From an optimization exercise on the open Yosys and OpenROAD flow, aimed at small area, a short achievable clock period and few clock cycles per item; shortcuts taken in it are not production practice.
Where RTL was checked, it was by simulation tests only, not by an equivalence proof against the original.
Some runs may be left out. An edit can pass the tests and still lose a function that they never use.
Function not checked in runs 1, 4 and 5: the RTL went through the layout flow alone.

Fig. 1: run 1, M2 wires
Drawn at 1 px/um.
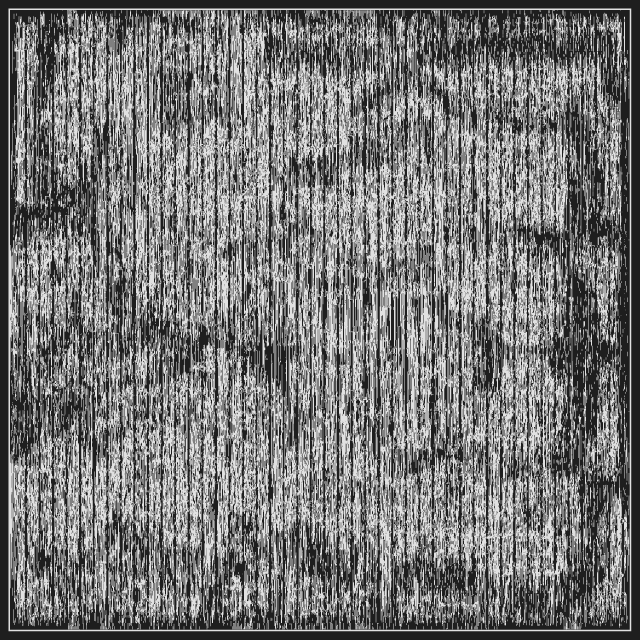
Fig. 2: run 1, clock network drawn from the DEF
Drawn at 1 px/um.
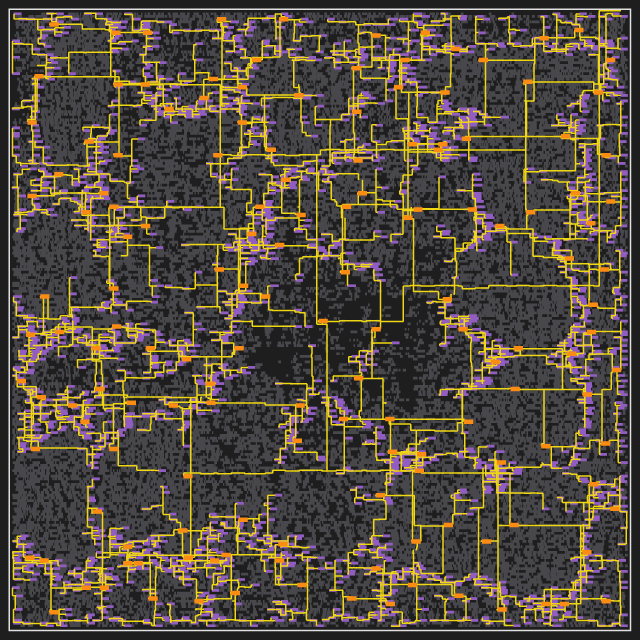
Fig. 3: run 1, wires at chosen ports, followed through buffers
Drawn at 1 px/um.
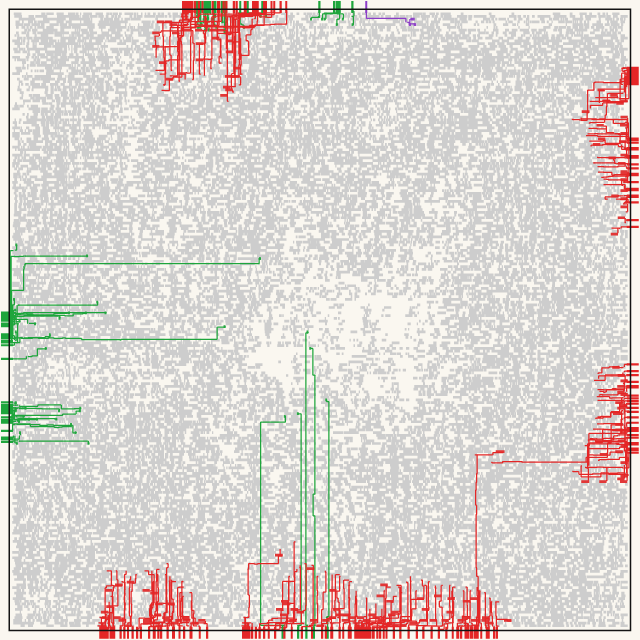
Fig. 4: run 1, path with the least slack
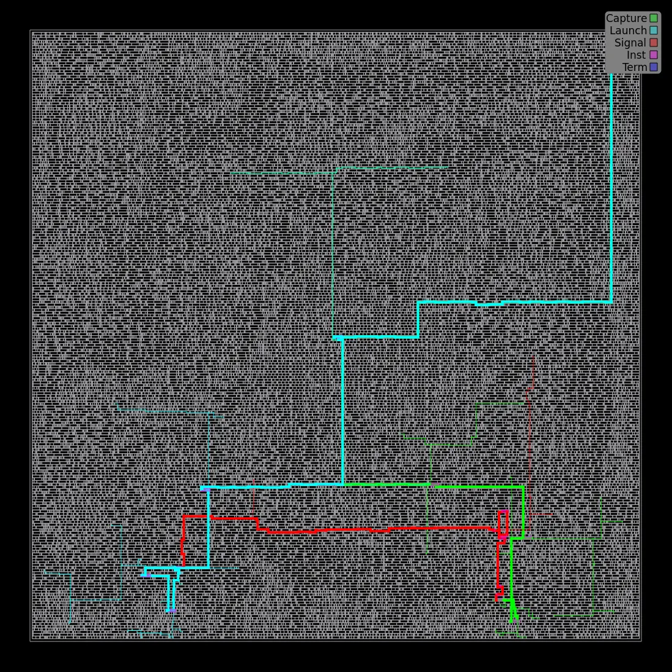
### flow/config.mk
export PLATFORM = sky130hd
export DESIGN_NAME = Calu_Covariance_Top
export DESIGN_NICKNAME = Calu_Covariance_Top
export VERILOG_FILES = /design/flow/design.v
export SDC_FILE = /design/flow/constraint.sdc
export NUM_CORES = 8
export LEC_CHECK = 0
export CAP_MARGIN = 20
export CORE_MARGIN = 2
export CORE_UTILIZATION = 60
export CTS_CLUSTER_DIAMETER = 120
export CTS_CLUSTER_SIZE = 20
export PLACE_DENSITY = 0.68
export SLEW_MARGIN = 20
export SYNTH_HIERARCHICAL = 1
### flow/standard.sh
#!/bin/bash
# synth_recipe.tcl (not shown) runs the flow's synth.tcl, then flattens the netlist and writes it again
# the make line also repeats each setting of config.mk as NAME=value (left out here)
make -C /OpenROAD-flow-scripts/flow DESIGN_CONFIG=/design/flow/config.mk WORK_HOME=/design/flow/orfs CLKGATE_MAP_FILE= SYNTH_SCRIPT=/design/flow/synth_recipe.tcl "${@:-finish}"
### flow/flow/run.sh
#!/bin/bash
# Own layout flow: the standard layout (standard.sh, unchanged synthesis,
# floorplan, power grid, placement, CTS and routing), run with extra make
# settings on the command line:
#   SETUP_SLACK_MARGIN   timing repair aims for this much setup slack
#   BUFFER_PORTS_ARGS    port buffers are buf_4 cells, not delay buffers
#   MATCH_CELL_FOOTPRINT repair may swap a cell for any cell of the same function
# The clock period and constraints are the standard flow's (constraint.sdc).
# make's full output goes to flow_make.log in this folder; ORFS's per-step
# logs stay under orfs/logs/.
set -euo pipefail
EXTRA="SETUP_SLACK_MARGIN=${FLOW_SETUP_MARGIN:-5.5} 'BUFFER_PORTS_ARGS=-buffer_cell sky130_fd_sc_hd__buf_4' MATCH_CELL_FOOTPRINT=0"
sed "s|CLKGATE_MAP_FILE= |CLKGATE_MAP_FILE= ${EXTRA} |" standard.sh > flow_standard.sh
grep -q "SETUP_SLACK_MARGIN=" flow_standard.sh
bash flow_standard.sh > flow_make.log 2>&1
test -s out/final.def
### flow/constraint.sdc
create_clock -name core_clock -period 9.0 [get_ports {iclk}]
set_input_delay 1.8000 -clock core_clock [delete_from_list [all_inputs] [get_ports {iclk}]]
set_output_delay 1.8000 -clock core_clock [all_outputs]
set_load 0.01 [all_outputs]
### flow/design.v
module pe_diag (
    input clk,
    input rst_n,
    input clr_pre,
    input [15:0] qin,
    input [15:0] iin,
    output reg [32:0] acc
);
    reg clr;
    always @(posedge clk or negedge rst_n) begin
        if (!rst_n) begin
            clr <= 1'b0;
        end else begin
            clr <= clr_pre;
        end
    end
    reg [15:0] xqn, xin;
    always @(posedge clk) begin xqn <= ~qin; xin <= ~iin; end
    wire ts1, tc1;
    wire ts2, tc2;
    wire ts3, tc3;
    wire ts4, tc4;
    wire ts5, tc5;
    wire ts6, tc6;
    wire ts7, tc7;
    wire ts8, tc8;
    wire ts9, tc9;
    wire ts10, tc10;
    wire ts11, tc11;
    wire ts12, tc12;
    wire ts13, tc13;
    wire ts14, tc14;
    wire ts15, tc15;
    wire ts16, tc16;
    wire ts17, tc17;
    wire ts18, tc18;
    wire ts19, tc19;
    wire ts20, tc20;
    wire ts21, tc21;
    wire ts22, tc22;
    wire ts23, tc23;
    wire ts24, tc24;
    wire ts25, tc25;
    wire ts26, tc26;
    wire ts27, tc27;
    wire ts28, tc28;
    wire ts29, tc29;
    wire ts30, tc30;
    wire ts31, tc31;
    wire ts32, tc32;
    wire ts33, tc33;
    wire ts34, tc34;
    wire ts35, tc35;
    wire ts36, tc36;
    wire ts37, tc37;
    wire ts38, tc38;
    wire ts39, tc39;
    wire ts40, tc40;
    wire ts41, tc41;
    wire ts42, tc42;
    wire ts43, tc43;
    wire ts44, tc44;
    wire ts45, tc45;
    wire ts46, tc46;
    wire ts47, tc47;
    wire ts48, tc48;
    wire ts49, tc49;
    wire ts50, tc50;
    wire ts51, tc51;
    wire ts52, tc52;
    wire ts53, tc53;
    wire ts54, tc54;
    wire ts55, tc55;
    wire ts56, tc56;
    wire ts57, tc57;
    wire ts58, tc58;
    wire ts59, tc59;
    wire ts60, tc60;
    wire ts61, tc61;
    wire ts62, tc62;
    wire ts63, tc63;
    wire ts64, tc64;
    wire ts65, tc65;
    wire ts66, tc66;
    wire ts67, tc67;
    wire ts68, tc68;
    wire ts69, tc69;
    wire ts70, tc70;
    wire ts71, tc71;
    wire ts72, tc72;
    wire ts73, tc73;
    wire ts74, tc74;
    wire ts75, tc75;
    wire ts76, tc76;
    wire ts77, tc77;
    wire ts78, tc78;
    wire ts79, tc79;
    wire ts80, tc80;
    wire ts81, tc81;
    wire ts82, tc82;
    wire ts83, tc83;
    wire ts84, tc84;
    wire ts85, tc85;
    wire ts86, tc86;
    wire ts87, tc87;
    wire ts88, tc88;
    wire ts89, tc89;
    wire ts90, tc90;
    wire ts91, tc91;
    wire ts92, tc92;
    wire ts93, tc93;
    wire ts94, tc94;
    wire ts95, tc95;
    wire ts96, tc96;
    wire ts97, tc97;
    wire ts98, tc98;
    wire ts99, tc99;
    wire ts100, tc100;
    wire ts101, tc101;
    wire ts102, tc102;
    wire ts103, tc103;
    wire ts104, tc104;
    wire ts105, tc105;
    wire ts106, tc106;
    wire ts107, tc107;
    wire ts108, tc108;
    wire ts109, tc109;
    wire ts110, tc110;
    wire ts111, tc111;
    wire ts112, tc112;
    wire ts113, tc113;
    wire ts114, tc114;
    wire ts115, tc115;
    wire ts116, tc116;
    wire ts117, tc117;
    wire ts118, tc118;
    wire ts119, tc119;
    wire ts120, tc120;
    wire ts121, tc121;
    wire ts122, tc122;
    wire ts123, tc123;
    wire ts124, tc124;
    wire ts125, tc125;
    wire ts126, tc126;
    wire ts127, tc127;
    wire ts128, tc128;
    wire ts129, tc129;
    wire ts130, tc130;
    wire ts131, tc131;
    wire ts132, tc132;
    wire ts133, tc133;
    wire ts134, tc134;
    wire ts135, tc135;
    wire ts136, tc136;
    wire ts137, tc137;
    wire ts138, tc138;
    wire ts139, tc139;
    wire ts140, tc140;
    wire ts141, tc141;
    wire ts142, tc142;
    wire ts143, tc143;
    wire ts144, tc144;
    wire ts145, tc145;
    wire ts146, tc146;
    wire ts147, tc147;
    wire ts148, tc148;
    wire ts149, tc149;
    wire ts150, tc150;
    wire ts151, tc151;
    wire ts152, tc152;
    wire ts153, tc153;
    wire ts154, tc154;
    wire ts155, tc155;
    wire ts156, tc156;
    wire ts157, tc157;
    wire ts158, tc158;
    wire ts159, tc159;
    wire ts160, tc160;
    wire ts161, tc161;
    wire ts162, tc162;
    wire ts163, tc163;
    wire ts164, tc164;
    wire ts165, tc165;
    wire ts166, tc166;
    wire ts167, tc167;
    wire ts168, tc168;
    wire ts169, tc169;
    wire ts170, tc170;
    wire ts171, tc171;
    wire ts172, tc172;
    wire ts173, tc173;
    wire ts174, tc174;
    wire ts175, tc175;
    wire ts176, tc176;
    wire ts177, tc177;
    wire ts178, tc178;
    wire ts179, tc179;
    wire ts180, tc180;
    wire ts181, tc181;
    wire ts182, tc182;
    wire ts183, tc183;
    wire ts184, tc184;
    wire ts185, tc185;
    wire ts186, tc186;
    wire ts187, tc187;
    wire ts188, tc188;
    wire ts189, tc189;
    wire ts190, tc190;
    wire ts191, tc191;
    wire ts192, tc192;
    wire ts193, tc193;
    wire ts194, tc194;
    wire ts195, tc195;
    wire ts196, tc196;
    wire ts197, tc197;
    wire ts198, tc198;
    wire ts199, tc199;
    wire ts200, tc200;
    wire ts201, tc201;
    wire ts202, tc202;
    wire ts203, tc203;
    wire ts204, tc204;
    wire ts205, tc205;
    wire ts206, tc206;
    wire ts207, tc207;
    wire ts208, tc208;
    wire ts209, tc209;
    wire ts210, tc210;
    wire ts211, tc211;
    wire ts212, tc212;
    wire ts213, tc213;
    wire ts214, tc214;
    wire ts215, tc215;
    wire ts216, tc216;
    wire ts217, tc217;
    wire ts218, tc218;
    wire ts219, tc219;
    wire ts220, tc220;
    wire ts221, tc221;
    wire ts222, tc222;
    wire ts223, tc223;
    wire ts224, tc224;
    wire ts225, tc225;
    wire ts226, tc226;
    wire ts227, tc227;
    wire ts228, tc228;
    wire ts229, tc229;
    wire ts230, tc230;
    cov_fa f1 (.a(~xqn[1]), .b(~xin[1]), .c(~(xqn[0] | xqn[1])), .s(ts1), .co(tc1));
    cov_ha h2 (.a(~(xqn[0] | xqn[2])), .b(~(xin[0] | xin[2])), .s(ts2), .co(tc2));
    cov_fa f3 (.a(~xqn[2]), .b(~xin[2]), .c(~(xqn[0] | xqn[3])), .s(ts3), .co(tc3));
    cov_fa f4 (.a(~(xqn[1] | xqn[2])), .b(~(xin[0] | xin[3])), .c(~(xin[1] | xin[2])), .s(ts4), .co(tc4));
    cov_ha h5 (.a(tc2), .b(ts3), .s(ts5), .co(tc5));
    cov_fa f6 (.a(~(xqn[0] | xqn[4])), .b(~(xqn[1] | xqn[3])), .c(~(xin[0] | xin[4])), .s(ts6), .co(tc6));
    cov_fa f7 (.a(~(xin[1] | xin[3])), .b(tc3), .c(tc4), .s(ts7), .co(tc7));
    cov_ha h8 (.a(ts6), .b(tc5), .s(ts8), .co(tc8));
    cov_fa f9 (.a(~xqn[3]), .b(~xin[3]), .c(~(xqn[0] | xqn[5])), .s(ts9), .co(tc9));
    cov_fa f10 (.a(~(xqn[1] | xqn[4])), .b(~(xqn[2] | xqn[3])), .c(~(xin[0] | xin[5])), .s(ts10), .co(tc10));
    cov_fa f11 (.a(~(xin[1] | xin[4])), .b(~(xin[2] | xin[3])), .c(tc6), .s(ts11), .co(tc11));
    cov_fa f12 (.a(ts9), .b(ts10), .c(ts11), .s(ts12), .co(tc12));
    cov_ha h13 (.a(tc7), .b(tc8), .s(ts13), .co(tc13));
    cov_fa f14 (.a(~(xqn[0] | xqn[6])), .b(~(xqn[1] | xqn[5])), .c(~(xqn[2] | xqn[4])), .s(ts14), .co(tc14));
    cov_fa f15 (.a(~(xin[0] | xin[6])), .b(~(xin[1] | xin[5])), .c(~(xin[2] | xin[4])), .s(ts15), .co(tc15));
    cov_fa f16 (.a(tc9), .b(tc10), .c(ts14), .s(ts16), .co(tc16));
    cov_fa f17 (.a(ts15), .b(tc11), .c(ts16), .s(ts17), .co(tc17));
    cov_ha h18 (.a(tc12), .b(tc13), .s(ts18), .co(tc18));
    cov_fa f19 (.a(~xqn[4]), .b(~xin[4]), .c(~(xqn[0] | xqn[7])), .s(ts19), .co(tc19));
    cov_fa f20 (.a(~(xqn[1] | xqn[6])), .b(~(xqn[2] | xqn[5])), .c(~(xqn[3] | xqn[4])), .s(ts20), .co(tc20));
    cov_fa f21 (.a(~(xin[0] | xin[7])), .b(~(xin[1] | xin[6])), .c(~(xin[2] | xin[5])), .s(ts21), .co(tc21));
    cov_fa f22 (.a(~(xin[3] | xin[4])), .b(tc14), .c(tc15), .s(ts22), .co(tc22));
    cov_fa f23 (.a(ts19), .b(ts20), .c(ts21), .s(ts23), .co(tc23));
    cov_fa f24 (.a(tc16), .b(ts22), .c(ts23), .s(ts24), .co(tc24));
    cov_ha h25 (.a(tc17), .b(tc18), .s(ts25), .co(tc25));
    cov_fx f26 (.a(~(xqn[0] | xqn[8])), .b(~(xqn[1] | xqn[7])), .c(~(xqn[2] | xqn[6])), .s(ts26), .co(tc26));
    cov_fx f27 (.a(~(xqn[3] | xqn[5])), .b(~(xin[0] | xin[8])), .c(~(xin[1] | xin[7])), .s(ts27), .co(tc27));
    cov_fa f28 (.a(~(xin[2] | xin[6])), .b(~(xin[3] | xin[5])), .c(tc19), .s(ts28), .co(tc28));
    cov_fa f29 (.a(tc20), .b(tc21), .c(ts26), .s(ts29), .co(tc29));
    cov_fa f30 (.a(ts27), .b(ts28), .c(tc22), .s(ts30), .co(tc30));
    cov_fa f31 (.a(tc23), .b(ts29), .c(ts30), .s(ts31), .co(tc31));
    cov_ha h32 (.a(tc24), .b(ts31), .s(ts32), .co(tc32));
    cov_fx f33 (.a(~xqn[5]), .b(~xin[5]), .c(~(xqn[0] | xqn[9])), .s(ts33), .co(tc33));
    cov_fx f34 (.a(~(xqn[1] | xqn[8])), .b(~(xqn[2] | xqn[7])), .c(~(xqn[3] | xqn[6])), .s(ts34), .co(tc34));
    cov_fa f35 (.a(~(xqn[4] | xqn[5])), .b(~(xin[0] | xin[9])), .c(~(xin[1] | xin[8])), .s(ts35), .co(tc35));
    cov_fa f36 (.a(~(xin[2] | xin[7])), .b(~(xin[3] | xin[6])), .c(~(xin[4] | xin[5])), .s(ts36), .co(tc36));
    cov_fa f37 (.a(tc26), .b(tc27), .c(ts33), .s(ts37), .co(tc37));
    cov_fa f38 (.a(ts34), .b(ts35), .c(ts36), .s(ts38), .co(tc38));
    cov_fa f39 (.a(tc28), .b(tc29), .c(ts37), .s(ts39), .co(tc39));
    cov_fa f40 (.a(ts38), .b(tc30), .c(ts39), .s(ts40), .co(tc40));
    cov_ha h41 (.a(tc31), .b(tc32), .s(ts41), .co(tc41));
    cov_fx f42 (.a(~(xqn[0] | xqn[10])), .b(~(xqn[1] | xqn[9])), .c(~(xqn[2] | xqn[8])), .s(ts42), .co(tc42));
    cov_fx f43 (.a(~(xqn[3] | xqn[7])), .b(~(xqn[4] | xqn[6])), .c(~(xin[0] | xin[10])), .s(ts43), .co(tc43));
    cov_fx f44 (.a(~(xin[1] | xin[9])), .b(~(xin[2] | xin[8])), .c(~(xin[3] | xin[7])), .s(ts44), .co(tc44));
    cov_fa f45 (.a(~(xin[4] | xin[6])), .b(tc33), .c(tc34), .s(ts45), .co(tc45));
    cov_fx f46 (.a(tc35), .b(tc36), .c(ts42), .s(ts46), .co(tc46));
    cov_fa f47 (.a(ts43), .b(ts44), .c(tc37), .s(ts47), .co(tc47));
    cov_fa f48 (.a(tc38), .b(ts45), .c(ts46), .s(ts48), .co(tc48));
    cov_fa f49 (.a(ts47), .b(tc39), .c(ts48), .s(ts49), .co(tc49));
    cov_ha h50 (.a(tc40), .b(ts49), .s(ts50), .co(tc50));
    cov_fx f51 (.a(~xqn[6]), .b(~xin[6]), .c(~(xqn[0] | xqn[11])), .s(ts51), .co(tc51));
    cov_fx f52 (.a(~(xqn[1] | xqn[10])), .b(~(xqn[2] | xqn[9])), .c(~(xqn[3] | xqn[8])), .s(ts52), .co(tc52));
    cov_fx f53 (.a(~(xqn[4] | xqn[7])), .b(~(xqn[5] | xqn[6])), .c(~(xin[0] | xin[11])), .s(ts53), .co(tc53));
    cov_fx f54 (.a(~(xin[1] | xin[10])), .b(~(xin[2] | xin[9])), .c(~(xin[3] | xin[8])), .s(ts54), .co(tc54));
    cov_fx f55 (.a(~(xin[4] | xin[7])), .b(~(xin[5] | xin[6])), .c(tc42), .s(ts55), .co(tc55));
    cov_fa f56 (.a(tc43), .b(tc44), .c(ts51), .s(ts56), .co(tc56));
    cov_fx f57 (.a(ts52), .b(ts53), .c(ts54), .s(ts57), .co(tc57));
    cov_fa f58 (.a(ts55), .b(tc45), .c(tc46), .s(ts58), .co(tc58));
    cov_fx f59 (.a(ts56), .b(ts57), .c(tc47), .s(ts59), .co(tc59));
    cov_fa f60 (.a(tc48), .b(ts58), .c(ts59), .s(ts60), .co(tc60));
    cov_ha h61 (.a(tc49), .b(ts60), .s(ts61), .co(tc61));
    cov_fx f62 (.a(~(xqn[0] | xqn[12])), .b(~(xqn[1] | xqn[11])), .c(~(xqn[2] | xqn[10])), .s(ts62), .co(tc62));
    cov_fx f63 (.a(~(xqn[3] | xqn[9])), .b(~(xqn[4] | xqn[8])), .c(~(xqn[5] | xqn[7])), .s(ts63), .co(tc63));
    cov_fa f64 (.a(~(xin[0] | xin[12])), .b(~(xin[1] | xin[11])), .c(~(xin[2] | xin[10])), .s(ts64), .co(tc64));
    cov_fa f65 (.a(~(xin[3] | xin[9])), .b(~(xin[4] | xin[8])), .c(~(xin[5] | xin[7])), .s(ts65), .co(tc65));
    cov_fx f66 (.a(tc51), .b(tc52), .c(tc53), .s(ts66), .co(tc66));
    cov_fa f67 (.a(tc54), .b(ts62), .c(ts63), .s(ts67), .co(tc67));
    cov_fa f68 (.a(ts64), .b(ts65), .c(tc55), .s(ts68), .co(tc68));
    cov_fx f69 (.a(tc56), .b(tc57), .c(ts66), .s(ts69), .co(tc69));
    cov_fa f70 (.a(ts67), .b(ts68), .c(tc58), .s(ts70), .co(tc70));
    cov_fa f71 (.a(ts69), .b(ts70), .c(tc59), .s(ts71), .co(tc71));
    cov_ha h72 (.a(tc60), .b(tc61), .s(ts72), .co(tc72));
    cov_fx f73 (.a(~xqn[7]), .b(~xin[7]), .c(~(xqn[0] | xqn[13])), .s(ts73), .co(tc73));
    cov_fx f74 (.a(~(xqn[1] | xqn[12])), .b(~(xqn[2] | xqn[11])), .c(~(xqn[3] | xqn[10])), .s(ts74), .co(tc74));
    cov_fx f75 (.a(~(xqn[4] | xqn[9])), .b(~(xqn[5] | xqn[8])), .c(~(xqn[6] | xqn[7])), .s(ts75), .co(tc75));
    cov_fx f76 (.a(~(xin[0] | xin[13])), .b(~(xin[1] | xin[12])), .c(~(xin[2] | xin[11])), .s(ts76), .co(tc76));
    cov_fa f77 (.a(~(xin[3] | xin[10])), .b(~(xin[4] | xin[9])), .c(~(xin[5] | xin[8])), .s(ts77), .co(tc77));
    cov_fx f78 (.a(~(xin[6] | xin[7])), .b(tc62), .c(tc63), .s(ts78), .co(tc78));
    cov_fx f79 (.a(tc64), .b(tc65), .c(ts73), .s(ts79), .co(tc79));
    cov_fx f80 (.a(ts74), .b(ts75), .c(ts76), .s(ts80), .co(tc80));
    cov_fx f81 (.a(ts77), .b(tc66), .c(tc67), .s(ts81), .co(tc81));
    cov_fa f82 (.a(ts78), .b(ts79), .c(ts80), .s(ts82), .co(tc82));
    cov_fa f83 (.a(tc68), .b(tc69), .c(ts81), .s(ts83), .co(tc83));
    cov_fa f84 (.a(ts82), .b(tc70), .c(ts83), .s(ts84), .co(tc84));
    cov_ha h85 (.a(tc71), .b(ts84), .s(ts85), .co(tc85));
    cov_fx f86 (.a(~xqn[8]), .b(~xqn[15]), .c(~xqn[8]), .s(ts86), .co(tc86));
    cov_fx f87 (.a(~xqn[15]), .b(~(xqn[0] | xqn[14])), .c(~(xqn[1] | xqn[13])), .s(ts87), .co(tc87));
    cov_fx f88 (.a(~(xqn[2] | xqn[12])), .b(~(xqn[3] | xqn[11])), .c(~(xqn[4] | xqn[10])), .s(ts88), .co(tc88));
    cov_fx f89 (.a(~(xqn[5] | xqn[9])), .b(~(xqn[6] | xqn[8])), .c(~(xin[0] | xin[14])), .s(ts89), .co(tc89));
    cov_fx f90 (.a(~(xin[1] | xin[13])), .b(~(xin[2] | xin[12])), .c(~(xin[3] | xin[11])), .s(ts90), .co(tc90));
    cov_fx f91 (.a(~(xin[4] | xin[10])), .b(~(xin[5] | xin[9])), .c(~(xin[6] | xin[8])), .s(ts91), .co(tc91));
    cov_fx f92 (.a(tc73), .b(tc74), .c(tc75), .s(ts92), .co(tc92));
    cov_fx f93 (.a(tc76), .b(tc77), .c(ts86), .s(ts93), .co(tc93));
    cov_fx f94 (.a(ts87), .b(ts88), .c(ts89), .s(ts94), .co(tc94));
    cov_fx f95 (.a(ts90), .b(ts91), .c(tc78), .s(ts95), .co(tc95));
    cov_fx f96 (.a(tc79), .b(tc80), .c(ts92), .s(ts96), .co(tc96));
    cov_fa f97 (.a(ts93), .b(ts94), .c(ts95), .s(ts97), .co(tc97));
    cov_fx f98 (.a(tc81), .b(ts96), .c(tc82), .s(ts98), .co(tc98));
    cov_fa f99 (.a(ts97), .b(tc83), .c(ts98), .s(ts99), .co(tc99));
    cov_ha h100 (.a(tc84), .b(ts99), .s(ts100), .co(tc100));
    cov_fx f101 (.a(~xin[8]), .b(~xin[15]), .c(~(xqn[1] | xqn[14])), .s(ts101), .co(tc101));
    cov_fx f102 (.a(~(xqn[2] | xqn[13])), .b(~(xqn[3] | xqn[12])), .c(~(xqn[4] | xqn[11])), .s(ts102), .co(tc102));
    cov_fx f103 (.a(~(xqn[5] | xqn[10])), .b(~(xqn[6] | xqn[9])), .c(~(xqn[7] | xqn[8])), .s(ts103), .co(tc103));
    cov_fx f104 (.a(~(xin[1] | xin[14])), .b(~(xin[2] | xin[13])), .c(~(xin[3] | xin[12])), .s(ts104), .co(tc104));
    cov_fa f105 (.a(~(xin[4] | xin[11])), .b(~(xin[5] | xin[10])), .c(~(xin[6] | xin[9])), .s(ts105), .co(tc105));
    cov_fx f106 (.a(~(xin[7] | xin[8])), .b((xqn[0] & ~xqn[15])), .c((xin[0] & ~xin[15])), .s(ts106), .co(tc106));
    cov_fx f107 (.a(tc86), .b(tc87), .c(tc88), .s(ts107), .co(tc107));
    cov_fx f108 (.a(tc89), .b(tc90), .c(tc91), .s(ts108), .co(tc108));
    cov_fx f109 (.a(ts101), .b(ts102), .c(ts103), .s(ts109), .co(tc109));
    cov_fx f110 (.a(ts104), .b(ts105), .c(ts106), .s(ts110), .co(tc110));
    cov_fx f111 (.a(tc92), .b(tc93), .c(tc94), .s(ts111), .co(tc111));
    cov_fx f112 (.a(ts107), .b(ts108), .c(ts109), .s(ts112), .co(tc112));
    cov_fx f113 (.a(ts110), .b(tc95), .c(tc96), .s(ts113), .co(tc113));
    cov_fx f114 (.a(ts111), .b(ts112), .c(tc97), .s(ts114), .co(tc114));
    cov_fx f115 (.a(ts113), .b(tc98), .c(ts114), .s(ts115), .co(tc115));
    cov_ha h116 (.a(tc99), .b(ts115), .s(ts116), .co(tc116));
    cov_fx f117 (.a(~(xqn[2] | xqn[14])), .b(~(xqn[3] | xqn[13])), .c(~(xqn[4] | xqn[12])), .s(ts117), .co(tc117));
    cov_fx f118 (.a(~(xqn[5] | xqn[11])), .b(~(xqn[6] | xqn[10])), .c(~(xqn[7] | xqn[9])), .s(ts118), .co(tc118));
    cov_fx f119 (.a(~(xin[2] | xin[14])), .b(~(xin[3] | xin[13])), .c(~(xin[4] | xin[12])), .s(ts119), .co(tc119));
    cov_fx f120 (.a(~(xin[5] | xin[11])), .b(~(xin[6] | xin[10])), .c(~(xin[7] | xin[9])), .s(ts120), .co(tc120));
    cov_fx f121 (.a((xqn[1] & ~xqn[15])), .b((xin[1] & ~xin[15])), .c(tc101), .s(ts121), .co(tc121));
    cov_fx f122 (.a(tc102), .b(tc103), .c(tc104), .s(ts122), .co(tc122));
    cov_fx f123 (.a(tc105), .b(tc106), .c(ts117), .s(ts123), .co(tc123));
    cov_fx f124 (.a(ts118), .b(ts119), .c(ts120), .s(ts124), .co(tc124));
    cov_fa f125 (.a(ts121), .b(tc107), .c(tc108), .s(ts125), .co(tc125));
    cov_fx f126 (.a(tc109), .b(ts122), .c(tc110), .s(ts126), .co(tc126));
    cov_fx f127 (.a(ts123), .b(ts124), .c(tc111), .s(ts127), .co(tc127));
    cov_fx f128 (.a(ts125), .b(ts126), .c(tc112), .s(ts128), .co(tc128));
    cov_fx f129 (.a(ts127), .b(tc113), .c(ts128), .s(ts129), .co(tc129));
    cov_fx f130 (.a(tc114), .b(ts129), .c(tc115), .s(ts130), .co(tc130));
    cov_fx f131 (.a(~xqn[9]), .b(~xin[9]), .c(~(xqn[3] | xqn[14])), .s(ts131), .co(tc131));
    cov_fx f132 (.a(~(xqn[4] | xqn[13])), .b(~(xqn[5] | xqn[12])), .c(~(xqn[6] | xqn[11])), .s(ts132), .co(tc132));
    cov_fx f133 (.a(~(xqn[7] | xqn[10])), .b(~(xqn[8] | xqn[9])), .c(~(xin[3] | xin[14])), .s(ts133), .co(tc133));
    cov_fx f134 (.a(~(xin[4] | xin[13])), .b(~(xin[5] | xin[12])), .c(~(xin[6] | xin[11])), .s(ts134), .co(tc134));
    cov_fa f135 (.a(~(xin[7] | xin[10])), .b(~(xin[8] | xin[9])), .c((xqn[2] & ~xqn[15])), .s(ts135), .co(tc135));
    cov_fa f136 (.a((xin[2] & ~xin[15])), .b(tc117), .c(tc118), .s(ts136), .co(tc136));
    cov_fa f137 (.a(tc119), .b(tc120), .c(ts131), .s(ts137), .co(tc137));
    cov_fa f138 (.a(ts132), .b(ts133), .c(ts134), .s(ts138), .co(tc138));
    cov_fa f139 (.a(ts135), .b(tc121), .c(tc122), .s(ts139), .co(tc139));
    cov_fx f140 (.a(tc123), .b(tc124), .c(ts136), .s(ts140), .co(tc140));
    cov_fx f141 (.a(ts137), .b(ts138), .c(tc125), .s(ts141), .co(tc141));
    cov_fa f142 (.a(ts139), .b(tc126), .c(ts140), .s(ts142), .co(tc142));
    cov_fx f143 (.a(ts141), .b(tc127), .c(tc128), .s(ts143), .co(tc143));
    cov_fx f144 (.a(ts142), .b(ts143), .c(tc129), .s(ts144), .co(tc144));
    cov_fa f145 (.a(~(xqn[4] | xqn[14])), .b(~(xqn[5] | xqn[13])), .c(~(xqn[6] | xqn[12])), .s(ts145), .co(tc145));
    cov_fa f146 (.a(~(xqn[7] | xqn[11])), .b(~(xqn[8] | xqn[10])), .c(~(xin[4] | xin[14])), .s(ts146), .co(tc146));
    cov_fa f147 (.a(~(xin[5] | xin[13])), .b(~(xin[6] | xin[12])), .c(~(xin[7] | xin[11])), .s(ts147), .co(tc147));
    cov_fa f148 (.a(~(xin[8] | xin[10])), .b((xqn[3] & ~xqn[15])), .c((xin[3] & ~xin[15])), .s(ts148), .co(tc148));
    cov_fa f149 (.a(tc131), .b(tc132), .c(tc133), .s(ts149), .co(tc149));
    cov_fa f150 (.a(tc134), .b(tc135), .c(ts145), .s(ts150), .co(tc150));
    cov_fa f151 (.a(ts146), .b(ts147), .c(ts148), .s(ts151), .co(tc151));
    cov_fa f152 (.a(tc136), .b(tc137), .c(tc138), .s(ts152), .co(tc152));
    cov_fa f153 (.a(ts149), .b(ts150), .c(ts151), .s(ts153), .co(tc153));
    cov_fa f154 (.a(tc139), .b(tc140), .c(ts152), .s(ts154), .co(tc154));
    cov_fx f155 (.a(ts153), .b(tc141), .c(tc142), .s(ts155), .co(tc155));
    cov_fx f156 (.a(ts154), .b(ts155), .c(tc143), .s(ts156), .co(tc156));
    cov_fa f157 (.a(~xqn[10]), .b(~xin[10]), .c(~(xqn[5] | xqn[14])), .s(ts157), .co(tc157));
    cov_fa f158 (.a(~(xqn[6] | xqn[13])), .b(~(xqn[7] | xqn[12])), .c(~(xqn[8] | xqn[11])), .s(ts158), .co(tc158));
    cov_fa f159 (.a(~(xqn[9] | xqn[10])), .b(~(xin[5] | xin[14])), .c(~(xin[6] | xin[13])), .s(ts159), .co(tc159));
    cov_fa f160 (.a(~(xin[7] | xin[12])), .b(~(xin[8] | xin[11])), .c(~(xin[9] | xin[10])), .s(ts160), .co(tc160));
    cov_fx f161 (.a((xqn[4] & ~xqn[15])), .b((xin[4] & ~xin[15])), .c(tc145), .s(ts161), .co(tc161));
    cov_fa f162 (.a(tc146), .b(tc147), .c(ts157), .s(ts162), .co(tc162));
    cov_fa f163 (.a(tc148), .b(ts158), .c(ts159), .s(ts163), .co(tc163));
    cov_fx f164 (.a(ts160), .b(ts161), .c(tc149), .s(ts164), .co(tc164));
    cov_fa f165 (.a(tc150), .b(ts162), .c(tc151), .s(ts165), .co(tc165));
    cov_fx f166 (.a(ts163), .b(ts164), .c(tc152), .s(ts166), .co(tc166));
    cov_fa f167 (.a(ts165), .b(tc153), .c(ts166), .s(ts167), .co(tc167));
    cov_fx f168 (.a(tc154), .b(ts167), .c(tc155), .s(ts168), .co(tc168));
    cov_fa f169 (.a(~(xqn[6] | xqn[14])), .b(~(xqn[7] | xqn[13])), .c(~(xqn[8] | xqn[12])), .s(ts169), .co(tc169));
    cov_fa f170 (.a(~(xqn[9] | xqn[11])), .b(~(xin[6] | xin[14])), .c(~(xin[7] | xin[13])), .s(ts170), .co(tc170));
    cov_fa f171 (.a(~(xin[8] | xin[12])), .b(~(xin[9] | xin[11])), .c((xqn[5] & ~xqn[15])), .s(ts171), .co(tc171));
    cov_fa f172 (.a((xin[5] & ~xin[15])), .b(tc157), .c(tc158), .s(ts172), .co(tc172));
    cov_fa f173 (.a(tc159), .b(tc160), .c(ts169), .s(ts173), .co(tc173));
    cov_fx f174 (.a(ts170), .b(ts171), .c(tc161), .s(ts174), .co(tc174));
    cov_fa f175 (.a(tc162), .b(tc163), .c(ts172), .s(ts175), .co(tc175));
    cov_fx f176 (.a(ts173), .b(ts174), .c(tc164), .s(ts176), .co(tc176));
    cov_fa f177 (.a(tc165), .b(ts175), .c(ts176), .s(ts177), .co(tc177));
    cov_fa f178 (.a(tc166), .b(ts177), .c(tc167), .s(ts178), .co(tc178));
    cov_fa f179 (.a(~xqn[11]), .b(~xin[11]), .c(~(xqn[7] | xqn[14])), .s(ts179), .co(tc179));
    cov_fa f180 (.a(~(xqn[8] | xqn[13])), .b(~(xqn[9] | xqn[12])), .c(~(xqn[10] | xqn[11])), .s(ts180), .co(tc180));
    cov_fa f181 (.a(~(xin[7] | xin[14])), .b(~(xin[8] | xin[13])), .c(~(xin[9] | xin[12])), .s(ts181), .co(tc181));
    cov_fa f182 (.a(~(xin[10] | xin[11])), .b((xqn[6] & ~xqn[15])), .c((xin[6] & ~xin[15])), .s(ts182), .co(tc182));
    cov_fa f183 (.a(tc169), .b(tc170), .c(ts179), .s(ts183), .co(tc183));
    cov_fa f184 (.a(tc171), .b(ts180), .c(ts181), .s(ts184), .co(tc184));
    cov_fa f185 (.a(ts182), .b(tc172), .c(tc173), .s(ts185), .co(tc185));
    cov_fx f186 (.a(ts183), .b(ts184), .c(tc174), .s(ts186), .co(tc186));
    cov_fa f187 (.a(tc175), .b(ts185), .c(ts186), .s(ts187), .co(tc187));
    cov_fa f188 (.a(tc176), .b(ts187), .c(tc177), .s(ts188), .co(tc188));
    cov_fa f189 (.a(~(xqn[8] | xqn[14])), .b(~(xqn[9] | xqn[13])), .c(~(xqn[10] | xqn[12])), .s(ts189), .co(tc189));
    cov_fa f190 (.a(~(xin[8] | xin[14])), .b(~(xin[9] | xin[13])), .c(~(xin[10] | xin[12])), .s(ts190), .co(tc190));
    cov_fa f191 (.a((xqn[7] & ~xqn[15])), .b((xin[7] & ~xin[15])), .c(tc179), .s(ts191), .co(tc191));
    cov_fa f192 (.a(tc180), .b(tc181), .c(tc182), .s(ts192), .co(tc192));
    cov_fa f193 (.a(ts189), .b(ts190), .c(ts191), .s(ts193), .co(tc193));
    cov_fa f194 (.a(tc183), .b(tc184), .c(ts192), .s(ts194), .co(tc194));
    cov_fa f195 (.a(ts193), .b(tc185), .c(ts194), .s(ts195), .co(tc195));
    cov_fa f196 (.a(tc186), .b(ts195), .c(tc187), .s(ts196), .co(tc196));
    cov_fa f197 (.a(~xqn[12]), .b(~xin[12]), .c(~(xqn[9] | xqn[14])), .s(ts197), .co(tc197));
    cov_fa f198 (.a(~(xqn[10] | xqn[13])), .b(~(xqn[11] | xqn[12])), .c(~(xin[9] | xin[14])), .s(ts198), .co(tc198));
    cov_fa f199 (.a(~(xin[10] | xin[13])), .b(~(xin[11] | xin[12])), .c((xqn[8] & ~xqn[15])), .s(ts199), .co(tc199));
    cov_fa f200 (.a((xin[8] & ~xin[15])), .b(tc189), .c(tc190), .s(ts200), .co(tc200));
    cov_fa f201 (.a(ts197), .b(ts198), .c(ts199), .s(ts201), .co(tc201));
    cov_fa f202 (.a(tc191), .b(tc192), .c(ts200), .s(ts202), .co(tc202));
    cov_fa f203 (.a(ts201), .b(tc193), .c(tc194), .s(ts203), .co(tc203));
    cov_fa f204 (.a(ts202), .b(ts203), .c(tc195), .s(ts204), .co(tc204));
    cov_fa f205 (.a(~(xqn[10] | xqn[14])), .b(~(xqn[11] | xqn[13])), .c(~(xin[10] | xin[14])), .s(ts205), .co(tc205));
    cov_fa f206 (.a(~(xin[11] | xin[13])), .b((xqn[9] & ~xqn[15])), .c((xin[9] & ~xin[15])), .s(ts206), .co(tc206));
    cov_fa f207 (.a(tc197), .b(tc198), .c(tc199), .s(ts207), .co(tc207));
    cov_fa f208 (.a(ts205), .b(ts206), .c(tc200), .s(ts208), .co(tc208));
    cov_fa f209 (.a(tc201), .b(ts207), .c(ts208), .s(ts209), .co(tc209));
    cov_fa f210 (.a(tc202), .b(ts209), .c(tc203), .s(ts210), .co(tc210));
    cov_fa f211 (.a(~xqn[13]), .b(~xin[13]), .c(~(xqn[11] | xqn[14])), .s(ts211), .co(tc211));
    cov_fa f212 (.a(~(xqn[12] | xqn[13])), .b(~(xin[11] | xin[14])), .c(~(xin[12] | xin[13])), .s(ts212), .co(tc212));
    cov_fa f213 (.a((xqn[10] & ~xqn[15])), .b((xin[10] & ~xin[15])), .c(tc205), .s(ts213), .co(tc213));
    cov_fa f214 (.a(ts211), .b(tc206), .c(ts212), .s(ts214), .co(tc214));
    cov_fa f215 (.a(ts213), .b(tc207), .c(ts214), .s(ts215), .co(tc215));
    cov_fa f216 (.a(tc208), .b(ts215), .c(tc209), .s(ts216), .co(tc216));
    cov_fa f217 (.a(~(xqn[12] | xqn[14])), .b(~(xin[12] | xin[14])), .c((xqn[11] & ~xqn[15])), .s(ts217), .co(tc217));
    cov_fa f218 (.a((xin[11] & ~xin[15])), .b(tc211), .c(tc212), .s(ts218), .co(tc218));
    cov_fa f219 (.a(ts217), .b(tc213), .c(tc214), .s(ts219), .co(tc219));
    cov_fa f220 (.a(ts218), .b(ts219), .c(tc215), .s(ts220), .co(tc220));
    cov_fa f221 (.a(~xqn[14]), .b(~xin[14]), .c(~(xqn[13] | xqn[14])), .s(ts221), .co(tc221));
    cov_fa f222 (.a(~(xin[13] | xin[14])), .b((xqn[12] & ~xqn[15])), .c((xin[12] & ~xin[15])), .s(ts222), .co(tc222));
    cov_fa f223 (.a(ts221), .b(tc217), .c(ts222), .s(ts223), .co(tc223));
    cov_fa f224 (.a(tc218), .b(ts223), .c(tc219), .s(ts224), .co(tc224));
    cov_fa f225 (.a((xqn[13] & ~xqn[15])), .b((xin[13] & ~xin[15])), .c(tc221), .s(ts225), .co(tc225));
    cov_fa f226 (.a(tc222), .b(ts225), .c(tc223), .s(ts226), .co(tc226));
    cov_fa f227 (.a(~xqn[15]), .b(~xin[15]), .c((xqn[14] & ~xqn[15])), .s(ts227), .co(tc227));
    cov_fa f228 (.a((xin[14] & ~xin[15])), .b(ts227), .c(tc225), .s(ts228), .co(tc228));
    cov_fa f229 (.a(~xqn[15]), .b(~xin[15]), .c(tc227), .s(ts229), .co(tc229));
    cov_ha h230 (.a(~xqn[15]), .b(~xin[15]), .s(ts230), .co(tc230));
    reg [32:0] ra, rb;
    always @(posedge clk) begin
        ra <= {tc229, tc228, tc226, tc224, tc220, tc216, tc210, tc204, tc196, tc188, tc178, tc168, tc156, tc144, tc130, tc116, tc100, tc85, tc72, ts71, tc50, tc41, ts40, tc25, ts24, ts17, ts12, ts7, ts4, tc1, ~(xin[0] | xin[1]), 1'b0, ~xqn[0]};
        rb <= {ts230, ts229, ts228, ts226, ts224, ts220, ts216, ts210, ts204, ts196, ts188, ts178, ts168, ts156, ts144, ts130, ts116, ts100, ts85, ts72, ts61, ts50, ts41, ts32, ts25, ts18, ts13, ts8, ts5, ts2, ts1, 1'b0, ~xin[0]};
    end
    wire [32:0] s2, c2;
    genvar j;
    generate for (j = 0; j < 33; j = j + 1) begin : g_csa
        cov_fa fs (.a(ra[j]), .b(rb[j]), .c(acc[j]), .s(s2[j]), .co(c2[j]));
    end endgenerate
    always @(posedge clk) acc <= (s2 + {c2[31:0], 1'b0}) & {33{~clr}};
endmodule
module cov_fa (input a, input b, input c, output s, output co);
    assign s = a ^ b ^ c;
    assign co = (a & b) | (a & c) | (b & c);
endmodule
module cov_fx (input a, input b, input c, output s, output co);
    wire x;
    cov_xor2 u_x (.a(a), .b(b), .y(x));
    cov_xor2 u_s (.a(x), .b(c), .y(s));
    cov_maj3 u_c (.a(a), .b(b), .c(c), .y(co));
endmodule
module cov_xor2 (input a, input b, output y);
    assign y = a ^ b;
endmodule
module cov_maj3 (input a, input b, input c, output y);
    assign y = (a & b) | (a & c) | (b & c);
endmodule
module cov_ha (input a, input b, output s, output co);
    assign s = a ^ b;
    assign co = a & b;
endmodule
module pe_offdiag (
    input clk,
    input rst_n,
    input clr_pre,
    input corr_pre,
    input [16:0] y1n,
    input [16:0] y2n,
    input [32:0] dr,
    input [32:0] dc,
    output reg [32:0] acc
);
    reg clr;
    reg corr;
    always @(posedge clk or negedge rst_n) begin
        if (!rst_n) begin
            clr <= 1'b0;
            corr <= 1'b0;
        end else begin
            clr <= clr_pre;
            corr <= corr_pre;
        end
    end
    wire ts1, tc1;
    wire ts2, tc2;
    wire ts3, tc3;
    wire ts4, tc4;
    wire ts5, tc5;
    wire ts6, tc6;
    wire ts7, tc7;
    wire ts8, tc8;
    wire ts9, tc9;
    wire ts10, tc10;
    wire ts11, tc11;
    wire ts12, tc12;
    wire ts13, tc13;
    wire ts14, tc14;
    wire ts15, tc15;
    wire ts16, tc16;
    wire ts17, tc17;
    wire ts18, tc18;
    wire ts19, tc19;
    wire ts20, tc20;
    wire ts21, tc21;
    wire ts22, tc22;
    wire ts23, tc23;
    wire ts24, tc24;
    wire ts25, tc25;
    wire ts26, tc26;
    wire ts27, tc27;
    wire ts28, tc28;
    wire ts29, tc29;
    wire ts30, tc30;
    wire ts31, tc31;
    wire ts32, tc32;
    wire ts33, tc33;
    wire ts34, tc34;
    wire ts35, tc35;
    wire ts36, tc36;
    wire ts37, tc37;
    wire ts38, tc38;
    wire ts39, tc39;
    wire ts40, tc40;
    wire ts41, tc41;
    wire ts42, tc42;
    wire ts43, tc43;
    wire ts44, tc44;
    wire ts45, tc45;
    wire ts46, tc46;
    wire ts47, tc47;
    wire ts48, tc48;
    wire ts49, tc49;
    wire ts50, tc50;
    wire ts51, tc51;
    wire ts52, tc52;
    wire ts53, tc53;
    wire ts54, tc54;
    wire ts55, tc55;
    wire ts56, tc56;
    wire ts57, tc57;
    wire ts58, tc58;
    wire ts59, tc59;
    wire ts60, tc60;
    wire ts61, tc61;
    wire ts62, tc62;
    wire ts63, tc63;
    wire ts64, tc64;
    wire ts65, tc65;
    wire ts66, tc66;
    wire ts67, tc67;
    wire ts68, tc68;
    wire ts69, tc69;
    wire ts70, tc70;
    wire ts71, tc71;
    wire ts72, tc72;
    wire ts73, tc73;
    wire ts74, tc74;
    wire ts75, tc75;
    wire ts76, tc76;
    wire ts77, tc77;
    wire ts78, tc78;
    wire ts79, tc79;
    wire ts80, tc80;
    wire ts81, tc81;
    wire ts82, tc82;
    wire ts83, tc83;
    wire ts84, tc84;
    wire ts85, tc85;
    wire ts86, tc86;
    wire ts87, tc87;
    wire ts88, tc88;
    wire ts89, tc89;
    wire ts90, tc90;
    wire ts91, tc91;
    wire ts92, tc92;
    wire ts93, tc93;
    wire ts94, tc94;
    wire ts95, tc95;
    wire ts96, tc96;
    wire ts97, tc97;
    wire ts98, tc98;
    wire ts99, tc99;
    wire ts100, tc100;
    wire ts101, tc101;
    wire ts102, tc102;
    wire ts103, tc103;
    wire ts104, tc104;
    wire ts105, tc105;
    wire ts106, tc106;
    wire ts107, tc107;
    wire ts108, tc108;
    wire ts109, tc109;
    wire ts110, tc110;
    wire ts111, tc111;
    wire ts112, tc112;
    wire ts113, tc113;
    wire ts114, tc114;
    wire ts115, tc115;
    wire ts116, tc116;
    wire ts117, tc117;
    wire ts118, tc118;
    wire ts119, tc119;
    wire ts120, tc120;
    wire ts121, tc121;
    wire ts122, tc122;
    wire ts123, tc123;
    wire ts124, tc124;
    wire ts125, tc125;
    wire ts126, tc126;
    wire ts127, tc127;
    wire ts128, tc128;
    wire ts129, tc129;
    wire ts130, tc130;
    wire ts131, tc131;
    wire ts132, tc132;
    wire ts133, tc133;
    wire ts134, tc134;
    wire ts135, tc135;
    wire ts136, tc136;
    wire ts137, tc137;
    wire ts138, tc138;
    wire ts139, tc139;
    wire ts140, tc140;
    wire ts141, tc141;
    wire ts142, tc142;
    wire ts143, tc143;
    wire ts144, tc144;
    wire ts145, tc145;
    wire ts146, tc146;
    wire ts147, tc147;
    wire ts148, tc148;
    wire ts149, tc149;
    wire ts150, tc150;
    wire ts151, tc151;
    wire ts152, tc152;
    wire ts153, tc153;
    wire ts154, tc154;
    wire ts155, tc155;
    wire ts156, tc156;
    wire ts157, tc157;
    wire ts158, tc158;
    wire ts159, tc159;
    wire ts160, tc160;
    wire ts161, tc161;
    wire ts162, tc162;
    wire ts163, tc163;
    wire ts164, tc164;
    wire ts165, tc165;
    wire ts166, tc166;
    wire ts167, tc167;
    wire ts168, tc168;
    wire ts169, tc169;
    wire ts170, tc170;
    wire ts171, tc171;
    wire ts172, tc172;
    wire ts173, tc173;
    wire ts174, tc174;
    wire ts175, tc175;
    wire ts176, tc176;
    wire ts177, tc177;
    wire ts178, tc178;
    wire ts179, tc179;
    wire ts180, tc180;
    wire ts181, tc181;
    wire ts182, tc182;
    wire ts183, tc183;
    wire ts184, tc184;
    wire ts185, tc185;
    wire ts186, tc186;
    wire ts187, tc187;
    wire ts188, tc188;
    wire ts189, tc189;
    wire ts190, tc190;
    wire ts191, tc191;
    wire ts192, tc192;
    wire ts193, tc193;
    wire ts194, tc194;
    wire ts195, tc195;
    wire ts196, tc196;
    wire ts197, tc197;
    wire ts198, tc198;
    wire ts199, tc199;
    wire ts200, tc200;
    wire ts201, tc201;
    wire ts202, tc202;
    wire ts203, tc203;
    wire ts204, tc204;
    wire ts205, tc205;
    wire ts206, tc206;
    wire ts207, tc207;
    wire ts208, tc208;
    wire ts209, tc209;
    wire ts210, tc210;
    wire ts211, tc211;
    wire ts212, tc212;
    wire ts213, tc213;
    wire ts214, tc214;
    wire ts215, tc215;
    wire ts216, tc216;
    wire ts217, tc217;
    wire ts218, tc218;
    wire ts219, tc219;
    wire ts220, tc220;
    wire ts221, tc221;
    wire ts222, tc222;
    wire ts223, tc223;
    wire ts224, tc224;
    wire ts225, tc225;
    wire ts226, tc226;
    wire ts227, tc227;
    wire ts228, tc228;
    wire ts229, tc229;
    wire ts230, tc230;
    wire ts231, tc231;
    wire ts232, tc232;
    wire ts233, tc233;
    wire ts234, tc234;
    wire ts235, tc235;
    wire ts236, tc236;
    wire ts237, tc237;
    wire ts238, tc238;
    wire ts239, tc239;
    wire ts240, tc240;
    wire ts241, tc241;
    wire ts242, tc242;
    wire ts243, tc243;
    wire ts244, tc244;
    wire ts245, tc245;
    wire ts246, tc246;
    wire ts247, tc247;
    wire ts248, tc248;
    wire ts249, tc249;
    wire ts250, tc250;
    wire ts251, tc251;
    wire ts252, tc252;
    wire ts253, tc253;
    wire ts254, tc254;
    wire ts255, tc255;
    wire ts256, tc256;
    wire ts257, tc257;
    wire ts258, tc258;
    wire ts259, tc259;
    wire ts260, tc260;
    wire ts261, tc261;
    wire ts262, tc262;
    cov_ha h1 (.a(dr[1]), .b(dc[1]), .s(ts1), .co(tc1));
    cov_fa f2 (.a(~y1n[1]), .b(~y2n[1]), .c((~(y1n[0] | y1n[1]) | dr[2])), .s(ts2), .co(tc2));
    cov_ha h3 (.a((~(y2n[0] | y2n[1]) | dc[2])), .b(tc1), .s(ts3), .co(tc3));
    cov_fa f4 (.a((~(y1n[0] | y1n[2]) | dr[3])), .b((~(y2n[0] | y2n[2]) | dc[3])), .c(tc2), .s(ts4), .co(tc4));
    cov_fa f5 (.a(~y1n[2]), .b(~y2n[2]), .c(~(y2n[0] | y2n[3])), .s(ts5), .co(tc5));
    cov_fa f6 (.a(~(y2n[1] | y2n[2])), .b((~(y1n[0] | y1n[3]) | dr[4])), .c((~(y1n[1] | y1n[2]) | dc[4])), .s(ts6), .co(tc6));
    cov_ha h7 (.a(ts5), .b(ts6), .s(ts7), .co(tc7));
    cov_fa f8 (.a(~(y2n[0] | y2n[4])), .b(~(y2n[1] | y2n[3])), .c((~(y1n[0] | y1n[4]) | dr[5])), .s(ts8), .co(tc8));
    cov_fa f9 (.a((~(y1n[1] | y1n[3]) | dc[5])), .b(tc5), .c(ts8), .s(ts9), .co(tc9));
    cov_ha h10 (.a(tc6), .b(tc7), .s(ts10), .co(tc10));
    cov_fa f11 (.a(~y1n[3]), .b(~y2n[3]), .c(~(y1n[2] | y1n[3])), .s(ts11), .co(tc11));
    cov_fa f12 (.a(~(y2n[0] | y2n[5])), .b(~(y2n[1] | y2n[4])), .c(~(y2n[2] | y2n[3])), .s(ts12), .co(tc12));
    cov_fa f13 (.a((~(y1n[0] | y1n[5]) | dr[6])), .b((~(y1n[1] | y1n[4]) | dc[6])), .c(ts11), .s(ts13), .co(tc13));
    cov_fa f14 (.a(ts12), .b(tc8), .c(ts13), .s(ts14), .co(tc14));
    cov_ha h15 (.a(tc9), .b(ts14), .s(ts15), .co(tc15));
    cov_fa f16 (.a(~(y1n[2] | y1n[4])), .b(~(y2n[0] | y2n[6])), .c(~(y2n[1] | y2n[5])), .s(ts16), .co(tc16));
    cov_fa f17 (.a(~(y2n[2] | y2n[4])), .b((~(y1n[0] | y1n[6]) | dr[7])), .c((~(y1n[1] | y1n[5]) | dc[7])), .s(ts17), .co(tc17));
    cov_fa f18 (.a(tc11), .b(tc12), .c(ts16), .s(ts18), .co(tc18));
    cov_fa f19 (.a(ts17), .b(tc13), .c(ts18), .s(ts19), .co(tc19));
    cov_ha h20 (.a(tc14), .b(tc15), .s(ts20), .co(tc20));
    cov_fa f21 (.a(~y1n[4]), .b(~y2n[4]), .c(~(y1n[2] | y1n[5])), .s(ts21), .co(tc21));
    cov_fa f22 (.a(~(y1n[3] | y1n[4])), .b(~(y2n[0] | y2n[7])), .c(~(y2n[1] | y2n[6])), .s(ts22), .co(tc22));
    cov_fa f23 (.a(~(y2n[2] | y2n[5])), .b(~(y2n[3] | y2n[4])), .c((~(y1n[0] | y1n[7]) | dr[8])), .s(ts23), .co(tc23));
    cov_fa f24 (.a((~(y1n[1] | y1n[6]) | dc[8])), .b(tc16), .c(ts21), .s(ts24), .co(tc24));
    cov_fa f25 (.a(ts22), .b(ts23), .c(tc17), .s(ts25), .co(tc25));
    cov_fa f26 (.a(tc18), .b(ts24), .c(ts25), .s(ts26), .co(tc26));
    cov_ha h27 (.a(tc19), .b(ts26), .s(ts27), .co(tc27));
    cov_fa f28 (.a(~(y1n[2] | y1n[6])), .b(~(y1n[3] | y1n[5])), .c(~(y2n[0] | y2n[8])), .s(ts28), .co(tc28));
    cov_fa f29 (.a(~(y2n[1] | y2n[7])), .b(~(y2n[2] | y2n[6])), .c(~(y2n[3] | y2n[5])), .s(ts29), .co(tc29));
    cov_fa f30 (.a((~(y1n[0] | y1n[8]) | dr[9])), .b((~(y1n[1] | y1n[7]) | dc[9])), .c(tc21), .s(ts30), .co(tc30));
    cov_fa f31 (.a(tc22), .b(ts28), .c(ts29), .s(ts31), .co(tc31));
    cov_fa f32 (.a(tc23), .b(ts30), .c(tc24), .s(ts32), .co(tc32));
    cov_fa f33 (.a(tc25), .b(ts31), .c(ts32), .s(ts33), .co(tc33));
    cov_ha h34 (.a(tc26), .b(ts33), .s(ts34), .co(tc34));
    cov_fa f35 (.a(~y1n[5]), .b(~y2n[5]), .c(~(y1n[2] | y1n[7])), .s(ts35), .co(tc35));
    cov_fa f36 (.a(~(y1n[3] | y1n[6])), .b(~(y1n[4] | y1n[5])), .c(~(y2n[0] | y2n[9])), .s(ts36), .co(tc36));
    cov_fa f37 (.a(~(y2n[1] | y2n[8])), .b(~(y2n[2] | y2n[7])), .c(~(y2n[3] | y2n[6])), .s(ts37), .co(tc37));
    cov_fa f38 (.a(~(y2n[4] | y2n[5])), .b((~(y1n[0] | y1n[9]) | dr[10])), .c((~(y1n[1] | y1n[8]) | dc[10])), .s(ts38), .co(tc38));
    cov_fa f39 (.a(tc28), .b(tc29), .c(ts35), .s(ts39), .co(tc39));
    cov_fa f40 (.a(ts36), .b(ts37), .c(ts38), .s(ts40), .co(tc40));
    cov_fa f41 (.a(tc30), .b(tc31), .c(ts39), .s(ts41), .co(tc41));
    cov_fa f42 (.a(ts40), .b(tc32), .c(ts41), .s(ts42), .co(tc42));
    cov_ha h43 (.a(tc33), .b(tc34), .s(ts43), .co(tc43));
    cov_fa f44 (.a(~(y1n[2] | y1n[8])), .b(~(y1n[3] | y1n[7])), .c(~(y1n[4] | y1n[6])), .s(ts44), .co(tc44));
    cov_fa f45 (.a(~(y2n[0] | y2n[10])), .b(~(y2n[1] | y2n[9])), .c(~(y2n[2] | y2n[8])), .s(ts45), .co(tc45));
    cov_fx f46 (.a(~(y2n[3] | y2n[7])), .b(~(y2n[4] | y2n[6])), .c((~(y1n[0] | y1n[10]) | dr[11])), .s(ts46), .co(tc46));
    cov_fa f47 (.a((~(y1n[1] | y1n[9]) | dc[11])), .b(tc35), .c(tc36), .s(ts47), .co(tc47));
    cov_fa f48 (.a(tc37), .b(ts44), .c(ts45), .s(ts48), .co(tc48));
    cov_fa f49 (.a(ts46), .b(tc38), .c(tc39), .s(ts49), .co(tc49));
    cov_fa f50 (.a(ts47), .b(ts48), .c(tc40), .s(ts50), .co(tc50));
    cov_fa f51 (.a(ts49), .b(tc41), .c(ts50), .s(ts51), .co(tc51));
    cov_ha h52 (.a(tc42), .b(ts51), .s(ts52), .co(tc52));
    cov_fa f53 (.a(~y1n[6]), .b(~y2n[6]), .c(~(y1n[2] | y1n[9])), .s(ts53), .co(tc53));
    cov_fa f54 (.a(~(y1n[3] | y1n[8])), .b(~(y1n[4] | y1n[7])), .c(~(y1n[5] | y1n[6])), .s(ts54), .co(tc54));
    cov_fa f55 (.a(~(y2n[0] | y2n[11])), .b(~(y2n[1] | y2n[10])), .c(~(y2n[2] | y2n[9])), .s(ts55), .co(tc55));
    cov_fa f56 (.a(~(y2n[3] | y2n[8])), .b(~(y2n[4] | y2n[7])), .c(~(y2n[5] | y2n[6])), .s(ts56), .co(tc56));
    cov_fa f57 (.a((~(y1n[0] | y1n[11]) | dr[12])), .b((~(y1n[1] | y1n[10]) | dc[12])), .c(tc44), .s(ts57), .co(tc57));
    cov_fa f58 (.a(tc45), .b(ts53), .c(ts54), .s(ts58), .co(tc58));
    cov_fa f59 (.a(ts55), .b(ts56), .c(tc46), .s(ts59), .co(tc59));
    cov_fa f60 (.a(ts57), .b(tc47), .c(tc48), .s(ts60), .co(tc60));
    cov_fa f61 (.a(ts58), .b(ts59), .c(tc49), .s(ts61), .co(tc61));
    cov_fa f62 (.a(ts60), .b(tc50), .c(ts61), .s(ts62), .co(tc62));
    cov_ha h63 (.a(tc51), .b(ts62), .s(ts63), .co(tc63));
    cov_fx f64 (.a(~(y1n[2] | y1n[10])), .b(~(y1n[3] | y1n[9])), .c(~(y1n[4] | y1n[8])), .s(ts64), .co(tc64));
    cov_fx f65 (.a(~(y1n[5] | y1n[7])), .b(~(y2n[0] | y2n[12])), .c(~(y2n[1] | y2n[11])), .s(ts65), .co(tc65));
    cov_fa f66 (.a(~(y2n[2] | y2n[10])), .b(~(y2n[3] | y2n[9])), .c(~(y2n[4] | y2n[8])), .s(ts66), .co(tc66));
    cov_fa f67 (.a(~(y2n[5] | y2n[7])), .b((~(y1n[0] | y1n[12]) | dr[13])), .c((~(y1n[1] | y1n[11]) | dc[13])), .s(ts67), .co(tc67));
    cov_fa f68 (.a(tc53), .b(tc54), .c(tc55), .s(ts68), .co(tc68));
    cov_fa f69 (.a(tc56), .b(ts64), .c(ts65), .s(ts69), .co(tc69));
    cov_fa f70 (.a(ts66), .b(ts67), .c(tc57), .s(ts70), .co(tc70));
    cov_fa f71 (.a(tc58), .b(ts68), .c(tc59), .s(ts71), .co(tc71));
    cov_fa f72 (.a(ts69), .b(ts70), .c(tc60), .s(ts72), .co(tc72));
    cov_fa f73 (.a(ts71), .b(ts72), .c(tc61), .s(ts73), .co(tc73));
    cov_ha h74 (.a(tc62), .b(ts73), .s(ts74), .co(tc74));
    cov_fx f75 (.a(~y1n[7]), .b(~y2n[7]), .c(~(y1n[2] | y1n[11])), .s(ts75), .co(tc75));
    cov_fx f76 (.a(~(y1n[3] | y1n[10])), .b(~(y1n[4] | y1n[9])), .c(~(y1n[5] | y1n[8])), .s(ts76), .co(tc76));
    cov_fx f77 (.a(~(y1n[6] | y1n[7])), .b(~(y2n[0] | y2n[13])), .c(~(y2n[1] | y2n[12])), .s(ts77), .co(tc77));
    cov_fx f78 (.a(~(y2n[2] | y2n[11])), .b(~(y2n[3] | y2n[10])), .c(~(y2n[4] | y2n[9])), .s(ts78), .co(tc78));
    cov_fx f79 (.a(~(y2n[5] | y2n[8])), .b(~(y2n[6] | y2n[7])), .c((~(y1n[0] | y1n[13]) | dr[14])), .s(ts79), .co(tc79));
    cov_fx f80 (.a((~(y1n[1] | y1n[12]) | dc[14])), .b(tc64), .c(tc65), .s(ts80), .co(tc80));
    cov_fx f81 (.a(tc66), .b(ts75), .c(ts76), .s(ts81), .co(tc81));
    cov_fx f82 (.a(ts77), .b(ts78), .c(ts79), .s(ts82), .co(tc82));
    cov_fa f83 (.a(tc67), .b(tc68), .c(tc69), .s(ts83), .co(tc83));
    cov_fa f84 (.a(ts80), .b(ts81), .c(ts82), .s(ts84), .co(tc84));
    cov_fa f85 (.a(tc70), .b(ts83), .c(tc71), .s(ts85), .co(tc85));
    cov_fa f86 (.a(ts84), .b(tc72), .c(ts85), .s(ts86), .co(tc86));
    cov_ha h87 (.a(tc73), .b(ts86), .s(ts87), .co(tc87));
    cov_fx f88 (.a(~y1n[8]), .b(~y1n[8]), .c(~(y1n[2] | y1n[12])), .s(ts88), .co(tc88));
    cov_fx f89 (.a(~(y1n[3] | y1n[11])), .b(~(y1n[4] | y1n[10])), .c(~(y1n[5] | y1n[9])), .s(ts89), .co(tc89));
    cov_fx f90 (.a(~(y1n[6] | y1n[8])), .b(~(y2n[0] | y2n[14])), .c(~(y2n[1] | y2n[13])), .s(ts90), .co(tc90));
    cov_fx f91 (.a(~(y2n[2] | y2n[12])), .b(~(y2n[3] | y2n[11])), .c(~(y2n[4] | y2n[10])), .s(ts91), .co(tc91));
    cov_fx f92 (.a(~(y2n[5] | y2n[9])), .b(~(y2n[6] | y2n[8])), .c((~(y1n[0] | y1n[14]) | dr[15])), .s(ts92), .co(tc92));
    cov_fx f93 (.a((~(y1n[1] | y1n[13]) | dc[15])), .b(tc75), .c(tc76), .s(ts93), .co(tc93));
    cov_fa f94 (.a(tc77), .b(tc78), .c(ts88), .s(ts94), .co(tc94));
    cov_fa f95 (.a(ts89), .b(ts90), .c(ts91), .s(ts95), .co(tc95));
    cov_fx f96 (.a(ts92), .b(tc79), .c(tc80), .s(ts96), .co(tc96));
    cov_fx f97 (.a(tc81), .b(tc82), .c(ts93), .s(ts97), .co(tc97));
    cov_fa f98 (.a(ts94), .b(ts95), .c(ts96), .s(ts98), .co(tc98));
    cov_fa f99 (.a(tc83), .b(ts97), .c(tc84), .s(ts99), .co(tc99));
    cov_fa f100 (.a(ts98), .b(tc85), .c(ts99), .s(ts100), .co(tc100));
    cov_ha h101 (.a(tc86), .b(ts100), .s(ts101), .co(tc101));
    cov_fx f102 (.a(~y2n[8]), .b(~(y1n[2] | y1n[13])), .c(~(y1n[3] | y1n[12])), .s(ts102), .co(tc102));
    cov_fx f103 (.a(~(y1n[4] | y1n[11])), .b(~(y1n[5] | y1n[10])), .c(~(y1n[6] | y1n[9])), .s(ts103), .co(tc103));
    cov_fx f104 (.a(~(y1n[7] | y1n[8])), .b(~(y2n[0] | y2n[15])), .c(~(y2n[1] | y2n[14])), .s(ts104), .co(tc104));
    cov_fx f105 (.a(~(y2n[2] | y2n[13])), .b(~(y2n[3] | y2n[12])), .c(~(y2n[4] | y2n[11])), .s(ts105), .co(tc105));
    cov_fx f106 (.a(~(y2n[5] | y2n[10])), .b(~(y2n[6] | y2n[9])), .c(~(y2n[7] | y2n[8])), .s(ts106), .co(tc106));
    cov_fx f107 (.a((~(y1n[0] | y1n[15]) | dr[16])), .b((~(y1n[1] | y1n[14]) | dc[16])), .c(tc88), .s(ts107), .co(tc107));
    cov_fa f108 (.a(tc89), .b(tc90), .c(tc91), .s(ts108), .co(tc108));
    cov_fx f109 (.a(ts102), .b(ts103), .c(ts104), .s(ts109), .co(tc109));
    cov_fa f110 (.a(ts105), .b(ts106), .c(tc92), .s(ts110), .co(tc110));
    cov_fa f111 (.a(ts107), .b(tc93), .c(tc94), .s(ts111), .co(tc111));
    cov_fa f112 (.a(tc95), .b(ts108), .c(ts109), .s(ts112), .co(tc112));
    cov_fx f113 (.a(ts110), .b(tc96), .c(tc97), .s(ts113), .co(tc113));
    cov_fx f114 (.a(ts111), .b(ts112), .c(tc98), .s(ts114), .co(tc114));
    cov_fa f115 (.a(ts113), .b(tc99), .c(ts114), .s(ts115), .co(tc115));
    cov_ha h116 (.a(tc100), .b(ts115), .s(ts116), .co(tc116));
    cov_fx f117 (.a(~y1n[16]), .b(~y2n[16]), .c(~(y1n[3] | y1n[13])), .s(ts117), .co(tc117));
    cov_fx f118 (.a(~(y1n[4] | y1n[12])), .b(~(y1n[5] | y1n[11])), .c(~(y1n[6] | y1n[10])), .s(ts118), .co(tc118));
    cov_fx f119 (.a(~(y1n[7] | y1n[9])), .b(~(y2n[1] | y2n[15])), .c(~(y2n[2] | y2n[14])), .s(ts119), .co(tc119));
    cov_fx f120 (.a(~(y2n[3] | y2n[13])), .b(~(y2n[4] | y2n[12])), .c(~(y2n[5] | y2n[11])), .s(ts120), .co(tc120));
    cov_fx f121 (.a(~(y2n[6] | y2n[10])), .b(~(y2n[7] | y2n[9])), .c((y1n[0] & ~y1n[16])), .s(ts121), .co(tc121));
    cov_fa f122 (.a((y2n[0] & ~y2n[16])), .b((~(y1n[1] | y1n[15]) | dr[17])), .c((~(y1n[2] | y1n[14]) | dc[17])), .s(ts122), .co(tc122));
    cov_fx f123 (.a(tc102), .b(tc103), .c(tc104), .s(ts123), .co(tc123));
    cov_fa f124 (.a(tc105), .b(tc106), .c(ts117), .s(ts124), .co(tc124));
    cov_fx f125 (.a(ts118), .b(ts119), .c(ts120), .s(ts125), .co(tc125));
    cov_fa f126 (.a(ts121), .b(ts122), .c(tc107), .s(ts126), .co(tc126));
    cov_fx f127 (.a(tc108), .b(tc109), .c(ts123), .s(ts127), .co(tc127));
    cov_fx f128 (.a(ts124), .b(tc110), .c(ts125), .s(ts128), .co(tc128));
    cov_fa f129 (.a(ts126), .b(tc111), .c(ts127), .s(ts129), .co(tc129));
    cov_fx f130 (.a(tc112), .b(ts128), .c(tc113), .s(ts130), .co(tc130));
    cov_fx f131 (.a(ts129), .b(tc114), .c(ts130), .s(ts131), .co(tc131));
    cov_ha h132 (.a(tc115), .b(ts131), .s(ts132), .co(tc132));
    cov_fx f133 (.a(~y1n[9]), .b(~y2n[9]), .c(~(y1n[4] | y1n[13])), .s(ts133), .co(tc133));
    cov_fx f134 (.a(~(y1n[5] | y1n[12])), .b(~(y1n[6] | y1n[11])), .c(~(y1n[7] | y1n[10])), .s(ts134), .co(tc134));
    cov_fx f135 (.a(~(y1n[8] | y1n[9])), .b(~(y2n[2] | y2n[15])), .c(~(y2n[3] | y2n[14])), .s(ts135), .co(tc135));
    cov_fx f136 (.a(~(y2n[4] | y2n[13])), .b(~(y2n[5] | y2n[12])), .c(~(y2n[6] | y2n[11])), .s(ts136), .co(tc136));
    cov_fa f137 (.a(~(y2n[7] | y2n[10])), .b(~(y2n[8] | y2n[9])), .c((y1n[1] & ~y1n[16])), .s(ts137), .co(tc137));
    cov_fa f138 (.a((y2n[1] & ~y2n[16])), .b((~(y1n[2] | y1n[15]) | dr[18])), .c((~(y1n[3] | y1n[14]) | dc[18])), .s(ts138), .co(tc138));
    cov_fx f139 (.a(tc117), .b(tc118), .c(tc119), .s(ts139), .co(tc139));
    cov_fx f140 (.a(tc120), .b(ts133), .c(tc121), .s(ts140), .co(tc140));
    cov_fx f141 (.a(ts134), .b(ts135), .c(ts136), .s(ts141), .co(tc141));
    cov_fa f142 (.a(ts137), .b(tc122), .c(ts138), .s(ts142), .co(tc142));
    cov_fx f143 (.a(tc123), .b(tc124), .c(tc125), .s(ts143), .co(tc143));
    cov_fx f144 (.a(ts139), .b(ts140), .c(ts141), .s(ts144), .co(tc144));
    cov_fa f145 (.a(ts142), .b(tc126), .c(tc127), .s(ts145), .co(tc145));
    cov_fx f146 (.a(ts143), .b(tc128), .c(ts144), .s(ts146), .co(tc146));
    cov_fx f147 (.a(ts145), .b(tc129), .c(ts146), .s(ts147), .co(tc147));
    cov_fx f148 (.a(tc130), .b(ts147), .c(tc131), .s(ts148), .co(tc148));
    cov_fx f149 (.a(~(y1n[5] | y1n[13])), .b(~(y1n[6] | y1n[12])), .c(~(y1n[7] | y1n[11])), .s(ts149), .co(tc149));
    cov_fx f150 (.a(~(y1n[8] | y1n[10])), .b(~(y2n[3] | y2n[15])), .c(~(y2n[4] | y2n[14])), .s(ts150), .co(tc150));
    cov_fa f151 (.a(~(y2n[5] | y2n[13])), .b(~(y2n[6] | y2n[12])), .c(~(y2n[7] | y2n[11])), .s(ts151), .co(tc151));
    cov_fa f152 (.a(~(y2n[8] | y2n[10])), .b((y1n[2] & ~y1n[16])), .c((y2n[2] & ~y2n[16])), .s(ts152), .co(tc152));
    cov_fx f153 (.a((~(y1n[3] | y1n[15]) | dr[19])), .b((~(y1n[4] | y1n[14]) | dc[19])), .c(tc133), .s(ts153), .co(tc153));
    cov_fx f154 (.a(tc134), .b(tc135), .c(tc136), .s(ts154), .co(tc154));
    cov_fx f155 (.a(tc137), .b(ts149), .c(ts150), .s(ts155), .co(tc155));
    cov_fa f156 (.a(ts151), .b(tc138), .c(ts152), .s(ts156), .co(tc156));
    cov_fx f157 (.a(ts153), .b(tc139), .c(tc140), .s(ts157), .co(tc157));
    cov_fx f158 (.a(tc141), .b(ts154), .c(ts155), .s(ts158), .co(tc158));
    cov_fx f159 (.a(tc142), .b(ts156), .c(tc143), .s(ts159), .co(tc159));
    cov_fa f160 (.a(ts157), .b(ts158), .c(tc144), .s(ts160), .co(tc160));
    cov_fx f161 (.a(ts159), .b(tc145), .c(tc146), .s(ts161), .co(tc161));
    cov_fa f162 (.a(ts160), .b(ts161), .c(tc147), .s(ts162), .co(tc162));
    cov_fa f163 (.a(~y1n[10]), .b(~y2n[10]), .c(~(y1n[6] | y1n[13])), .s(ts163), .co(tc163));
    cov_fa f164 (.a(~(y1n[7] | y1n[12])), .b(~(y1n[8] | y1n[11])), .c(~(y1n[9] | y1n[10])), .s(ts164), .co(tc164));
    cov_fa f165 (.a(~(y2n[4] | y2n[15])), .b(~(y2n[5] | y2n[14])), .c(~(y2n[6] | y2n[13])), .s(ts165), .co(tc165));
    cov_fa f166 (.a(~(y2n[7] | y2n[12])), .b(~(y2n[8] | y2n[11])), .c(~(y2n[9] | y2n[10])), .s(ts166), .co(tc166));
    cov_fa f167 (.a((y1n[3] & ~y1n[16])), .b((y2n[3] & ~y2n[16])), .c((~(y1n[4] | y1n[15]) | dr[20])), .s(ts167), .co(tc167));
    cov_fx f168 (.a((~(y1n[5] | y1n[14]) | dc[20])), .b(tc149), .c(tc150), .s(ts168), .co(tc168));
    cov_fa f169 (.a(tc151), .b(ts163), .c(tc152), .s(ts169), .co(tc169));
    cov_fa f170 (.a(ts164), .b(ts165), .c(ts166), .s(ts170), .co(tc170));
    cov_fa f171 (.a(ts167), .b(tc153), .c(tc154), .s(ts171), .co(tc171));
    cov_fx f172 (.a(tc155), .b(ts168), .c(ts169), .s(ts172), .co(tc172));
    cov_fa f173 (.a(tc156), .b(ts170), .c(tc157), .s(ts173), .co(tc173));
    cov_fa f174 (.a(ts171), .b(ts172), .c(tc158), .s(ts174), .co(tc174));
    cov_fx f175 (.a(ts173), .b(tc159), .c(tc160), .s(ts175), .co(tc175));
    cov_fa f176 (.a(ts174), .b(ts175), .c(tc161), .s(ts176), .co(tc176));
    cov_fa f177 (.a(~(y1n[7] | y1n[13])), .b(~(y1n[8] | y1n[12])), .c(~(y1n[9] | y1n[11])), .s(ts177), .co(tc177));
    cov_fa f178 (.a(~(y2n[5] | y2n[15])), .b(~(y2n[6] | y2n[14])), .c(~(y2n[7] | y2n[13])), .s(ts178), .co(tc178));
    cov_fa f179 (.a(~(y2n[8] | y2n[12])), .b(~(y2n[9] | y2n[11])), .c((y1n[4] & ~y1n[16])), .s(ts179), .co(tc179));
    cov_fa f180 (.a((y2n[4] & ~y2n[16])), .b((~(y1n[5] | y1n[15]) | dr[21])), .c((~(y1n[6] | y1n[14]) | dc[21])), .s(ts180), .co(tc180));
    cov_fa f181 (.a(tc163), .b(tc164), .c(tc165), .s(ts181), .co(tc181));
    cov_fa f182 (.a(tc166), .b(ts177), .c(ts178), .s(ts182), .co(tc182));
    cov_fa f183 (.a(ts179), .b(tc167), .c(ts180), .s(ts183), .co(tc183));
    cov_fa f184 (.a(tc168), .b(tc169), .c(tc170), .s(ts184), .co(tc184));
    cov_fa f185 (.a(ts181), .b(ts182), .c(ts183), .s(ts185), .co(tc185));
    cov_fa f186 (.a(tc171), .b(tc172), .c(ts184), .s(ts186), .co(tc186));
    cov_fx f187 (.a(ts185), .b(tc173), .c(tc174), .s(ts187), .co(tc187));
    cov_fa f188 (.a(ts186), .b(ts187), .c(tc175), .s(ts188), .co(tc188));
    cov_fa f189 (.a(~y1n[11]), .b(~y2n[11]), .c(~(y1n[8] | y1n[13])), .s(ts189), .co(tc189));
    cov_fa f190 (.a(~(y1n[9] | y1n[12])), .b(~(y1n[10] | y1n[11])), .c(~(y2n[6] | y2n[15])), .s(ts190), .co(tc190));
    cov_fa f191 (.a(~(y2n[7] | y2n[14])), .b(~(y2n[8] | y2n[13])), .c(~(y2n[9] | y2n[12])), .s(ts191), .co(tc191));
    cov_fa f192 (.a(~(y2n[10] | y2n[11])), .b((y1n[5] & ~y1n[16])), .c((y2n[5] & ~y2n[16])), .s(ts192), .co(tc192));
    cov_fx f193 (.a((~(y1n[6] | y1n[15]) | dr[22])), .b((~(y1n[7] | y1n[14]) | dc[22])), .c(tc177), .s(ts193), .co(tc193));
    cov_fa f194 (.a(tc178), .b(ts189), .c(tc179), .s(ts194), .co(tc194));
    cov_fa f195 (.a(ts190), .b(ts191), .c(tc180), .s(ts195), .co(tc195));
    cov_fx f196 (.a(ts192), .b(ts193), .c(tc181), .s(ts196), .co(tc196));
    cov_fa f197 (.a(tc182), .b(ts194), .c(ts195), .s(ts197), .co(tc197));
    cov_fx f198 (.a(tc183), .b(ts196), .c(tc184), .s(ts198), .co(tc198));
    cov_fa f199 (.a(tc185), .b(ts197), .c(ts198), .s(ts199), .co(tc199));
    cov_fa f200 (.a(tc186), .b(ts199), .c(tc187), .s(ts200), .co(tc200));
    cov_fa f201 (.a(~(y1n[9] | y1n[13])), .b(~(y1n[10] | y1n[12])), .c(~(y2n[7] | y2n[15])), .s(ts201), .co(tc201));
    cov_fa f202 (.a(~(y2n[8] | y2n[14])), .b(~(y2n[9] | y2n[13])), .c(~(y2n[10] | y2n[12])), .s(ts202), .co(tc202));
    cov_fa f203 (.a((y1n[6] & ~y1n[16])), .b((y2n[6] & ~y2n[16])), .c((~(y1n[7] | y1n[15]) | dr[23])), .s(ts203), .co(tc203));
    cov_fa f204 (.a((~(y1n[8] | y1n[14]) | dc[23])), .b(tc189), .c(tc190), .s(ts204), .co(tc204));
    cov_fa f205 (.a(tc191), .b(tc192), .c(ts201), .s(ts205), .co(tc205));
    cov_fx f206 (.a(ts202), .b(ts203), .c(tc193), .s(ts206), .co(tc206));
    cov_fa f207 (.a(tc194), .b(ts204), .c(tc195), .s(ts207), .co(tc207));
    cov_fx f208 (.a(ts205), .b(ts206), .c(tc196), .s(ts208), .co(tc208));
    cov_fa f209 (.a(ts207), .b(tc197), .c(ts208), .s(ts209), .co(tc209));
    cov_fa f210 (.a(tc198), .b(ts209), .c(tc199), .s(ts210), .co(tc210));
    cov_fa f211 (.a(~y1n[12]), .b(~y2n[12]), .c(~(y1n[10] | y1n[13])), .s(ts211), .co(tc211));
    cov_fa f212 (.a(~(y1n[11] | y1n[12])), .b(~(y2n[8] | y2n[15])), .c(~(y2n[9] | y2n[14])), .s(ts212), .co(tc212));
    cov_fa f213 (.a(~(y2n[10] | y2n[13])), .b(~(y2n[11] | y2n[12])), .c((y1n[7] & ~y1n[16])), .s(ts213), .co(tc213));
    cov_fa f214 (.a((y2n[7] & ~y2n[16])), .b((~(y1n[8] | y1n[15]) | dr[24])), .c((~(y1n[9] | y1n[14]) | dc[24])), .s(ts214), .co(tc214));
    cov_fa f215 (.a(tc201), .b(tc202), .c(ts211), .s(ts215), .co(tc215));
    cov_fa f216 (.a(ts212), .b(ts213), .c(tc203), .s(ts216), .co(tc216));
    cov_fa f217 (.a(ts214), .b(tc204), .c(tc205), .s(ts217), .co(tc217));
    cov_fx f218 (.a(ts215), .b(ts216), .c(tc206), .s(ts218), .co(tc218));
    cov_fa f219 (.a(ts217), .b(tc207), .c(ts218), .s(ts219), .co(tc219));
    cov_fa f220 (.a(tc208), .b(ts219), .c(tc209), .s(ts220), .co(tc220));
    cov_fa f221 (.a(~(y1n[11] | y1n[13])), .b(~(y2n[9] | y2n[15])), .c(~(y2n[10] | y2n[14])), .s(ts221), .co(tc221));
    cov_fa f222 (.a(~(y2n[11] | y2n[13])), .b((y1n[8] & ~y1n[16])), .c((y2n[8] & ~y2n[16])), .s(ts222), .co(tc222));
    cov_fa f223 (.a((~(y1n[9] | y1n[15]) | dr[25])), .b((~(y1n[10] | y1n[14]) | dc[25])), .c(tc211), .s(ts223), .co(tc223));
    cov_fa f224 (.a(tc212), .b(tc213), .c(ts221), .s(ts224), .co(tc224));
    cov_fa f225 (.a(tc214), .b(ts222), .c(ts223), .s(ts225), .co(tc225));
    cov_fa f226 (.a(tc215), .b(tc216), .c(ts224), .s(ts226), .co(tc226));
    cov_fa f227 (.a(ts225), .b(tc217), .c(ts226), .s(ts227), .co(tc227));
    cov_fa f228 (.a(tc218), .b(ts227), .c(tc219), .s(ts228), .co(tc228));
    cov_fa f229 (.a(~y1n[13]), .b(~y2n[13]), .c(~(y1n[12] | y1n[13])), .s(ts229), .co(tc229));
    cov_fa f230 (.a(~(y2n[10] | y2n[15])), .b(~(y2n[11] | y2n[14])), .c(~(y2n[12] | y2n[13])), .s(ts230), .co(tc230));
    cov_fa f231 (.a((y1n[9] & ~y1n[16])), .b((y2n[9] & ~y2n[16])), .c((~(y1n[10] | y1n[15]) | dr[26])), .s(ts231), .co(tc231));
    cov_fa f232 (.a((~(y1n[11] | y1n[14]) | dc[26])), .b(tc221), .c(ts229), .s(ts232), .co(tc232));
    cov_fa f233 (.a(tc222), .b(ts230), .c(ts231), .s(ts233), .co(tc233));
    cov_fa f234 (.a(tc223), .b(tc224), .c(ts232), .s(ts234), .co(tc234));
    cov_fa f235 (.a(ts233), .b(tc225), .c(tc226), .s(ts235), .co(tc235));
    cov_fa f236 (.a(ts234), .b(ts235), .c(tc227), .s(ts236), .co(tc236));
    cov_fa f237 (.a(~(y2n[11] | y2n[15])), .b(~(y2n[12] | y2n[14])), .c((y1n[10] & ~y1n[16])), .s(ts237), .co(tc237));
    cov_fa f238 (.a((y2n[10] & ~y2n[16])), .b((~(y1n[11] | y1n[15]) | dr[27])), .c((~(y1n[12] | y1n[14]) | dc[27])), .s(ts238), .co(tc238));
    cov_fa f239 (.a(tc229), .b(tc230), .c(ts237), .s(ts239), .co(tc239));
    cov_fa f240 (.a(tc231), .b(ts238), .c(tc232), .s(ts240), .co(tc240));
    cov_fa f241 (.a(ts239), .b(tc233), .c(ts240), .s(ts241), .co(tc241));
    cov_fa f242 (.a(tc234), .b(ts241), .c(tc235), .s(ts242), .co(tc242));
    cov_fa f243 (.a(~y1n[14]), .b(~y2n[14]), .c(~(y2n[12] | y2n[15])), .s(ts243), .co(tc243));
    cov_fa f244 (.a(~(y2n[13] | y2n[14])), .b((y1n[11] & ~y1n[16])), .c((y2n[11] & ~y2n[16])), .s(ts244), .co(tc244));
    cov_fa f245 (.a((~(y1n[12] | y1n[15]) | dr[28])), .b((~(y1n[13] | y1n[14]) | dc[28])), .c(ts243), .s(ts245), .co(tc245));
    cov_fa f246 (.a(tc237), .b(tc238), .c(ts244), .s(ts246), .co(tc246));
    cov_fa f247 (.a(ts245), .b(tc239), .c(ts246), .s(ts247), .co(tc247));
    cov_fa f248 (.a(tc240), .b(ts247), .c(tc241), .s(ts248), .co(tc248));
    cov_fa f249 (.a((y1n[12] & ~y1n[16])), .b((y2n[12] & ~y2n[16])), .c((~(y1n[13] | y1n[15]) | dr[29])), .s(ts249), .co(tc249));
    cov_fa f250 (.a((~(y2n[13] | y2n[15]) | dc[29])), .b(tc243), .c(tc244), .s(ts250), .co(tc250));
    cov_fa f251 (.a(ts249), .b(tc245), .c(ts250), .s(ts251), .co(tc251));
    cov_fa f252 (.a(tc246), .b(ts251), .c(tc247), .s(ts252), .co(tc252));
    cov_fa f253 (.a(~y1n[15]), .b(~y2n[15]), .c((y1n[13] & ~y1n[16])), .s(ts253), .co(tc253));
    cov_fa f254 (.a((y2n[13] & ~y2n[16])), .b((~(y1n[14] | y1n[15]) | dr[30])), .c((~(y2n[14] | y2n[15]) | dc[30])), .s(ts254), .co(tc254));
    cov_fa f255 (.a(ts253), .b(tc249), .c(ts254), .s(ts255), .co(tc255));
    cov_fa f256 (.a(tc250), .b(ts255), .c(tc251), .s(ts256), .co(tc256));
    cov_fa f257 (.a((y1n[14] & ~y1n[16])), .b((y2n[14] & ~y2n[16])), .c(dr[31]), .s(ts257), .co(tc257));
    cov_fa f258 (.a(dc[31]), .b(tc253), .c(tc254), .s(ts258), .co(tc258));
    cov_fa f259 (.a(ts257), .b(ts258), .c(tc255), .s(ts259), .co(tc259));
    cov_fa f260 (.a((y1n[15] & ~y1n[16])), .b((y2n[15] & ~y2n[16])), .c((~y1n[16] | dr[32])), .s(ts260), .co(tc260));
    cov_fa f261 (.a((~y2n[16] | dc[32])), .b(tc257), .c(ts260), .s(ts261), .co(tc261));
    cov_ha h262 (.a(tc258), .b(ts261), .s(ts262), .co(tc262));
    reg [32:0] ra, rb;
    always @(posedge clk) begin
        ra <= {tc259, tc256, tc252, tc248, tc242, tc236, tc228, tc220, tc210, tc200, tc188, tc176, tc162, tc148, tc132, tc116, tc101, tc87, tc74, tc63, tc52, tc43, ts42, tc27, tc20, ts19, tc10, ts9, tc4, tc3, ts2, corr, (~y1n[0] | dr[0])};
        rb <= {ts262, ts259, ts256, ts252, ts248, ts242, ts236, ts228, ts220, ts210, ts200, ts188, ts176, ts162, ts148, ts132, ts116, ts101, ts87, ts74, ts63, ts52, ts43, ts34, ts27, ts20, ts15, ts10, ts7, ts4, ts3, ts1, (~y2n[0] | dc[0])};
    end
    wire [32:0] s2, c2;
    genvar j;
    generate for (j = 0; j < 33; j = j + 1) begin : g_csa
        cov_fa fs (.a(ra[j]), .b(rb[j]), .c(acc[j]), .s(s2[j]), .co(c2[j]));
    end endgenerate
    always @(posedge clk) acc <= (s2 + {c2[31:0], 1'b0}) & {33{~clr}};
endmodule
module Calu_Covariance_Top #(
    parameter N           = 4,
    parameter DATA_WIDTH  = 16,
    parameter ACC_WIDTH   = 32,
    parameter SAMPLES_NUM = 128,
    parameter DONE_WAIT_CYCLES = 10
)(
    input  wire                       iclk,
    input  wire                       irst_n,
    input  wire                       istart,
    input  wire                       idata_valid,
    input  wire [N*DATA_WIDTH-1:0]    idata_i,
    input  wire [N*DATA_WIDTH-1:0]    idata_q,
    output wire [N*ACC_WIDTH-1:0]           oresult_diag,
    output wire [(N*(N-1)/2)*ACC_WIDTH-1:0] oresult_upper_q,
    output wire [(N*(N-1)/2)*ACC_WIDTH-1:0] oresult_upper_i,
    output wire                       oresult_valid,
    output wire                       ocalu_done
);
    localparam [2:0] S_IDLE = 3'd0, S_SKIP = 3'd1, S_COLL = 3'd2, S_DRAIN = 3'd3, S_DONE = 3'd4;
    localparam [2:0] NDRAIN = 3'd5;
    reg [2:0] st;
    reg [6:0] cnt;
    reg [2:0] pcnt;
    reg [3:0] dcnt;
    reg       done_r;
    reg       coll;       
    wire idle  = (st == S_IDLE) || (st == S_DONE && dcnt == 4'd10);
    wire take  = coll && idata_valid;
    wire start = idle && istart;
    always @(posedge iclk or negedge irst_n) begin
        if (!irst_n) begin
            st <= S_IDLE;
            cnt <= 7'd0;
            pcnt <= 3'd0;
            dcnt <= 4'd0;
            done_r <= 1'b0;
            coll <= 1'b0;
        end else begin
            if (start) begin
                st <= S_SKIP;
                done_r <= 1'b0;
            end else begin
                case (st)
                    S_SKIP: begin st <= S_COLL; cnt <= 7'd0; coll <= 1'b1; end
                    S_COLL: if (idata_valid) begin
                                cnt <= cnt + 7'd1;
                                if (cnt == 7'd127) begin st <= S_DRAIN; pcnt <= 3'd0; coll <= 1'b0; end
                            end
                    S_DRAIN: begin
                                pcnt <= pcnt + 3'd1;
                                if (pcnt == NDRAIN - 3'd1) begin st <= S_DONE; dcnt <= 4'd0; done_r <= 1'b1; end
                            end
                    S_DONE: begin
                                dcnt <= dcnt + 4'd1;
                                if (dcnt == 4'd10) begin st <= S_IDLE; done_r <= 1'b0; end
                            end
                    default: st <= S_IDLE;
                endcase
            end
        end
    end
    assign ocalu_done = done_r;
    assign oresult_valid = done_r;
    wire clr_pre  = (st == S_SKIP);
    reg [15:0] xq [0:3];
    reg [15:0] xi [0:3];
    wire [15:0] q [0:3];
    wire [15:0] i [0:3];
    wire [15:0] gq [0:3];
    wire [15:0] gi [0:3];
    genvar k;
    generate
        for (k = 0; k < 4; k = k + 1) begin : g_in
            assign gq[k] = idata_q[16*k +: 16] & {16{take}};
            assign gi[k] = idata_i[16*k +: 16] & {16{take}};
            always @(posedge iclk) begin
                xq[k] <= ~gq[k];
                xi[k] <= ~gi[k];
            end
            assign q[k] = ~xq[k];
            assign i[k] = ~xi[k];
        end
    endgenerate
    reg [16:0] ya0, yb0, yc0, yd0;
    always @(posedge iclk) begin
        ya0 <= ~({q[0][15], q[0]} + {q[1][15], q[1]});
        yb0 <= ~({i[0][15], i[0]} + {i[1][15], i[1]});
        yc0 <= ~({q[0][15], q[0]} - {i[1][15], i[1]});
        yd0 <= ~({i[0][15], i[0]} + {q[1][15], q[1]});
    end
    reg [16:0] ya1, yb1, yc1, yd1;
    always @(posedge iclk) begin
        ya1 <= ~({q[0][15], q[0]} + {q[2][15], q[2]});
        yb1 <= ~({i[0][15], i[0]} + {i[2][15], i[2]});
        yc1 <= ~({q[0][15], q[0]} - {i[2][15], i[2]});
        yd1 <= ~({i[0][15], i[0]} + {q[2][15], q[2]});
    end
    reg [16:0] ya2, yb2, yc2, yd2;
    always @(posedge iclk) begin
        ya2 <= ~({q[0][15], q[0]} + {q[3][15], q[3]});
        yb2 <= ~({i[0][15], i[0]} + {i[3][15], i[3]});
        yc2 <= ~({q[0][15], q[0]} - {i[3][15], i[3]});
        yd2 <= ~({i[0][15], i[0]} + {q[3][15], q[3]});
    end
    reg [16:0] ya3, yb3, yc3, yd3;
    always @(posedge iclk) begin
        ya3 <= ~({q[1][15], q[1]} + {q[2][15], q[2]});
        yb3 <= ~({i[1][15], i[1]} + {i[2][15], i[2]});
        yc3 <= ~({q[1][15], q[1]} - {i[2][15], i[2]});
        yd3 <= ~({i[1][15], i[1]} + {q[2][15], q[2]});
    end
    reg [16:0] ya4, yb4, yc4, yd4;
    always @(posedge iclk) begin
        ya4 <= ~({q[1][15], q[1]} + {q[3][15], q[3]});
        yb4 <= ~({i[1][15], i[1]} + {i[3][15], i[3]});
        yc4 <= ~({q[1][15], q[1]} - {i[3][15], i[3]});
        yd4 <= ~({i[1][15], i[1]} + {q[3][15], q[3]});
    end
    reg [16:0] ya5, yb5, yc5, yd5;
    always @(posedge iclk) begin
        ya5 <= ~({q[2][15], q[2]} + {q[3][15], q[3]});
        yb5 <= ~({i[2][15], i[2]} + {i[3][15], i[3]});
        yc5 <= ~({q[2][15], q[2]} - {i[3][15], i[3]});
        yd5 <= ~({i[2][15], i[2]} + {q[3][15], q[3]});
    end
    wire [32:0] d0;
    pe_diag u_d0 (.clk(iclk), .rst_n(irst_n), .clr_pre(clr_pre), .qin(gq[0]), .iin(gi[0]), .acc(d0));
    wire [32:0] d1;
    pe_diag u_d1 (.clk(iclk), .rst_n(irst_n), .clr_pre(clr_pre), .qin(gq[1]), .iin(gi[1]), .acc(d1));
    wire [32:0] d2;
    pe_diag u_d2 (.clk(iclk), .rst_n(irst_n), .clr_pre(clr_pre), .qin(gq[2]), .iin(gi[2]), .acc(d2));
    wire [32:0] d3;
    pe_diag u_d3 (.clk(iclk), .rst_n(irst_n), .clr_pre(clr_pre), .qin(gq[3]), .iin(gi[3]), .acc(d3));
    wire dm_pre = (st == S_DRAIN) && (pcnt == 3'd2);
    wire corr_pre = dm_pre;
    reg [32:0] dm0;
    always @(posedge iclk) dm0 <= ~d0 & {33{dm_pre}};
    reg [32:0] dm1;
    always @(posedge iclk) dm1 <= ~d1 & {33{dm_pre}};
    reg [32:0] dm2;
    always @(posedge iclk) dm2 <= ~d2 & {33{dm_pre}};
    reg [32:0] dm3;
    always @(posedge iclk) dm3 <= ~d3 & {33{dm_pre}};
    wire [32:0] re0, im0;
    pe_offdiag u_re0 (.clk(iclk), .rst_n(irst_n), .clr_pre(clr_pre), .corr_pre(corr_pre), .y1n(ya0), .y2n(yb0), .dr(dm0), .dc(dm1), .acc(re0));
    pe_offdiag u_im0 (.clk(iclk), .rst_n(irst_n), .clr_pre(clr_pre), .corr_pre(corr_pre), .y1n(yc0), .y2n(yd0), .dr(dm0), .dc(dm1), .acc(im0));
    wire [32:0] re1, im1;
    pe_offdiag u_re1 (.clk(iclk), .rst_n(irst_n), .clr_pre(clr_pre), .corr_pre(corr_pre), .y1n(ya1), .y2n(yb1), .dr(dm0), .dc(dm2), .acc(re1));
    pe_offdiag u_im1 (.clk(iclk), .rst_n(irst_n), .clr_pre(clr_pre), .corr_pre(corr_pre), .y1n(yc1), .y2n(yd1), .dr(dm0), .dc(dm2), .acc(im1));
    wire [32:0] re2, im2;
    pe_offdiag u_re2 (.clk(iclk), .rst_n(irst_n), .clr_pre(clr_pre), .corr_pre(corr_pre), .y1n(ya2), .y2n(yb2), .dr(dm0), .dc(dm3), .acc(re2));
    pe_offdiag u_im2 (.clk(iclk), .rst_n(irst_n), .clr_pre(clr_pre), .corr_pre(corr_pre), .y1n(yc2), .y2n(yd2), .dr(dm0), .dc(dm3), .acc(im2));
    wire [32:0] re3, im3;
    pe_offdiag u_re3 (.clk(iclk), .rst_n(irst_n), .clr_pre(clr_pre), .corr_pre(corr_pre), .y1n(ya3), .y2n(yb3), .dr(dm1), .dc(dm2), .acc(re3));
    pe_offdiag u_im3 (.clk(iclk), .rst_n(irst_n), .clr_pre(clr_pre), .corr_pre(corr_pre), .y1n(yc3), .y2n(yd3), .dr(dm1), .dc(dm2), .acc(im3));
    wire [32:0] re4, im4;
    pe_offdiag u_re4 (.clk(iclk), .rst_n(irst_n), .clr_pre(clr_pre), .corr_pre(corr_pre), .y1n(ya4), .y2n(yb4), .dr(dm1), .dc(dm3), .acc(re4));
    pe_offdiag u_im4 (.clk(iclk), .rst_n(irst_n), .clr_pre(clr_pre), .corr_pre(corr_pre), .y1n(yc4), .y2n(yd4), .dr(dm1), .dc(dm3), .acc(im4));
    wire [32:0] re5, im5;
    pe_offdiag u_re5 (.clk(iclk), .rst_n(irst_n), .clr_pre(clr_pre), .corr_pre(corr_pre), .y1n(ya5), .y2n(yb5), .dr(dm2), .dc(dm3), .acc(re5));
    pe_offdiag u_im5 (.clk(iclk), .rst_n(irst_n), .clr_pre(clr_pre), .corr_pre(corr_pre), .y1n(yc5), .y2n(yd5), .dr(dm2), .dc(dm3), .acc(im5));
    assign oresult_diag[0 +: 32] = {{7{d0[31]}}, d0[31:7]};
    assign oresult_diag[32 +: 32] = {{7{d1[31]}}, d1[31:7]};
    assign oresult_diag[64 +: 32] = {{7{d2[31]}}, d2[31:7]};
    assign oresult_diag[96 +: 32] = {{7{d3[31]}}, d3[31:7]};
    assign oresult_upper_q[0 +: 32] = {{7{re0[32]}}, re0[32:8]};
    assign oresult_upper_i[0 +: 32] = {{7{im0[32]}}, im0[32:8]};
    assign oresult_upper_q[32 +: 32] = {{7{re1[32]}}, re1[32:8]};
    assign oresult_upper_i[32 +: 32] = {{7{im1[32]}}, im1[32:8]};
    assign oresult_upper_q[64 +: 32] = {{7{re2[32]}}, re2[32:8]};
    assign oresult_upper_i[64 +: 32] = {{7{im2[32]}}, im2[32:8]};
    assign oresult_upper_q[96 +: 32] = {{7{re3[32]}}, re3[32:8]};
    assign oresult_upper_i[96 +: 32] = {{7{im3[32]}}, im3[32:8]};
    assign oresult_upper_q[128 +: 32] = {{7{re4[32]}}, re4[32:8]};
    assign oresult_upper_i[128 +: 32] = {{7{im4[32]}}, im4[32:8]};
    assign oresult_upper_q[160 +: 32] = {{7{re5[32]}}, re5[32:8]};
    assign oresult_upper_i[160 +: 32] = {{7{im5[32]}}, im5[32:8]};
endmodule
==> key figures, run 1 <==
Synthesis
  – Syn avg cell area: 9.75 um2
  – Post-synthesis mux area share: 0.00578
  – Yosys cell types: 91
  – Largest family of logic cells by synthesized area: adder cells

Clock tree
  – Post-cts sizing count: 724

Final layout
  – Commonest non-fill, non-tap cell in the layout: nor2_1
  – Bufs w/o clock: 1,044
  – Final-layout fill cell count: 31,300
  – P&R area growth vs syn: 7.32%
  – Most frequent cells in the layout: nor2_1, fa_1, xor2_1, dfxtp_1, maj3_2
  – Sequential share of cell area: 0.206
  – # clk buffers: 182
  – Antenna Cells: 423

STA
  – Tcrit/Tclk final: 0.409
  – Slew Viols, Final: 0
  – F_max: 271 MHz
  – Endpoints failing hold: 0

Place
  – GPL Wtd Cong: 1.04

Floorplan
  – # Taps: 5,016
  – DIE HEIGHT: 620 um

Worst setup path
  – CP Launch Type: flip-flop
  – CP Class: flip-flop to flip-flop
  – Worst reg-to-reg setup slack: 5.32 ns
  – CP peak stage delay: 1.26 ns

Worst hold path
  – Hold WC Path Type: flip-flop to flip-flop

Detailed routing
  – Post-detailed-route count of antenna-violating nets: 0
  – Avg WL per Cell: 30.1 um
  – First-pass DRT Iterations: 7

Global routing
  – Initial antenna violation count: 191

Status
  – Outcome: no timing/DRC/antenna violations
About Fig. 1:
longest straight run	191 um
share of all routed wire	43%
nets with wire on the layer	24,576
wire length on this layer	371 mm
routed vias: 182,000
met2 GRT Util: 0.644
wirelength, routed: 863,000 um

About Fig. 2:
[purple] flip-flops | count: 2,419
[yellow] clock wires | length: 32.3 mm
[orange] clock-net drivers | count: 151
routed clock nets	152
Worst-Skew Late Latency: 0.97 ns
clk_skew: 0.0662 ns

About Fig. 3:
color	port	direction	end cells	buffers	wire
purple	`istart`	input	3	1	68.4 um
green	`idata_q`	input	64	64	3,800 um
red	`oresult_upper_i`	output	150	192	10,700 um
I/O pin total: 646
I/O Buffers: 645

About Fig. 4:
shortest period the worst path allows: 3.68 ns
fin worst setup slack: 5.32 ns
final cell count without fillers: 28,700
setup TNS: 0 ns

## run 1: per-module statistics from Yosys, one instance, submodules excluded, a selection
module	flops+latches	cells inside
pe_diag	130	788
pe_offdiag	101	796
cov_ha	0	1
cov_xor2	0	1
cov_fa	0	1
Calu_Covariance_Top	687	3693
cov_maj3	0	1
## run 1: per-stage QoR
stage,hold WS (ns),setup WS (ns),util,instances
3_5_place_dp,0.327,5.02,0.620,27800
5_1_grt,0.354,5.42,0.644,28400
4_1_cts,0.348,5.46,0.635,28000
6_report,0.344,5.32,0.645,28700
3_3_place_gp,0.325,5.03,0.620,27800
2_1_floorplan,0.324,5.49,-,23300
## run 1: routing by layer
layer	routed length (um)	GRT usage	vias to the layer above
li1	-	-	76500
met1	313000	0.536	90000
met2	371000	0.644	12200
met3	103000	0.147	3328
met4	75300	0.354	56
met5	815	0.00215	-
Fig. 5: run 1, PDN straps and rails
Pins as bars on the die edge.
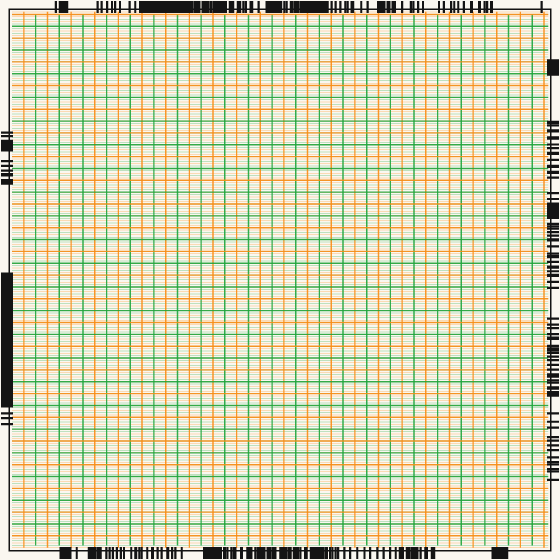

==> run 2: too many edits to list; what changed since run 1 <==
flow/design.v: 1247 -> 1864 lines; modules unchanged: 5
  pe_diag: edited, 490 -> 496 lines
  cov_fm: new, 6 lines
  cov_mux2: new, 3 lines
  cov_g0: new, 3 lines
  cov_g1: new, 3 lines
  cov_g2: new, 3 lines
  cov_g3: new, 3 lines
  cov_g4: new, 3 lines
  cov_g5: new, 3 lines
  pe_offdiag: edited, 558 -> 561 lines
  cov_cpa: new, 264 lines
  Calu_Covariance_Top: edited, 179 -> 187 lines
  cov_add_nn: new, 146 lines
  cov_add_pn: new, 163 lines
==> module cov_g5 as of run 2 <==
module cov_g5 (input a, output y);
    assign y = ~a;
endmodule
==> module cov_g2 as of run 2 <==
module cov_g2 (input a, input b, output y);
    assign y = a ^ b;
endmodule
==> module cov_g1 as of run 2 <==
module cov_g1 (input a, input b, output y);
    assign y = a & b;
endmodule
==> module cov_fm as of run 2 <==
module cov_fm (input a, input b, input c, output s, output co);
    wire x;
    cov_xor2 u_x (.a(a), .b(b), .y(x));
    cov_xor2 u_s (.a(x), .b(c), .y(s));
    cov_mux2 u_c (.s(x), .a0(a), .a1(c), .y(co));
endmodule
==> module cov_g0 as of run 2 <==
module cov_g0 (input a, input b, input c, output y);
    assign y = (a & b) | c;
endmodule
==> module cov_mux2 as of run 2 <==
module cov_mux2 (input s, input a0, input a1, output y);
    assign y = s ? a1 : a0;
endmodule
==> module cov_g3 as of run 2 <==
module cov_g3 (input a, input b, output y);
    assign y = ~(a ^ b);
endmodule
==> module cov_add_nn as of run 2 <==
module cov_add_nn (input [16:0] a, input [16:0] b, output [16:0] s);
    wire p0, g0_0;
    cov_g2 up0 (.a(a[0]), .b(b[0]), .y(p0));
    cov_g4 ug0 (.a(a[0]), .b(b[0]), .y(g0_0));
    wire p1, g1_0;
    cov_g2 up1 (.a(a[1]), .b(b[1]), .y(p1));
    cov_g4 ug1 (.a(a[1]), .b(b[1]), .y(g1_0));
    wire p2, g2_0;
    cov_g2 up2 (.a(a[2]), .b(b[2]), .y(p2));
    cov_g4 ug2 (.a(a[2]), .b(b[2]), .y(g2_0));
    wire p3, g3_0;
    cov_g2 up3 (.a(a[3]), .b(b[3]), .y(p3));
    cov_g4 ug3 (.a(a[3]), .b(b[3]), .y(g3_0));
    wire p4, g4_0;
    cov_g2 up4 (.a(a[4]), .b(b[4]), .y(p4));
    cov_g4 ug4 (.a(a[4]), .b(b[4]), .y(g4_0));
    wire p5, g5_0;
    cov_g2 up5 (.a(a[5]), .b(b[5]), .y(p5));
    cov_g4 ug5 (.a(a[5]), .b(b[5]), .y(g5_0));
    wire p6, g6_0;
    cov_g2 up6 (.a(a[6]), .b(b[6]), .y(p6));
    cov_g4 ug6 (.a(a[6]), .b(b[6]), .y(g6_0));
    wire p7, g7_0;
    cov_g2 up7 (.a(a[7]), .b(b[7]), .y(p7));
    cov_g4 ug7 (.a(a[7]), .b(b[7]), .y(g7_0));
    wire p8, g8_0;
    cov_g2 up8 (.a(a[8]), .b(b[8]), .y(p8));
    cov_g4 ug8 (.a(a[8]), .b(b[8]), .y(g8_0));
    wire p9, g9_0;
    cov_g2 up9 (.a(a[9]), .b(b[9]), .y(p9));
    cov_g4 ug9 (.a(a[9]), .b(b[9]), .y(g9_0));
    wire p10, g10_0;
    cov_g2 up10 (.a(a[10]), .b(b[10]), .y(p10));
    cov_g4 ug10 (.a(a[10]), .b(b[10]), .y(g10_0));
    wire p11, g11_0;
    cov_g2 up11 (.a(a[11]), .b(b[11]), .y(p11));
    cov_g4 ug11 (.a(a[11]), .b(b[11]), .y(g11_0));
    wire p12, g12_0;
    cov_g2 up12 (.a(a[12]), .b(b[12]), .y(p12));
    cov_g4 ug12 (.a(a[12]), .b(b[12]), .y(g12_0));
    wire p13, g13_0;
    cov_g2 up13 (.a(a[13]), .b(b[13]), .y(p13));
    cov_g4 ug13 (.a(a[13]), .b(b[13]), .y(g13_0));
    wire p14, g14_0;
    cov_g2 up14 (.a(a[14]), .b(b[14]), .y(p14));
    cov_g4 ug14 (.a(a[14]), .b(b[14]), .y(g14_0));
    wire p15, g15_0;
    cov_g2 up15 (.a(a[15]), .b(b[15]), .y(p15));
    cov_g4 ug15 (.a(a[15]), .b(b[15]), .y(g15_0));
    wire p16, g16_0;
    cov_g2 up16 (.a(a[16]), .b(b[16]), .y(p16));
    cov_g4 ug16 (.a(a[16]), .b(b[16]), .y(g16_0));
    wire g1_1;
    cov_g0 ua1_1 (.a(p1), .b(g0_0), .c(g1_0), .y(g1_1));
    wire g3_1;
    cov_g0 ua3_1 (.a(p3), .b(g2_0), .c(g3_0), .y(g3_1));
    wire pp3_1;
    cov_g1 um3_1 (.a(p3), .b(p2), .y(pp3_1));
    wire g5_1;
    cov_g0 ua5_1 (.a(p5), .b(g4_0), .c(g5_0), .y(g5_1));
    wire pp5_1;
    cov_g1 um5_1 (.a(p5), .b(p4), .y(pp5_1));
    wire g7_1;
    cov_g0 ua7_1 (.a(p7), .b(g6_0), .c(g7_0), .y(g7_1));
    wire pp7_1;
    cov_g1 um7_1 (.a(p7), .b(p6), .y(pp7_1));
    wire g9_1;
    cov_g0 ua9_1 (.a(p9), .b(g8_0), .c(g9_0), .y(g9_1));
    wire pp9_1;
    cov_g1 um9_1 (.a(p9), .b(p8), .y(pp9_1));
    wire g11_1;
    cov_g0 ua11_1 (.a(p11), .b(g10_0), .c(g11_0), .y(g11_1));
    wire pp11_1;
    cov_g1 um11_1 (.a(p11), .b(p10), .y(pp11_1));
    wire g13_1;
    cov_g0 ua13_1 (.a(p13), .b(g12_0), .c(g13_0), .y(g13_1));
    wire pp13_1;
    cov_g1 um13_1 (.a(p13), .b(p12), .y(pp13_1));
    wire g15_1;
    cov_g0 ua15_1 (.a(p15), .b(g14_0), .c(g15_0), .y(g15_1));
    wire pp15_1;
    cov_g1 um15_1 (.a(p15), .b(p14), .y(pp15_1));
    wire g3_2;
    cov_g0 ua3_2 (.a(pp3_1), .b(g1_1), .c(g3_1), .y(g3_2));
    wire g7_2;
    cov_g0 ua7_2 (.a(pp7_1), .b(g5_1), .c(g7_1), .y(g7_2));
    wire pp7_2;
    cov_g1 um7_2 (.a(pp7_1), .b(pp5_1), .y(pp7_2));
    wire g11_2;
    cov_g0 ua11_2 (.a(pp11_1), .b(g9_1), .c(g11_1), .y(g11_2));
    wire pp11_2;
    cov_g1 um11_2 (.a(pp11_1), .b(pp9_1), .y(pp11_2));
    wire g15_2;
    cov_g0 ua15_2 (.a(pp15_1), .b(g13_1), .c(g15_1), .y(g15_2));
    wire pp15_2;
    cov_g1 um15_2 (.a(pp15_1), .b(pp13_1), .y(pp15_2));
    wire g7_3;
    cov_g0 ua7_3 (.a(pp7_2), .b(g3_2), .c(g7_2), .y(g7_3));
    wire g15_3;
    cov_g0 ua15_3 (.a(pp15_2), .b(g11_2), .c(g15_2), .y(g15_3));
    wire pp15_3;
    cov_g1 um15_3 (.a(pp15_2), .b(pp11_2), .y(pp15_3));
    wire g15_4;
    cov_g0 ua15_4 (.a(pp15_3), .b(g7_3), .c(g15_3), .y(g15_4));
    wire g11_5;
    cov_g0 ua11_5 (.a(pp11_2), .b(g7_3), .c(g11_2), .y(g11_5));
    wire g5_6;
    cov_g0 ua5_6 (.a(pp5_1), .b(g3_2), .c(g5_1), .y(g5_6));
    wire g9_6;
    cov_g0 ua9_6 (.a(pp9_1), .b(g7_3), .c(g9_1), .y(g9_6));
    wire g13_6;
    cov_g0 ua13_6 (.a(pp13_1), .b(g11_5), .c(g13_1), .y(g13_6));
    wire g2_7;
    cov_g0 ua2_7 (.a(p2), .b(g1_1), .c(g2_0), .y(g2_7));
    wire g4_7;
    cov_g0 ua4_7 (.a(p4), .b(g3_2), .c(g4_0), .y(g4_7));
    wire g6_7;
    cov_g0 ua6_7 (.a(p6), .b(g5_6), .c(g6_0), .y(g6_7));
    wire g8_7;
    cov_g0 ua8_7 (.a(p8), .b(g7_3), .c(g8_0), .y(g8_7));
    wire g10_7;
    cov_g0 ua10_7 (.a(p10), .b(g9_6), .c(g10_0), .y(g10_7));
    wire g12_7;
    cov_g0 ua12_7 (.a(p12), .b(g11_5), .c(g12_0), .y(g12_7));
    wire g14_7;
    cov_g0 ua14_7 (.a(p14), .b(g13_6), .c(g14_0), .y(g14_7));
    wire g16_7;
    cov_g0 ua16_7 (.a(p16), .b(g15_4), .c(g16_0), .y(g16_7));
    cov_g5 us0 (.a(p0), .y(s[0]));
    cov_g3 us1 (.a(p1), .b(g0_0), .y(s[1]));
    cov_g3 us2 (.a(p2), .b(g1_1), .y(s[2]));
    cov_g3 us3 (.a(p3), .b(g2_7), .y(s[3]));
    cov_g3 us4 (.a(p4), .b(g3_2), .y(s[4]));
    cov_g3 us5 (.a(p5), .b(g4_7), .y(s[5]));
    cov_g3 us6 (.a(p6), .b(g5_6), .y(s[6]));
    cov_g3 us7 (.a(p7), .b(g6_7), .y(s[7]));
    cov_g3 us8 (.a(p8), .b(g7_3), .y(s[8]));
    cov_g3 us9 (.a(p9), .b(g8_7), .y(s[9]));
    cov_g3 us10 (.a(p10), .b(g9_6), .y(s[10]));
    cov_g3 us11 (.a(p11), .b(g10_7), .y(s[11]));
    cov_g3 us12 (.a(p12), .b(g11_5), .y(s[12]));
    cov_g3 us13 (.a(p13), .b(g12_7), .y(s[13]));
    cov_g3 us14 (.a(p14), .b(g13_6), .y(s[14]));
    cov_g3 us15 (.a(p15), .b(g14_7), .y(s[15]));
    cov_g3 us16 (.a(p16), .b(g15_4), .y(s[16]));
endmodule
==> module cov_add_pn as of run 2 <==
module cov_add_pn (input [16:0] a, input [16:0] b, output [16:0] s);
    wire p0, g0_0;
    wire bn0;
    cov_g5 ui0 (.a(b[0]), .y(bn0));
    cov_ha ug0 (.a(a[0]), .b(bn0), .s(p0), .co(g0_0));
    wire p1, g1_0;
    wire bn1;
    cov_g5 ui1 (.a(b[1]), .y(bn1));
    cov_ha ug1 (.a(a[1]), .b(bn1), .s(p1), .co(g1_0));
    wire p2, g2_0;
    wire bn2;
    cov_g5 ui2 (.a(b[2]), .y(bn2));
    cov_ha ug2 (.a(a[2]), .b(bn2), .s(p2), .co(g2_0));
    wire p3, g3_0;
    wire bn3;
    cov_g5 ui3 (.a(b[3]), .y(bn3));
    cov_ha ug3 (.a(a[3]), .b(bn3), .s(p3), .co(g3_0));
    wire p4, g4_0;
    wire bn4;
    cov_g5 ui4 (.a(b[4]), .y(bn4));
    cov_ha ug4 (.a(a[4]), .b(bn4), .s(p4), .co(g4_0));
    wire p5, g5_0;
    wire bn5;
    cov_g5 ui5 (.a(b[5]), .y(bn5));
    cov_ha ug5 (.a(a[5]), .b(bn5), .s(p5), .co(g5_0));
    wire p6, g6_0;
    wire bn6;
    cov_g5 ui6 (.a(b[6]), .y(bn6));
    cov_ha ug6 (.a(a[6]), .b(bn6), .s(p6), .co(g6_0));
    wire p7, g7_0;
    wire bn7;
    cov_g5 ui7 (.a(b[7]), .y(bn7));
    cov_ha ug7 (.a(a[7]), .b(bn7), .s(p7), .co(g7_0));
    wire p8, g8_0;
    wire bn8;
    cov_g5 ui8 (.a(b[8]), .y(bn8));
    cov_ha ug8 (.a(a[8]), .b(bn8), .s(p8), .co(g8_0));
    wire p9, g9_0;
    wire bn9;
    cov_g5 ui9 (.a(b[9]), .y(bn9));
    cov_ha ug9 (.a(a[9]), .b(bn9), .s(p9), .co(g9_0));
    wire p10, g10_0;
    wire bn10;
    cov_g5 ui10 (.a(b[10]), .y(bn10));
    cov_ha ug10 (.a(a[10]), .b(bn10), .s(p10), .co(g10_0));
    wire p11, g11_0;
    wire bn11;
    cov_g5 ui11 (.a(b[11]), .y(bn11));
    cov_ha ug11 (.a(a[11]), .b(bn11), .s(p11), .co(g11_0));
    wire p12, g12_0;
    wire bn12;
    cov_g5 ui12 (.a(b[12]), .y(bn12));
    cov_ha ug12 (.a(a[12]), .b(bn12), .s(p12), .co(g12_0));
    wire p13, g13_0;
    wire bn13;
    cov_g5 ui13 (.a(b[13]), .y(bn13));
    cov_ha ug13 (.a(a[13]), .b(bn13), .s(p13), .co(g13_0));
    wire p14, g14_0;
    wire bn14;
    cov_g5 ui14 (.a(b[14]), .y(bn14));
    cov_ha ug14 (.a(a[14]), .b(bn14), .s(p14), .co(g14_0));
    wire p15, g15_0;
    wire bn15;
    cov_g5 ui15 (.a(b[15]), .y(bn15));
    cov_ha ug15 (.a(a[15]), .b(bn15), .s(p15), .co(g15_0));
    wire p16, g16_0;
    wire bn16;
    cov_g5 ui16 (.a(b[16]), .y(bn16));
    cov_ha ug16 (.a(a[16]), .b(bn16), .s(p16), .co(g16_0));
    wire g1_1;
    cov_g0 ua1_1 (.a(p1), .b(g0_0), .c(g1_0), .y(g1_1));
    wire g3_1;
    cov_g0 ua3_1 (.a(p3), .b(g2_0), .c(g3_0), .y(g3_1));
    wire pp3_1;
    cov_g1 um3_1 (.a(p3), .b(p2), .y(pp3_1));
    wire g5_1;
    cov_g0 ua5_1 (.a(p5), .b(g4_0), .c(g5_0), .y(g5_1));
    wire pp5_1;
    cov_g1 um5_1 (.a(p5), .b(p4), .y(pp5_1));
    wire g7_1;
    cov_g0 ua7_1 (.a(p7), .b(g6_0), .c(g7_0), .y(g7_1));
    wire pp7_1;
    cov_g1 um7_1 (.a(p7), .b(p6), .y(pp7_1));
    wire g9_1;
    cov_g0 ua9_1 (.a(p9), .b(g8_0), .c(g9_0), .y(g9_1));
    wire pp9_1;
    cov_g1 um9_1 (.a(p9), .b(p8), .y(pp9_1));
    wire g11_1;
    cov_g0 ua11_1 (.a(p11), .b(g10_0), .c(g11_0), .y(g11_1));
    wire pp11_1;
    cov_g1 um11_1 (.a(p11), .b(p10), .y(pp11_1));
    wire g13_1;
    cov_g0 ua13_1 (.a(p13), .b(g12_0), .c(g13_0), .y(g13_1));
    wire pp13_1;
    cov_g1 um13_1 (.a(p13), .b(p12), .y(pp13_1));
    wire g15_1;
    cov_g0 ua15_1 (.a(p15), .b(g14_0), .c(g15_0), .y(g15_1));
    wire pp15_1;
    cov_g1 um15_1 (.a(p15), .b(p14), .y(pp15_1));
    wire g3_2;
    cov_g0 ua3_2 (.a(pp3_1), .b(g1_1), .c(g3_1), .y(g3_2));
    wire g7_2;
    cov_g0 ua7_2 (.a(pp7_1), .b(g5_1), .c(g7_1), .y(g7_2));
    wire pp7_2;
    cov_g1 um7_2 (.a(pp7_1), .b(pp5_1), .y(pp7_2));
    wire g11_2;
    cov_g0 ua11_2 (.a(pp11_1), .b(g9_1), .c(g11_1), .y(g11_2));
    wire pp11_2;
    cov_g1 um11_2 (.a(pp11_1), .b(pp9_1), .y(pp11_2));
    wire g15_2;
    cov_g0 ua15_2 (.a(pp15_1), .b(g13_1), .c(g15_1), .y(g15_2));
    wire pp15_2;
    cov_g1 um15_2 (.a(pp15_1), .b(pp13_1), .y(pp15_2));
    wire g7_3;
    cov_g0 ua7_3 (.a(pp7_2), .b(g3_2), .c(g7_2), .y(g7_3));
    wire g15_3;
    cov_g0 ua15_3 (.a(pp15_2), .b(g11_2), .c(g15_2), .y(g15_3));
    wire pp15_3;
    cov_g1 um15_3 (.a(pp15_2), .b(pp11_2), .y(pp15_3));
    wire g15_4;
    cov_g0 ua15_4 (.a(pp15_3), .b(g7_3), .c(g15_3), .y(g15_4));
    wire g11_5;
    cov_g0 ua11_5 (.a(pp11_2), .b(g7_3), .c(g11_2), .y(g11_5));
    wire g5_6;
    cov_g0 ua5_6 (.a(pp5_1), .b(g3_2), .c(g5_1), .y(g5_6));
    wire g9_6;
    cov_g0 ua9_6 (.a(pp9_1), .b(g7_3), .c(g9_1), .y(g9_6));
    wire g13_6;
    cov_g0 ua13_6 (.a(pp13_1), .b(g11_5), .c(g13_1), .y(g13_6));
    wire g2_7;
    cov_g0 ua2_7 (.a(p2), .b(g1_1), .c(g2_0), .y(g2_7));
    wire g4_7;
    cov_g0 ua4_7 (.a(p4), .b(g3_2), .c(g4_0), .y(g4_7));
    wire g6_7;
    cov_g0 ua6_7 (.a(p6), .b(g5_6), .c(g6_0), .y(g6_7));
    wire g8_7;
    cov_g0 ua8_7 (.a(p8), .b(g7_3), .c(g8_0), .y(g8_7));
    wire g10_7;
    cov_g0 ua10_7 (.a(p10), .b(g9_6), .c(g10_0), .y(g10_7));
    wire g12_7;
    cov_g0 ua12_7 (.a(p12), .b(g11_5), .c(g12_0), .y(g12_7));
    wire g14_7;
    cov_g0 ua14_7 (.a(p14), .b(g13_6), .c(g14_0), .y(g14_7));
    wire g16_7;
    cov_g0 ua16_7 (.a(p16), .b(g15_4), .c(g16_0), .y(g16_7));
    assign s[0] = p0;
    cov_g2 us1 (.a(p1), .b(g0_0), .y(s[1]));
    cov_g2 us2 (.a(p2), .b(g1_1), .y(s[2]));
    cov_g2 us3 (.a(p3), .b(g2_7), .y(s[3]));
    cov_g2 us4 (.a(p4), .b(g3_2), .y(s[4]));
    cov_g2 us5 (.a(p5), .b(g4_7), .y(s[5]));
    cov_g2 us6 (.a(p6), .b(g5_6), .y(s[6]));
    cov_g2 us7 (.a(p7), .b(g6_7), .y(s[7]));
    cov_g2 us8 (.a(p8), .b(g7_3), .y(s[8]));
    cov_g2 us9 (.a(p9), .b(g8_7), .y(s[9]));
    cov_g2 us10 (.a(p10), .b(g9_6), .y(s[10]));
    cov_g2 us11 (.a(p11), .b(g10_7), .y(s[11]));
    cov_g2 us12 (.a(p12), .b(g11_5), .y(s[12]));
    cov_g2 us13 (.a(p13), .b(g12_7), .y(s[13]));
    cov_g2 us14 (.a(p14), .b(g13_6), .y(s[14]));
    cov_g2 us15 (.a(p15), .b(g14_7), .y(s[15]));
    cov_g2 us16 (.a(p16), .b(g15_4), .y(s[16]));
endmodule
==> module cov_g4 as of run 2 <==
module cov_g4 (input a, input b, output y);
    assign y = ~(a | b);
endmodule
Fig. 6: run 2, PDN straps and rails
Pins as bars on the die edge.
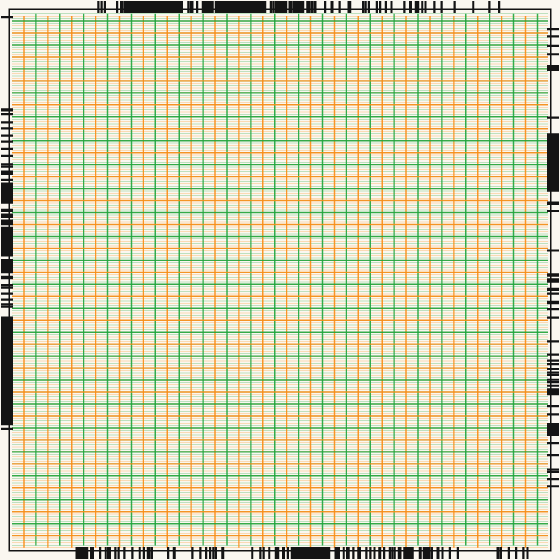
color	net
orange	VSS
green	VDD
met5 straps	44
rows	223
DIE HEIGHT: 614 um
Die X: 614 um

Fig. 7: run 2, path with the least slack
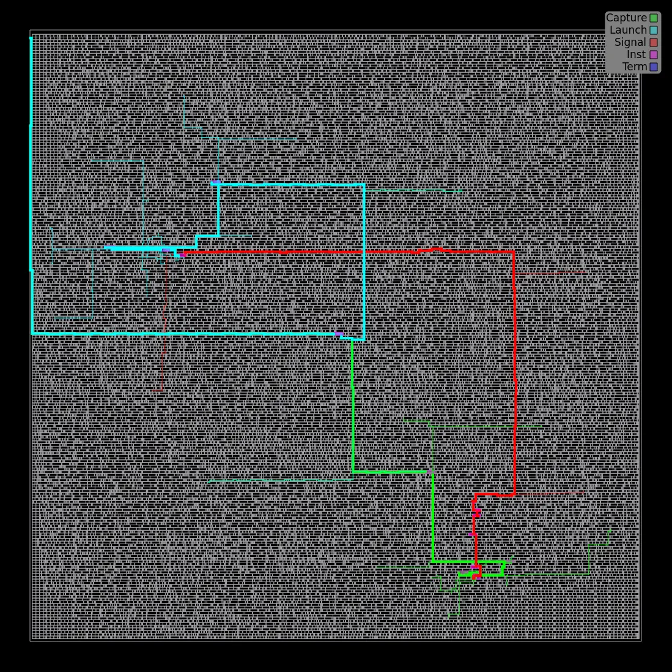
final cell count without fillers: 26,500
Core Util, Final: 0.650

==> key figures, run 2 <==
Synthesis
  – Syn avg cell area: 10.7 um2
  – Yosys cell types: 51

STA
  – Tcrit/Tclk final: 0.399
  – Fin worst setup slack: 5.41 ns
  – Clk_skew: 0.0817 ns
  – F_max: 278 MHz
  – Setup TNS: 0 ns
  – Shortest period the worst path allows: 3.59 ns
  – Endpoints failing hold: 0

Place
  – Pre-CTS setup slack: 4.73 ns
  – Placed insts: 25,500
  – GPL Wtd Cong: 0.998

Worst setup path
  – CP Class: flip-flop to flip-flop
  – CP Launch Type: flip-flop
  – CP peak stage delay: 0.96 ns

Floorplan
  – I/O pin total: 646

Detailed routing
  – Met1 Wirelength: 268,000 um
  – Routed vias: 157,000
  – Wirelength, routed: 748,000 um
  – Avg WL per Cell: 28.2 um
  – Post-detailed-route count of antenna-violating nets: 1
  – Metal2 WL: 308,000 um

Worst hold path
  – Hold WC Path Type: flip-flop to flip-flop

Final layout
  – P&R area growth vs syn: 7.60%
  – Bufs w/o clock: 1,280
  – Commonest non-fill, non-tap cell in the layout: nor2_1
  – Sequential share of cell area: 0.212
  – Antenna Cells: 332
  – Final-layout fill cell count: 29,600
  – # clk buffers: 185

Global routing
  – Gr busiest metal: met2
  – Initial antenna violation count: 128
  – Met3 Use GR: 0.162
  – M1 GR Usage: 0.465

Clock tree
  – Worst-Skew Late Latency: 0.96 ns

Status
  – Failed Checks: antenna violations
  – Outcome: complete, but fails checks
Testbench counts for the RTL of run 2, summed over its fixed seeds: cycles 18,352, frames 128.
Fig. 8: run 2, wires at chosen ports, followed through buffers
Drawn at 1 px/um.
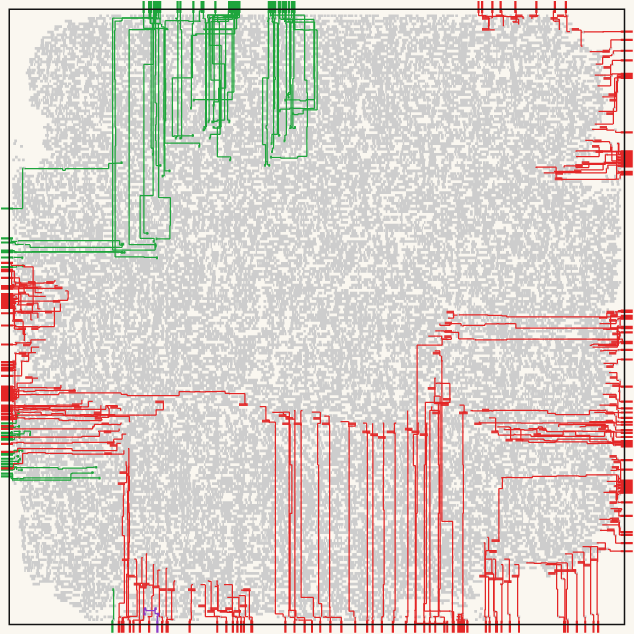
color	port	direction	end cells	buffers	wire
green	`idata_q`	input	64	64	8,060 um
red	`oresult_upper_i`	output	150	192	15,000 um
purple	`istart`	input	4	1	36.0 um

==> run 2: changes by cell type after synthesis, moves of 326 or more <==
cell | before | now
a21o_1 | 373 | 1456
a21oi_1 | 869 | 7
and2_1 | 11 | 617
buf_2 | 48 | 374
buf_6 | 2 | 480
clkbuf_1 | 1202 | 1
nand2_1 | 589 | 141
nor2_1 | 4373 | 3303
nor2b_1 | 289 | 916
o21ai_0 | 377 | 12
xor2_1 | 2574 | 3426
==> run 2: worst max-delay path, delay by kind of cell, from the launching register on <==
kind | cells | cell delay [ns]
adder cells (fa/ha/maj) | 5 | 2.13
flip-flops | 1 | 0.96
AO/OA/AOI/OAI | 1 | 0.26
==> run 2: cells by family after synthesis <==
family / Yosys count / share of synthesized area
multiplexers: 285 / 0.0191
AND/OR/NAND/NOR: 5314 / 0.112
other: 4 / 0.0000673
XOR/XNOR: 3714 / 0.146
AO/OA/AOI/OAI: 2187 / 0.0735
adder cells (fa/ha/maj): 4932 / 0.374
flip-flops: 2419 / 0.218
buffers and inverters: 2029 / 0.0571
==> run 2: repair_timing <==
item,4_1_cts,5_1_grt
gates cloned,0,2
pin swaps,36,156
resized for setup,1063,494
hold endpoints to repair,0,0
endpoints found under the setup margin,647,278
setup buffers,91,342
Fig. 9: run 2, M2 wires
Drawn at 1 px/um.
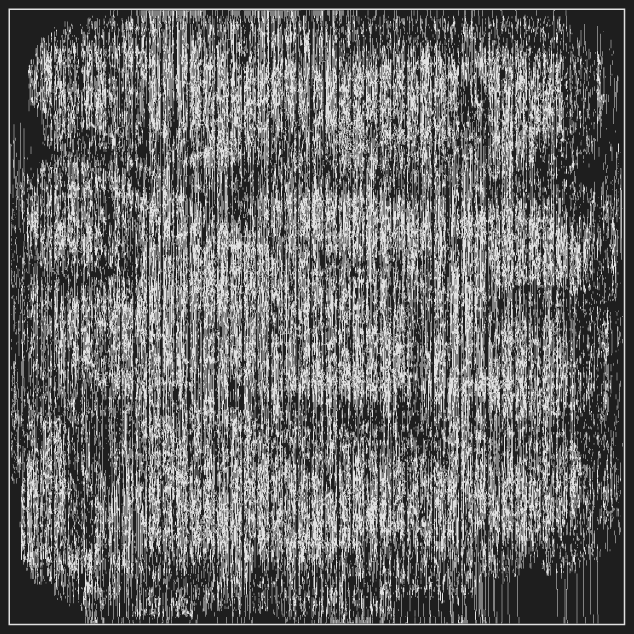

--- run 3 (diff from run 2) ---
--- a/flow/flow/run.sh
+++ b/flow/flow/run.sh
@@ -5,11 +5,12 @@
 #   SETUP_SLACK_MARGIN   timing repair aims for this much setup slack
 #   BUFFER_PORTS_ARGS    port buffers are buf_4 cells, not delay buffers
 #   MATCH_CELL_FOOTPRINT repair may swap a cell for any cell of the same function
+#   MAX_REPAIR_ANTENNAS_ITER_* more antenna-repair rounds after routing
 # The clock period and constraints are the standard flow's (constraint.sdc).
 # make's full output goes to flow_make.log in this folder; ORFS's per-step
 # logs stay under orfs/logs/.
 set -euo pipefail
-EXTRA="SETUP_SLACK_MARGIN=${FLOW_SETUP_MARGIN:-5.5} 'BUFFER_PORTS_ARGS=-buffer_cell sky130_fd_sc_hd__buf_4' MATCH_CELL_FOOTPRINT=0"
+EXTRA="SETUP_SLACK_MARGIN=${FLOW_SETUP_MARGIN:-5.5} 'BUFFER_PORTS_ARGS=-buffer_cell sky130_fd_sc_hd__buf_4' MATCH_CELL_FOOTPRINT=0 MAX_REPAIR_ANTENNAS_ITER_DRT=20 MAX_REPAIR_ANTENNAS_ITER_GRT=20"
 sed "s|CLKGATE_MAP_FILE= |CLKGATE_MAP_FILE= ${EXTRA} |" standard.sh > flow_standard.sh
 grep -q "SETUP_SLACK_MARGIN=" flow_standard.sh
 bash flow_standard.sh > flow_make.log 2>&1
Fig. 10: run 3, M2 wires
Drawn at 1 px/um.
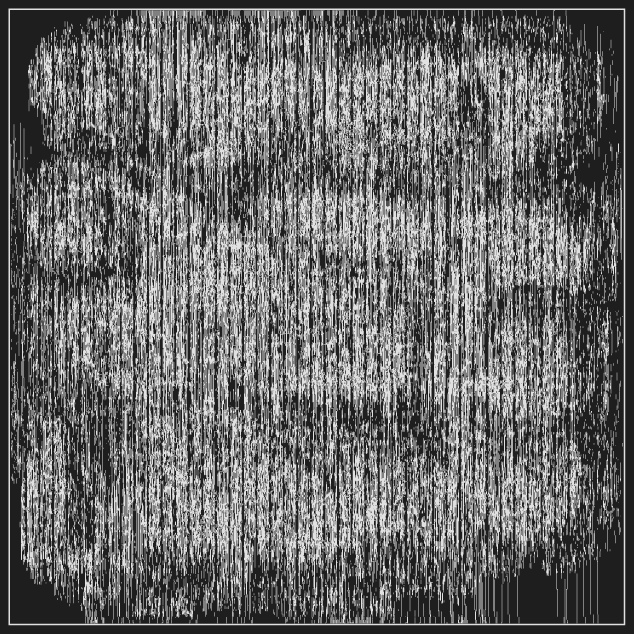
longest straight run	209 um
wire length on this layer	308 mm
share of all routed wire	41%
nets with wire on the layer	22,616
routed vias: 157,000
wirelength, routed: 748,000 um

Fig. 11: run 3, path with the least slack
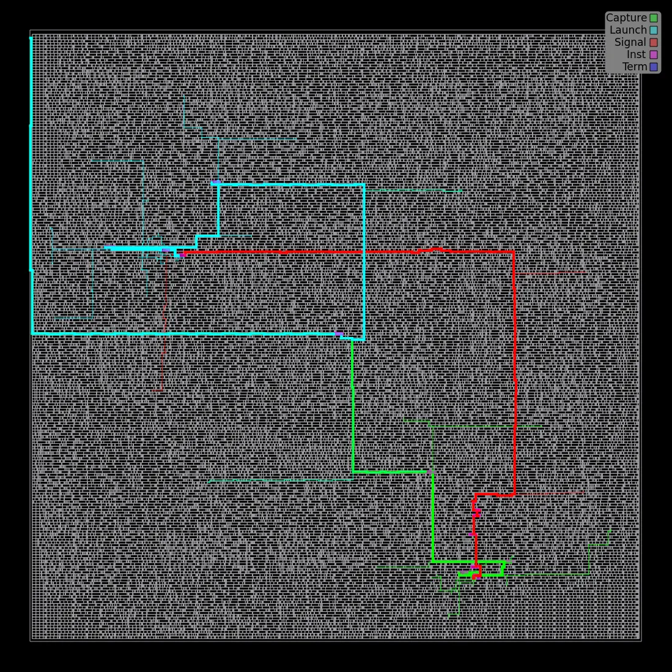
shortest period the worst path allows: 3.59 ns
fin worst setup slack: 5.41 ns

==> key figures, run 3 <==
Status
  – Outcome: no timing/DRC/antenna violations

Detailed routing
  – Post-detailed-route count of antenna-violating nets: 0
  – Avg WL per Cell: 28.2 um
  – First-pass DRT Iterations: 9
  – Metal2 WL: 308,000 um
  – Metal3 WL: 95,300 um

Synthesis
  – Yosys cell types: 51
  – Post-synthesis mux area share: 0.0191
  – Syn avg cell area: 10.7 um2
  – Synth Area in Adders: 0.374
  – Largest family of logic cells by synthesized area: adder cells
  – Count leader, synth: xor2_1

Place
  – Placed insts: 25,500
  – I/O Buffers: 645
  – Pre-CTS setup slack: 4.73 ns

Final layout
  – Final cell count without fillers: 26,500
  – Final-layout fill cell count: 29,600
  – Core Util, Final: 0.650
  – Commonest non-fill, non-tap cell in the layout: nor2_1
  – P&R area growth vs syn: 7.61%

Global routing
  – Gr busiest metal: met2
  – M1 GR Usage: 0.465
  – Initial antenna violation count: 128
  – Met3 Use GR: 0.162
  – Met2 GRT Util: 0.549

Floorplan
  – I/O pin total: 646
  – Die X: 614 um
  – DIE HEIGHT: 614 um

Worst setup path
  – CP Class: flip-flop to flip-flop

Clock tree
  – Num CTS Buffers: 150
  – Setup Fix Bufs, Post-CTS: 91
  – Post-cts sizing count: 1,063

STA
  – F_max: 278 MHz
  – Setup TNS: 0 ns
  – Endpoints failing hold: 0
  – Slew Viols, Final: 0
Fig. 12: run 3, clock network drawn from the DEF
Drawn at 1 px/um.
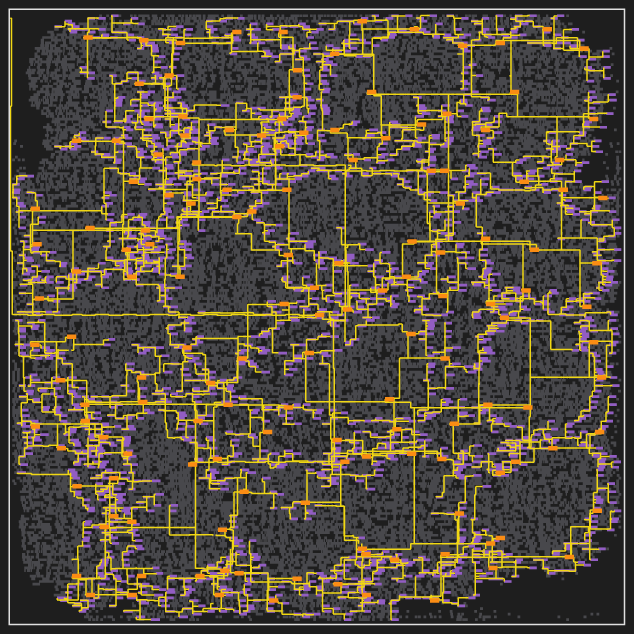
[purple] flip-flops | count: 2,419
[orange] clock-net drivers | count: 150
[yellow] clock wires | length: 31.7 mm
routed clock nets	151
Worst-Skew Late Latency: 0.96 ns
clk_skew: 0.0817 ns

==> run 3: cell count changes in the layout (fill, tap and decap cells not counted) <==
cell	delta
diode_2	+3
==> run 3: worst max-delay path, stage by stage, from the launching register on <==
cell	delay [ns]
dfxtp_2	0.96
o21bai_1	0.26
fa_1	0.46
fa_1	0.41
fa_1	0.54
fa_1	0.44
ha_1	0.28
==> run 3: metrics by stage <==
stage	hold slack, ns	area (um2)
3_3_place_gp	0.324	226000
2_1_floorplan	0.324	223000
4_1_cts	0.346	234000
3_5_place_dp	0.327	226000
5_1_grt	0.351	240000
6_report	0.344	240000
==> run 3: layout make-up <==
cell class              count  area, um2  share of cell area
diodes                    335        838             0.00349
well taps                4950       6190              0.0258
clock inverters            29        379             0.00158
flip-flops and latches   2419      50800               0.212
repair buffers           1280      10700              0.0448
inverters                 895       3370              0.0141
clock buffers             185       3960              0.0165
multi-input cells       16400     164000               0.682
==> run 4: too many edits to list; what changed since run 3 <==
flow/design.v: 1864 -> 1864 lines; modules unchanged: 18
  pe_offdiag: edited, 561 -> 561 lines
Fig. 13: run 4, wires at chosen ports, followed through buffers
Drawn at 1 px/um.
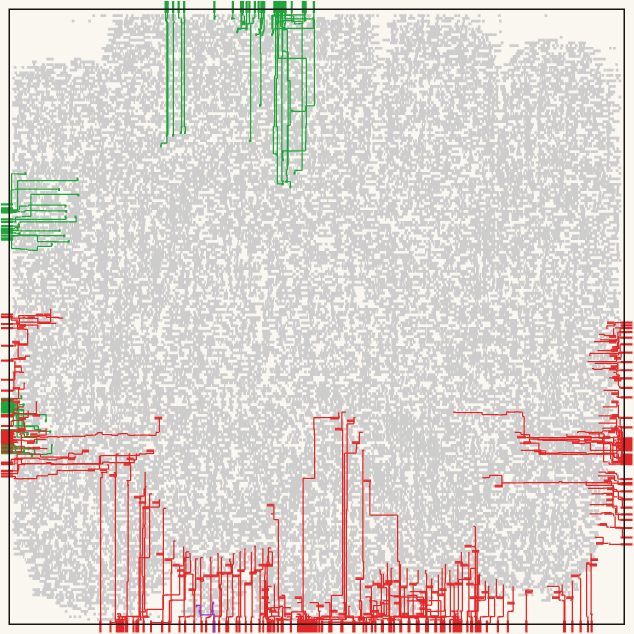

Fig. 14: run 4, path with the least slack
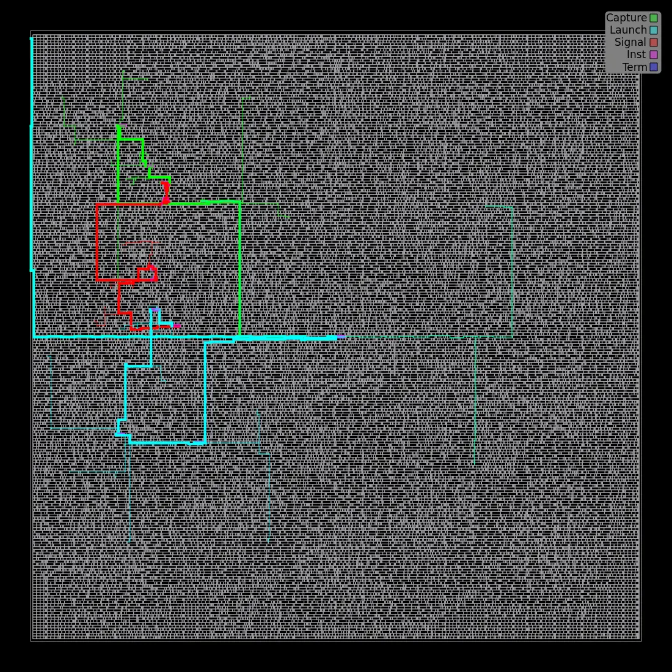
fin worst setup slack: 5.40 ns
shortest period the worst path allows: 3.60 ns
final cell count without fillers: 26,700
Core Util, Final: 0.649

Fig. 15: run 4, PDN straps and rails
Pins as bars on the die edge.
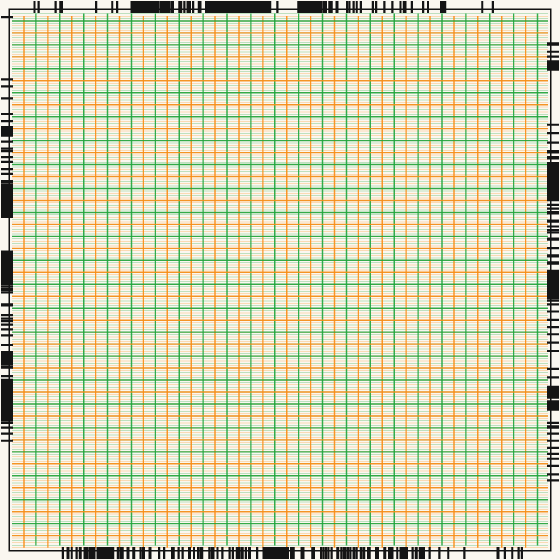
color	net
green	VDD
orange	VSS
met1 rails	224
met5 straps	44
met4 straps	44
rows	223
Die X: 614 um
DIE HEIGHT: 614 um

==> key figures, run 4 <==
Status
  – Outcome: no timing/DRC/antenna violations

Place
  – I/O Buffers: 645
  – Dpl cell area: 0.226 mm2
  – Pre-CTS setup slack: 4.96 ns
  – GPL Wtd Cong: 0.997

Detailed routing
  – Post-detailed-route count of antenna-violating nets: 0
  – Avg WL per Cell: 29.0 um

Synthesis
  – Syn avg cell area: 10.7 um2
  – Count leader, synth: xor2_1
  – Yosys cell types: 51
  – Synth Area in XOR/XNOR: 0.146
  – Synth Area in Adders: 0.376
  – Post-synthesis compound-gate area fraction: 0.0735
  – Post-synthesis mux area share: 0.0175

Clock tree
  – Post-cts sizing count: 911
  – Worst-Skew Late Latency: 0.98 ns

STA
  – Setup TNS: 0 ns
  – Endpoints failing hold: 0
  – Tcrit/Tclk final: 0.400
  – Hold slack: 0.479 ns
  – Clk_skew: 0.0658 ns

Worst hold path
  – Hold WC Path Type: flip-flop to flip-flop

Worst setup path
  – Worst reg-to-reg setup slack: 5.40 ns
  – CP Class: flip-flop to flip-flop
  – CP peak stage delay: 0.51 ns

Global routing
  – Initial antenna violation count: 152

Final layout
  – Final instance area: 0.240 mm2
## run 4: changes by cell type after synthesis
cell and delta:
mux2_4 -24, maj3_2 +24
## run 4: logic make-up after synthesis
group | after synthesis
other | 4
AND/OR/NAND/NOR | 5314
multiplexers | 261
XOR/XNOR | 3714
flip-flops | 2419
buffers and inverters | 2029
AO/OA/AOI/OAI | 2187
adder cells (fa/ha/maj) | 4956
## run 4: stage by stage
stage,utilization,cells
floorplan,-,20900
global placement,0.612,25500
detailed placement,0.612,25500
CTS,0.629,25800
global route,0.648,26500
finish,0.649,26700
## run 4: cell type report
cell class,instances,area [um2]
Inverter,895,3370
Clock inverter,33,367
Multi-Input combinational cell,16400,163000
Tap cell,4950,6190
Antenna cell,410,1030
Clock buffer,184,4000
Sequential cell,2419,50700
Fill cell,29600,129000
Timing Repair Buffer,1393,11400
## run 4: routing by layer
layer	track usage	up-vias	wire length (um)
met2	0.595	10100	334000
met1	0.453	79100	267000
met5	0.00362	-	623
li1	-	66900	-
met3	0.151	3130	94000
met4	0.359	36	79400
Fig. 16: run 4, M2 wires
Drawn at 1 px/um.
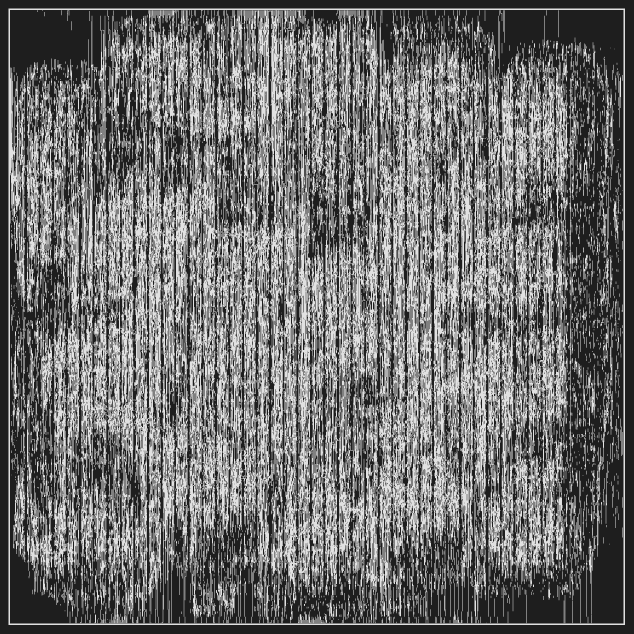

--- run 5 (diff from run 4) ---
--- a/flow/design.v
+++ b/flow/design.v
@@ -535,10 +535,7 @@
 module cov_g3 (input a, input b, output y);
     assign y = ~(a ^ b);
 endmodule
-module cov_g4 (input a, input b, output y);
-    assign y = ~(a | b);
-endmodule
-module cov_g5 (input a, output y);
+module cov_g4 (input a, output y);
     assign y = ~a;
 endmodule
 module pe_offdiag (
@@ -1431,8 +1428,6 @@
     assign ocalu_done = done_r;
     assign oresult_valid = done_r;
     wire clr_pre  = (st == S_SKIP);
-    reg [15:0] xq [0:3];
-    reg [15:0] xi [0:3];
     wire [15:0] q [0:3];
     wire [15:0] i [0:3];
     wire [15:0] gq [0:3];
@@ -1442,12 +1437,8 @@
         for (k = 0; k < 4; k = k + 1) begin : g_in
             assign gq[k] = idata_q[16*k +: 16] & {16{take}};
             assign gi[k] = idata_i[16*k +: 16] & {16{take}};
-            always @(posedge iclk) begin
-                xq[k] <= ~gq[k];
-                xi[k] <= ~gi[k];
-            end
-            assign q[k] = ~xq[k];
-            assign i[k] = ~xi[k];
+            assign q[k] = gq[k];
+            assign i[k] = gi[k];
         end
     endgenerate
     reg [16:0] ya0, yb0, yc0, yd0;
@@ -1455,55 +1446,55 @@
         ya0 <= sa0; yb0 <= sb0; yc0 <= sc0; yd0 <= sd0;
     end
     wire [16:0] sa0, sb0, sc0, sd0;
-    cov_add_nn u_sa0 (.a({xq[0][15], xq[0]}), .b({xq[1][15], xq[1]}), .s(sa0));
-    cov_add_nn u_sb0 (.a({xi[0][15], xi[0]}), .b({xi[1][15], xi[1]}), .s(sb0));
-    cov_add_pn u_sc0 (.a({xq[0][15], xq[0]}), .b({xi[1][15], xi[1]}), .s(sc0));
-    cov_add_nn u_sd0 (.a({xi[0][15], xi[0]}), .b({xq[1][15], xq[1]}), .s(sd0));
+    cov_add_hh u_sa0 (.a({q[0][15], q[0]}), .b({q[1][15], q[1]}), .s(sa0));
+    cov_add_hh u_sb0 (.a({i[0][15], i[0]}), .b({i[1][15], i[1]}), .s(sb0));
+    cov_add_pn u_sc0 (.a({i[1][15], i[1]}), .b({q[0][15], q[0]}), .s(sc0));
+    cov_add_hh u_sd0 (.a({i[0][15], i[0]}), .b({q[1][15], q[1]}), .s(sd0));
     reg [16:0] ya1, yb1, yc1, yd1;
     always @(posedge iclk) begin
         ya1 <= sa1; yb1 <= sb1; yc1 <= sc1; yd1 <= sd1;
     end
     wire [16:0] sa1, sb1, sc1, sd1;
-    cov_add_nn u_sa1 (.a({xq[0][15], xq[0]}), .b({xq[2][15], xq[2]}), .s(sa1));
-    cov_add_nn u_sb1 (.a({xi[0][15], xi[0]}), .b({xi[2][15], xi[2]}), .s(sb1));
-    cov_add_pn u_sc1 (.a({xq[0][15], xq[0]}), .b({xi[2][15], xi[2]}), .s(sc1));
-    cov_add_nn u_sd1 (.a({xi[0][15], xi[0]}), .b({xq[2][15], xq[2]}), .s(sd1));
+    cov_add_hh u_sa1 (.a({q[0][15], q[0]}), .b({q[2][15], q[2]}), .s(sa1));
+    cov_add_hh u_sb1 (.a({i[0][15], i[0]}), .b({i[2][15], i[2]}), .s(sb1));
+    cov_add_pn u_sc1 (.a({i[2][15], i[2]}), .b({q[0][15], q[0]}), .s(sc1));
+    cov_add_hh u_sd1 (.a({i[0][15], i[0]}), .b({q[2][15], q[2]}), .s(sd1));
     reg [16:0] ya2, yb2, yc2, yd2;
     always @(posedge iclk) begin
         ya2 <= sa2; yb2 <= sb2; yc2 <= sc2; yd2 <= sd2;
     end
     wire [16:0] sa2, sb2, sc2, sd2;
-    cov_add_nn u_sa2 (.a({xq[0][15], xq[0]}), .b({xq[3][15], xq[3]}), .s(sa2));
-    cov_add_nn u_sb2 (.a({xi[0][15], xi[0]}), .b({xi[3][15], xi[3]}), .s(sb2));
-    cov_add_pn u_sc2 (.a({xq[0][15], xq[0]}), .b({xi[3][15], xi[3]}), .s(sc2));
-    cov_add_nn u_sd2 (.a({xi[0][15], xi[0]}), .b({xq[3][15], xq[3]}), .s(sd2));
+    cov_add_hh u_sa2 (.a({q[0][15], q[0]}), .b({q[3][15], q[3]}), .s(sa2));
+    cov_add_hh u_sb2 (.a({i[0][15], i[0]}), .b({i[3][15], i[3]}), .s(sb2));
+    cov_add_pn u_sc2 (.a({i[3][15], i[3]}), .b({q[0][15], q[0]}), .s(sc2));
+    cov_add_hh u_sd2 (.a({i[0][15], i[0]}), .b({q[3][15], q[3]}), .s(sd2));
     reg [16:0] ya3, yb3, yc3, yd3;
     always @(posedge iclk) begin
         ya3 <= sa3; yb3 <= sb3; yc3 <= sc3; yd3 <= sd3;
     end
     wire [16:0] sa3, sb3, sc3, sd3;
-    cov_add_nn u_sa3 (.a({xq[1][15], xq[1]}), .b({xq[2][15], xq[2]}), .s(sa3));
-    cov_add_nn u_sb3 (.a({xi[1][15], xi[1]}), .b({xi[2][15], xi[2]}), .s(sb3));
-    cov_add_pn u_sc3 (.a({xq[1][15], xq[1]}), .b({xi[2][15], xi[2]}), .s(sc3));
-    cov_add_nn u_sd3 (.a({xi[1][15], xi[1]}), .b({xq[2][15], xq[2]}), .s(sd3));
+    cov_add_hh u_sa3 (.a({q[1][15], q[1]}), .b({q[2][15], q[2]}), .s(sa3));
+    cov_add_hh u_sb3 (.a({i[1][15], i[1]}), .b({i[2][15], i[2]}), .s(sb3));
+    cov_add_pn u_sc3 (.a({i[2][15], i[2]}), .b({q[1][15], q[1]}), .s(sc3));
+    cov_add_hh u_sd3 (.a({i[1][15], i[1]}), .b({q[2][15], q[2]}), .s(sd3));
     reg [16:0] ya4, yb4, yc4, yd4;
     always @(posedge iclk) begin
         ya4 <= sa4; yb4 <= sb4; yc4 <= sc4; yd4 <= sd4;
     end
     wire [16:0] sa4, sb4, sc4, sd4;
-    cov_add_nn u_sa4 (.a({xq[1][15], xq[1]}), .b({xq[3][15], xq[3]}), .s(sa4));
-    cov_add_nn u_sb4 (.a({xi[1][15], xi[1]}), .b({xi[3][15], xi[3]}), .s(sb4));
-    cov_add_pn u_sc4 (.a({xq[1][15], xq[1]}), .b({xi[3][15], xi[3]}), .s(sc4));
-    cov_add_nn u_sd4 (.a({xi[1][15], xi[1]}), .b({xq[3][15], xq[3]}), .s(sd4));
+    cov_add_hh u_sa4 (.a({q[1][15], q[1]}), .b({q[3][15], q[3]}), .s(sa4));
+    cov_add_hh u_sb4 (.a({i[1][15], i[1]}), .b({i[3][15], i[3]}), .s(sb4));
+    cov_add_pn u_sc4 (.a({i[3][15], i[3]}), .b({q[1][15], q[1]}), .s(sc4));
+    cov_add_hh u_sd4 (.a({i[1][15], i[1]}), .b({q[3][15], q[3]}), .s(sd4));
     reg [16:0] ya5, yb5, yc5, yd5;
     always @(posedge iclk) begin
         ya5 <= sa5; yb5 <= sb5; yc5 <= sc5; yd5 <= sd5;
     end
     wire [16:0] sa5, sb5, sc5, sd5;
-    cov_add_nn u_sa5 (.a({xq[2][15], xq[2]}), .b({xq[3][15], xq[3]}), .s(sa5));
-    cov_add_nn u_sb5 (.a({xi[2][15], xi[2]}), .b({xi[3][15], xi[3]}), .s(sb5));
-    cov_add_pn u_sc5 (.a({xq[2][15], xq[2]}), .b({xi[3][15], xi[3]}), .s(sc5));
-    cov_add_nn u_sd5 (.a({xi[2][15], xi[2]}), .b({xq[3][15], xq[3]}), .s(sd5));
+    cov_add_hh u_sa5 (.a({q[2][15], q[2]}), .b({q[3][15], q[3]}), .s(sa5));
+    cov_add_hh u_sb5 (.a({i[2][15], i[2]}), .b({i[3][15], i[3]}), .s(sb5));
+    cov_add_pn u_sc5 (.a({i[3][15], i[3]}), .b({q[2][15], q[2]}), .s(sc5));
+    cov_add_hh u_sd5 (.a({i[2][15], i[2]}), .b({q[3][15], q[3]}), .s(sd5));
     wire [32:0] d0;
     wire [32:0] dm0;
     pe_diag u_d0 (.clk(iclk), .rst_n(irst_n), .clr_pre(clr_pre), .dm_pre(dm_pre), .dm(dm0), .qin(gq[0]), .iin(gi[0]), .acc(d0));
@@ -1553,58 +1544,41 @@
     assign oresult_upper_q[160 +: 32] = {{7{re5[32]}}, re5[32:8]};
     assign oresult_upper_i[160 +: 32] = {{7{im5[32]}}, im5[32:8]};
 endmodule
-module cov_add_nn (input [16:0] a, input [16:0] b, output [16:0] s);
+module cov_add_hh (input [16:0] a, input [16:0] b, output [16:0] s);
     wire p0, g0_0;
-    cov_g2 up0 (.a(a[0]), .b(b[0]), .y(p0));
-    cov_g4 ug0 (.a(a[0]), .b(b[0]), .y(g0_0));
+    cov_ha ug0 (.a(a[0]), .b(b[0]), .s(p0), .co(g0_0));
     wire p1, g1_0;
-    cov_g2 up1 (.a(a[1]), .b(b[1]), .y(p1));
-    cov_g4 ug1 (.a(a[1]), .b(b[1]), .y(g1_0));
+    cov_ha ug1 (.a(a[1]), .b(b[1]), .s(p1), .co(g1_0));
     wire p2, g2_0;
-    cov_g2 up2 (.a(a[2]), .b(b[2]), .y(p2));
-    cov_g4 ug2 (.a(a[2]), .b(b[2]), .y(g2_0));
+    cov_ha ug2 (.a(a[2]), .b(b[2]), .s(p2), .co(g2_0));
     wire p3, g3_0;
-    cov_g2 up3 (.a(a[3]), .b(b[3]), .y(p3));
-    cov_g4 ug3 (.a(a[3]), .b(b[3]), .y(g3_0));
+    cov_ha ug3 (.a(a[3]), .b(b[3]), .s(p3), .co(g3_0));
     wire p4, g4_0;
-    cov_g2 up4 (.a(a[4]), .b(b[4]), .y(p4));
-    cov_g4 ug4 (.a(a[4]), .b(b[4]), .y(g4_0));
+    cov_ha ug4 (.a(a[4]), .b(b[4]), .s(p4), .co(g4_0));
     wire p5, g5_0;
-    cov_g2 up5 (.a(a[5]), .b(b[5]), .y(p5));
-    cov_g4 ug5 (.a(a[5]), .b(b[5]), .y(g5_0));
+    cov_ha ug5 (.a(a[5]), .b(b[5]), .s(p5), .co(g5_0));
     wire p6, g6_0;
-    cov_g2 up6 (.a(a[6]), .b(b[6]), .y(p6));
-    cov_g4 ug6 (.a(a[6]), .b(b[6]), .y(g6_0));
+    cov_ha ug6 (.a(a[6]), .b(b[6]), .s(p6), .co(g6_0));
     wire p7, g7_0;
-    cov_g2 up7 (.a(a[7]), .b(b[7]), .y(p7));
-    cov_g4 ug7 (.a(a[7]), .b(b[7]), .y(g7_0));
+    cov_ha ug7 (.a(a[7]), .b(b[7]), .s(p7), .co(g7_0));
     wire p8, g8_0;
-    cov_g2 up8 (.a(a[8]), .b(b[8]), .y(p8));
-    cov_g4 ug8 (.a(a[8]), .b(b[8]), .y(g8_0));
+    cov_ha ug8 (.a(a[8]), .b(b[8]), .s(p8), .co(g8_0));
     wire p9, g9_0;
-    cov_g2 up9 (.a(a[9]), .b(b[9]), .y(p9));
-    cov_g4 ug9 (.a(a[9]), .b(b[9]), .y(g9_0));
+    cov_ha ug9 (.a(a[9]), .b(b[9]), .s(p9), .co(g9_0));
     wire p10, g10_0;
-    cov_g2 up10 (.a(a[10]), .b(b[10]), .y(p10));
-    cov_g4 ug10 (.a(a[10]), .b(b[10]), .y(g10_0));
+    cov_ha ug10 (.a(a[10]), .b(b[10]), .s(p10), .co(g10_0));
     wire p11, g11_0;
-    cov_g2 up11 (.a(a[11]), .b(b[11]), .y(p11));
-    cov_g4 ug11 (.a(a[11]), .b(b[11]), .y(g11_0));
+    cov_ha ug11 (.a(a[11]), .b(b[11]), .s(p11), .co(g11_0));
     wire p12, g12_0;
-    cov_g2 up12 (.a(a[12]), .b(b[12]), .y(p12));
-    cov_g4 ug12 (.a(a[12]), .b(b[12]), .y(g12_0));
+    cov_ha ug12 (.a(a[12]), .b(b[12]), .s(p12), .co(g12_0));
     wire p13, g13_0;
-    cov_g2 up13 (.a(a[13]), .b(b[13]), .y(p13));
-    cov_g4 ug13 (.a(a[13]), .b(b[13]), .y(g13_0));
+    cov_ha ug13 (.a(a[13]), .b(b[13]), .s(p13), .co(g13_0));
     wire p14, g14_0;
-    cov_g2 up14 (.a(a[14]), .b(b[14]), .y(p14));
-    cov_g4 ug14 (.a(a[14]), .b(b[14]), .y(g14_0));
+    cov_ha ug14 (.a(a[14]), .b(b[14]), .s(p14), .co(g14_0));
     wire p15, g15_0;
-    cov_g2 up15 (.a(a[15]), .b(b[15]), .y(p15));
-    cov_g4 ug15 (.a(a[15]), .b(b[15]), .y(g15_0));
+    cov_ha ug15 (.a(a[15]), .b(b[15]), .s(p15), .co(g15_0));
     wire p16, g16_0;
-    cov_g2 up16 (.a(a[16]), .b(b[16]), .y(p16));
-    cov_g4 ug16 (.a(a[16]), .b(b[16]), .y(g16_0));
+    cov_ha ug16 (.a(a[16]), .b(b[16]), .s(p16), .co(g16_0));
     wire g1_1;
     cov_g0 ua1_1 (.a(p1), .b(g0_0), .c(g1_0), .y(g1_1));
     wire g3_1;
@@ -1635,138 +1609,162 @@
     cov_g0 ua15_1 (.a(p15), .b(g14_0), .c(g15_0), .y(g15_1));
     wire pp15_1;
     cov_g1 um15_1 (.a(p15), .b(p14), .y(pp15_1));
+    wire g2_2;
+    cov_g0 ua2_2 (.a(p2), .b(g1_1), .c(g2_0), .y(g2_2));
     wire g3_2;
     cov_g0 ua3_2 (.a(pp3_1), .b(g1_1), .c(g3_1), .y(g3_2));
+    wire g6_2;
+    cov_g0 ua6_2 (.a(p6), .b(g5_1), .c(g6_0), .y(g6_2));
+    wire pp6_2;
+    cov_g1 um6_2 (.a(p6), .b(pp5_1), .y(pp6_2));
     wire g7_2;
     cov_g0 ua7_2 (.a(pp7_1), .b(g5_1), .c(g7_1), .y(g7_2));
     wire pp7_2;
     cov_g1 um7_2 (.a(pp7_1), .b(pp5_1), .y(pp7_2));
+    wire g10_2;
+    cov_g0 ua10_2 (.a(p10), .b(g9_1), .c(g10_0), .y(g10_2));
+    wire pp10_2;
+    cov_g1 um10_2 (.a(p10), .b(pp9_1), .y(pp10_2));
     wire g11_2;
     cov_g0 ua11_2 (.a(pp11_1), .b(g9_1), .c(g11_1), .y(g11_2));
     wire pp11_2;
     cov_g1 um11_2 (.a(pp11_1), .b(pp9_1), .y(pp11_2));
+    wire g14_2;
+    cov_g0 ua14_2 (.a(p14), .b(g13_1), .c(g14_0), .y(g14_2));
+    wire pp14_2;
+    cov_g1 um14_2 (.a(p14), .b(pp13_1), .y(pp14_2));
     wire g15_2;
     cov_g0 ua15_2 (.a(pp15_1), .b(g13_1), .c(g15_1), .y(g15_2));
     wire pp15_2;
     cov_g1 um15_2 (.a(pp15_1), .b(pp13_1), .y(pp15_2));
+    wire g4_3;
+    cov_g0 ua4_3 (.a(p4), .b(g3_2), .c(g4_0), .y(g4_3));
+    wire g5_3;
+    cov_g0 ua5_3 (.a(pp5_1), .b(g3_2), .c(g5_1), .y(g5_3));
+    wire g6_3;
+    cov_g0 ua6_3 (.a(pp6_2), .b(g3_2), .c(g6_2), .y(g6_3));
     wire g7_3;
     cov_g0 ua7_3 (.a(pp7_2), .b(g3_2), .c(g7_2), .y(g7_3));
+    wire g12_3;
+    cov_g0 ua12_3 (.a(p12), .b(g11_2), .c(g12_0), .y(g12_3));
+    wire pp12_3;
+    cov_g1 um12_3 (.a(p12), .b(pp11_2), .y(pp12_3));
+    wire g13_3;
+    cov_g0 ua13_3 (.a(pp13_1), .b(g11_2), .c(g13_1), .y(g13_3));
+    wire pp13_3;
+    cov_g1 um13_3 (.a(pp13_1), .b(pp11_2), .y(pp13_3));
+    wire g14_3;
+    cov_g0 ua14_3 (.a(pp14_2), .b(g11_2), .c(g14_2), .y(g14_3));
+    wire pp14_3;
+    cov_g1 um14_3 (.a(pp14_2), .b(pp11_2), .y(pp14_3));
     wire g15_3;
     cov_g0 ua15_3 (.a(pp15_2), .b(g11_2), .c(g15_2), .y(g15_3));
     wire pp15_3;
     cov_g1 um15_3 (.a(pp15_2), .b(pp11_2), .y(pp15_3));
+    wire g8_4;
+    cov_g0 ua8_4 (.a(p8), .b(g7_3), .c(g8_0), .y(g8_4));
+    wire g9_4;
+    cov_g0 ua9_4 (.a(pp9_1), .b(g7_3), .c(g9_1), .y(g9_4));
+    wire g10_4;
+    cov_g0 ua10_4 (.a(pp10_2), .b(g7_3), .c(g10_2), .y(g10_4));
+    wire g11_4;
+    cov_g0 ua11_4 (.a(pp11_2), .b(g7_3), .c(g11_2), .y(g11_4));
+    wire g12_4;
+    cov_g0 ua12_4 (.a(pp12_3), .b(g7_3), .c(g12_3), .y(g12_4));
+    wire g13_4;
+    cov_g0 ua13_4 (.a(pp13_3), .b(g7_3), .c(g13_3), .y(g13_4));
+    wire g14_4;
+    cov_g0 ua14_4 (.a(pp14_3), .b(g7_3), .c(g14_3), .y(g14_4));
     wire g15_4;
     cov_g0 ua15_4 (.a(pp15_3), .b(g7_3), .c(g15_3), .y(g15_4));
-    wire g11_5;
-    cov_g0 ua11_5 (.a(pp11_2), .b(g7_3), .c(g11_2), .y(g11_5));
-    wire g5_6;
-    cov_g0 ua5_6 (.a(pp5_1), .b(g3_2), .c(g5_1), .y(g5_6));
-    wire g9_6;
-    cov_g0 ua9_6 (.a(pp9_1), .b(g7_3), .c(g9_1), .y(g9_6));
-    wire g13_6;
-    cov_g0 ua13_6 (.a(pp13_1), .b(g11_5), .c(g13_1), .y(g13_6));
-    wire g2_7;
-    cov_g0 ua2_7 (.a(p2), .b(g1_1), .c(g2_0), .y(g2_7));
-    wire g4_7;
-    cov_g0 ua4_7 (.a(p4), .b(g3_2), .c(g4_0), .y(g4_7));
-    wire g6_7;
-    cov_g0 ua6_7 (.a(p6), .b(g5_6), .c(g6_0), .y(g6_7));
-    wire g8_7;
-    cov_g0 ua8_7 (.a(p8), .b(g7_3), .c(g8_0), .y(g8_7));
-    wire g10_7;
-    cov_g0 ua10_7 (.a(p10), .b(g9_6), .c(g10_0), .y(g10_7));
-    wire g12_7;
-    cov_g0 ua12_7 (.a(p12), .b(g11_5), .c(g12_0), .y(g12_7));
-    wire g14_7;
-    cov_g0 ua14_7 (.a(p14), .b(g13_6), .c(g14_0), .y(g14_7));
-    wire g16_7;
-    cov_g0 ua16_7 (.a(p16), .b(g15_4), .c(g16_0), .y(g16_7));
-    cov_g5 us0 (.a(p0), .y(s[0]));
+    wire g16_5;
+    cov_g0 ua16_5 (.a(p16), .b(g15_4), .c(g16_0), .y(g16_5));
+    cov_g4 us0 (.a(p0), .y(s[0]));
     cov_g3 us1 (.a(p1), .b(g0_0), .y(s[1]));
     cov_g3 us2 (.a(p2), .b(g1_1), .y(s[2]));
-    cov_g3 us3 (.a(p3), .b(g2_7), .y(s[3]));
+    cov_g3 us3 (.a(p3), .b(g2_2), .y(s[3]));
     cov_g3 us4 (.a(p4), .b(g3_2), .y(s[4]));
-    cov_g3 us5 (.a(p5), .b(g4_7), .y(s[5]));
-    cov_g3 us6 (.a(p6), .b(g5_6), .y(s[6]));
-    cov_g3 us7 (.a(p7), .b(g6_7), .y(s[7]));
+    cov_g3 us5 (.a(p5), .b(g4_3), .y(s[5]));
+    cov_g3 us6 (.a(p6), .b(g5_3), .y(s[6]));
+    cov_g3 us7 (.a(p7), .b(g6_3), .y(s[7]));
     cov_g3 us8 (.a(p8), .b(g7_3), .y(s[8]));
-    cov_g3 us9 (.a(p9), .b(g8_7), .y(s[9]));
-    cov_g3 us10 (.a(p10), .b(g9_6), .y(s[10]));
-    cov_g3 us11 (.a(p11), .b(g10_7), .y(s[11]));
-    cov_g3 us12 (.a(p12), .b(g11_5), .y(s[12]));
-    cov_g3 us13 (.a(p13), .b(g12_7), .y(s[13]));
-    cov_g3 us14 (.a(p14), .b(g13_6), .y(s[14]));
-    cov_g3 us15 (.a(p15), .b(g14_7), .y(s[15]));
+    cov_g3 us9 (.a(p9), .b(g8_4), .y(s[9]));
+    cov_g3 us10 (.a(p10), .b(g9_4), .y(s[10]));
+    cov_g3 us11 (.a(p11), .b(g10_4), .y(s[11]));
+    cov_g3 us12 (.a(p12), .b(g11_4), .y(s[12]));
+    cov_g3 us13 (.a(p13), .b(g12_4), .y(s[13]));
+    cov_g3 us14 (.a(p14), .b(g13_4), .y(s[14]));
+    cov_g3 us15 (.a(p15), .b(g14_4), .y(s[15]));
     cov_g3 us16 (.a(p16), .b(g15_4), .y(s[16]));
 endmodule
 module cov_add_pn (input [16:0] a, input [16:0] b, output [16:0] s);
     wire p0, g0_0;
     wire bn0;
-    cov_g5 ui0 (.a(b[0]), .y(bn0));
+    cov_g4 ui0 (.a(b[0]), .y(bn0));
     cov_ha ug0 (.a(a[0]), .b(bn0), .s(p0), .co(g0_0));
     wire p1, g1_0;
     wire bn1;
-    cov_g5 ui1 (.a(b[1]), .y(bn1));
+    cov_g4 ui1 (.a(b[1]), .y(bn1));
     cov_ha ug1 (.a(a[1]), .b(bn1), .s(p1), .co(g1_0));
     wire p2, g2_0;
     wire bn2;
-    cov_g5 ui2 (.a(b[2]), .y(bn2));
+    cov_g4 ui2 (.a(b[2]), .y(bn2));
     cov_ha ug2 (.a(a[2]), .b(bn2), .s(p2), .co(g2_0));
     wire p3, g3_0;
     wire bn3;
-    cov_g5 ui3 (.a(b[3]), .y(bn3));
+    cov_g4 ui3 (.a(b[3]), .y(bn3));
     cov_ha ug3 (.a(a[3]), .b(bn3), .s(p3), .co(g3_0));
     wire p4, g4_0;
     wire bn4;
-    cov_g5 ui4 (.a(b[4]), .y(bn4));
+    cov_g4 ui4 (.a(b[4]), .y(bn4));
     cov_ha ug4 (.a(a[4]), .b(bn4), .s(p4), .co(g4_0));
     wire p5, g5_0;
     wire bn5;
-    cov_g5 ui5 (.a(b[5]), .y(bn5));
+    cov_g4 ui5 (.a(b[5]), .y(bn5));
     cov_ha ug5 (.a(a[5]), .b(bn5), .s(p5), .co(g5_0));
     wire p6, g6_0;
     wire bn6;
-    cov_g5 ui6 (.a(b[6]), .y(bn6));
+    cov_g4 ui6 (.a(b[6]), .y(bn6));
     cov_ha ug6 (.a(a[6]), .b(bn6), .s(p6), .co(g6_0));
     wire p7, g7_0;
     wire bn7;
-    cov_g5 ui7 (.a(b[7]), .y(bn7));
+    cov_g4 ui7 (.a(b[7]), .y(bn7));
     cov_ha ug7 (.a(a[7]), .b(bn7), .s(p7), .co(g7_0));
     wire p8, g8_0;
     wire bn8;
-    cov_g5 ui8 (.a(b[8]), .y(bn8));
+    cov_g4 ui8 (.a(b[8]), .y(bn8));
     cov_ha ug8 (.a(a[8]), .b(bn8), .s(p8), .co(g8_0));
     wire p9, g9_0;
     wire bn9;
-    cov_g5 ui9 (.a(b[9]), .y(bn9));
+    cov_g4 ui9 (.a(b[9]), .y(bn9));
     cov_ha ug9 (.a(a[9]), .b(bn9), .s(p9), .co(g9_0));
     wire p10, g10_0;
     wire bn10;
-    cov_g5 ui10 (.a(b[10]), .y(bn10));
+    cov_g4 ui10 (.a(b[10]), .y(bn10));
     cov_ha ug10 (.a(a[10]), .b(bn10), .s(p10), .co(g10_0));
     wire p11, g11_0;
     wire bn11;
-    cov_g5 ui11 (.a(b[11]), .y(bn11));
+    cov_g4 ui11 (.a(b[11]), .y(bn11));
     cov_ha ug11 (.a(a[11]), .b(bn11), .s(p11), .co(g11_0));
     wire p12, g12_0;
     wire bn12;
-    cov_g5 ui12 (.a(b[12]), .y(bn12));
+    cov_g4 ui12 (.a(b[12]), .y(bn12));
     cov_ha ug12 (.a(a[12]), .b(bn12), .s(p12), .co(g12_0));
     wire p13, g13_0;
     wire bn13;
-    cov_g5 ui13 (.a(b[13]), .y(bn13));
+    cov_g4 ui13 (.a(b[13]), .y(bn13));
     cov_ha ug13 (.a(a[13]), .b(bn13), .s(p13), .co(g13_0));
     wire p14, g14_0;
     wire bn14;
-    cov_g5 ui14 (.a(b[14]), .y(bn14));
+    cov_g4 ui14 (.a(b[14]), .y(bn14));
     cov_ha ug14 (.a(a[14]), .b(bn14), .s(p14), .co(g14_0));
     wire p15, g15_0;
     wire bn15;
-    cov_g5 ui15 (.a(b[15]), .y(bn15));
+    cov_g4 ui15 (.a(b[15]), .y(bn15));
     cov_ha ug15 (.a(a[15]), .b(bn15), .s(p15), .co(g15_0));
     wire p16, g16_0;
     wire bn16;
-    cov_g5 ui16 (.a(b[16]), .y(bn16));
+    cov_g4 ui16 (.a(b[16]), .y(bn16));
     cov_ha ug16 (.a(a[16]), .b(bn16), .s(p16), .co(g16_0));
     wire g1_1;
     cov_g0 ua1_1 (.a(p1), .b(g0_0), .c(g1_0), .y(g1_1));
@@ -1798,67 +1796,91 @@
     cov_g0 ua15_1 (.a(p15), .b(g14_0), .c(g15_0), .y(g15_1));
     wire pp15_1;
     cov_g1 um15_1 (.a(p15), .b(p14), .y(pp15_1));
+    wire g2_2;
+    cov_g0 ua2_2 (.a(p2), .b(g1_1), .c(g2_0), .y(g2_2));
     wire g3_2;
     cov_g0 ua3_2 (.a(pp3_1), .b(g1_1), .c(g3_1), .y(g3_2));
+    wire g6_2;
+    cov_g0 ua6_2 (.a(p6), .b(g5_1), .c(g6_0), .y(g6_2));
+    wire pp6_2;
+    cov_g1 um6_2 (.a(p6), .b(pp5_1), .y(pp6_2));
     wire g7_2;
     cov_g0 ua7_2 (.a(pp7_1), .b(g5_1), .c(g7_1), .y(g7_2));
     wire pp7_2;
     cov_g1 um7_2 (.a(pp7_1), .b(pp5_1), .y(pp7_2));
+    wire g10_2;
+    cov_g0 ua10_2 (.a(p10), .b(g9_1), .c(g10_0), .y(g10_2));
+    wire pp10_2;
+    cov_g1 um10_2 (.a(p10), .b(pp9_1), .y(pp10_2));
     wire g11_2;
     cov_g0 ua11_2 (.a(pp11_1), .b(g9_1), .c(g11_1), .y(g11_2));
     wire pp11_2;
     cov_g1 um11_2 (.a(pp11_1), .b(pp9_1), .y(pp11_2));
+    wire g14_2;
+    cov_g0 ua14_2 (.a(p14), .b(g13_1), .c(g14_0), .y(g14_2));
+    wire pp14_2;
+    cov_g1 um14_2 (.a(p14), .b(pp13_1), .y(pp14_2));
     wire g15_2;
     cov_g0 ua15_2 (.a(pp15_1), .b(g13_1), .c(g15_1), .y(g15_2));
     wire pp15_2;
     cov_g1 um15_2 (.a(pp15_1), .b(pp13_1), .y(pp15_2));
+    wire g4_3;
+    cov_g0 ua4_3 (.a(p4), .b(g3_2), .c(g4_0), .y(g4_3));
+    wire g5_3;
+    cov_g0 ua5_3 (.a(pp5_1), .b(g3_2), .c(g5_1), .y(g5_3));
+    wire g6_3;
+    cov_g0 ua6_3 (.a(pp6_2), .b(g3_2), .c(g6_2), .y(g6_3));
     wire g7_3;
     cov_g0 ua7_3 (.a(pp7_2), .b(g3_2), .c(g7_2), .y(g7_3));
+    wire g12_3;
+    cov_g0 ua12_3 (.a(p12), .b(g11_2), .c(g12_0), .y(g12_3));
+    wire pp12_3;
+    cov_g1 um12_3 (.a(p12), .b(pp11_2), .y(pp12_3));
+    wire g13_3;
+    cov_g0 ua13_3 (.a(pp13_1), .b(g11_2), .c(g13_1), .y(g13_3));
+    wire pp13_3;
+    cov_g1 um13_3 (.a(pp13_1), .b(pp11_2), .y(pp13_3));
+    wire g14_3;
+    cov_g0 ua14_3 (.a(pp14_2), .b(g11_2), .c(g14_2), .y(g14_3));
+    wire pp14_3;
+    cov_g1 um14_3 (.a(pp14_2), .b(pp11_2), .y(pp14_3));
     wire g15_3;
     cov_g0 ua15_3 (.a(pp15_2), .b(g11_2), .c(g15_2), .y(g15_3));
     wire pp15_3;
     cov_g1 um15_3 (.a(pp15_2), .b(pp11_2), .y(pp15_3));
+    wire g8_4;
+    cov_g0 ua8_4 (.a(p8), .b(g7_3), .c(g8_0), .y(g8_4));
+    wire g9_4;
+    cov_g0 ua9_4 (.a(pp9_1), .b(g7_3), .c(g9_1), .y(g9_4));
+    wire g10_4;
+    cov_g0 ua10_4 (.a(pp10_2), .b(g7_3), .c(g10_2), .y(g10_4));
+    wire g11_4;
+    cov_g0 ua11_4 (.a(pp11_2), .b(g7_3), .c(g11_2), .y(g11_4));
+    wire g12_4;
+    cov_g0 ua12_4 (.a(pp12_3), .b(g7_3), .c(g12_3), .y(g12_4));
+    wire g13_4;
+    cov_g0 ua13_4 (.a(pp13_3), .b(g7_3), .c(g13_3), .y(g13_4));
+    wire g14_4;
+    cov_g0 ua14_4 (.a(pp14_3), .b(g7_3), .c(g14_3), .y(g14_4));
     wire g15_4;
     cov_g0 ua15_4 (.a(pp15_3), .b(g7_3), .c(g15_3), .y(g15_4));
-    wire g11_5;
-    cov_g0 ua11_5 (.a(pp11_2), .b(g7_3), .c(g11_2), .y(g11_5));
-    wire g5_6;
-    cov_g0 ua5_6 (.a(pp5_1), .b(g3_2), .c(g5_1), .y(g5_6));
-    wire g9_6;
-    cov_g0 ua9_6 (.a(pp9_1), .b(g7_3), .c(g9_1), .y(g9_6));
-    wire g13_6;
-    cov_g0 ua13_6 (.a(pp13_1), .b(g11_5), .c(g13_1), .y(g13_6));
-    wire g2_7;
-    cov_g0 ua2_7 (.a(p2), .b(g1_1), .c(g2_0), .y(g2_7));
-    wire g4_7;
-    cov_g0 ua4_7 (.a(p4), .b(g3_2), .c(g4_0), .y(g4_7));
-    wire g6_7;
-    cov_g0 ua6_7 (.a(p6), .b(g5_6), .c(g6_0), .y(g6_7));
-    wire g8_7;
-    cov_g0 ua8_7 (.a(p8), .b(g7_3), .c(g8_0), .y(g8_7));
-    wire g10_7;
-    cov_g0 ua10_7 (.a(p10), .b(g9_6), .c(g10_0), .y(g10_7));
-    wire g12_7;
-    cov_g0 ua12_7 (.a(p12), .b(g11_5), .c(g12_0), .y(g12_7));
-    wire g14_7;
-    cov_g0 ua14_7 (.a(p14), .b(g13_6), .c(g14_0), .y(g14_7));
-    wire g16_7;
-    cov_g0 ua16_7 (.a(p16), .b(g15_4), .c(g16_0), .y(g16_7));
+    wire g16_5;
+    cov_g0 ua16_5 (.a(p16), .b(g15_4), .c(g16_0), .y(g16_5));
     assign s[0] = p0;
     cov_g2 us1 (.a(p1), .b(g0_0), .y(s[1]));
     cov_g2 us2 (.a(p2), .b(g1_1), .y(s[2]));
-    cov_g2 us3 (.a(p3), .b(g2_7), .y(s[3]));
+    cov_g2 us3 (.a(p3), .b(g2_2), .y(s[3]));
     cov_g2 us4 (.a(p4), .b(g3_2), .y(s[4]));
-    cov_g2 us5 (.a(p5), .b(g4_7), .y(s[5]));
-    cov_g2 us6 (.a(p6), .b(g5_6), .y(s[6]));
-    cov_g2 us7 (.a(p7), .b(g6_7), .y(s[7]));
+    cov_g2 us5 (.a(p5), .b(g4_3), .y(s[5]));
+    cov_g2 us6 (.a(p6), .b(g5_3), .y(s[6]));
+    cov_g2 us7 (.a(p7), .b(g6_3), .y(s[7]));
     cov_g2 us8 (.a(p8), .b(g7_3), .y(s[8]));
-    cov_g2 us9 (.a(p9), .b(g8_7), .y(s[9]));
-    cov_g2 us10 (.a(p10), .b(g9_6), .y(s[10]));
-    cov_g2 us11 (.a(p11), .b(g10_7), .y(s[11]));
-    cov_g2 us12 (.a(p12), .b(g11_5), .y(s[12]));
-    cov_g2 us13 (.a(p13), .b(g12_7), .y(s[13]));
-    cov_g2 us14 (.a(p14), .b(g13_6), .y(s[14]));
-    cov_g2 us15 (.a(p15), .b(g14_7), .y(s[15]));
+    cov_g2 us9 (.a(p9), .b(g8_4), .y(s[9]));
+    cov_g2 us10 (.a(p10), .b(g9_4), .y(s[10]));
+    cov_g2 us11 (.a(p11), .b(g10_4), .y(s[11]));
+    cov_g2 us12 (.a(p12), .b(g11_4), .y(s[12]));
+    cov_g2 us13 (.a(p13), .b(g12_4), .y(s[13]));
+    cov_g2 us14 (.a(p14), .b(g13_4), .y(s[14]));
+    cov_g2 us15 (.a(p15), .b(g14_4), .y(s[15]));
     cov_g2 us16 (.a(p16), .b(g15_4), .y(s[16]));
 endmodule
Fig. 17: run 5, M2 wires
Drawn at 1 px/um.
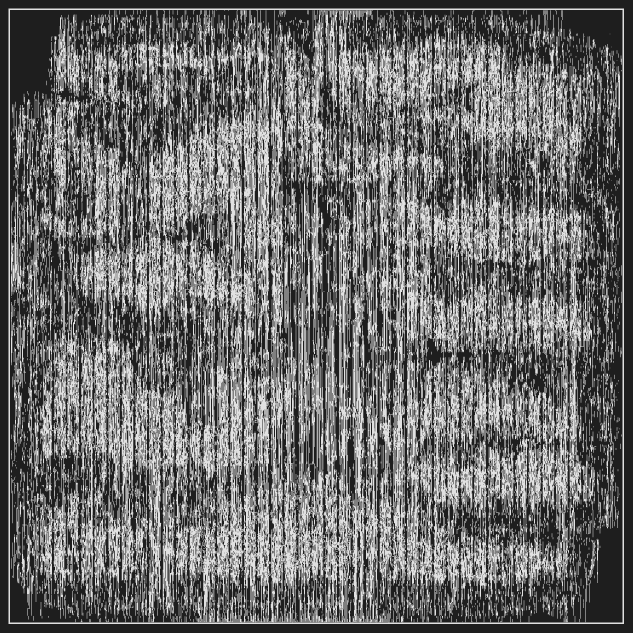
nets with wire on the layer	23,030
main direction	vertical
share of all routed wire	42%
wire length on this layer	324 mm
longest straight run	268 um
wirelength, routed: 775,000 um
met2 GRT Util: 0.572

Fig. 18: run 5, path with the least slack
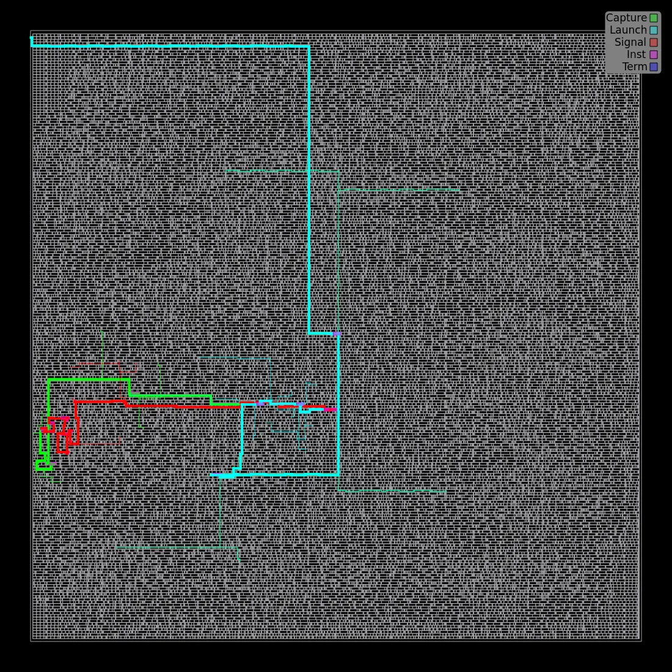
fin worst setup slack: 5.40 ns
Core Util, Final: 0.665
shortest period the worst path allows: 3.60 ns
final cell count without fillers: 26,700

==> key figures, run 5 <==
Detailed routing
  – Metal3 WL: 93,800 um
  – First-pass DRT Iterations: 8
  – Routed vias: 160,000
  – Max layer used: met5
  – Avg WL per Cell: 29.0 um
  – Metal2 WL: 324,000 um
  – Met1 Wirelength: 285,000 um

Worst setup path
  – Crit-path leading delay family: XOR/XNOR gates
  – Most frequent CP cell: xor2_1
  – CP peak stage delay: 0.59 ns
  – Slowest CP cell: fa_2
  – Worst reg-to-reg setup slack: 5.40 ns

Place
  – Placed insts: 25,300
  – GPL Wtd Cong: 0.986

Synthesis
  – Synth Area in Simple Gates: 0.113
  – Yosys cell types: 48
  – Syn avg cell area: 10.8 um2
  – Synth Area in Adders: 0.394
  – Post-synthesis compound-gate area fraction: 0.0783

Global routing
  – Initial antenna violation count: 143
  – Met3 Use GR: 0.148

Final layout
  – Most frequent cells in the layout: xor2_1, fa_1, nor2_1, dfxtp_1, a21o_1
  – P&R area growth vs syn: 10.4%

Floorplan
  – I/O pin total: 646
  – Die X: 613 um
  – DIE HEIGHT: 613 um

STA
  – F_max: 278 MHz
  – Setup TNS: 0 ns
  – Slew Viols, Final: 0

Worst hold path
  – Hold WC Path Type: flip-flop to flip-flop

Status
  – Outcome: no timing/DRC/antenna violations

Clock tree
  – Num CTS Buffers: 145
Fig. 19: run 5, clock network drawn from the DEF
Drawn at 1 px/um.
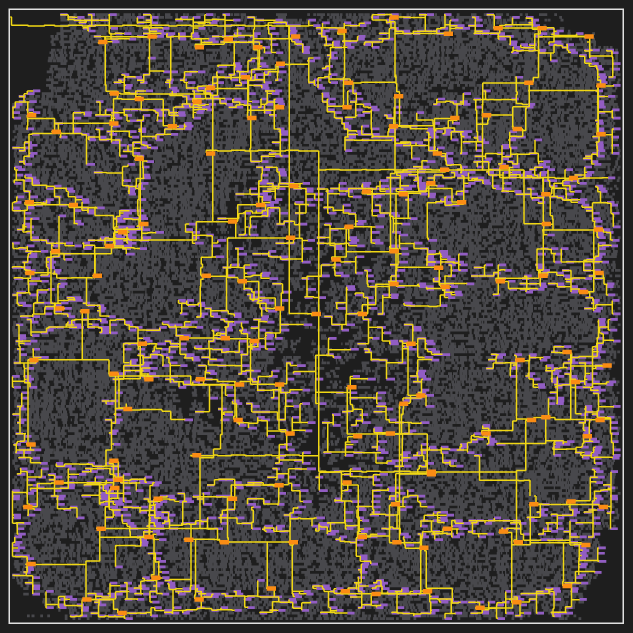
[orange] clock-net drivers | count: 145
[purple] flip-flops | count: 2,291
[yellow] clock wires | length: 30.9 mm
routed clock nets	146
Worst-Skew Late Latency: 0.98 ns
clk_skew: 0.0887 ns

run 5: how the worst max path moves through the flow:
stage / startpoint / to / slack [ns] / cells after the start
3_5_place_dp: idata_valid / yc5[14] / 3.89 / 10
5_1_grt: yb0[12] / u_re0.ra[19] / 5.30 / 11
3_3_place_gp: idata_valid / yc5[14] / 3.89 / 10
2_1_floorplan: idata_valid / ya2[14] / 5.36 / 9
6_report: yb0[12] / u_re0.ra[19] / 5.40 / 11
4_1_cts: ya0[8] / u_re0.rb[17] / 5.40 / 10
run 5: stage by stage:
stage	setup WS, ns	hold slack, ns	cell area [um2]
3_5_place_dp	3.89	0.459	227000
2_1_floorplan	5.36	0.373	223000
5_1_grt	5.30	0.490	245000
4_1_cts	5.40	0.481	235000
6_report	5.40	0.478	245000
3_3_place_gp	3.89	0.453	227000
run 5: final cells by class:
type,count,area (um2)
tap,4950,6190
fill,28900,124000
clock inverter,31,419
clock buffer,175,3760
sequential,2291,47700
inverter,765,2900
antenna,343,858
timing repair buffer,1752,16700
multi-input combinational,16400,167000

static timing again, ports no longer ideal:
Ports are ideal in the flow. The routed layouts listed here were re-timed in OpenROAD. Step 1 assumes that a clkbuf_16 drives the clock port and a buf_2 every other input. Step 2 also shifts input and output timing later by t, the mid clock arrival at the registers, as if the neighbouring blocks saw the same clock. Slacks: ideal / step 1 / step 2; pairs: ideal / step 1.
run | t, ns | setup slack, ns | worst setup path after step 2
run 1 | 1.078 | 5.315 / 5.315 / 4.974 | input to register
run 2 | 1.038 | 5.405 / 5.398 / 4.908 | input to register
run 3 | 1.038 | 5.405 / 5.398 / 4.908 | input to register
run 4 | 1.078 | 5.404 / 5.371 / 5.280 | input to register
run 5 | 1.051 | 5.397 / 5.365 / 4.535 | input to register
The setup slack of run 5, which loses most, moves by -0.032 ns with the drivers and by -0.862 ns with both steps.
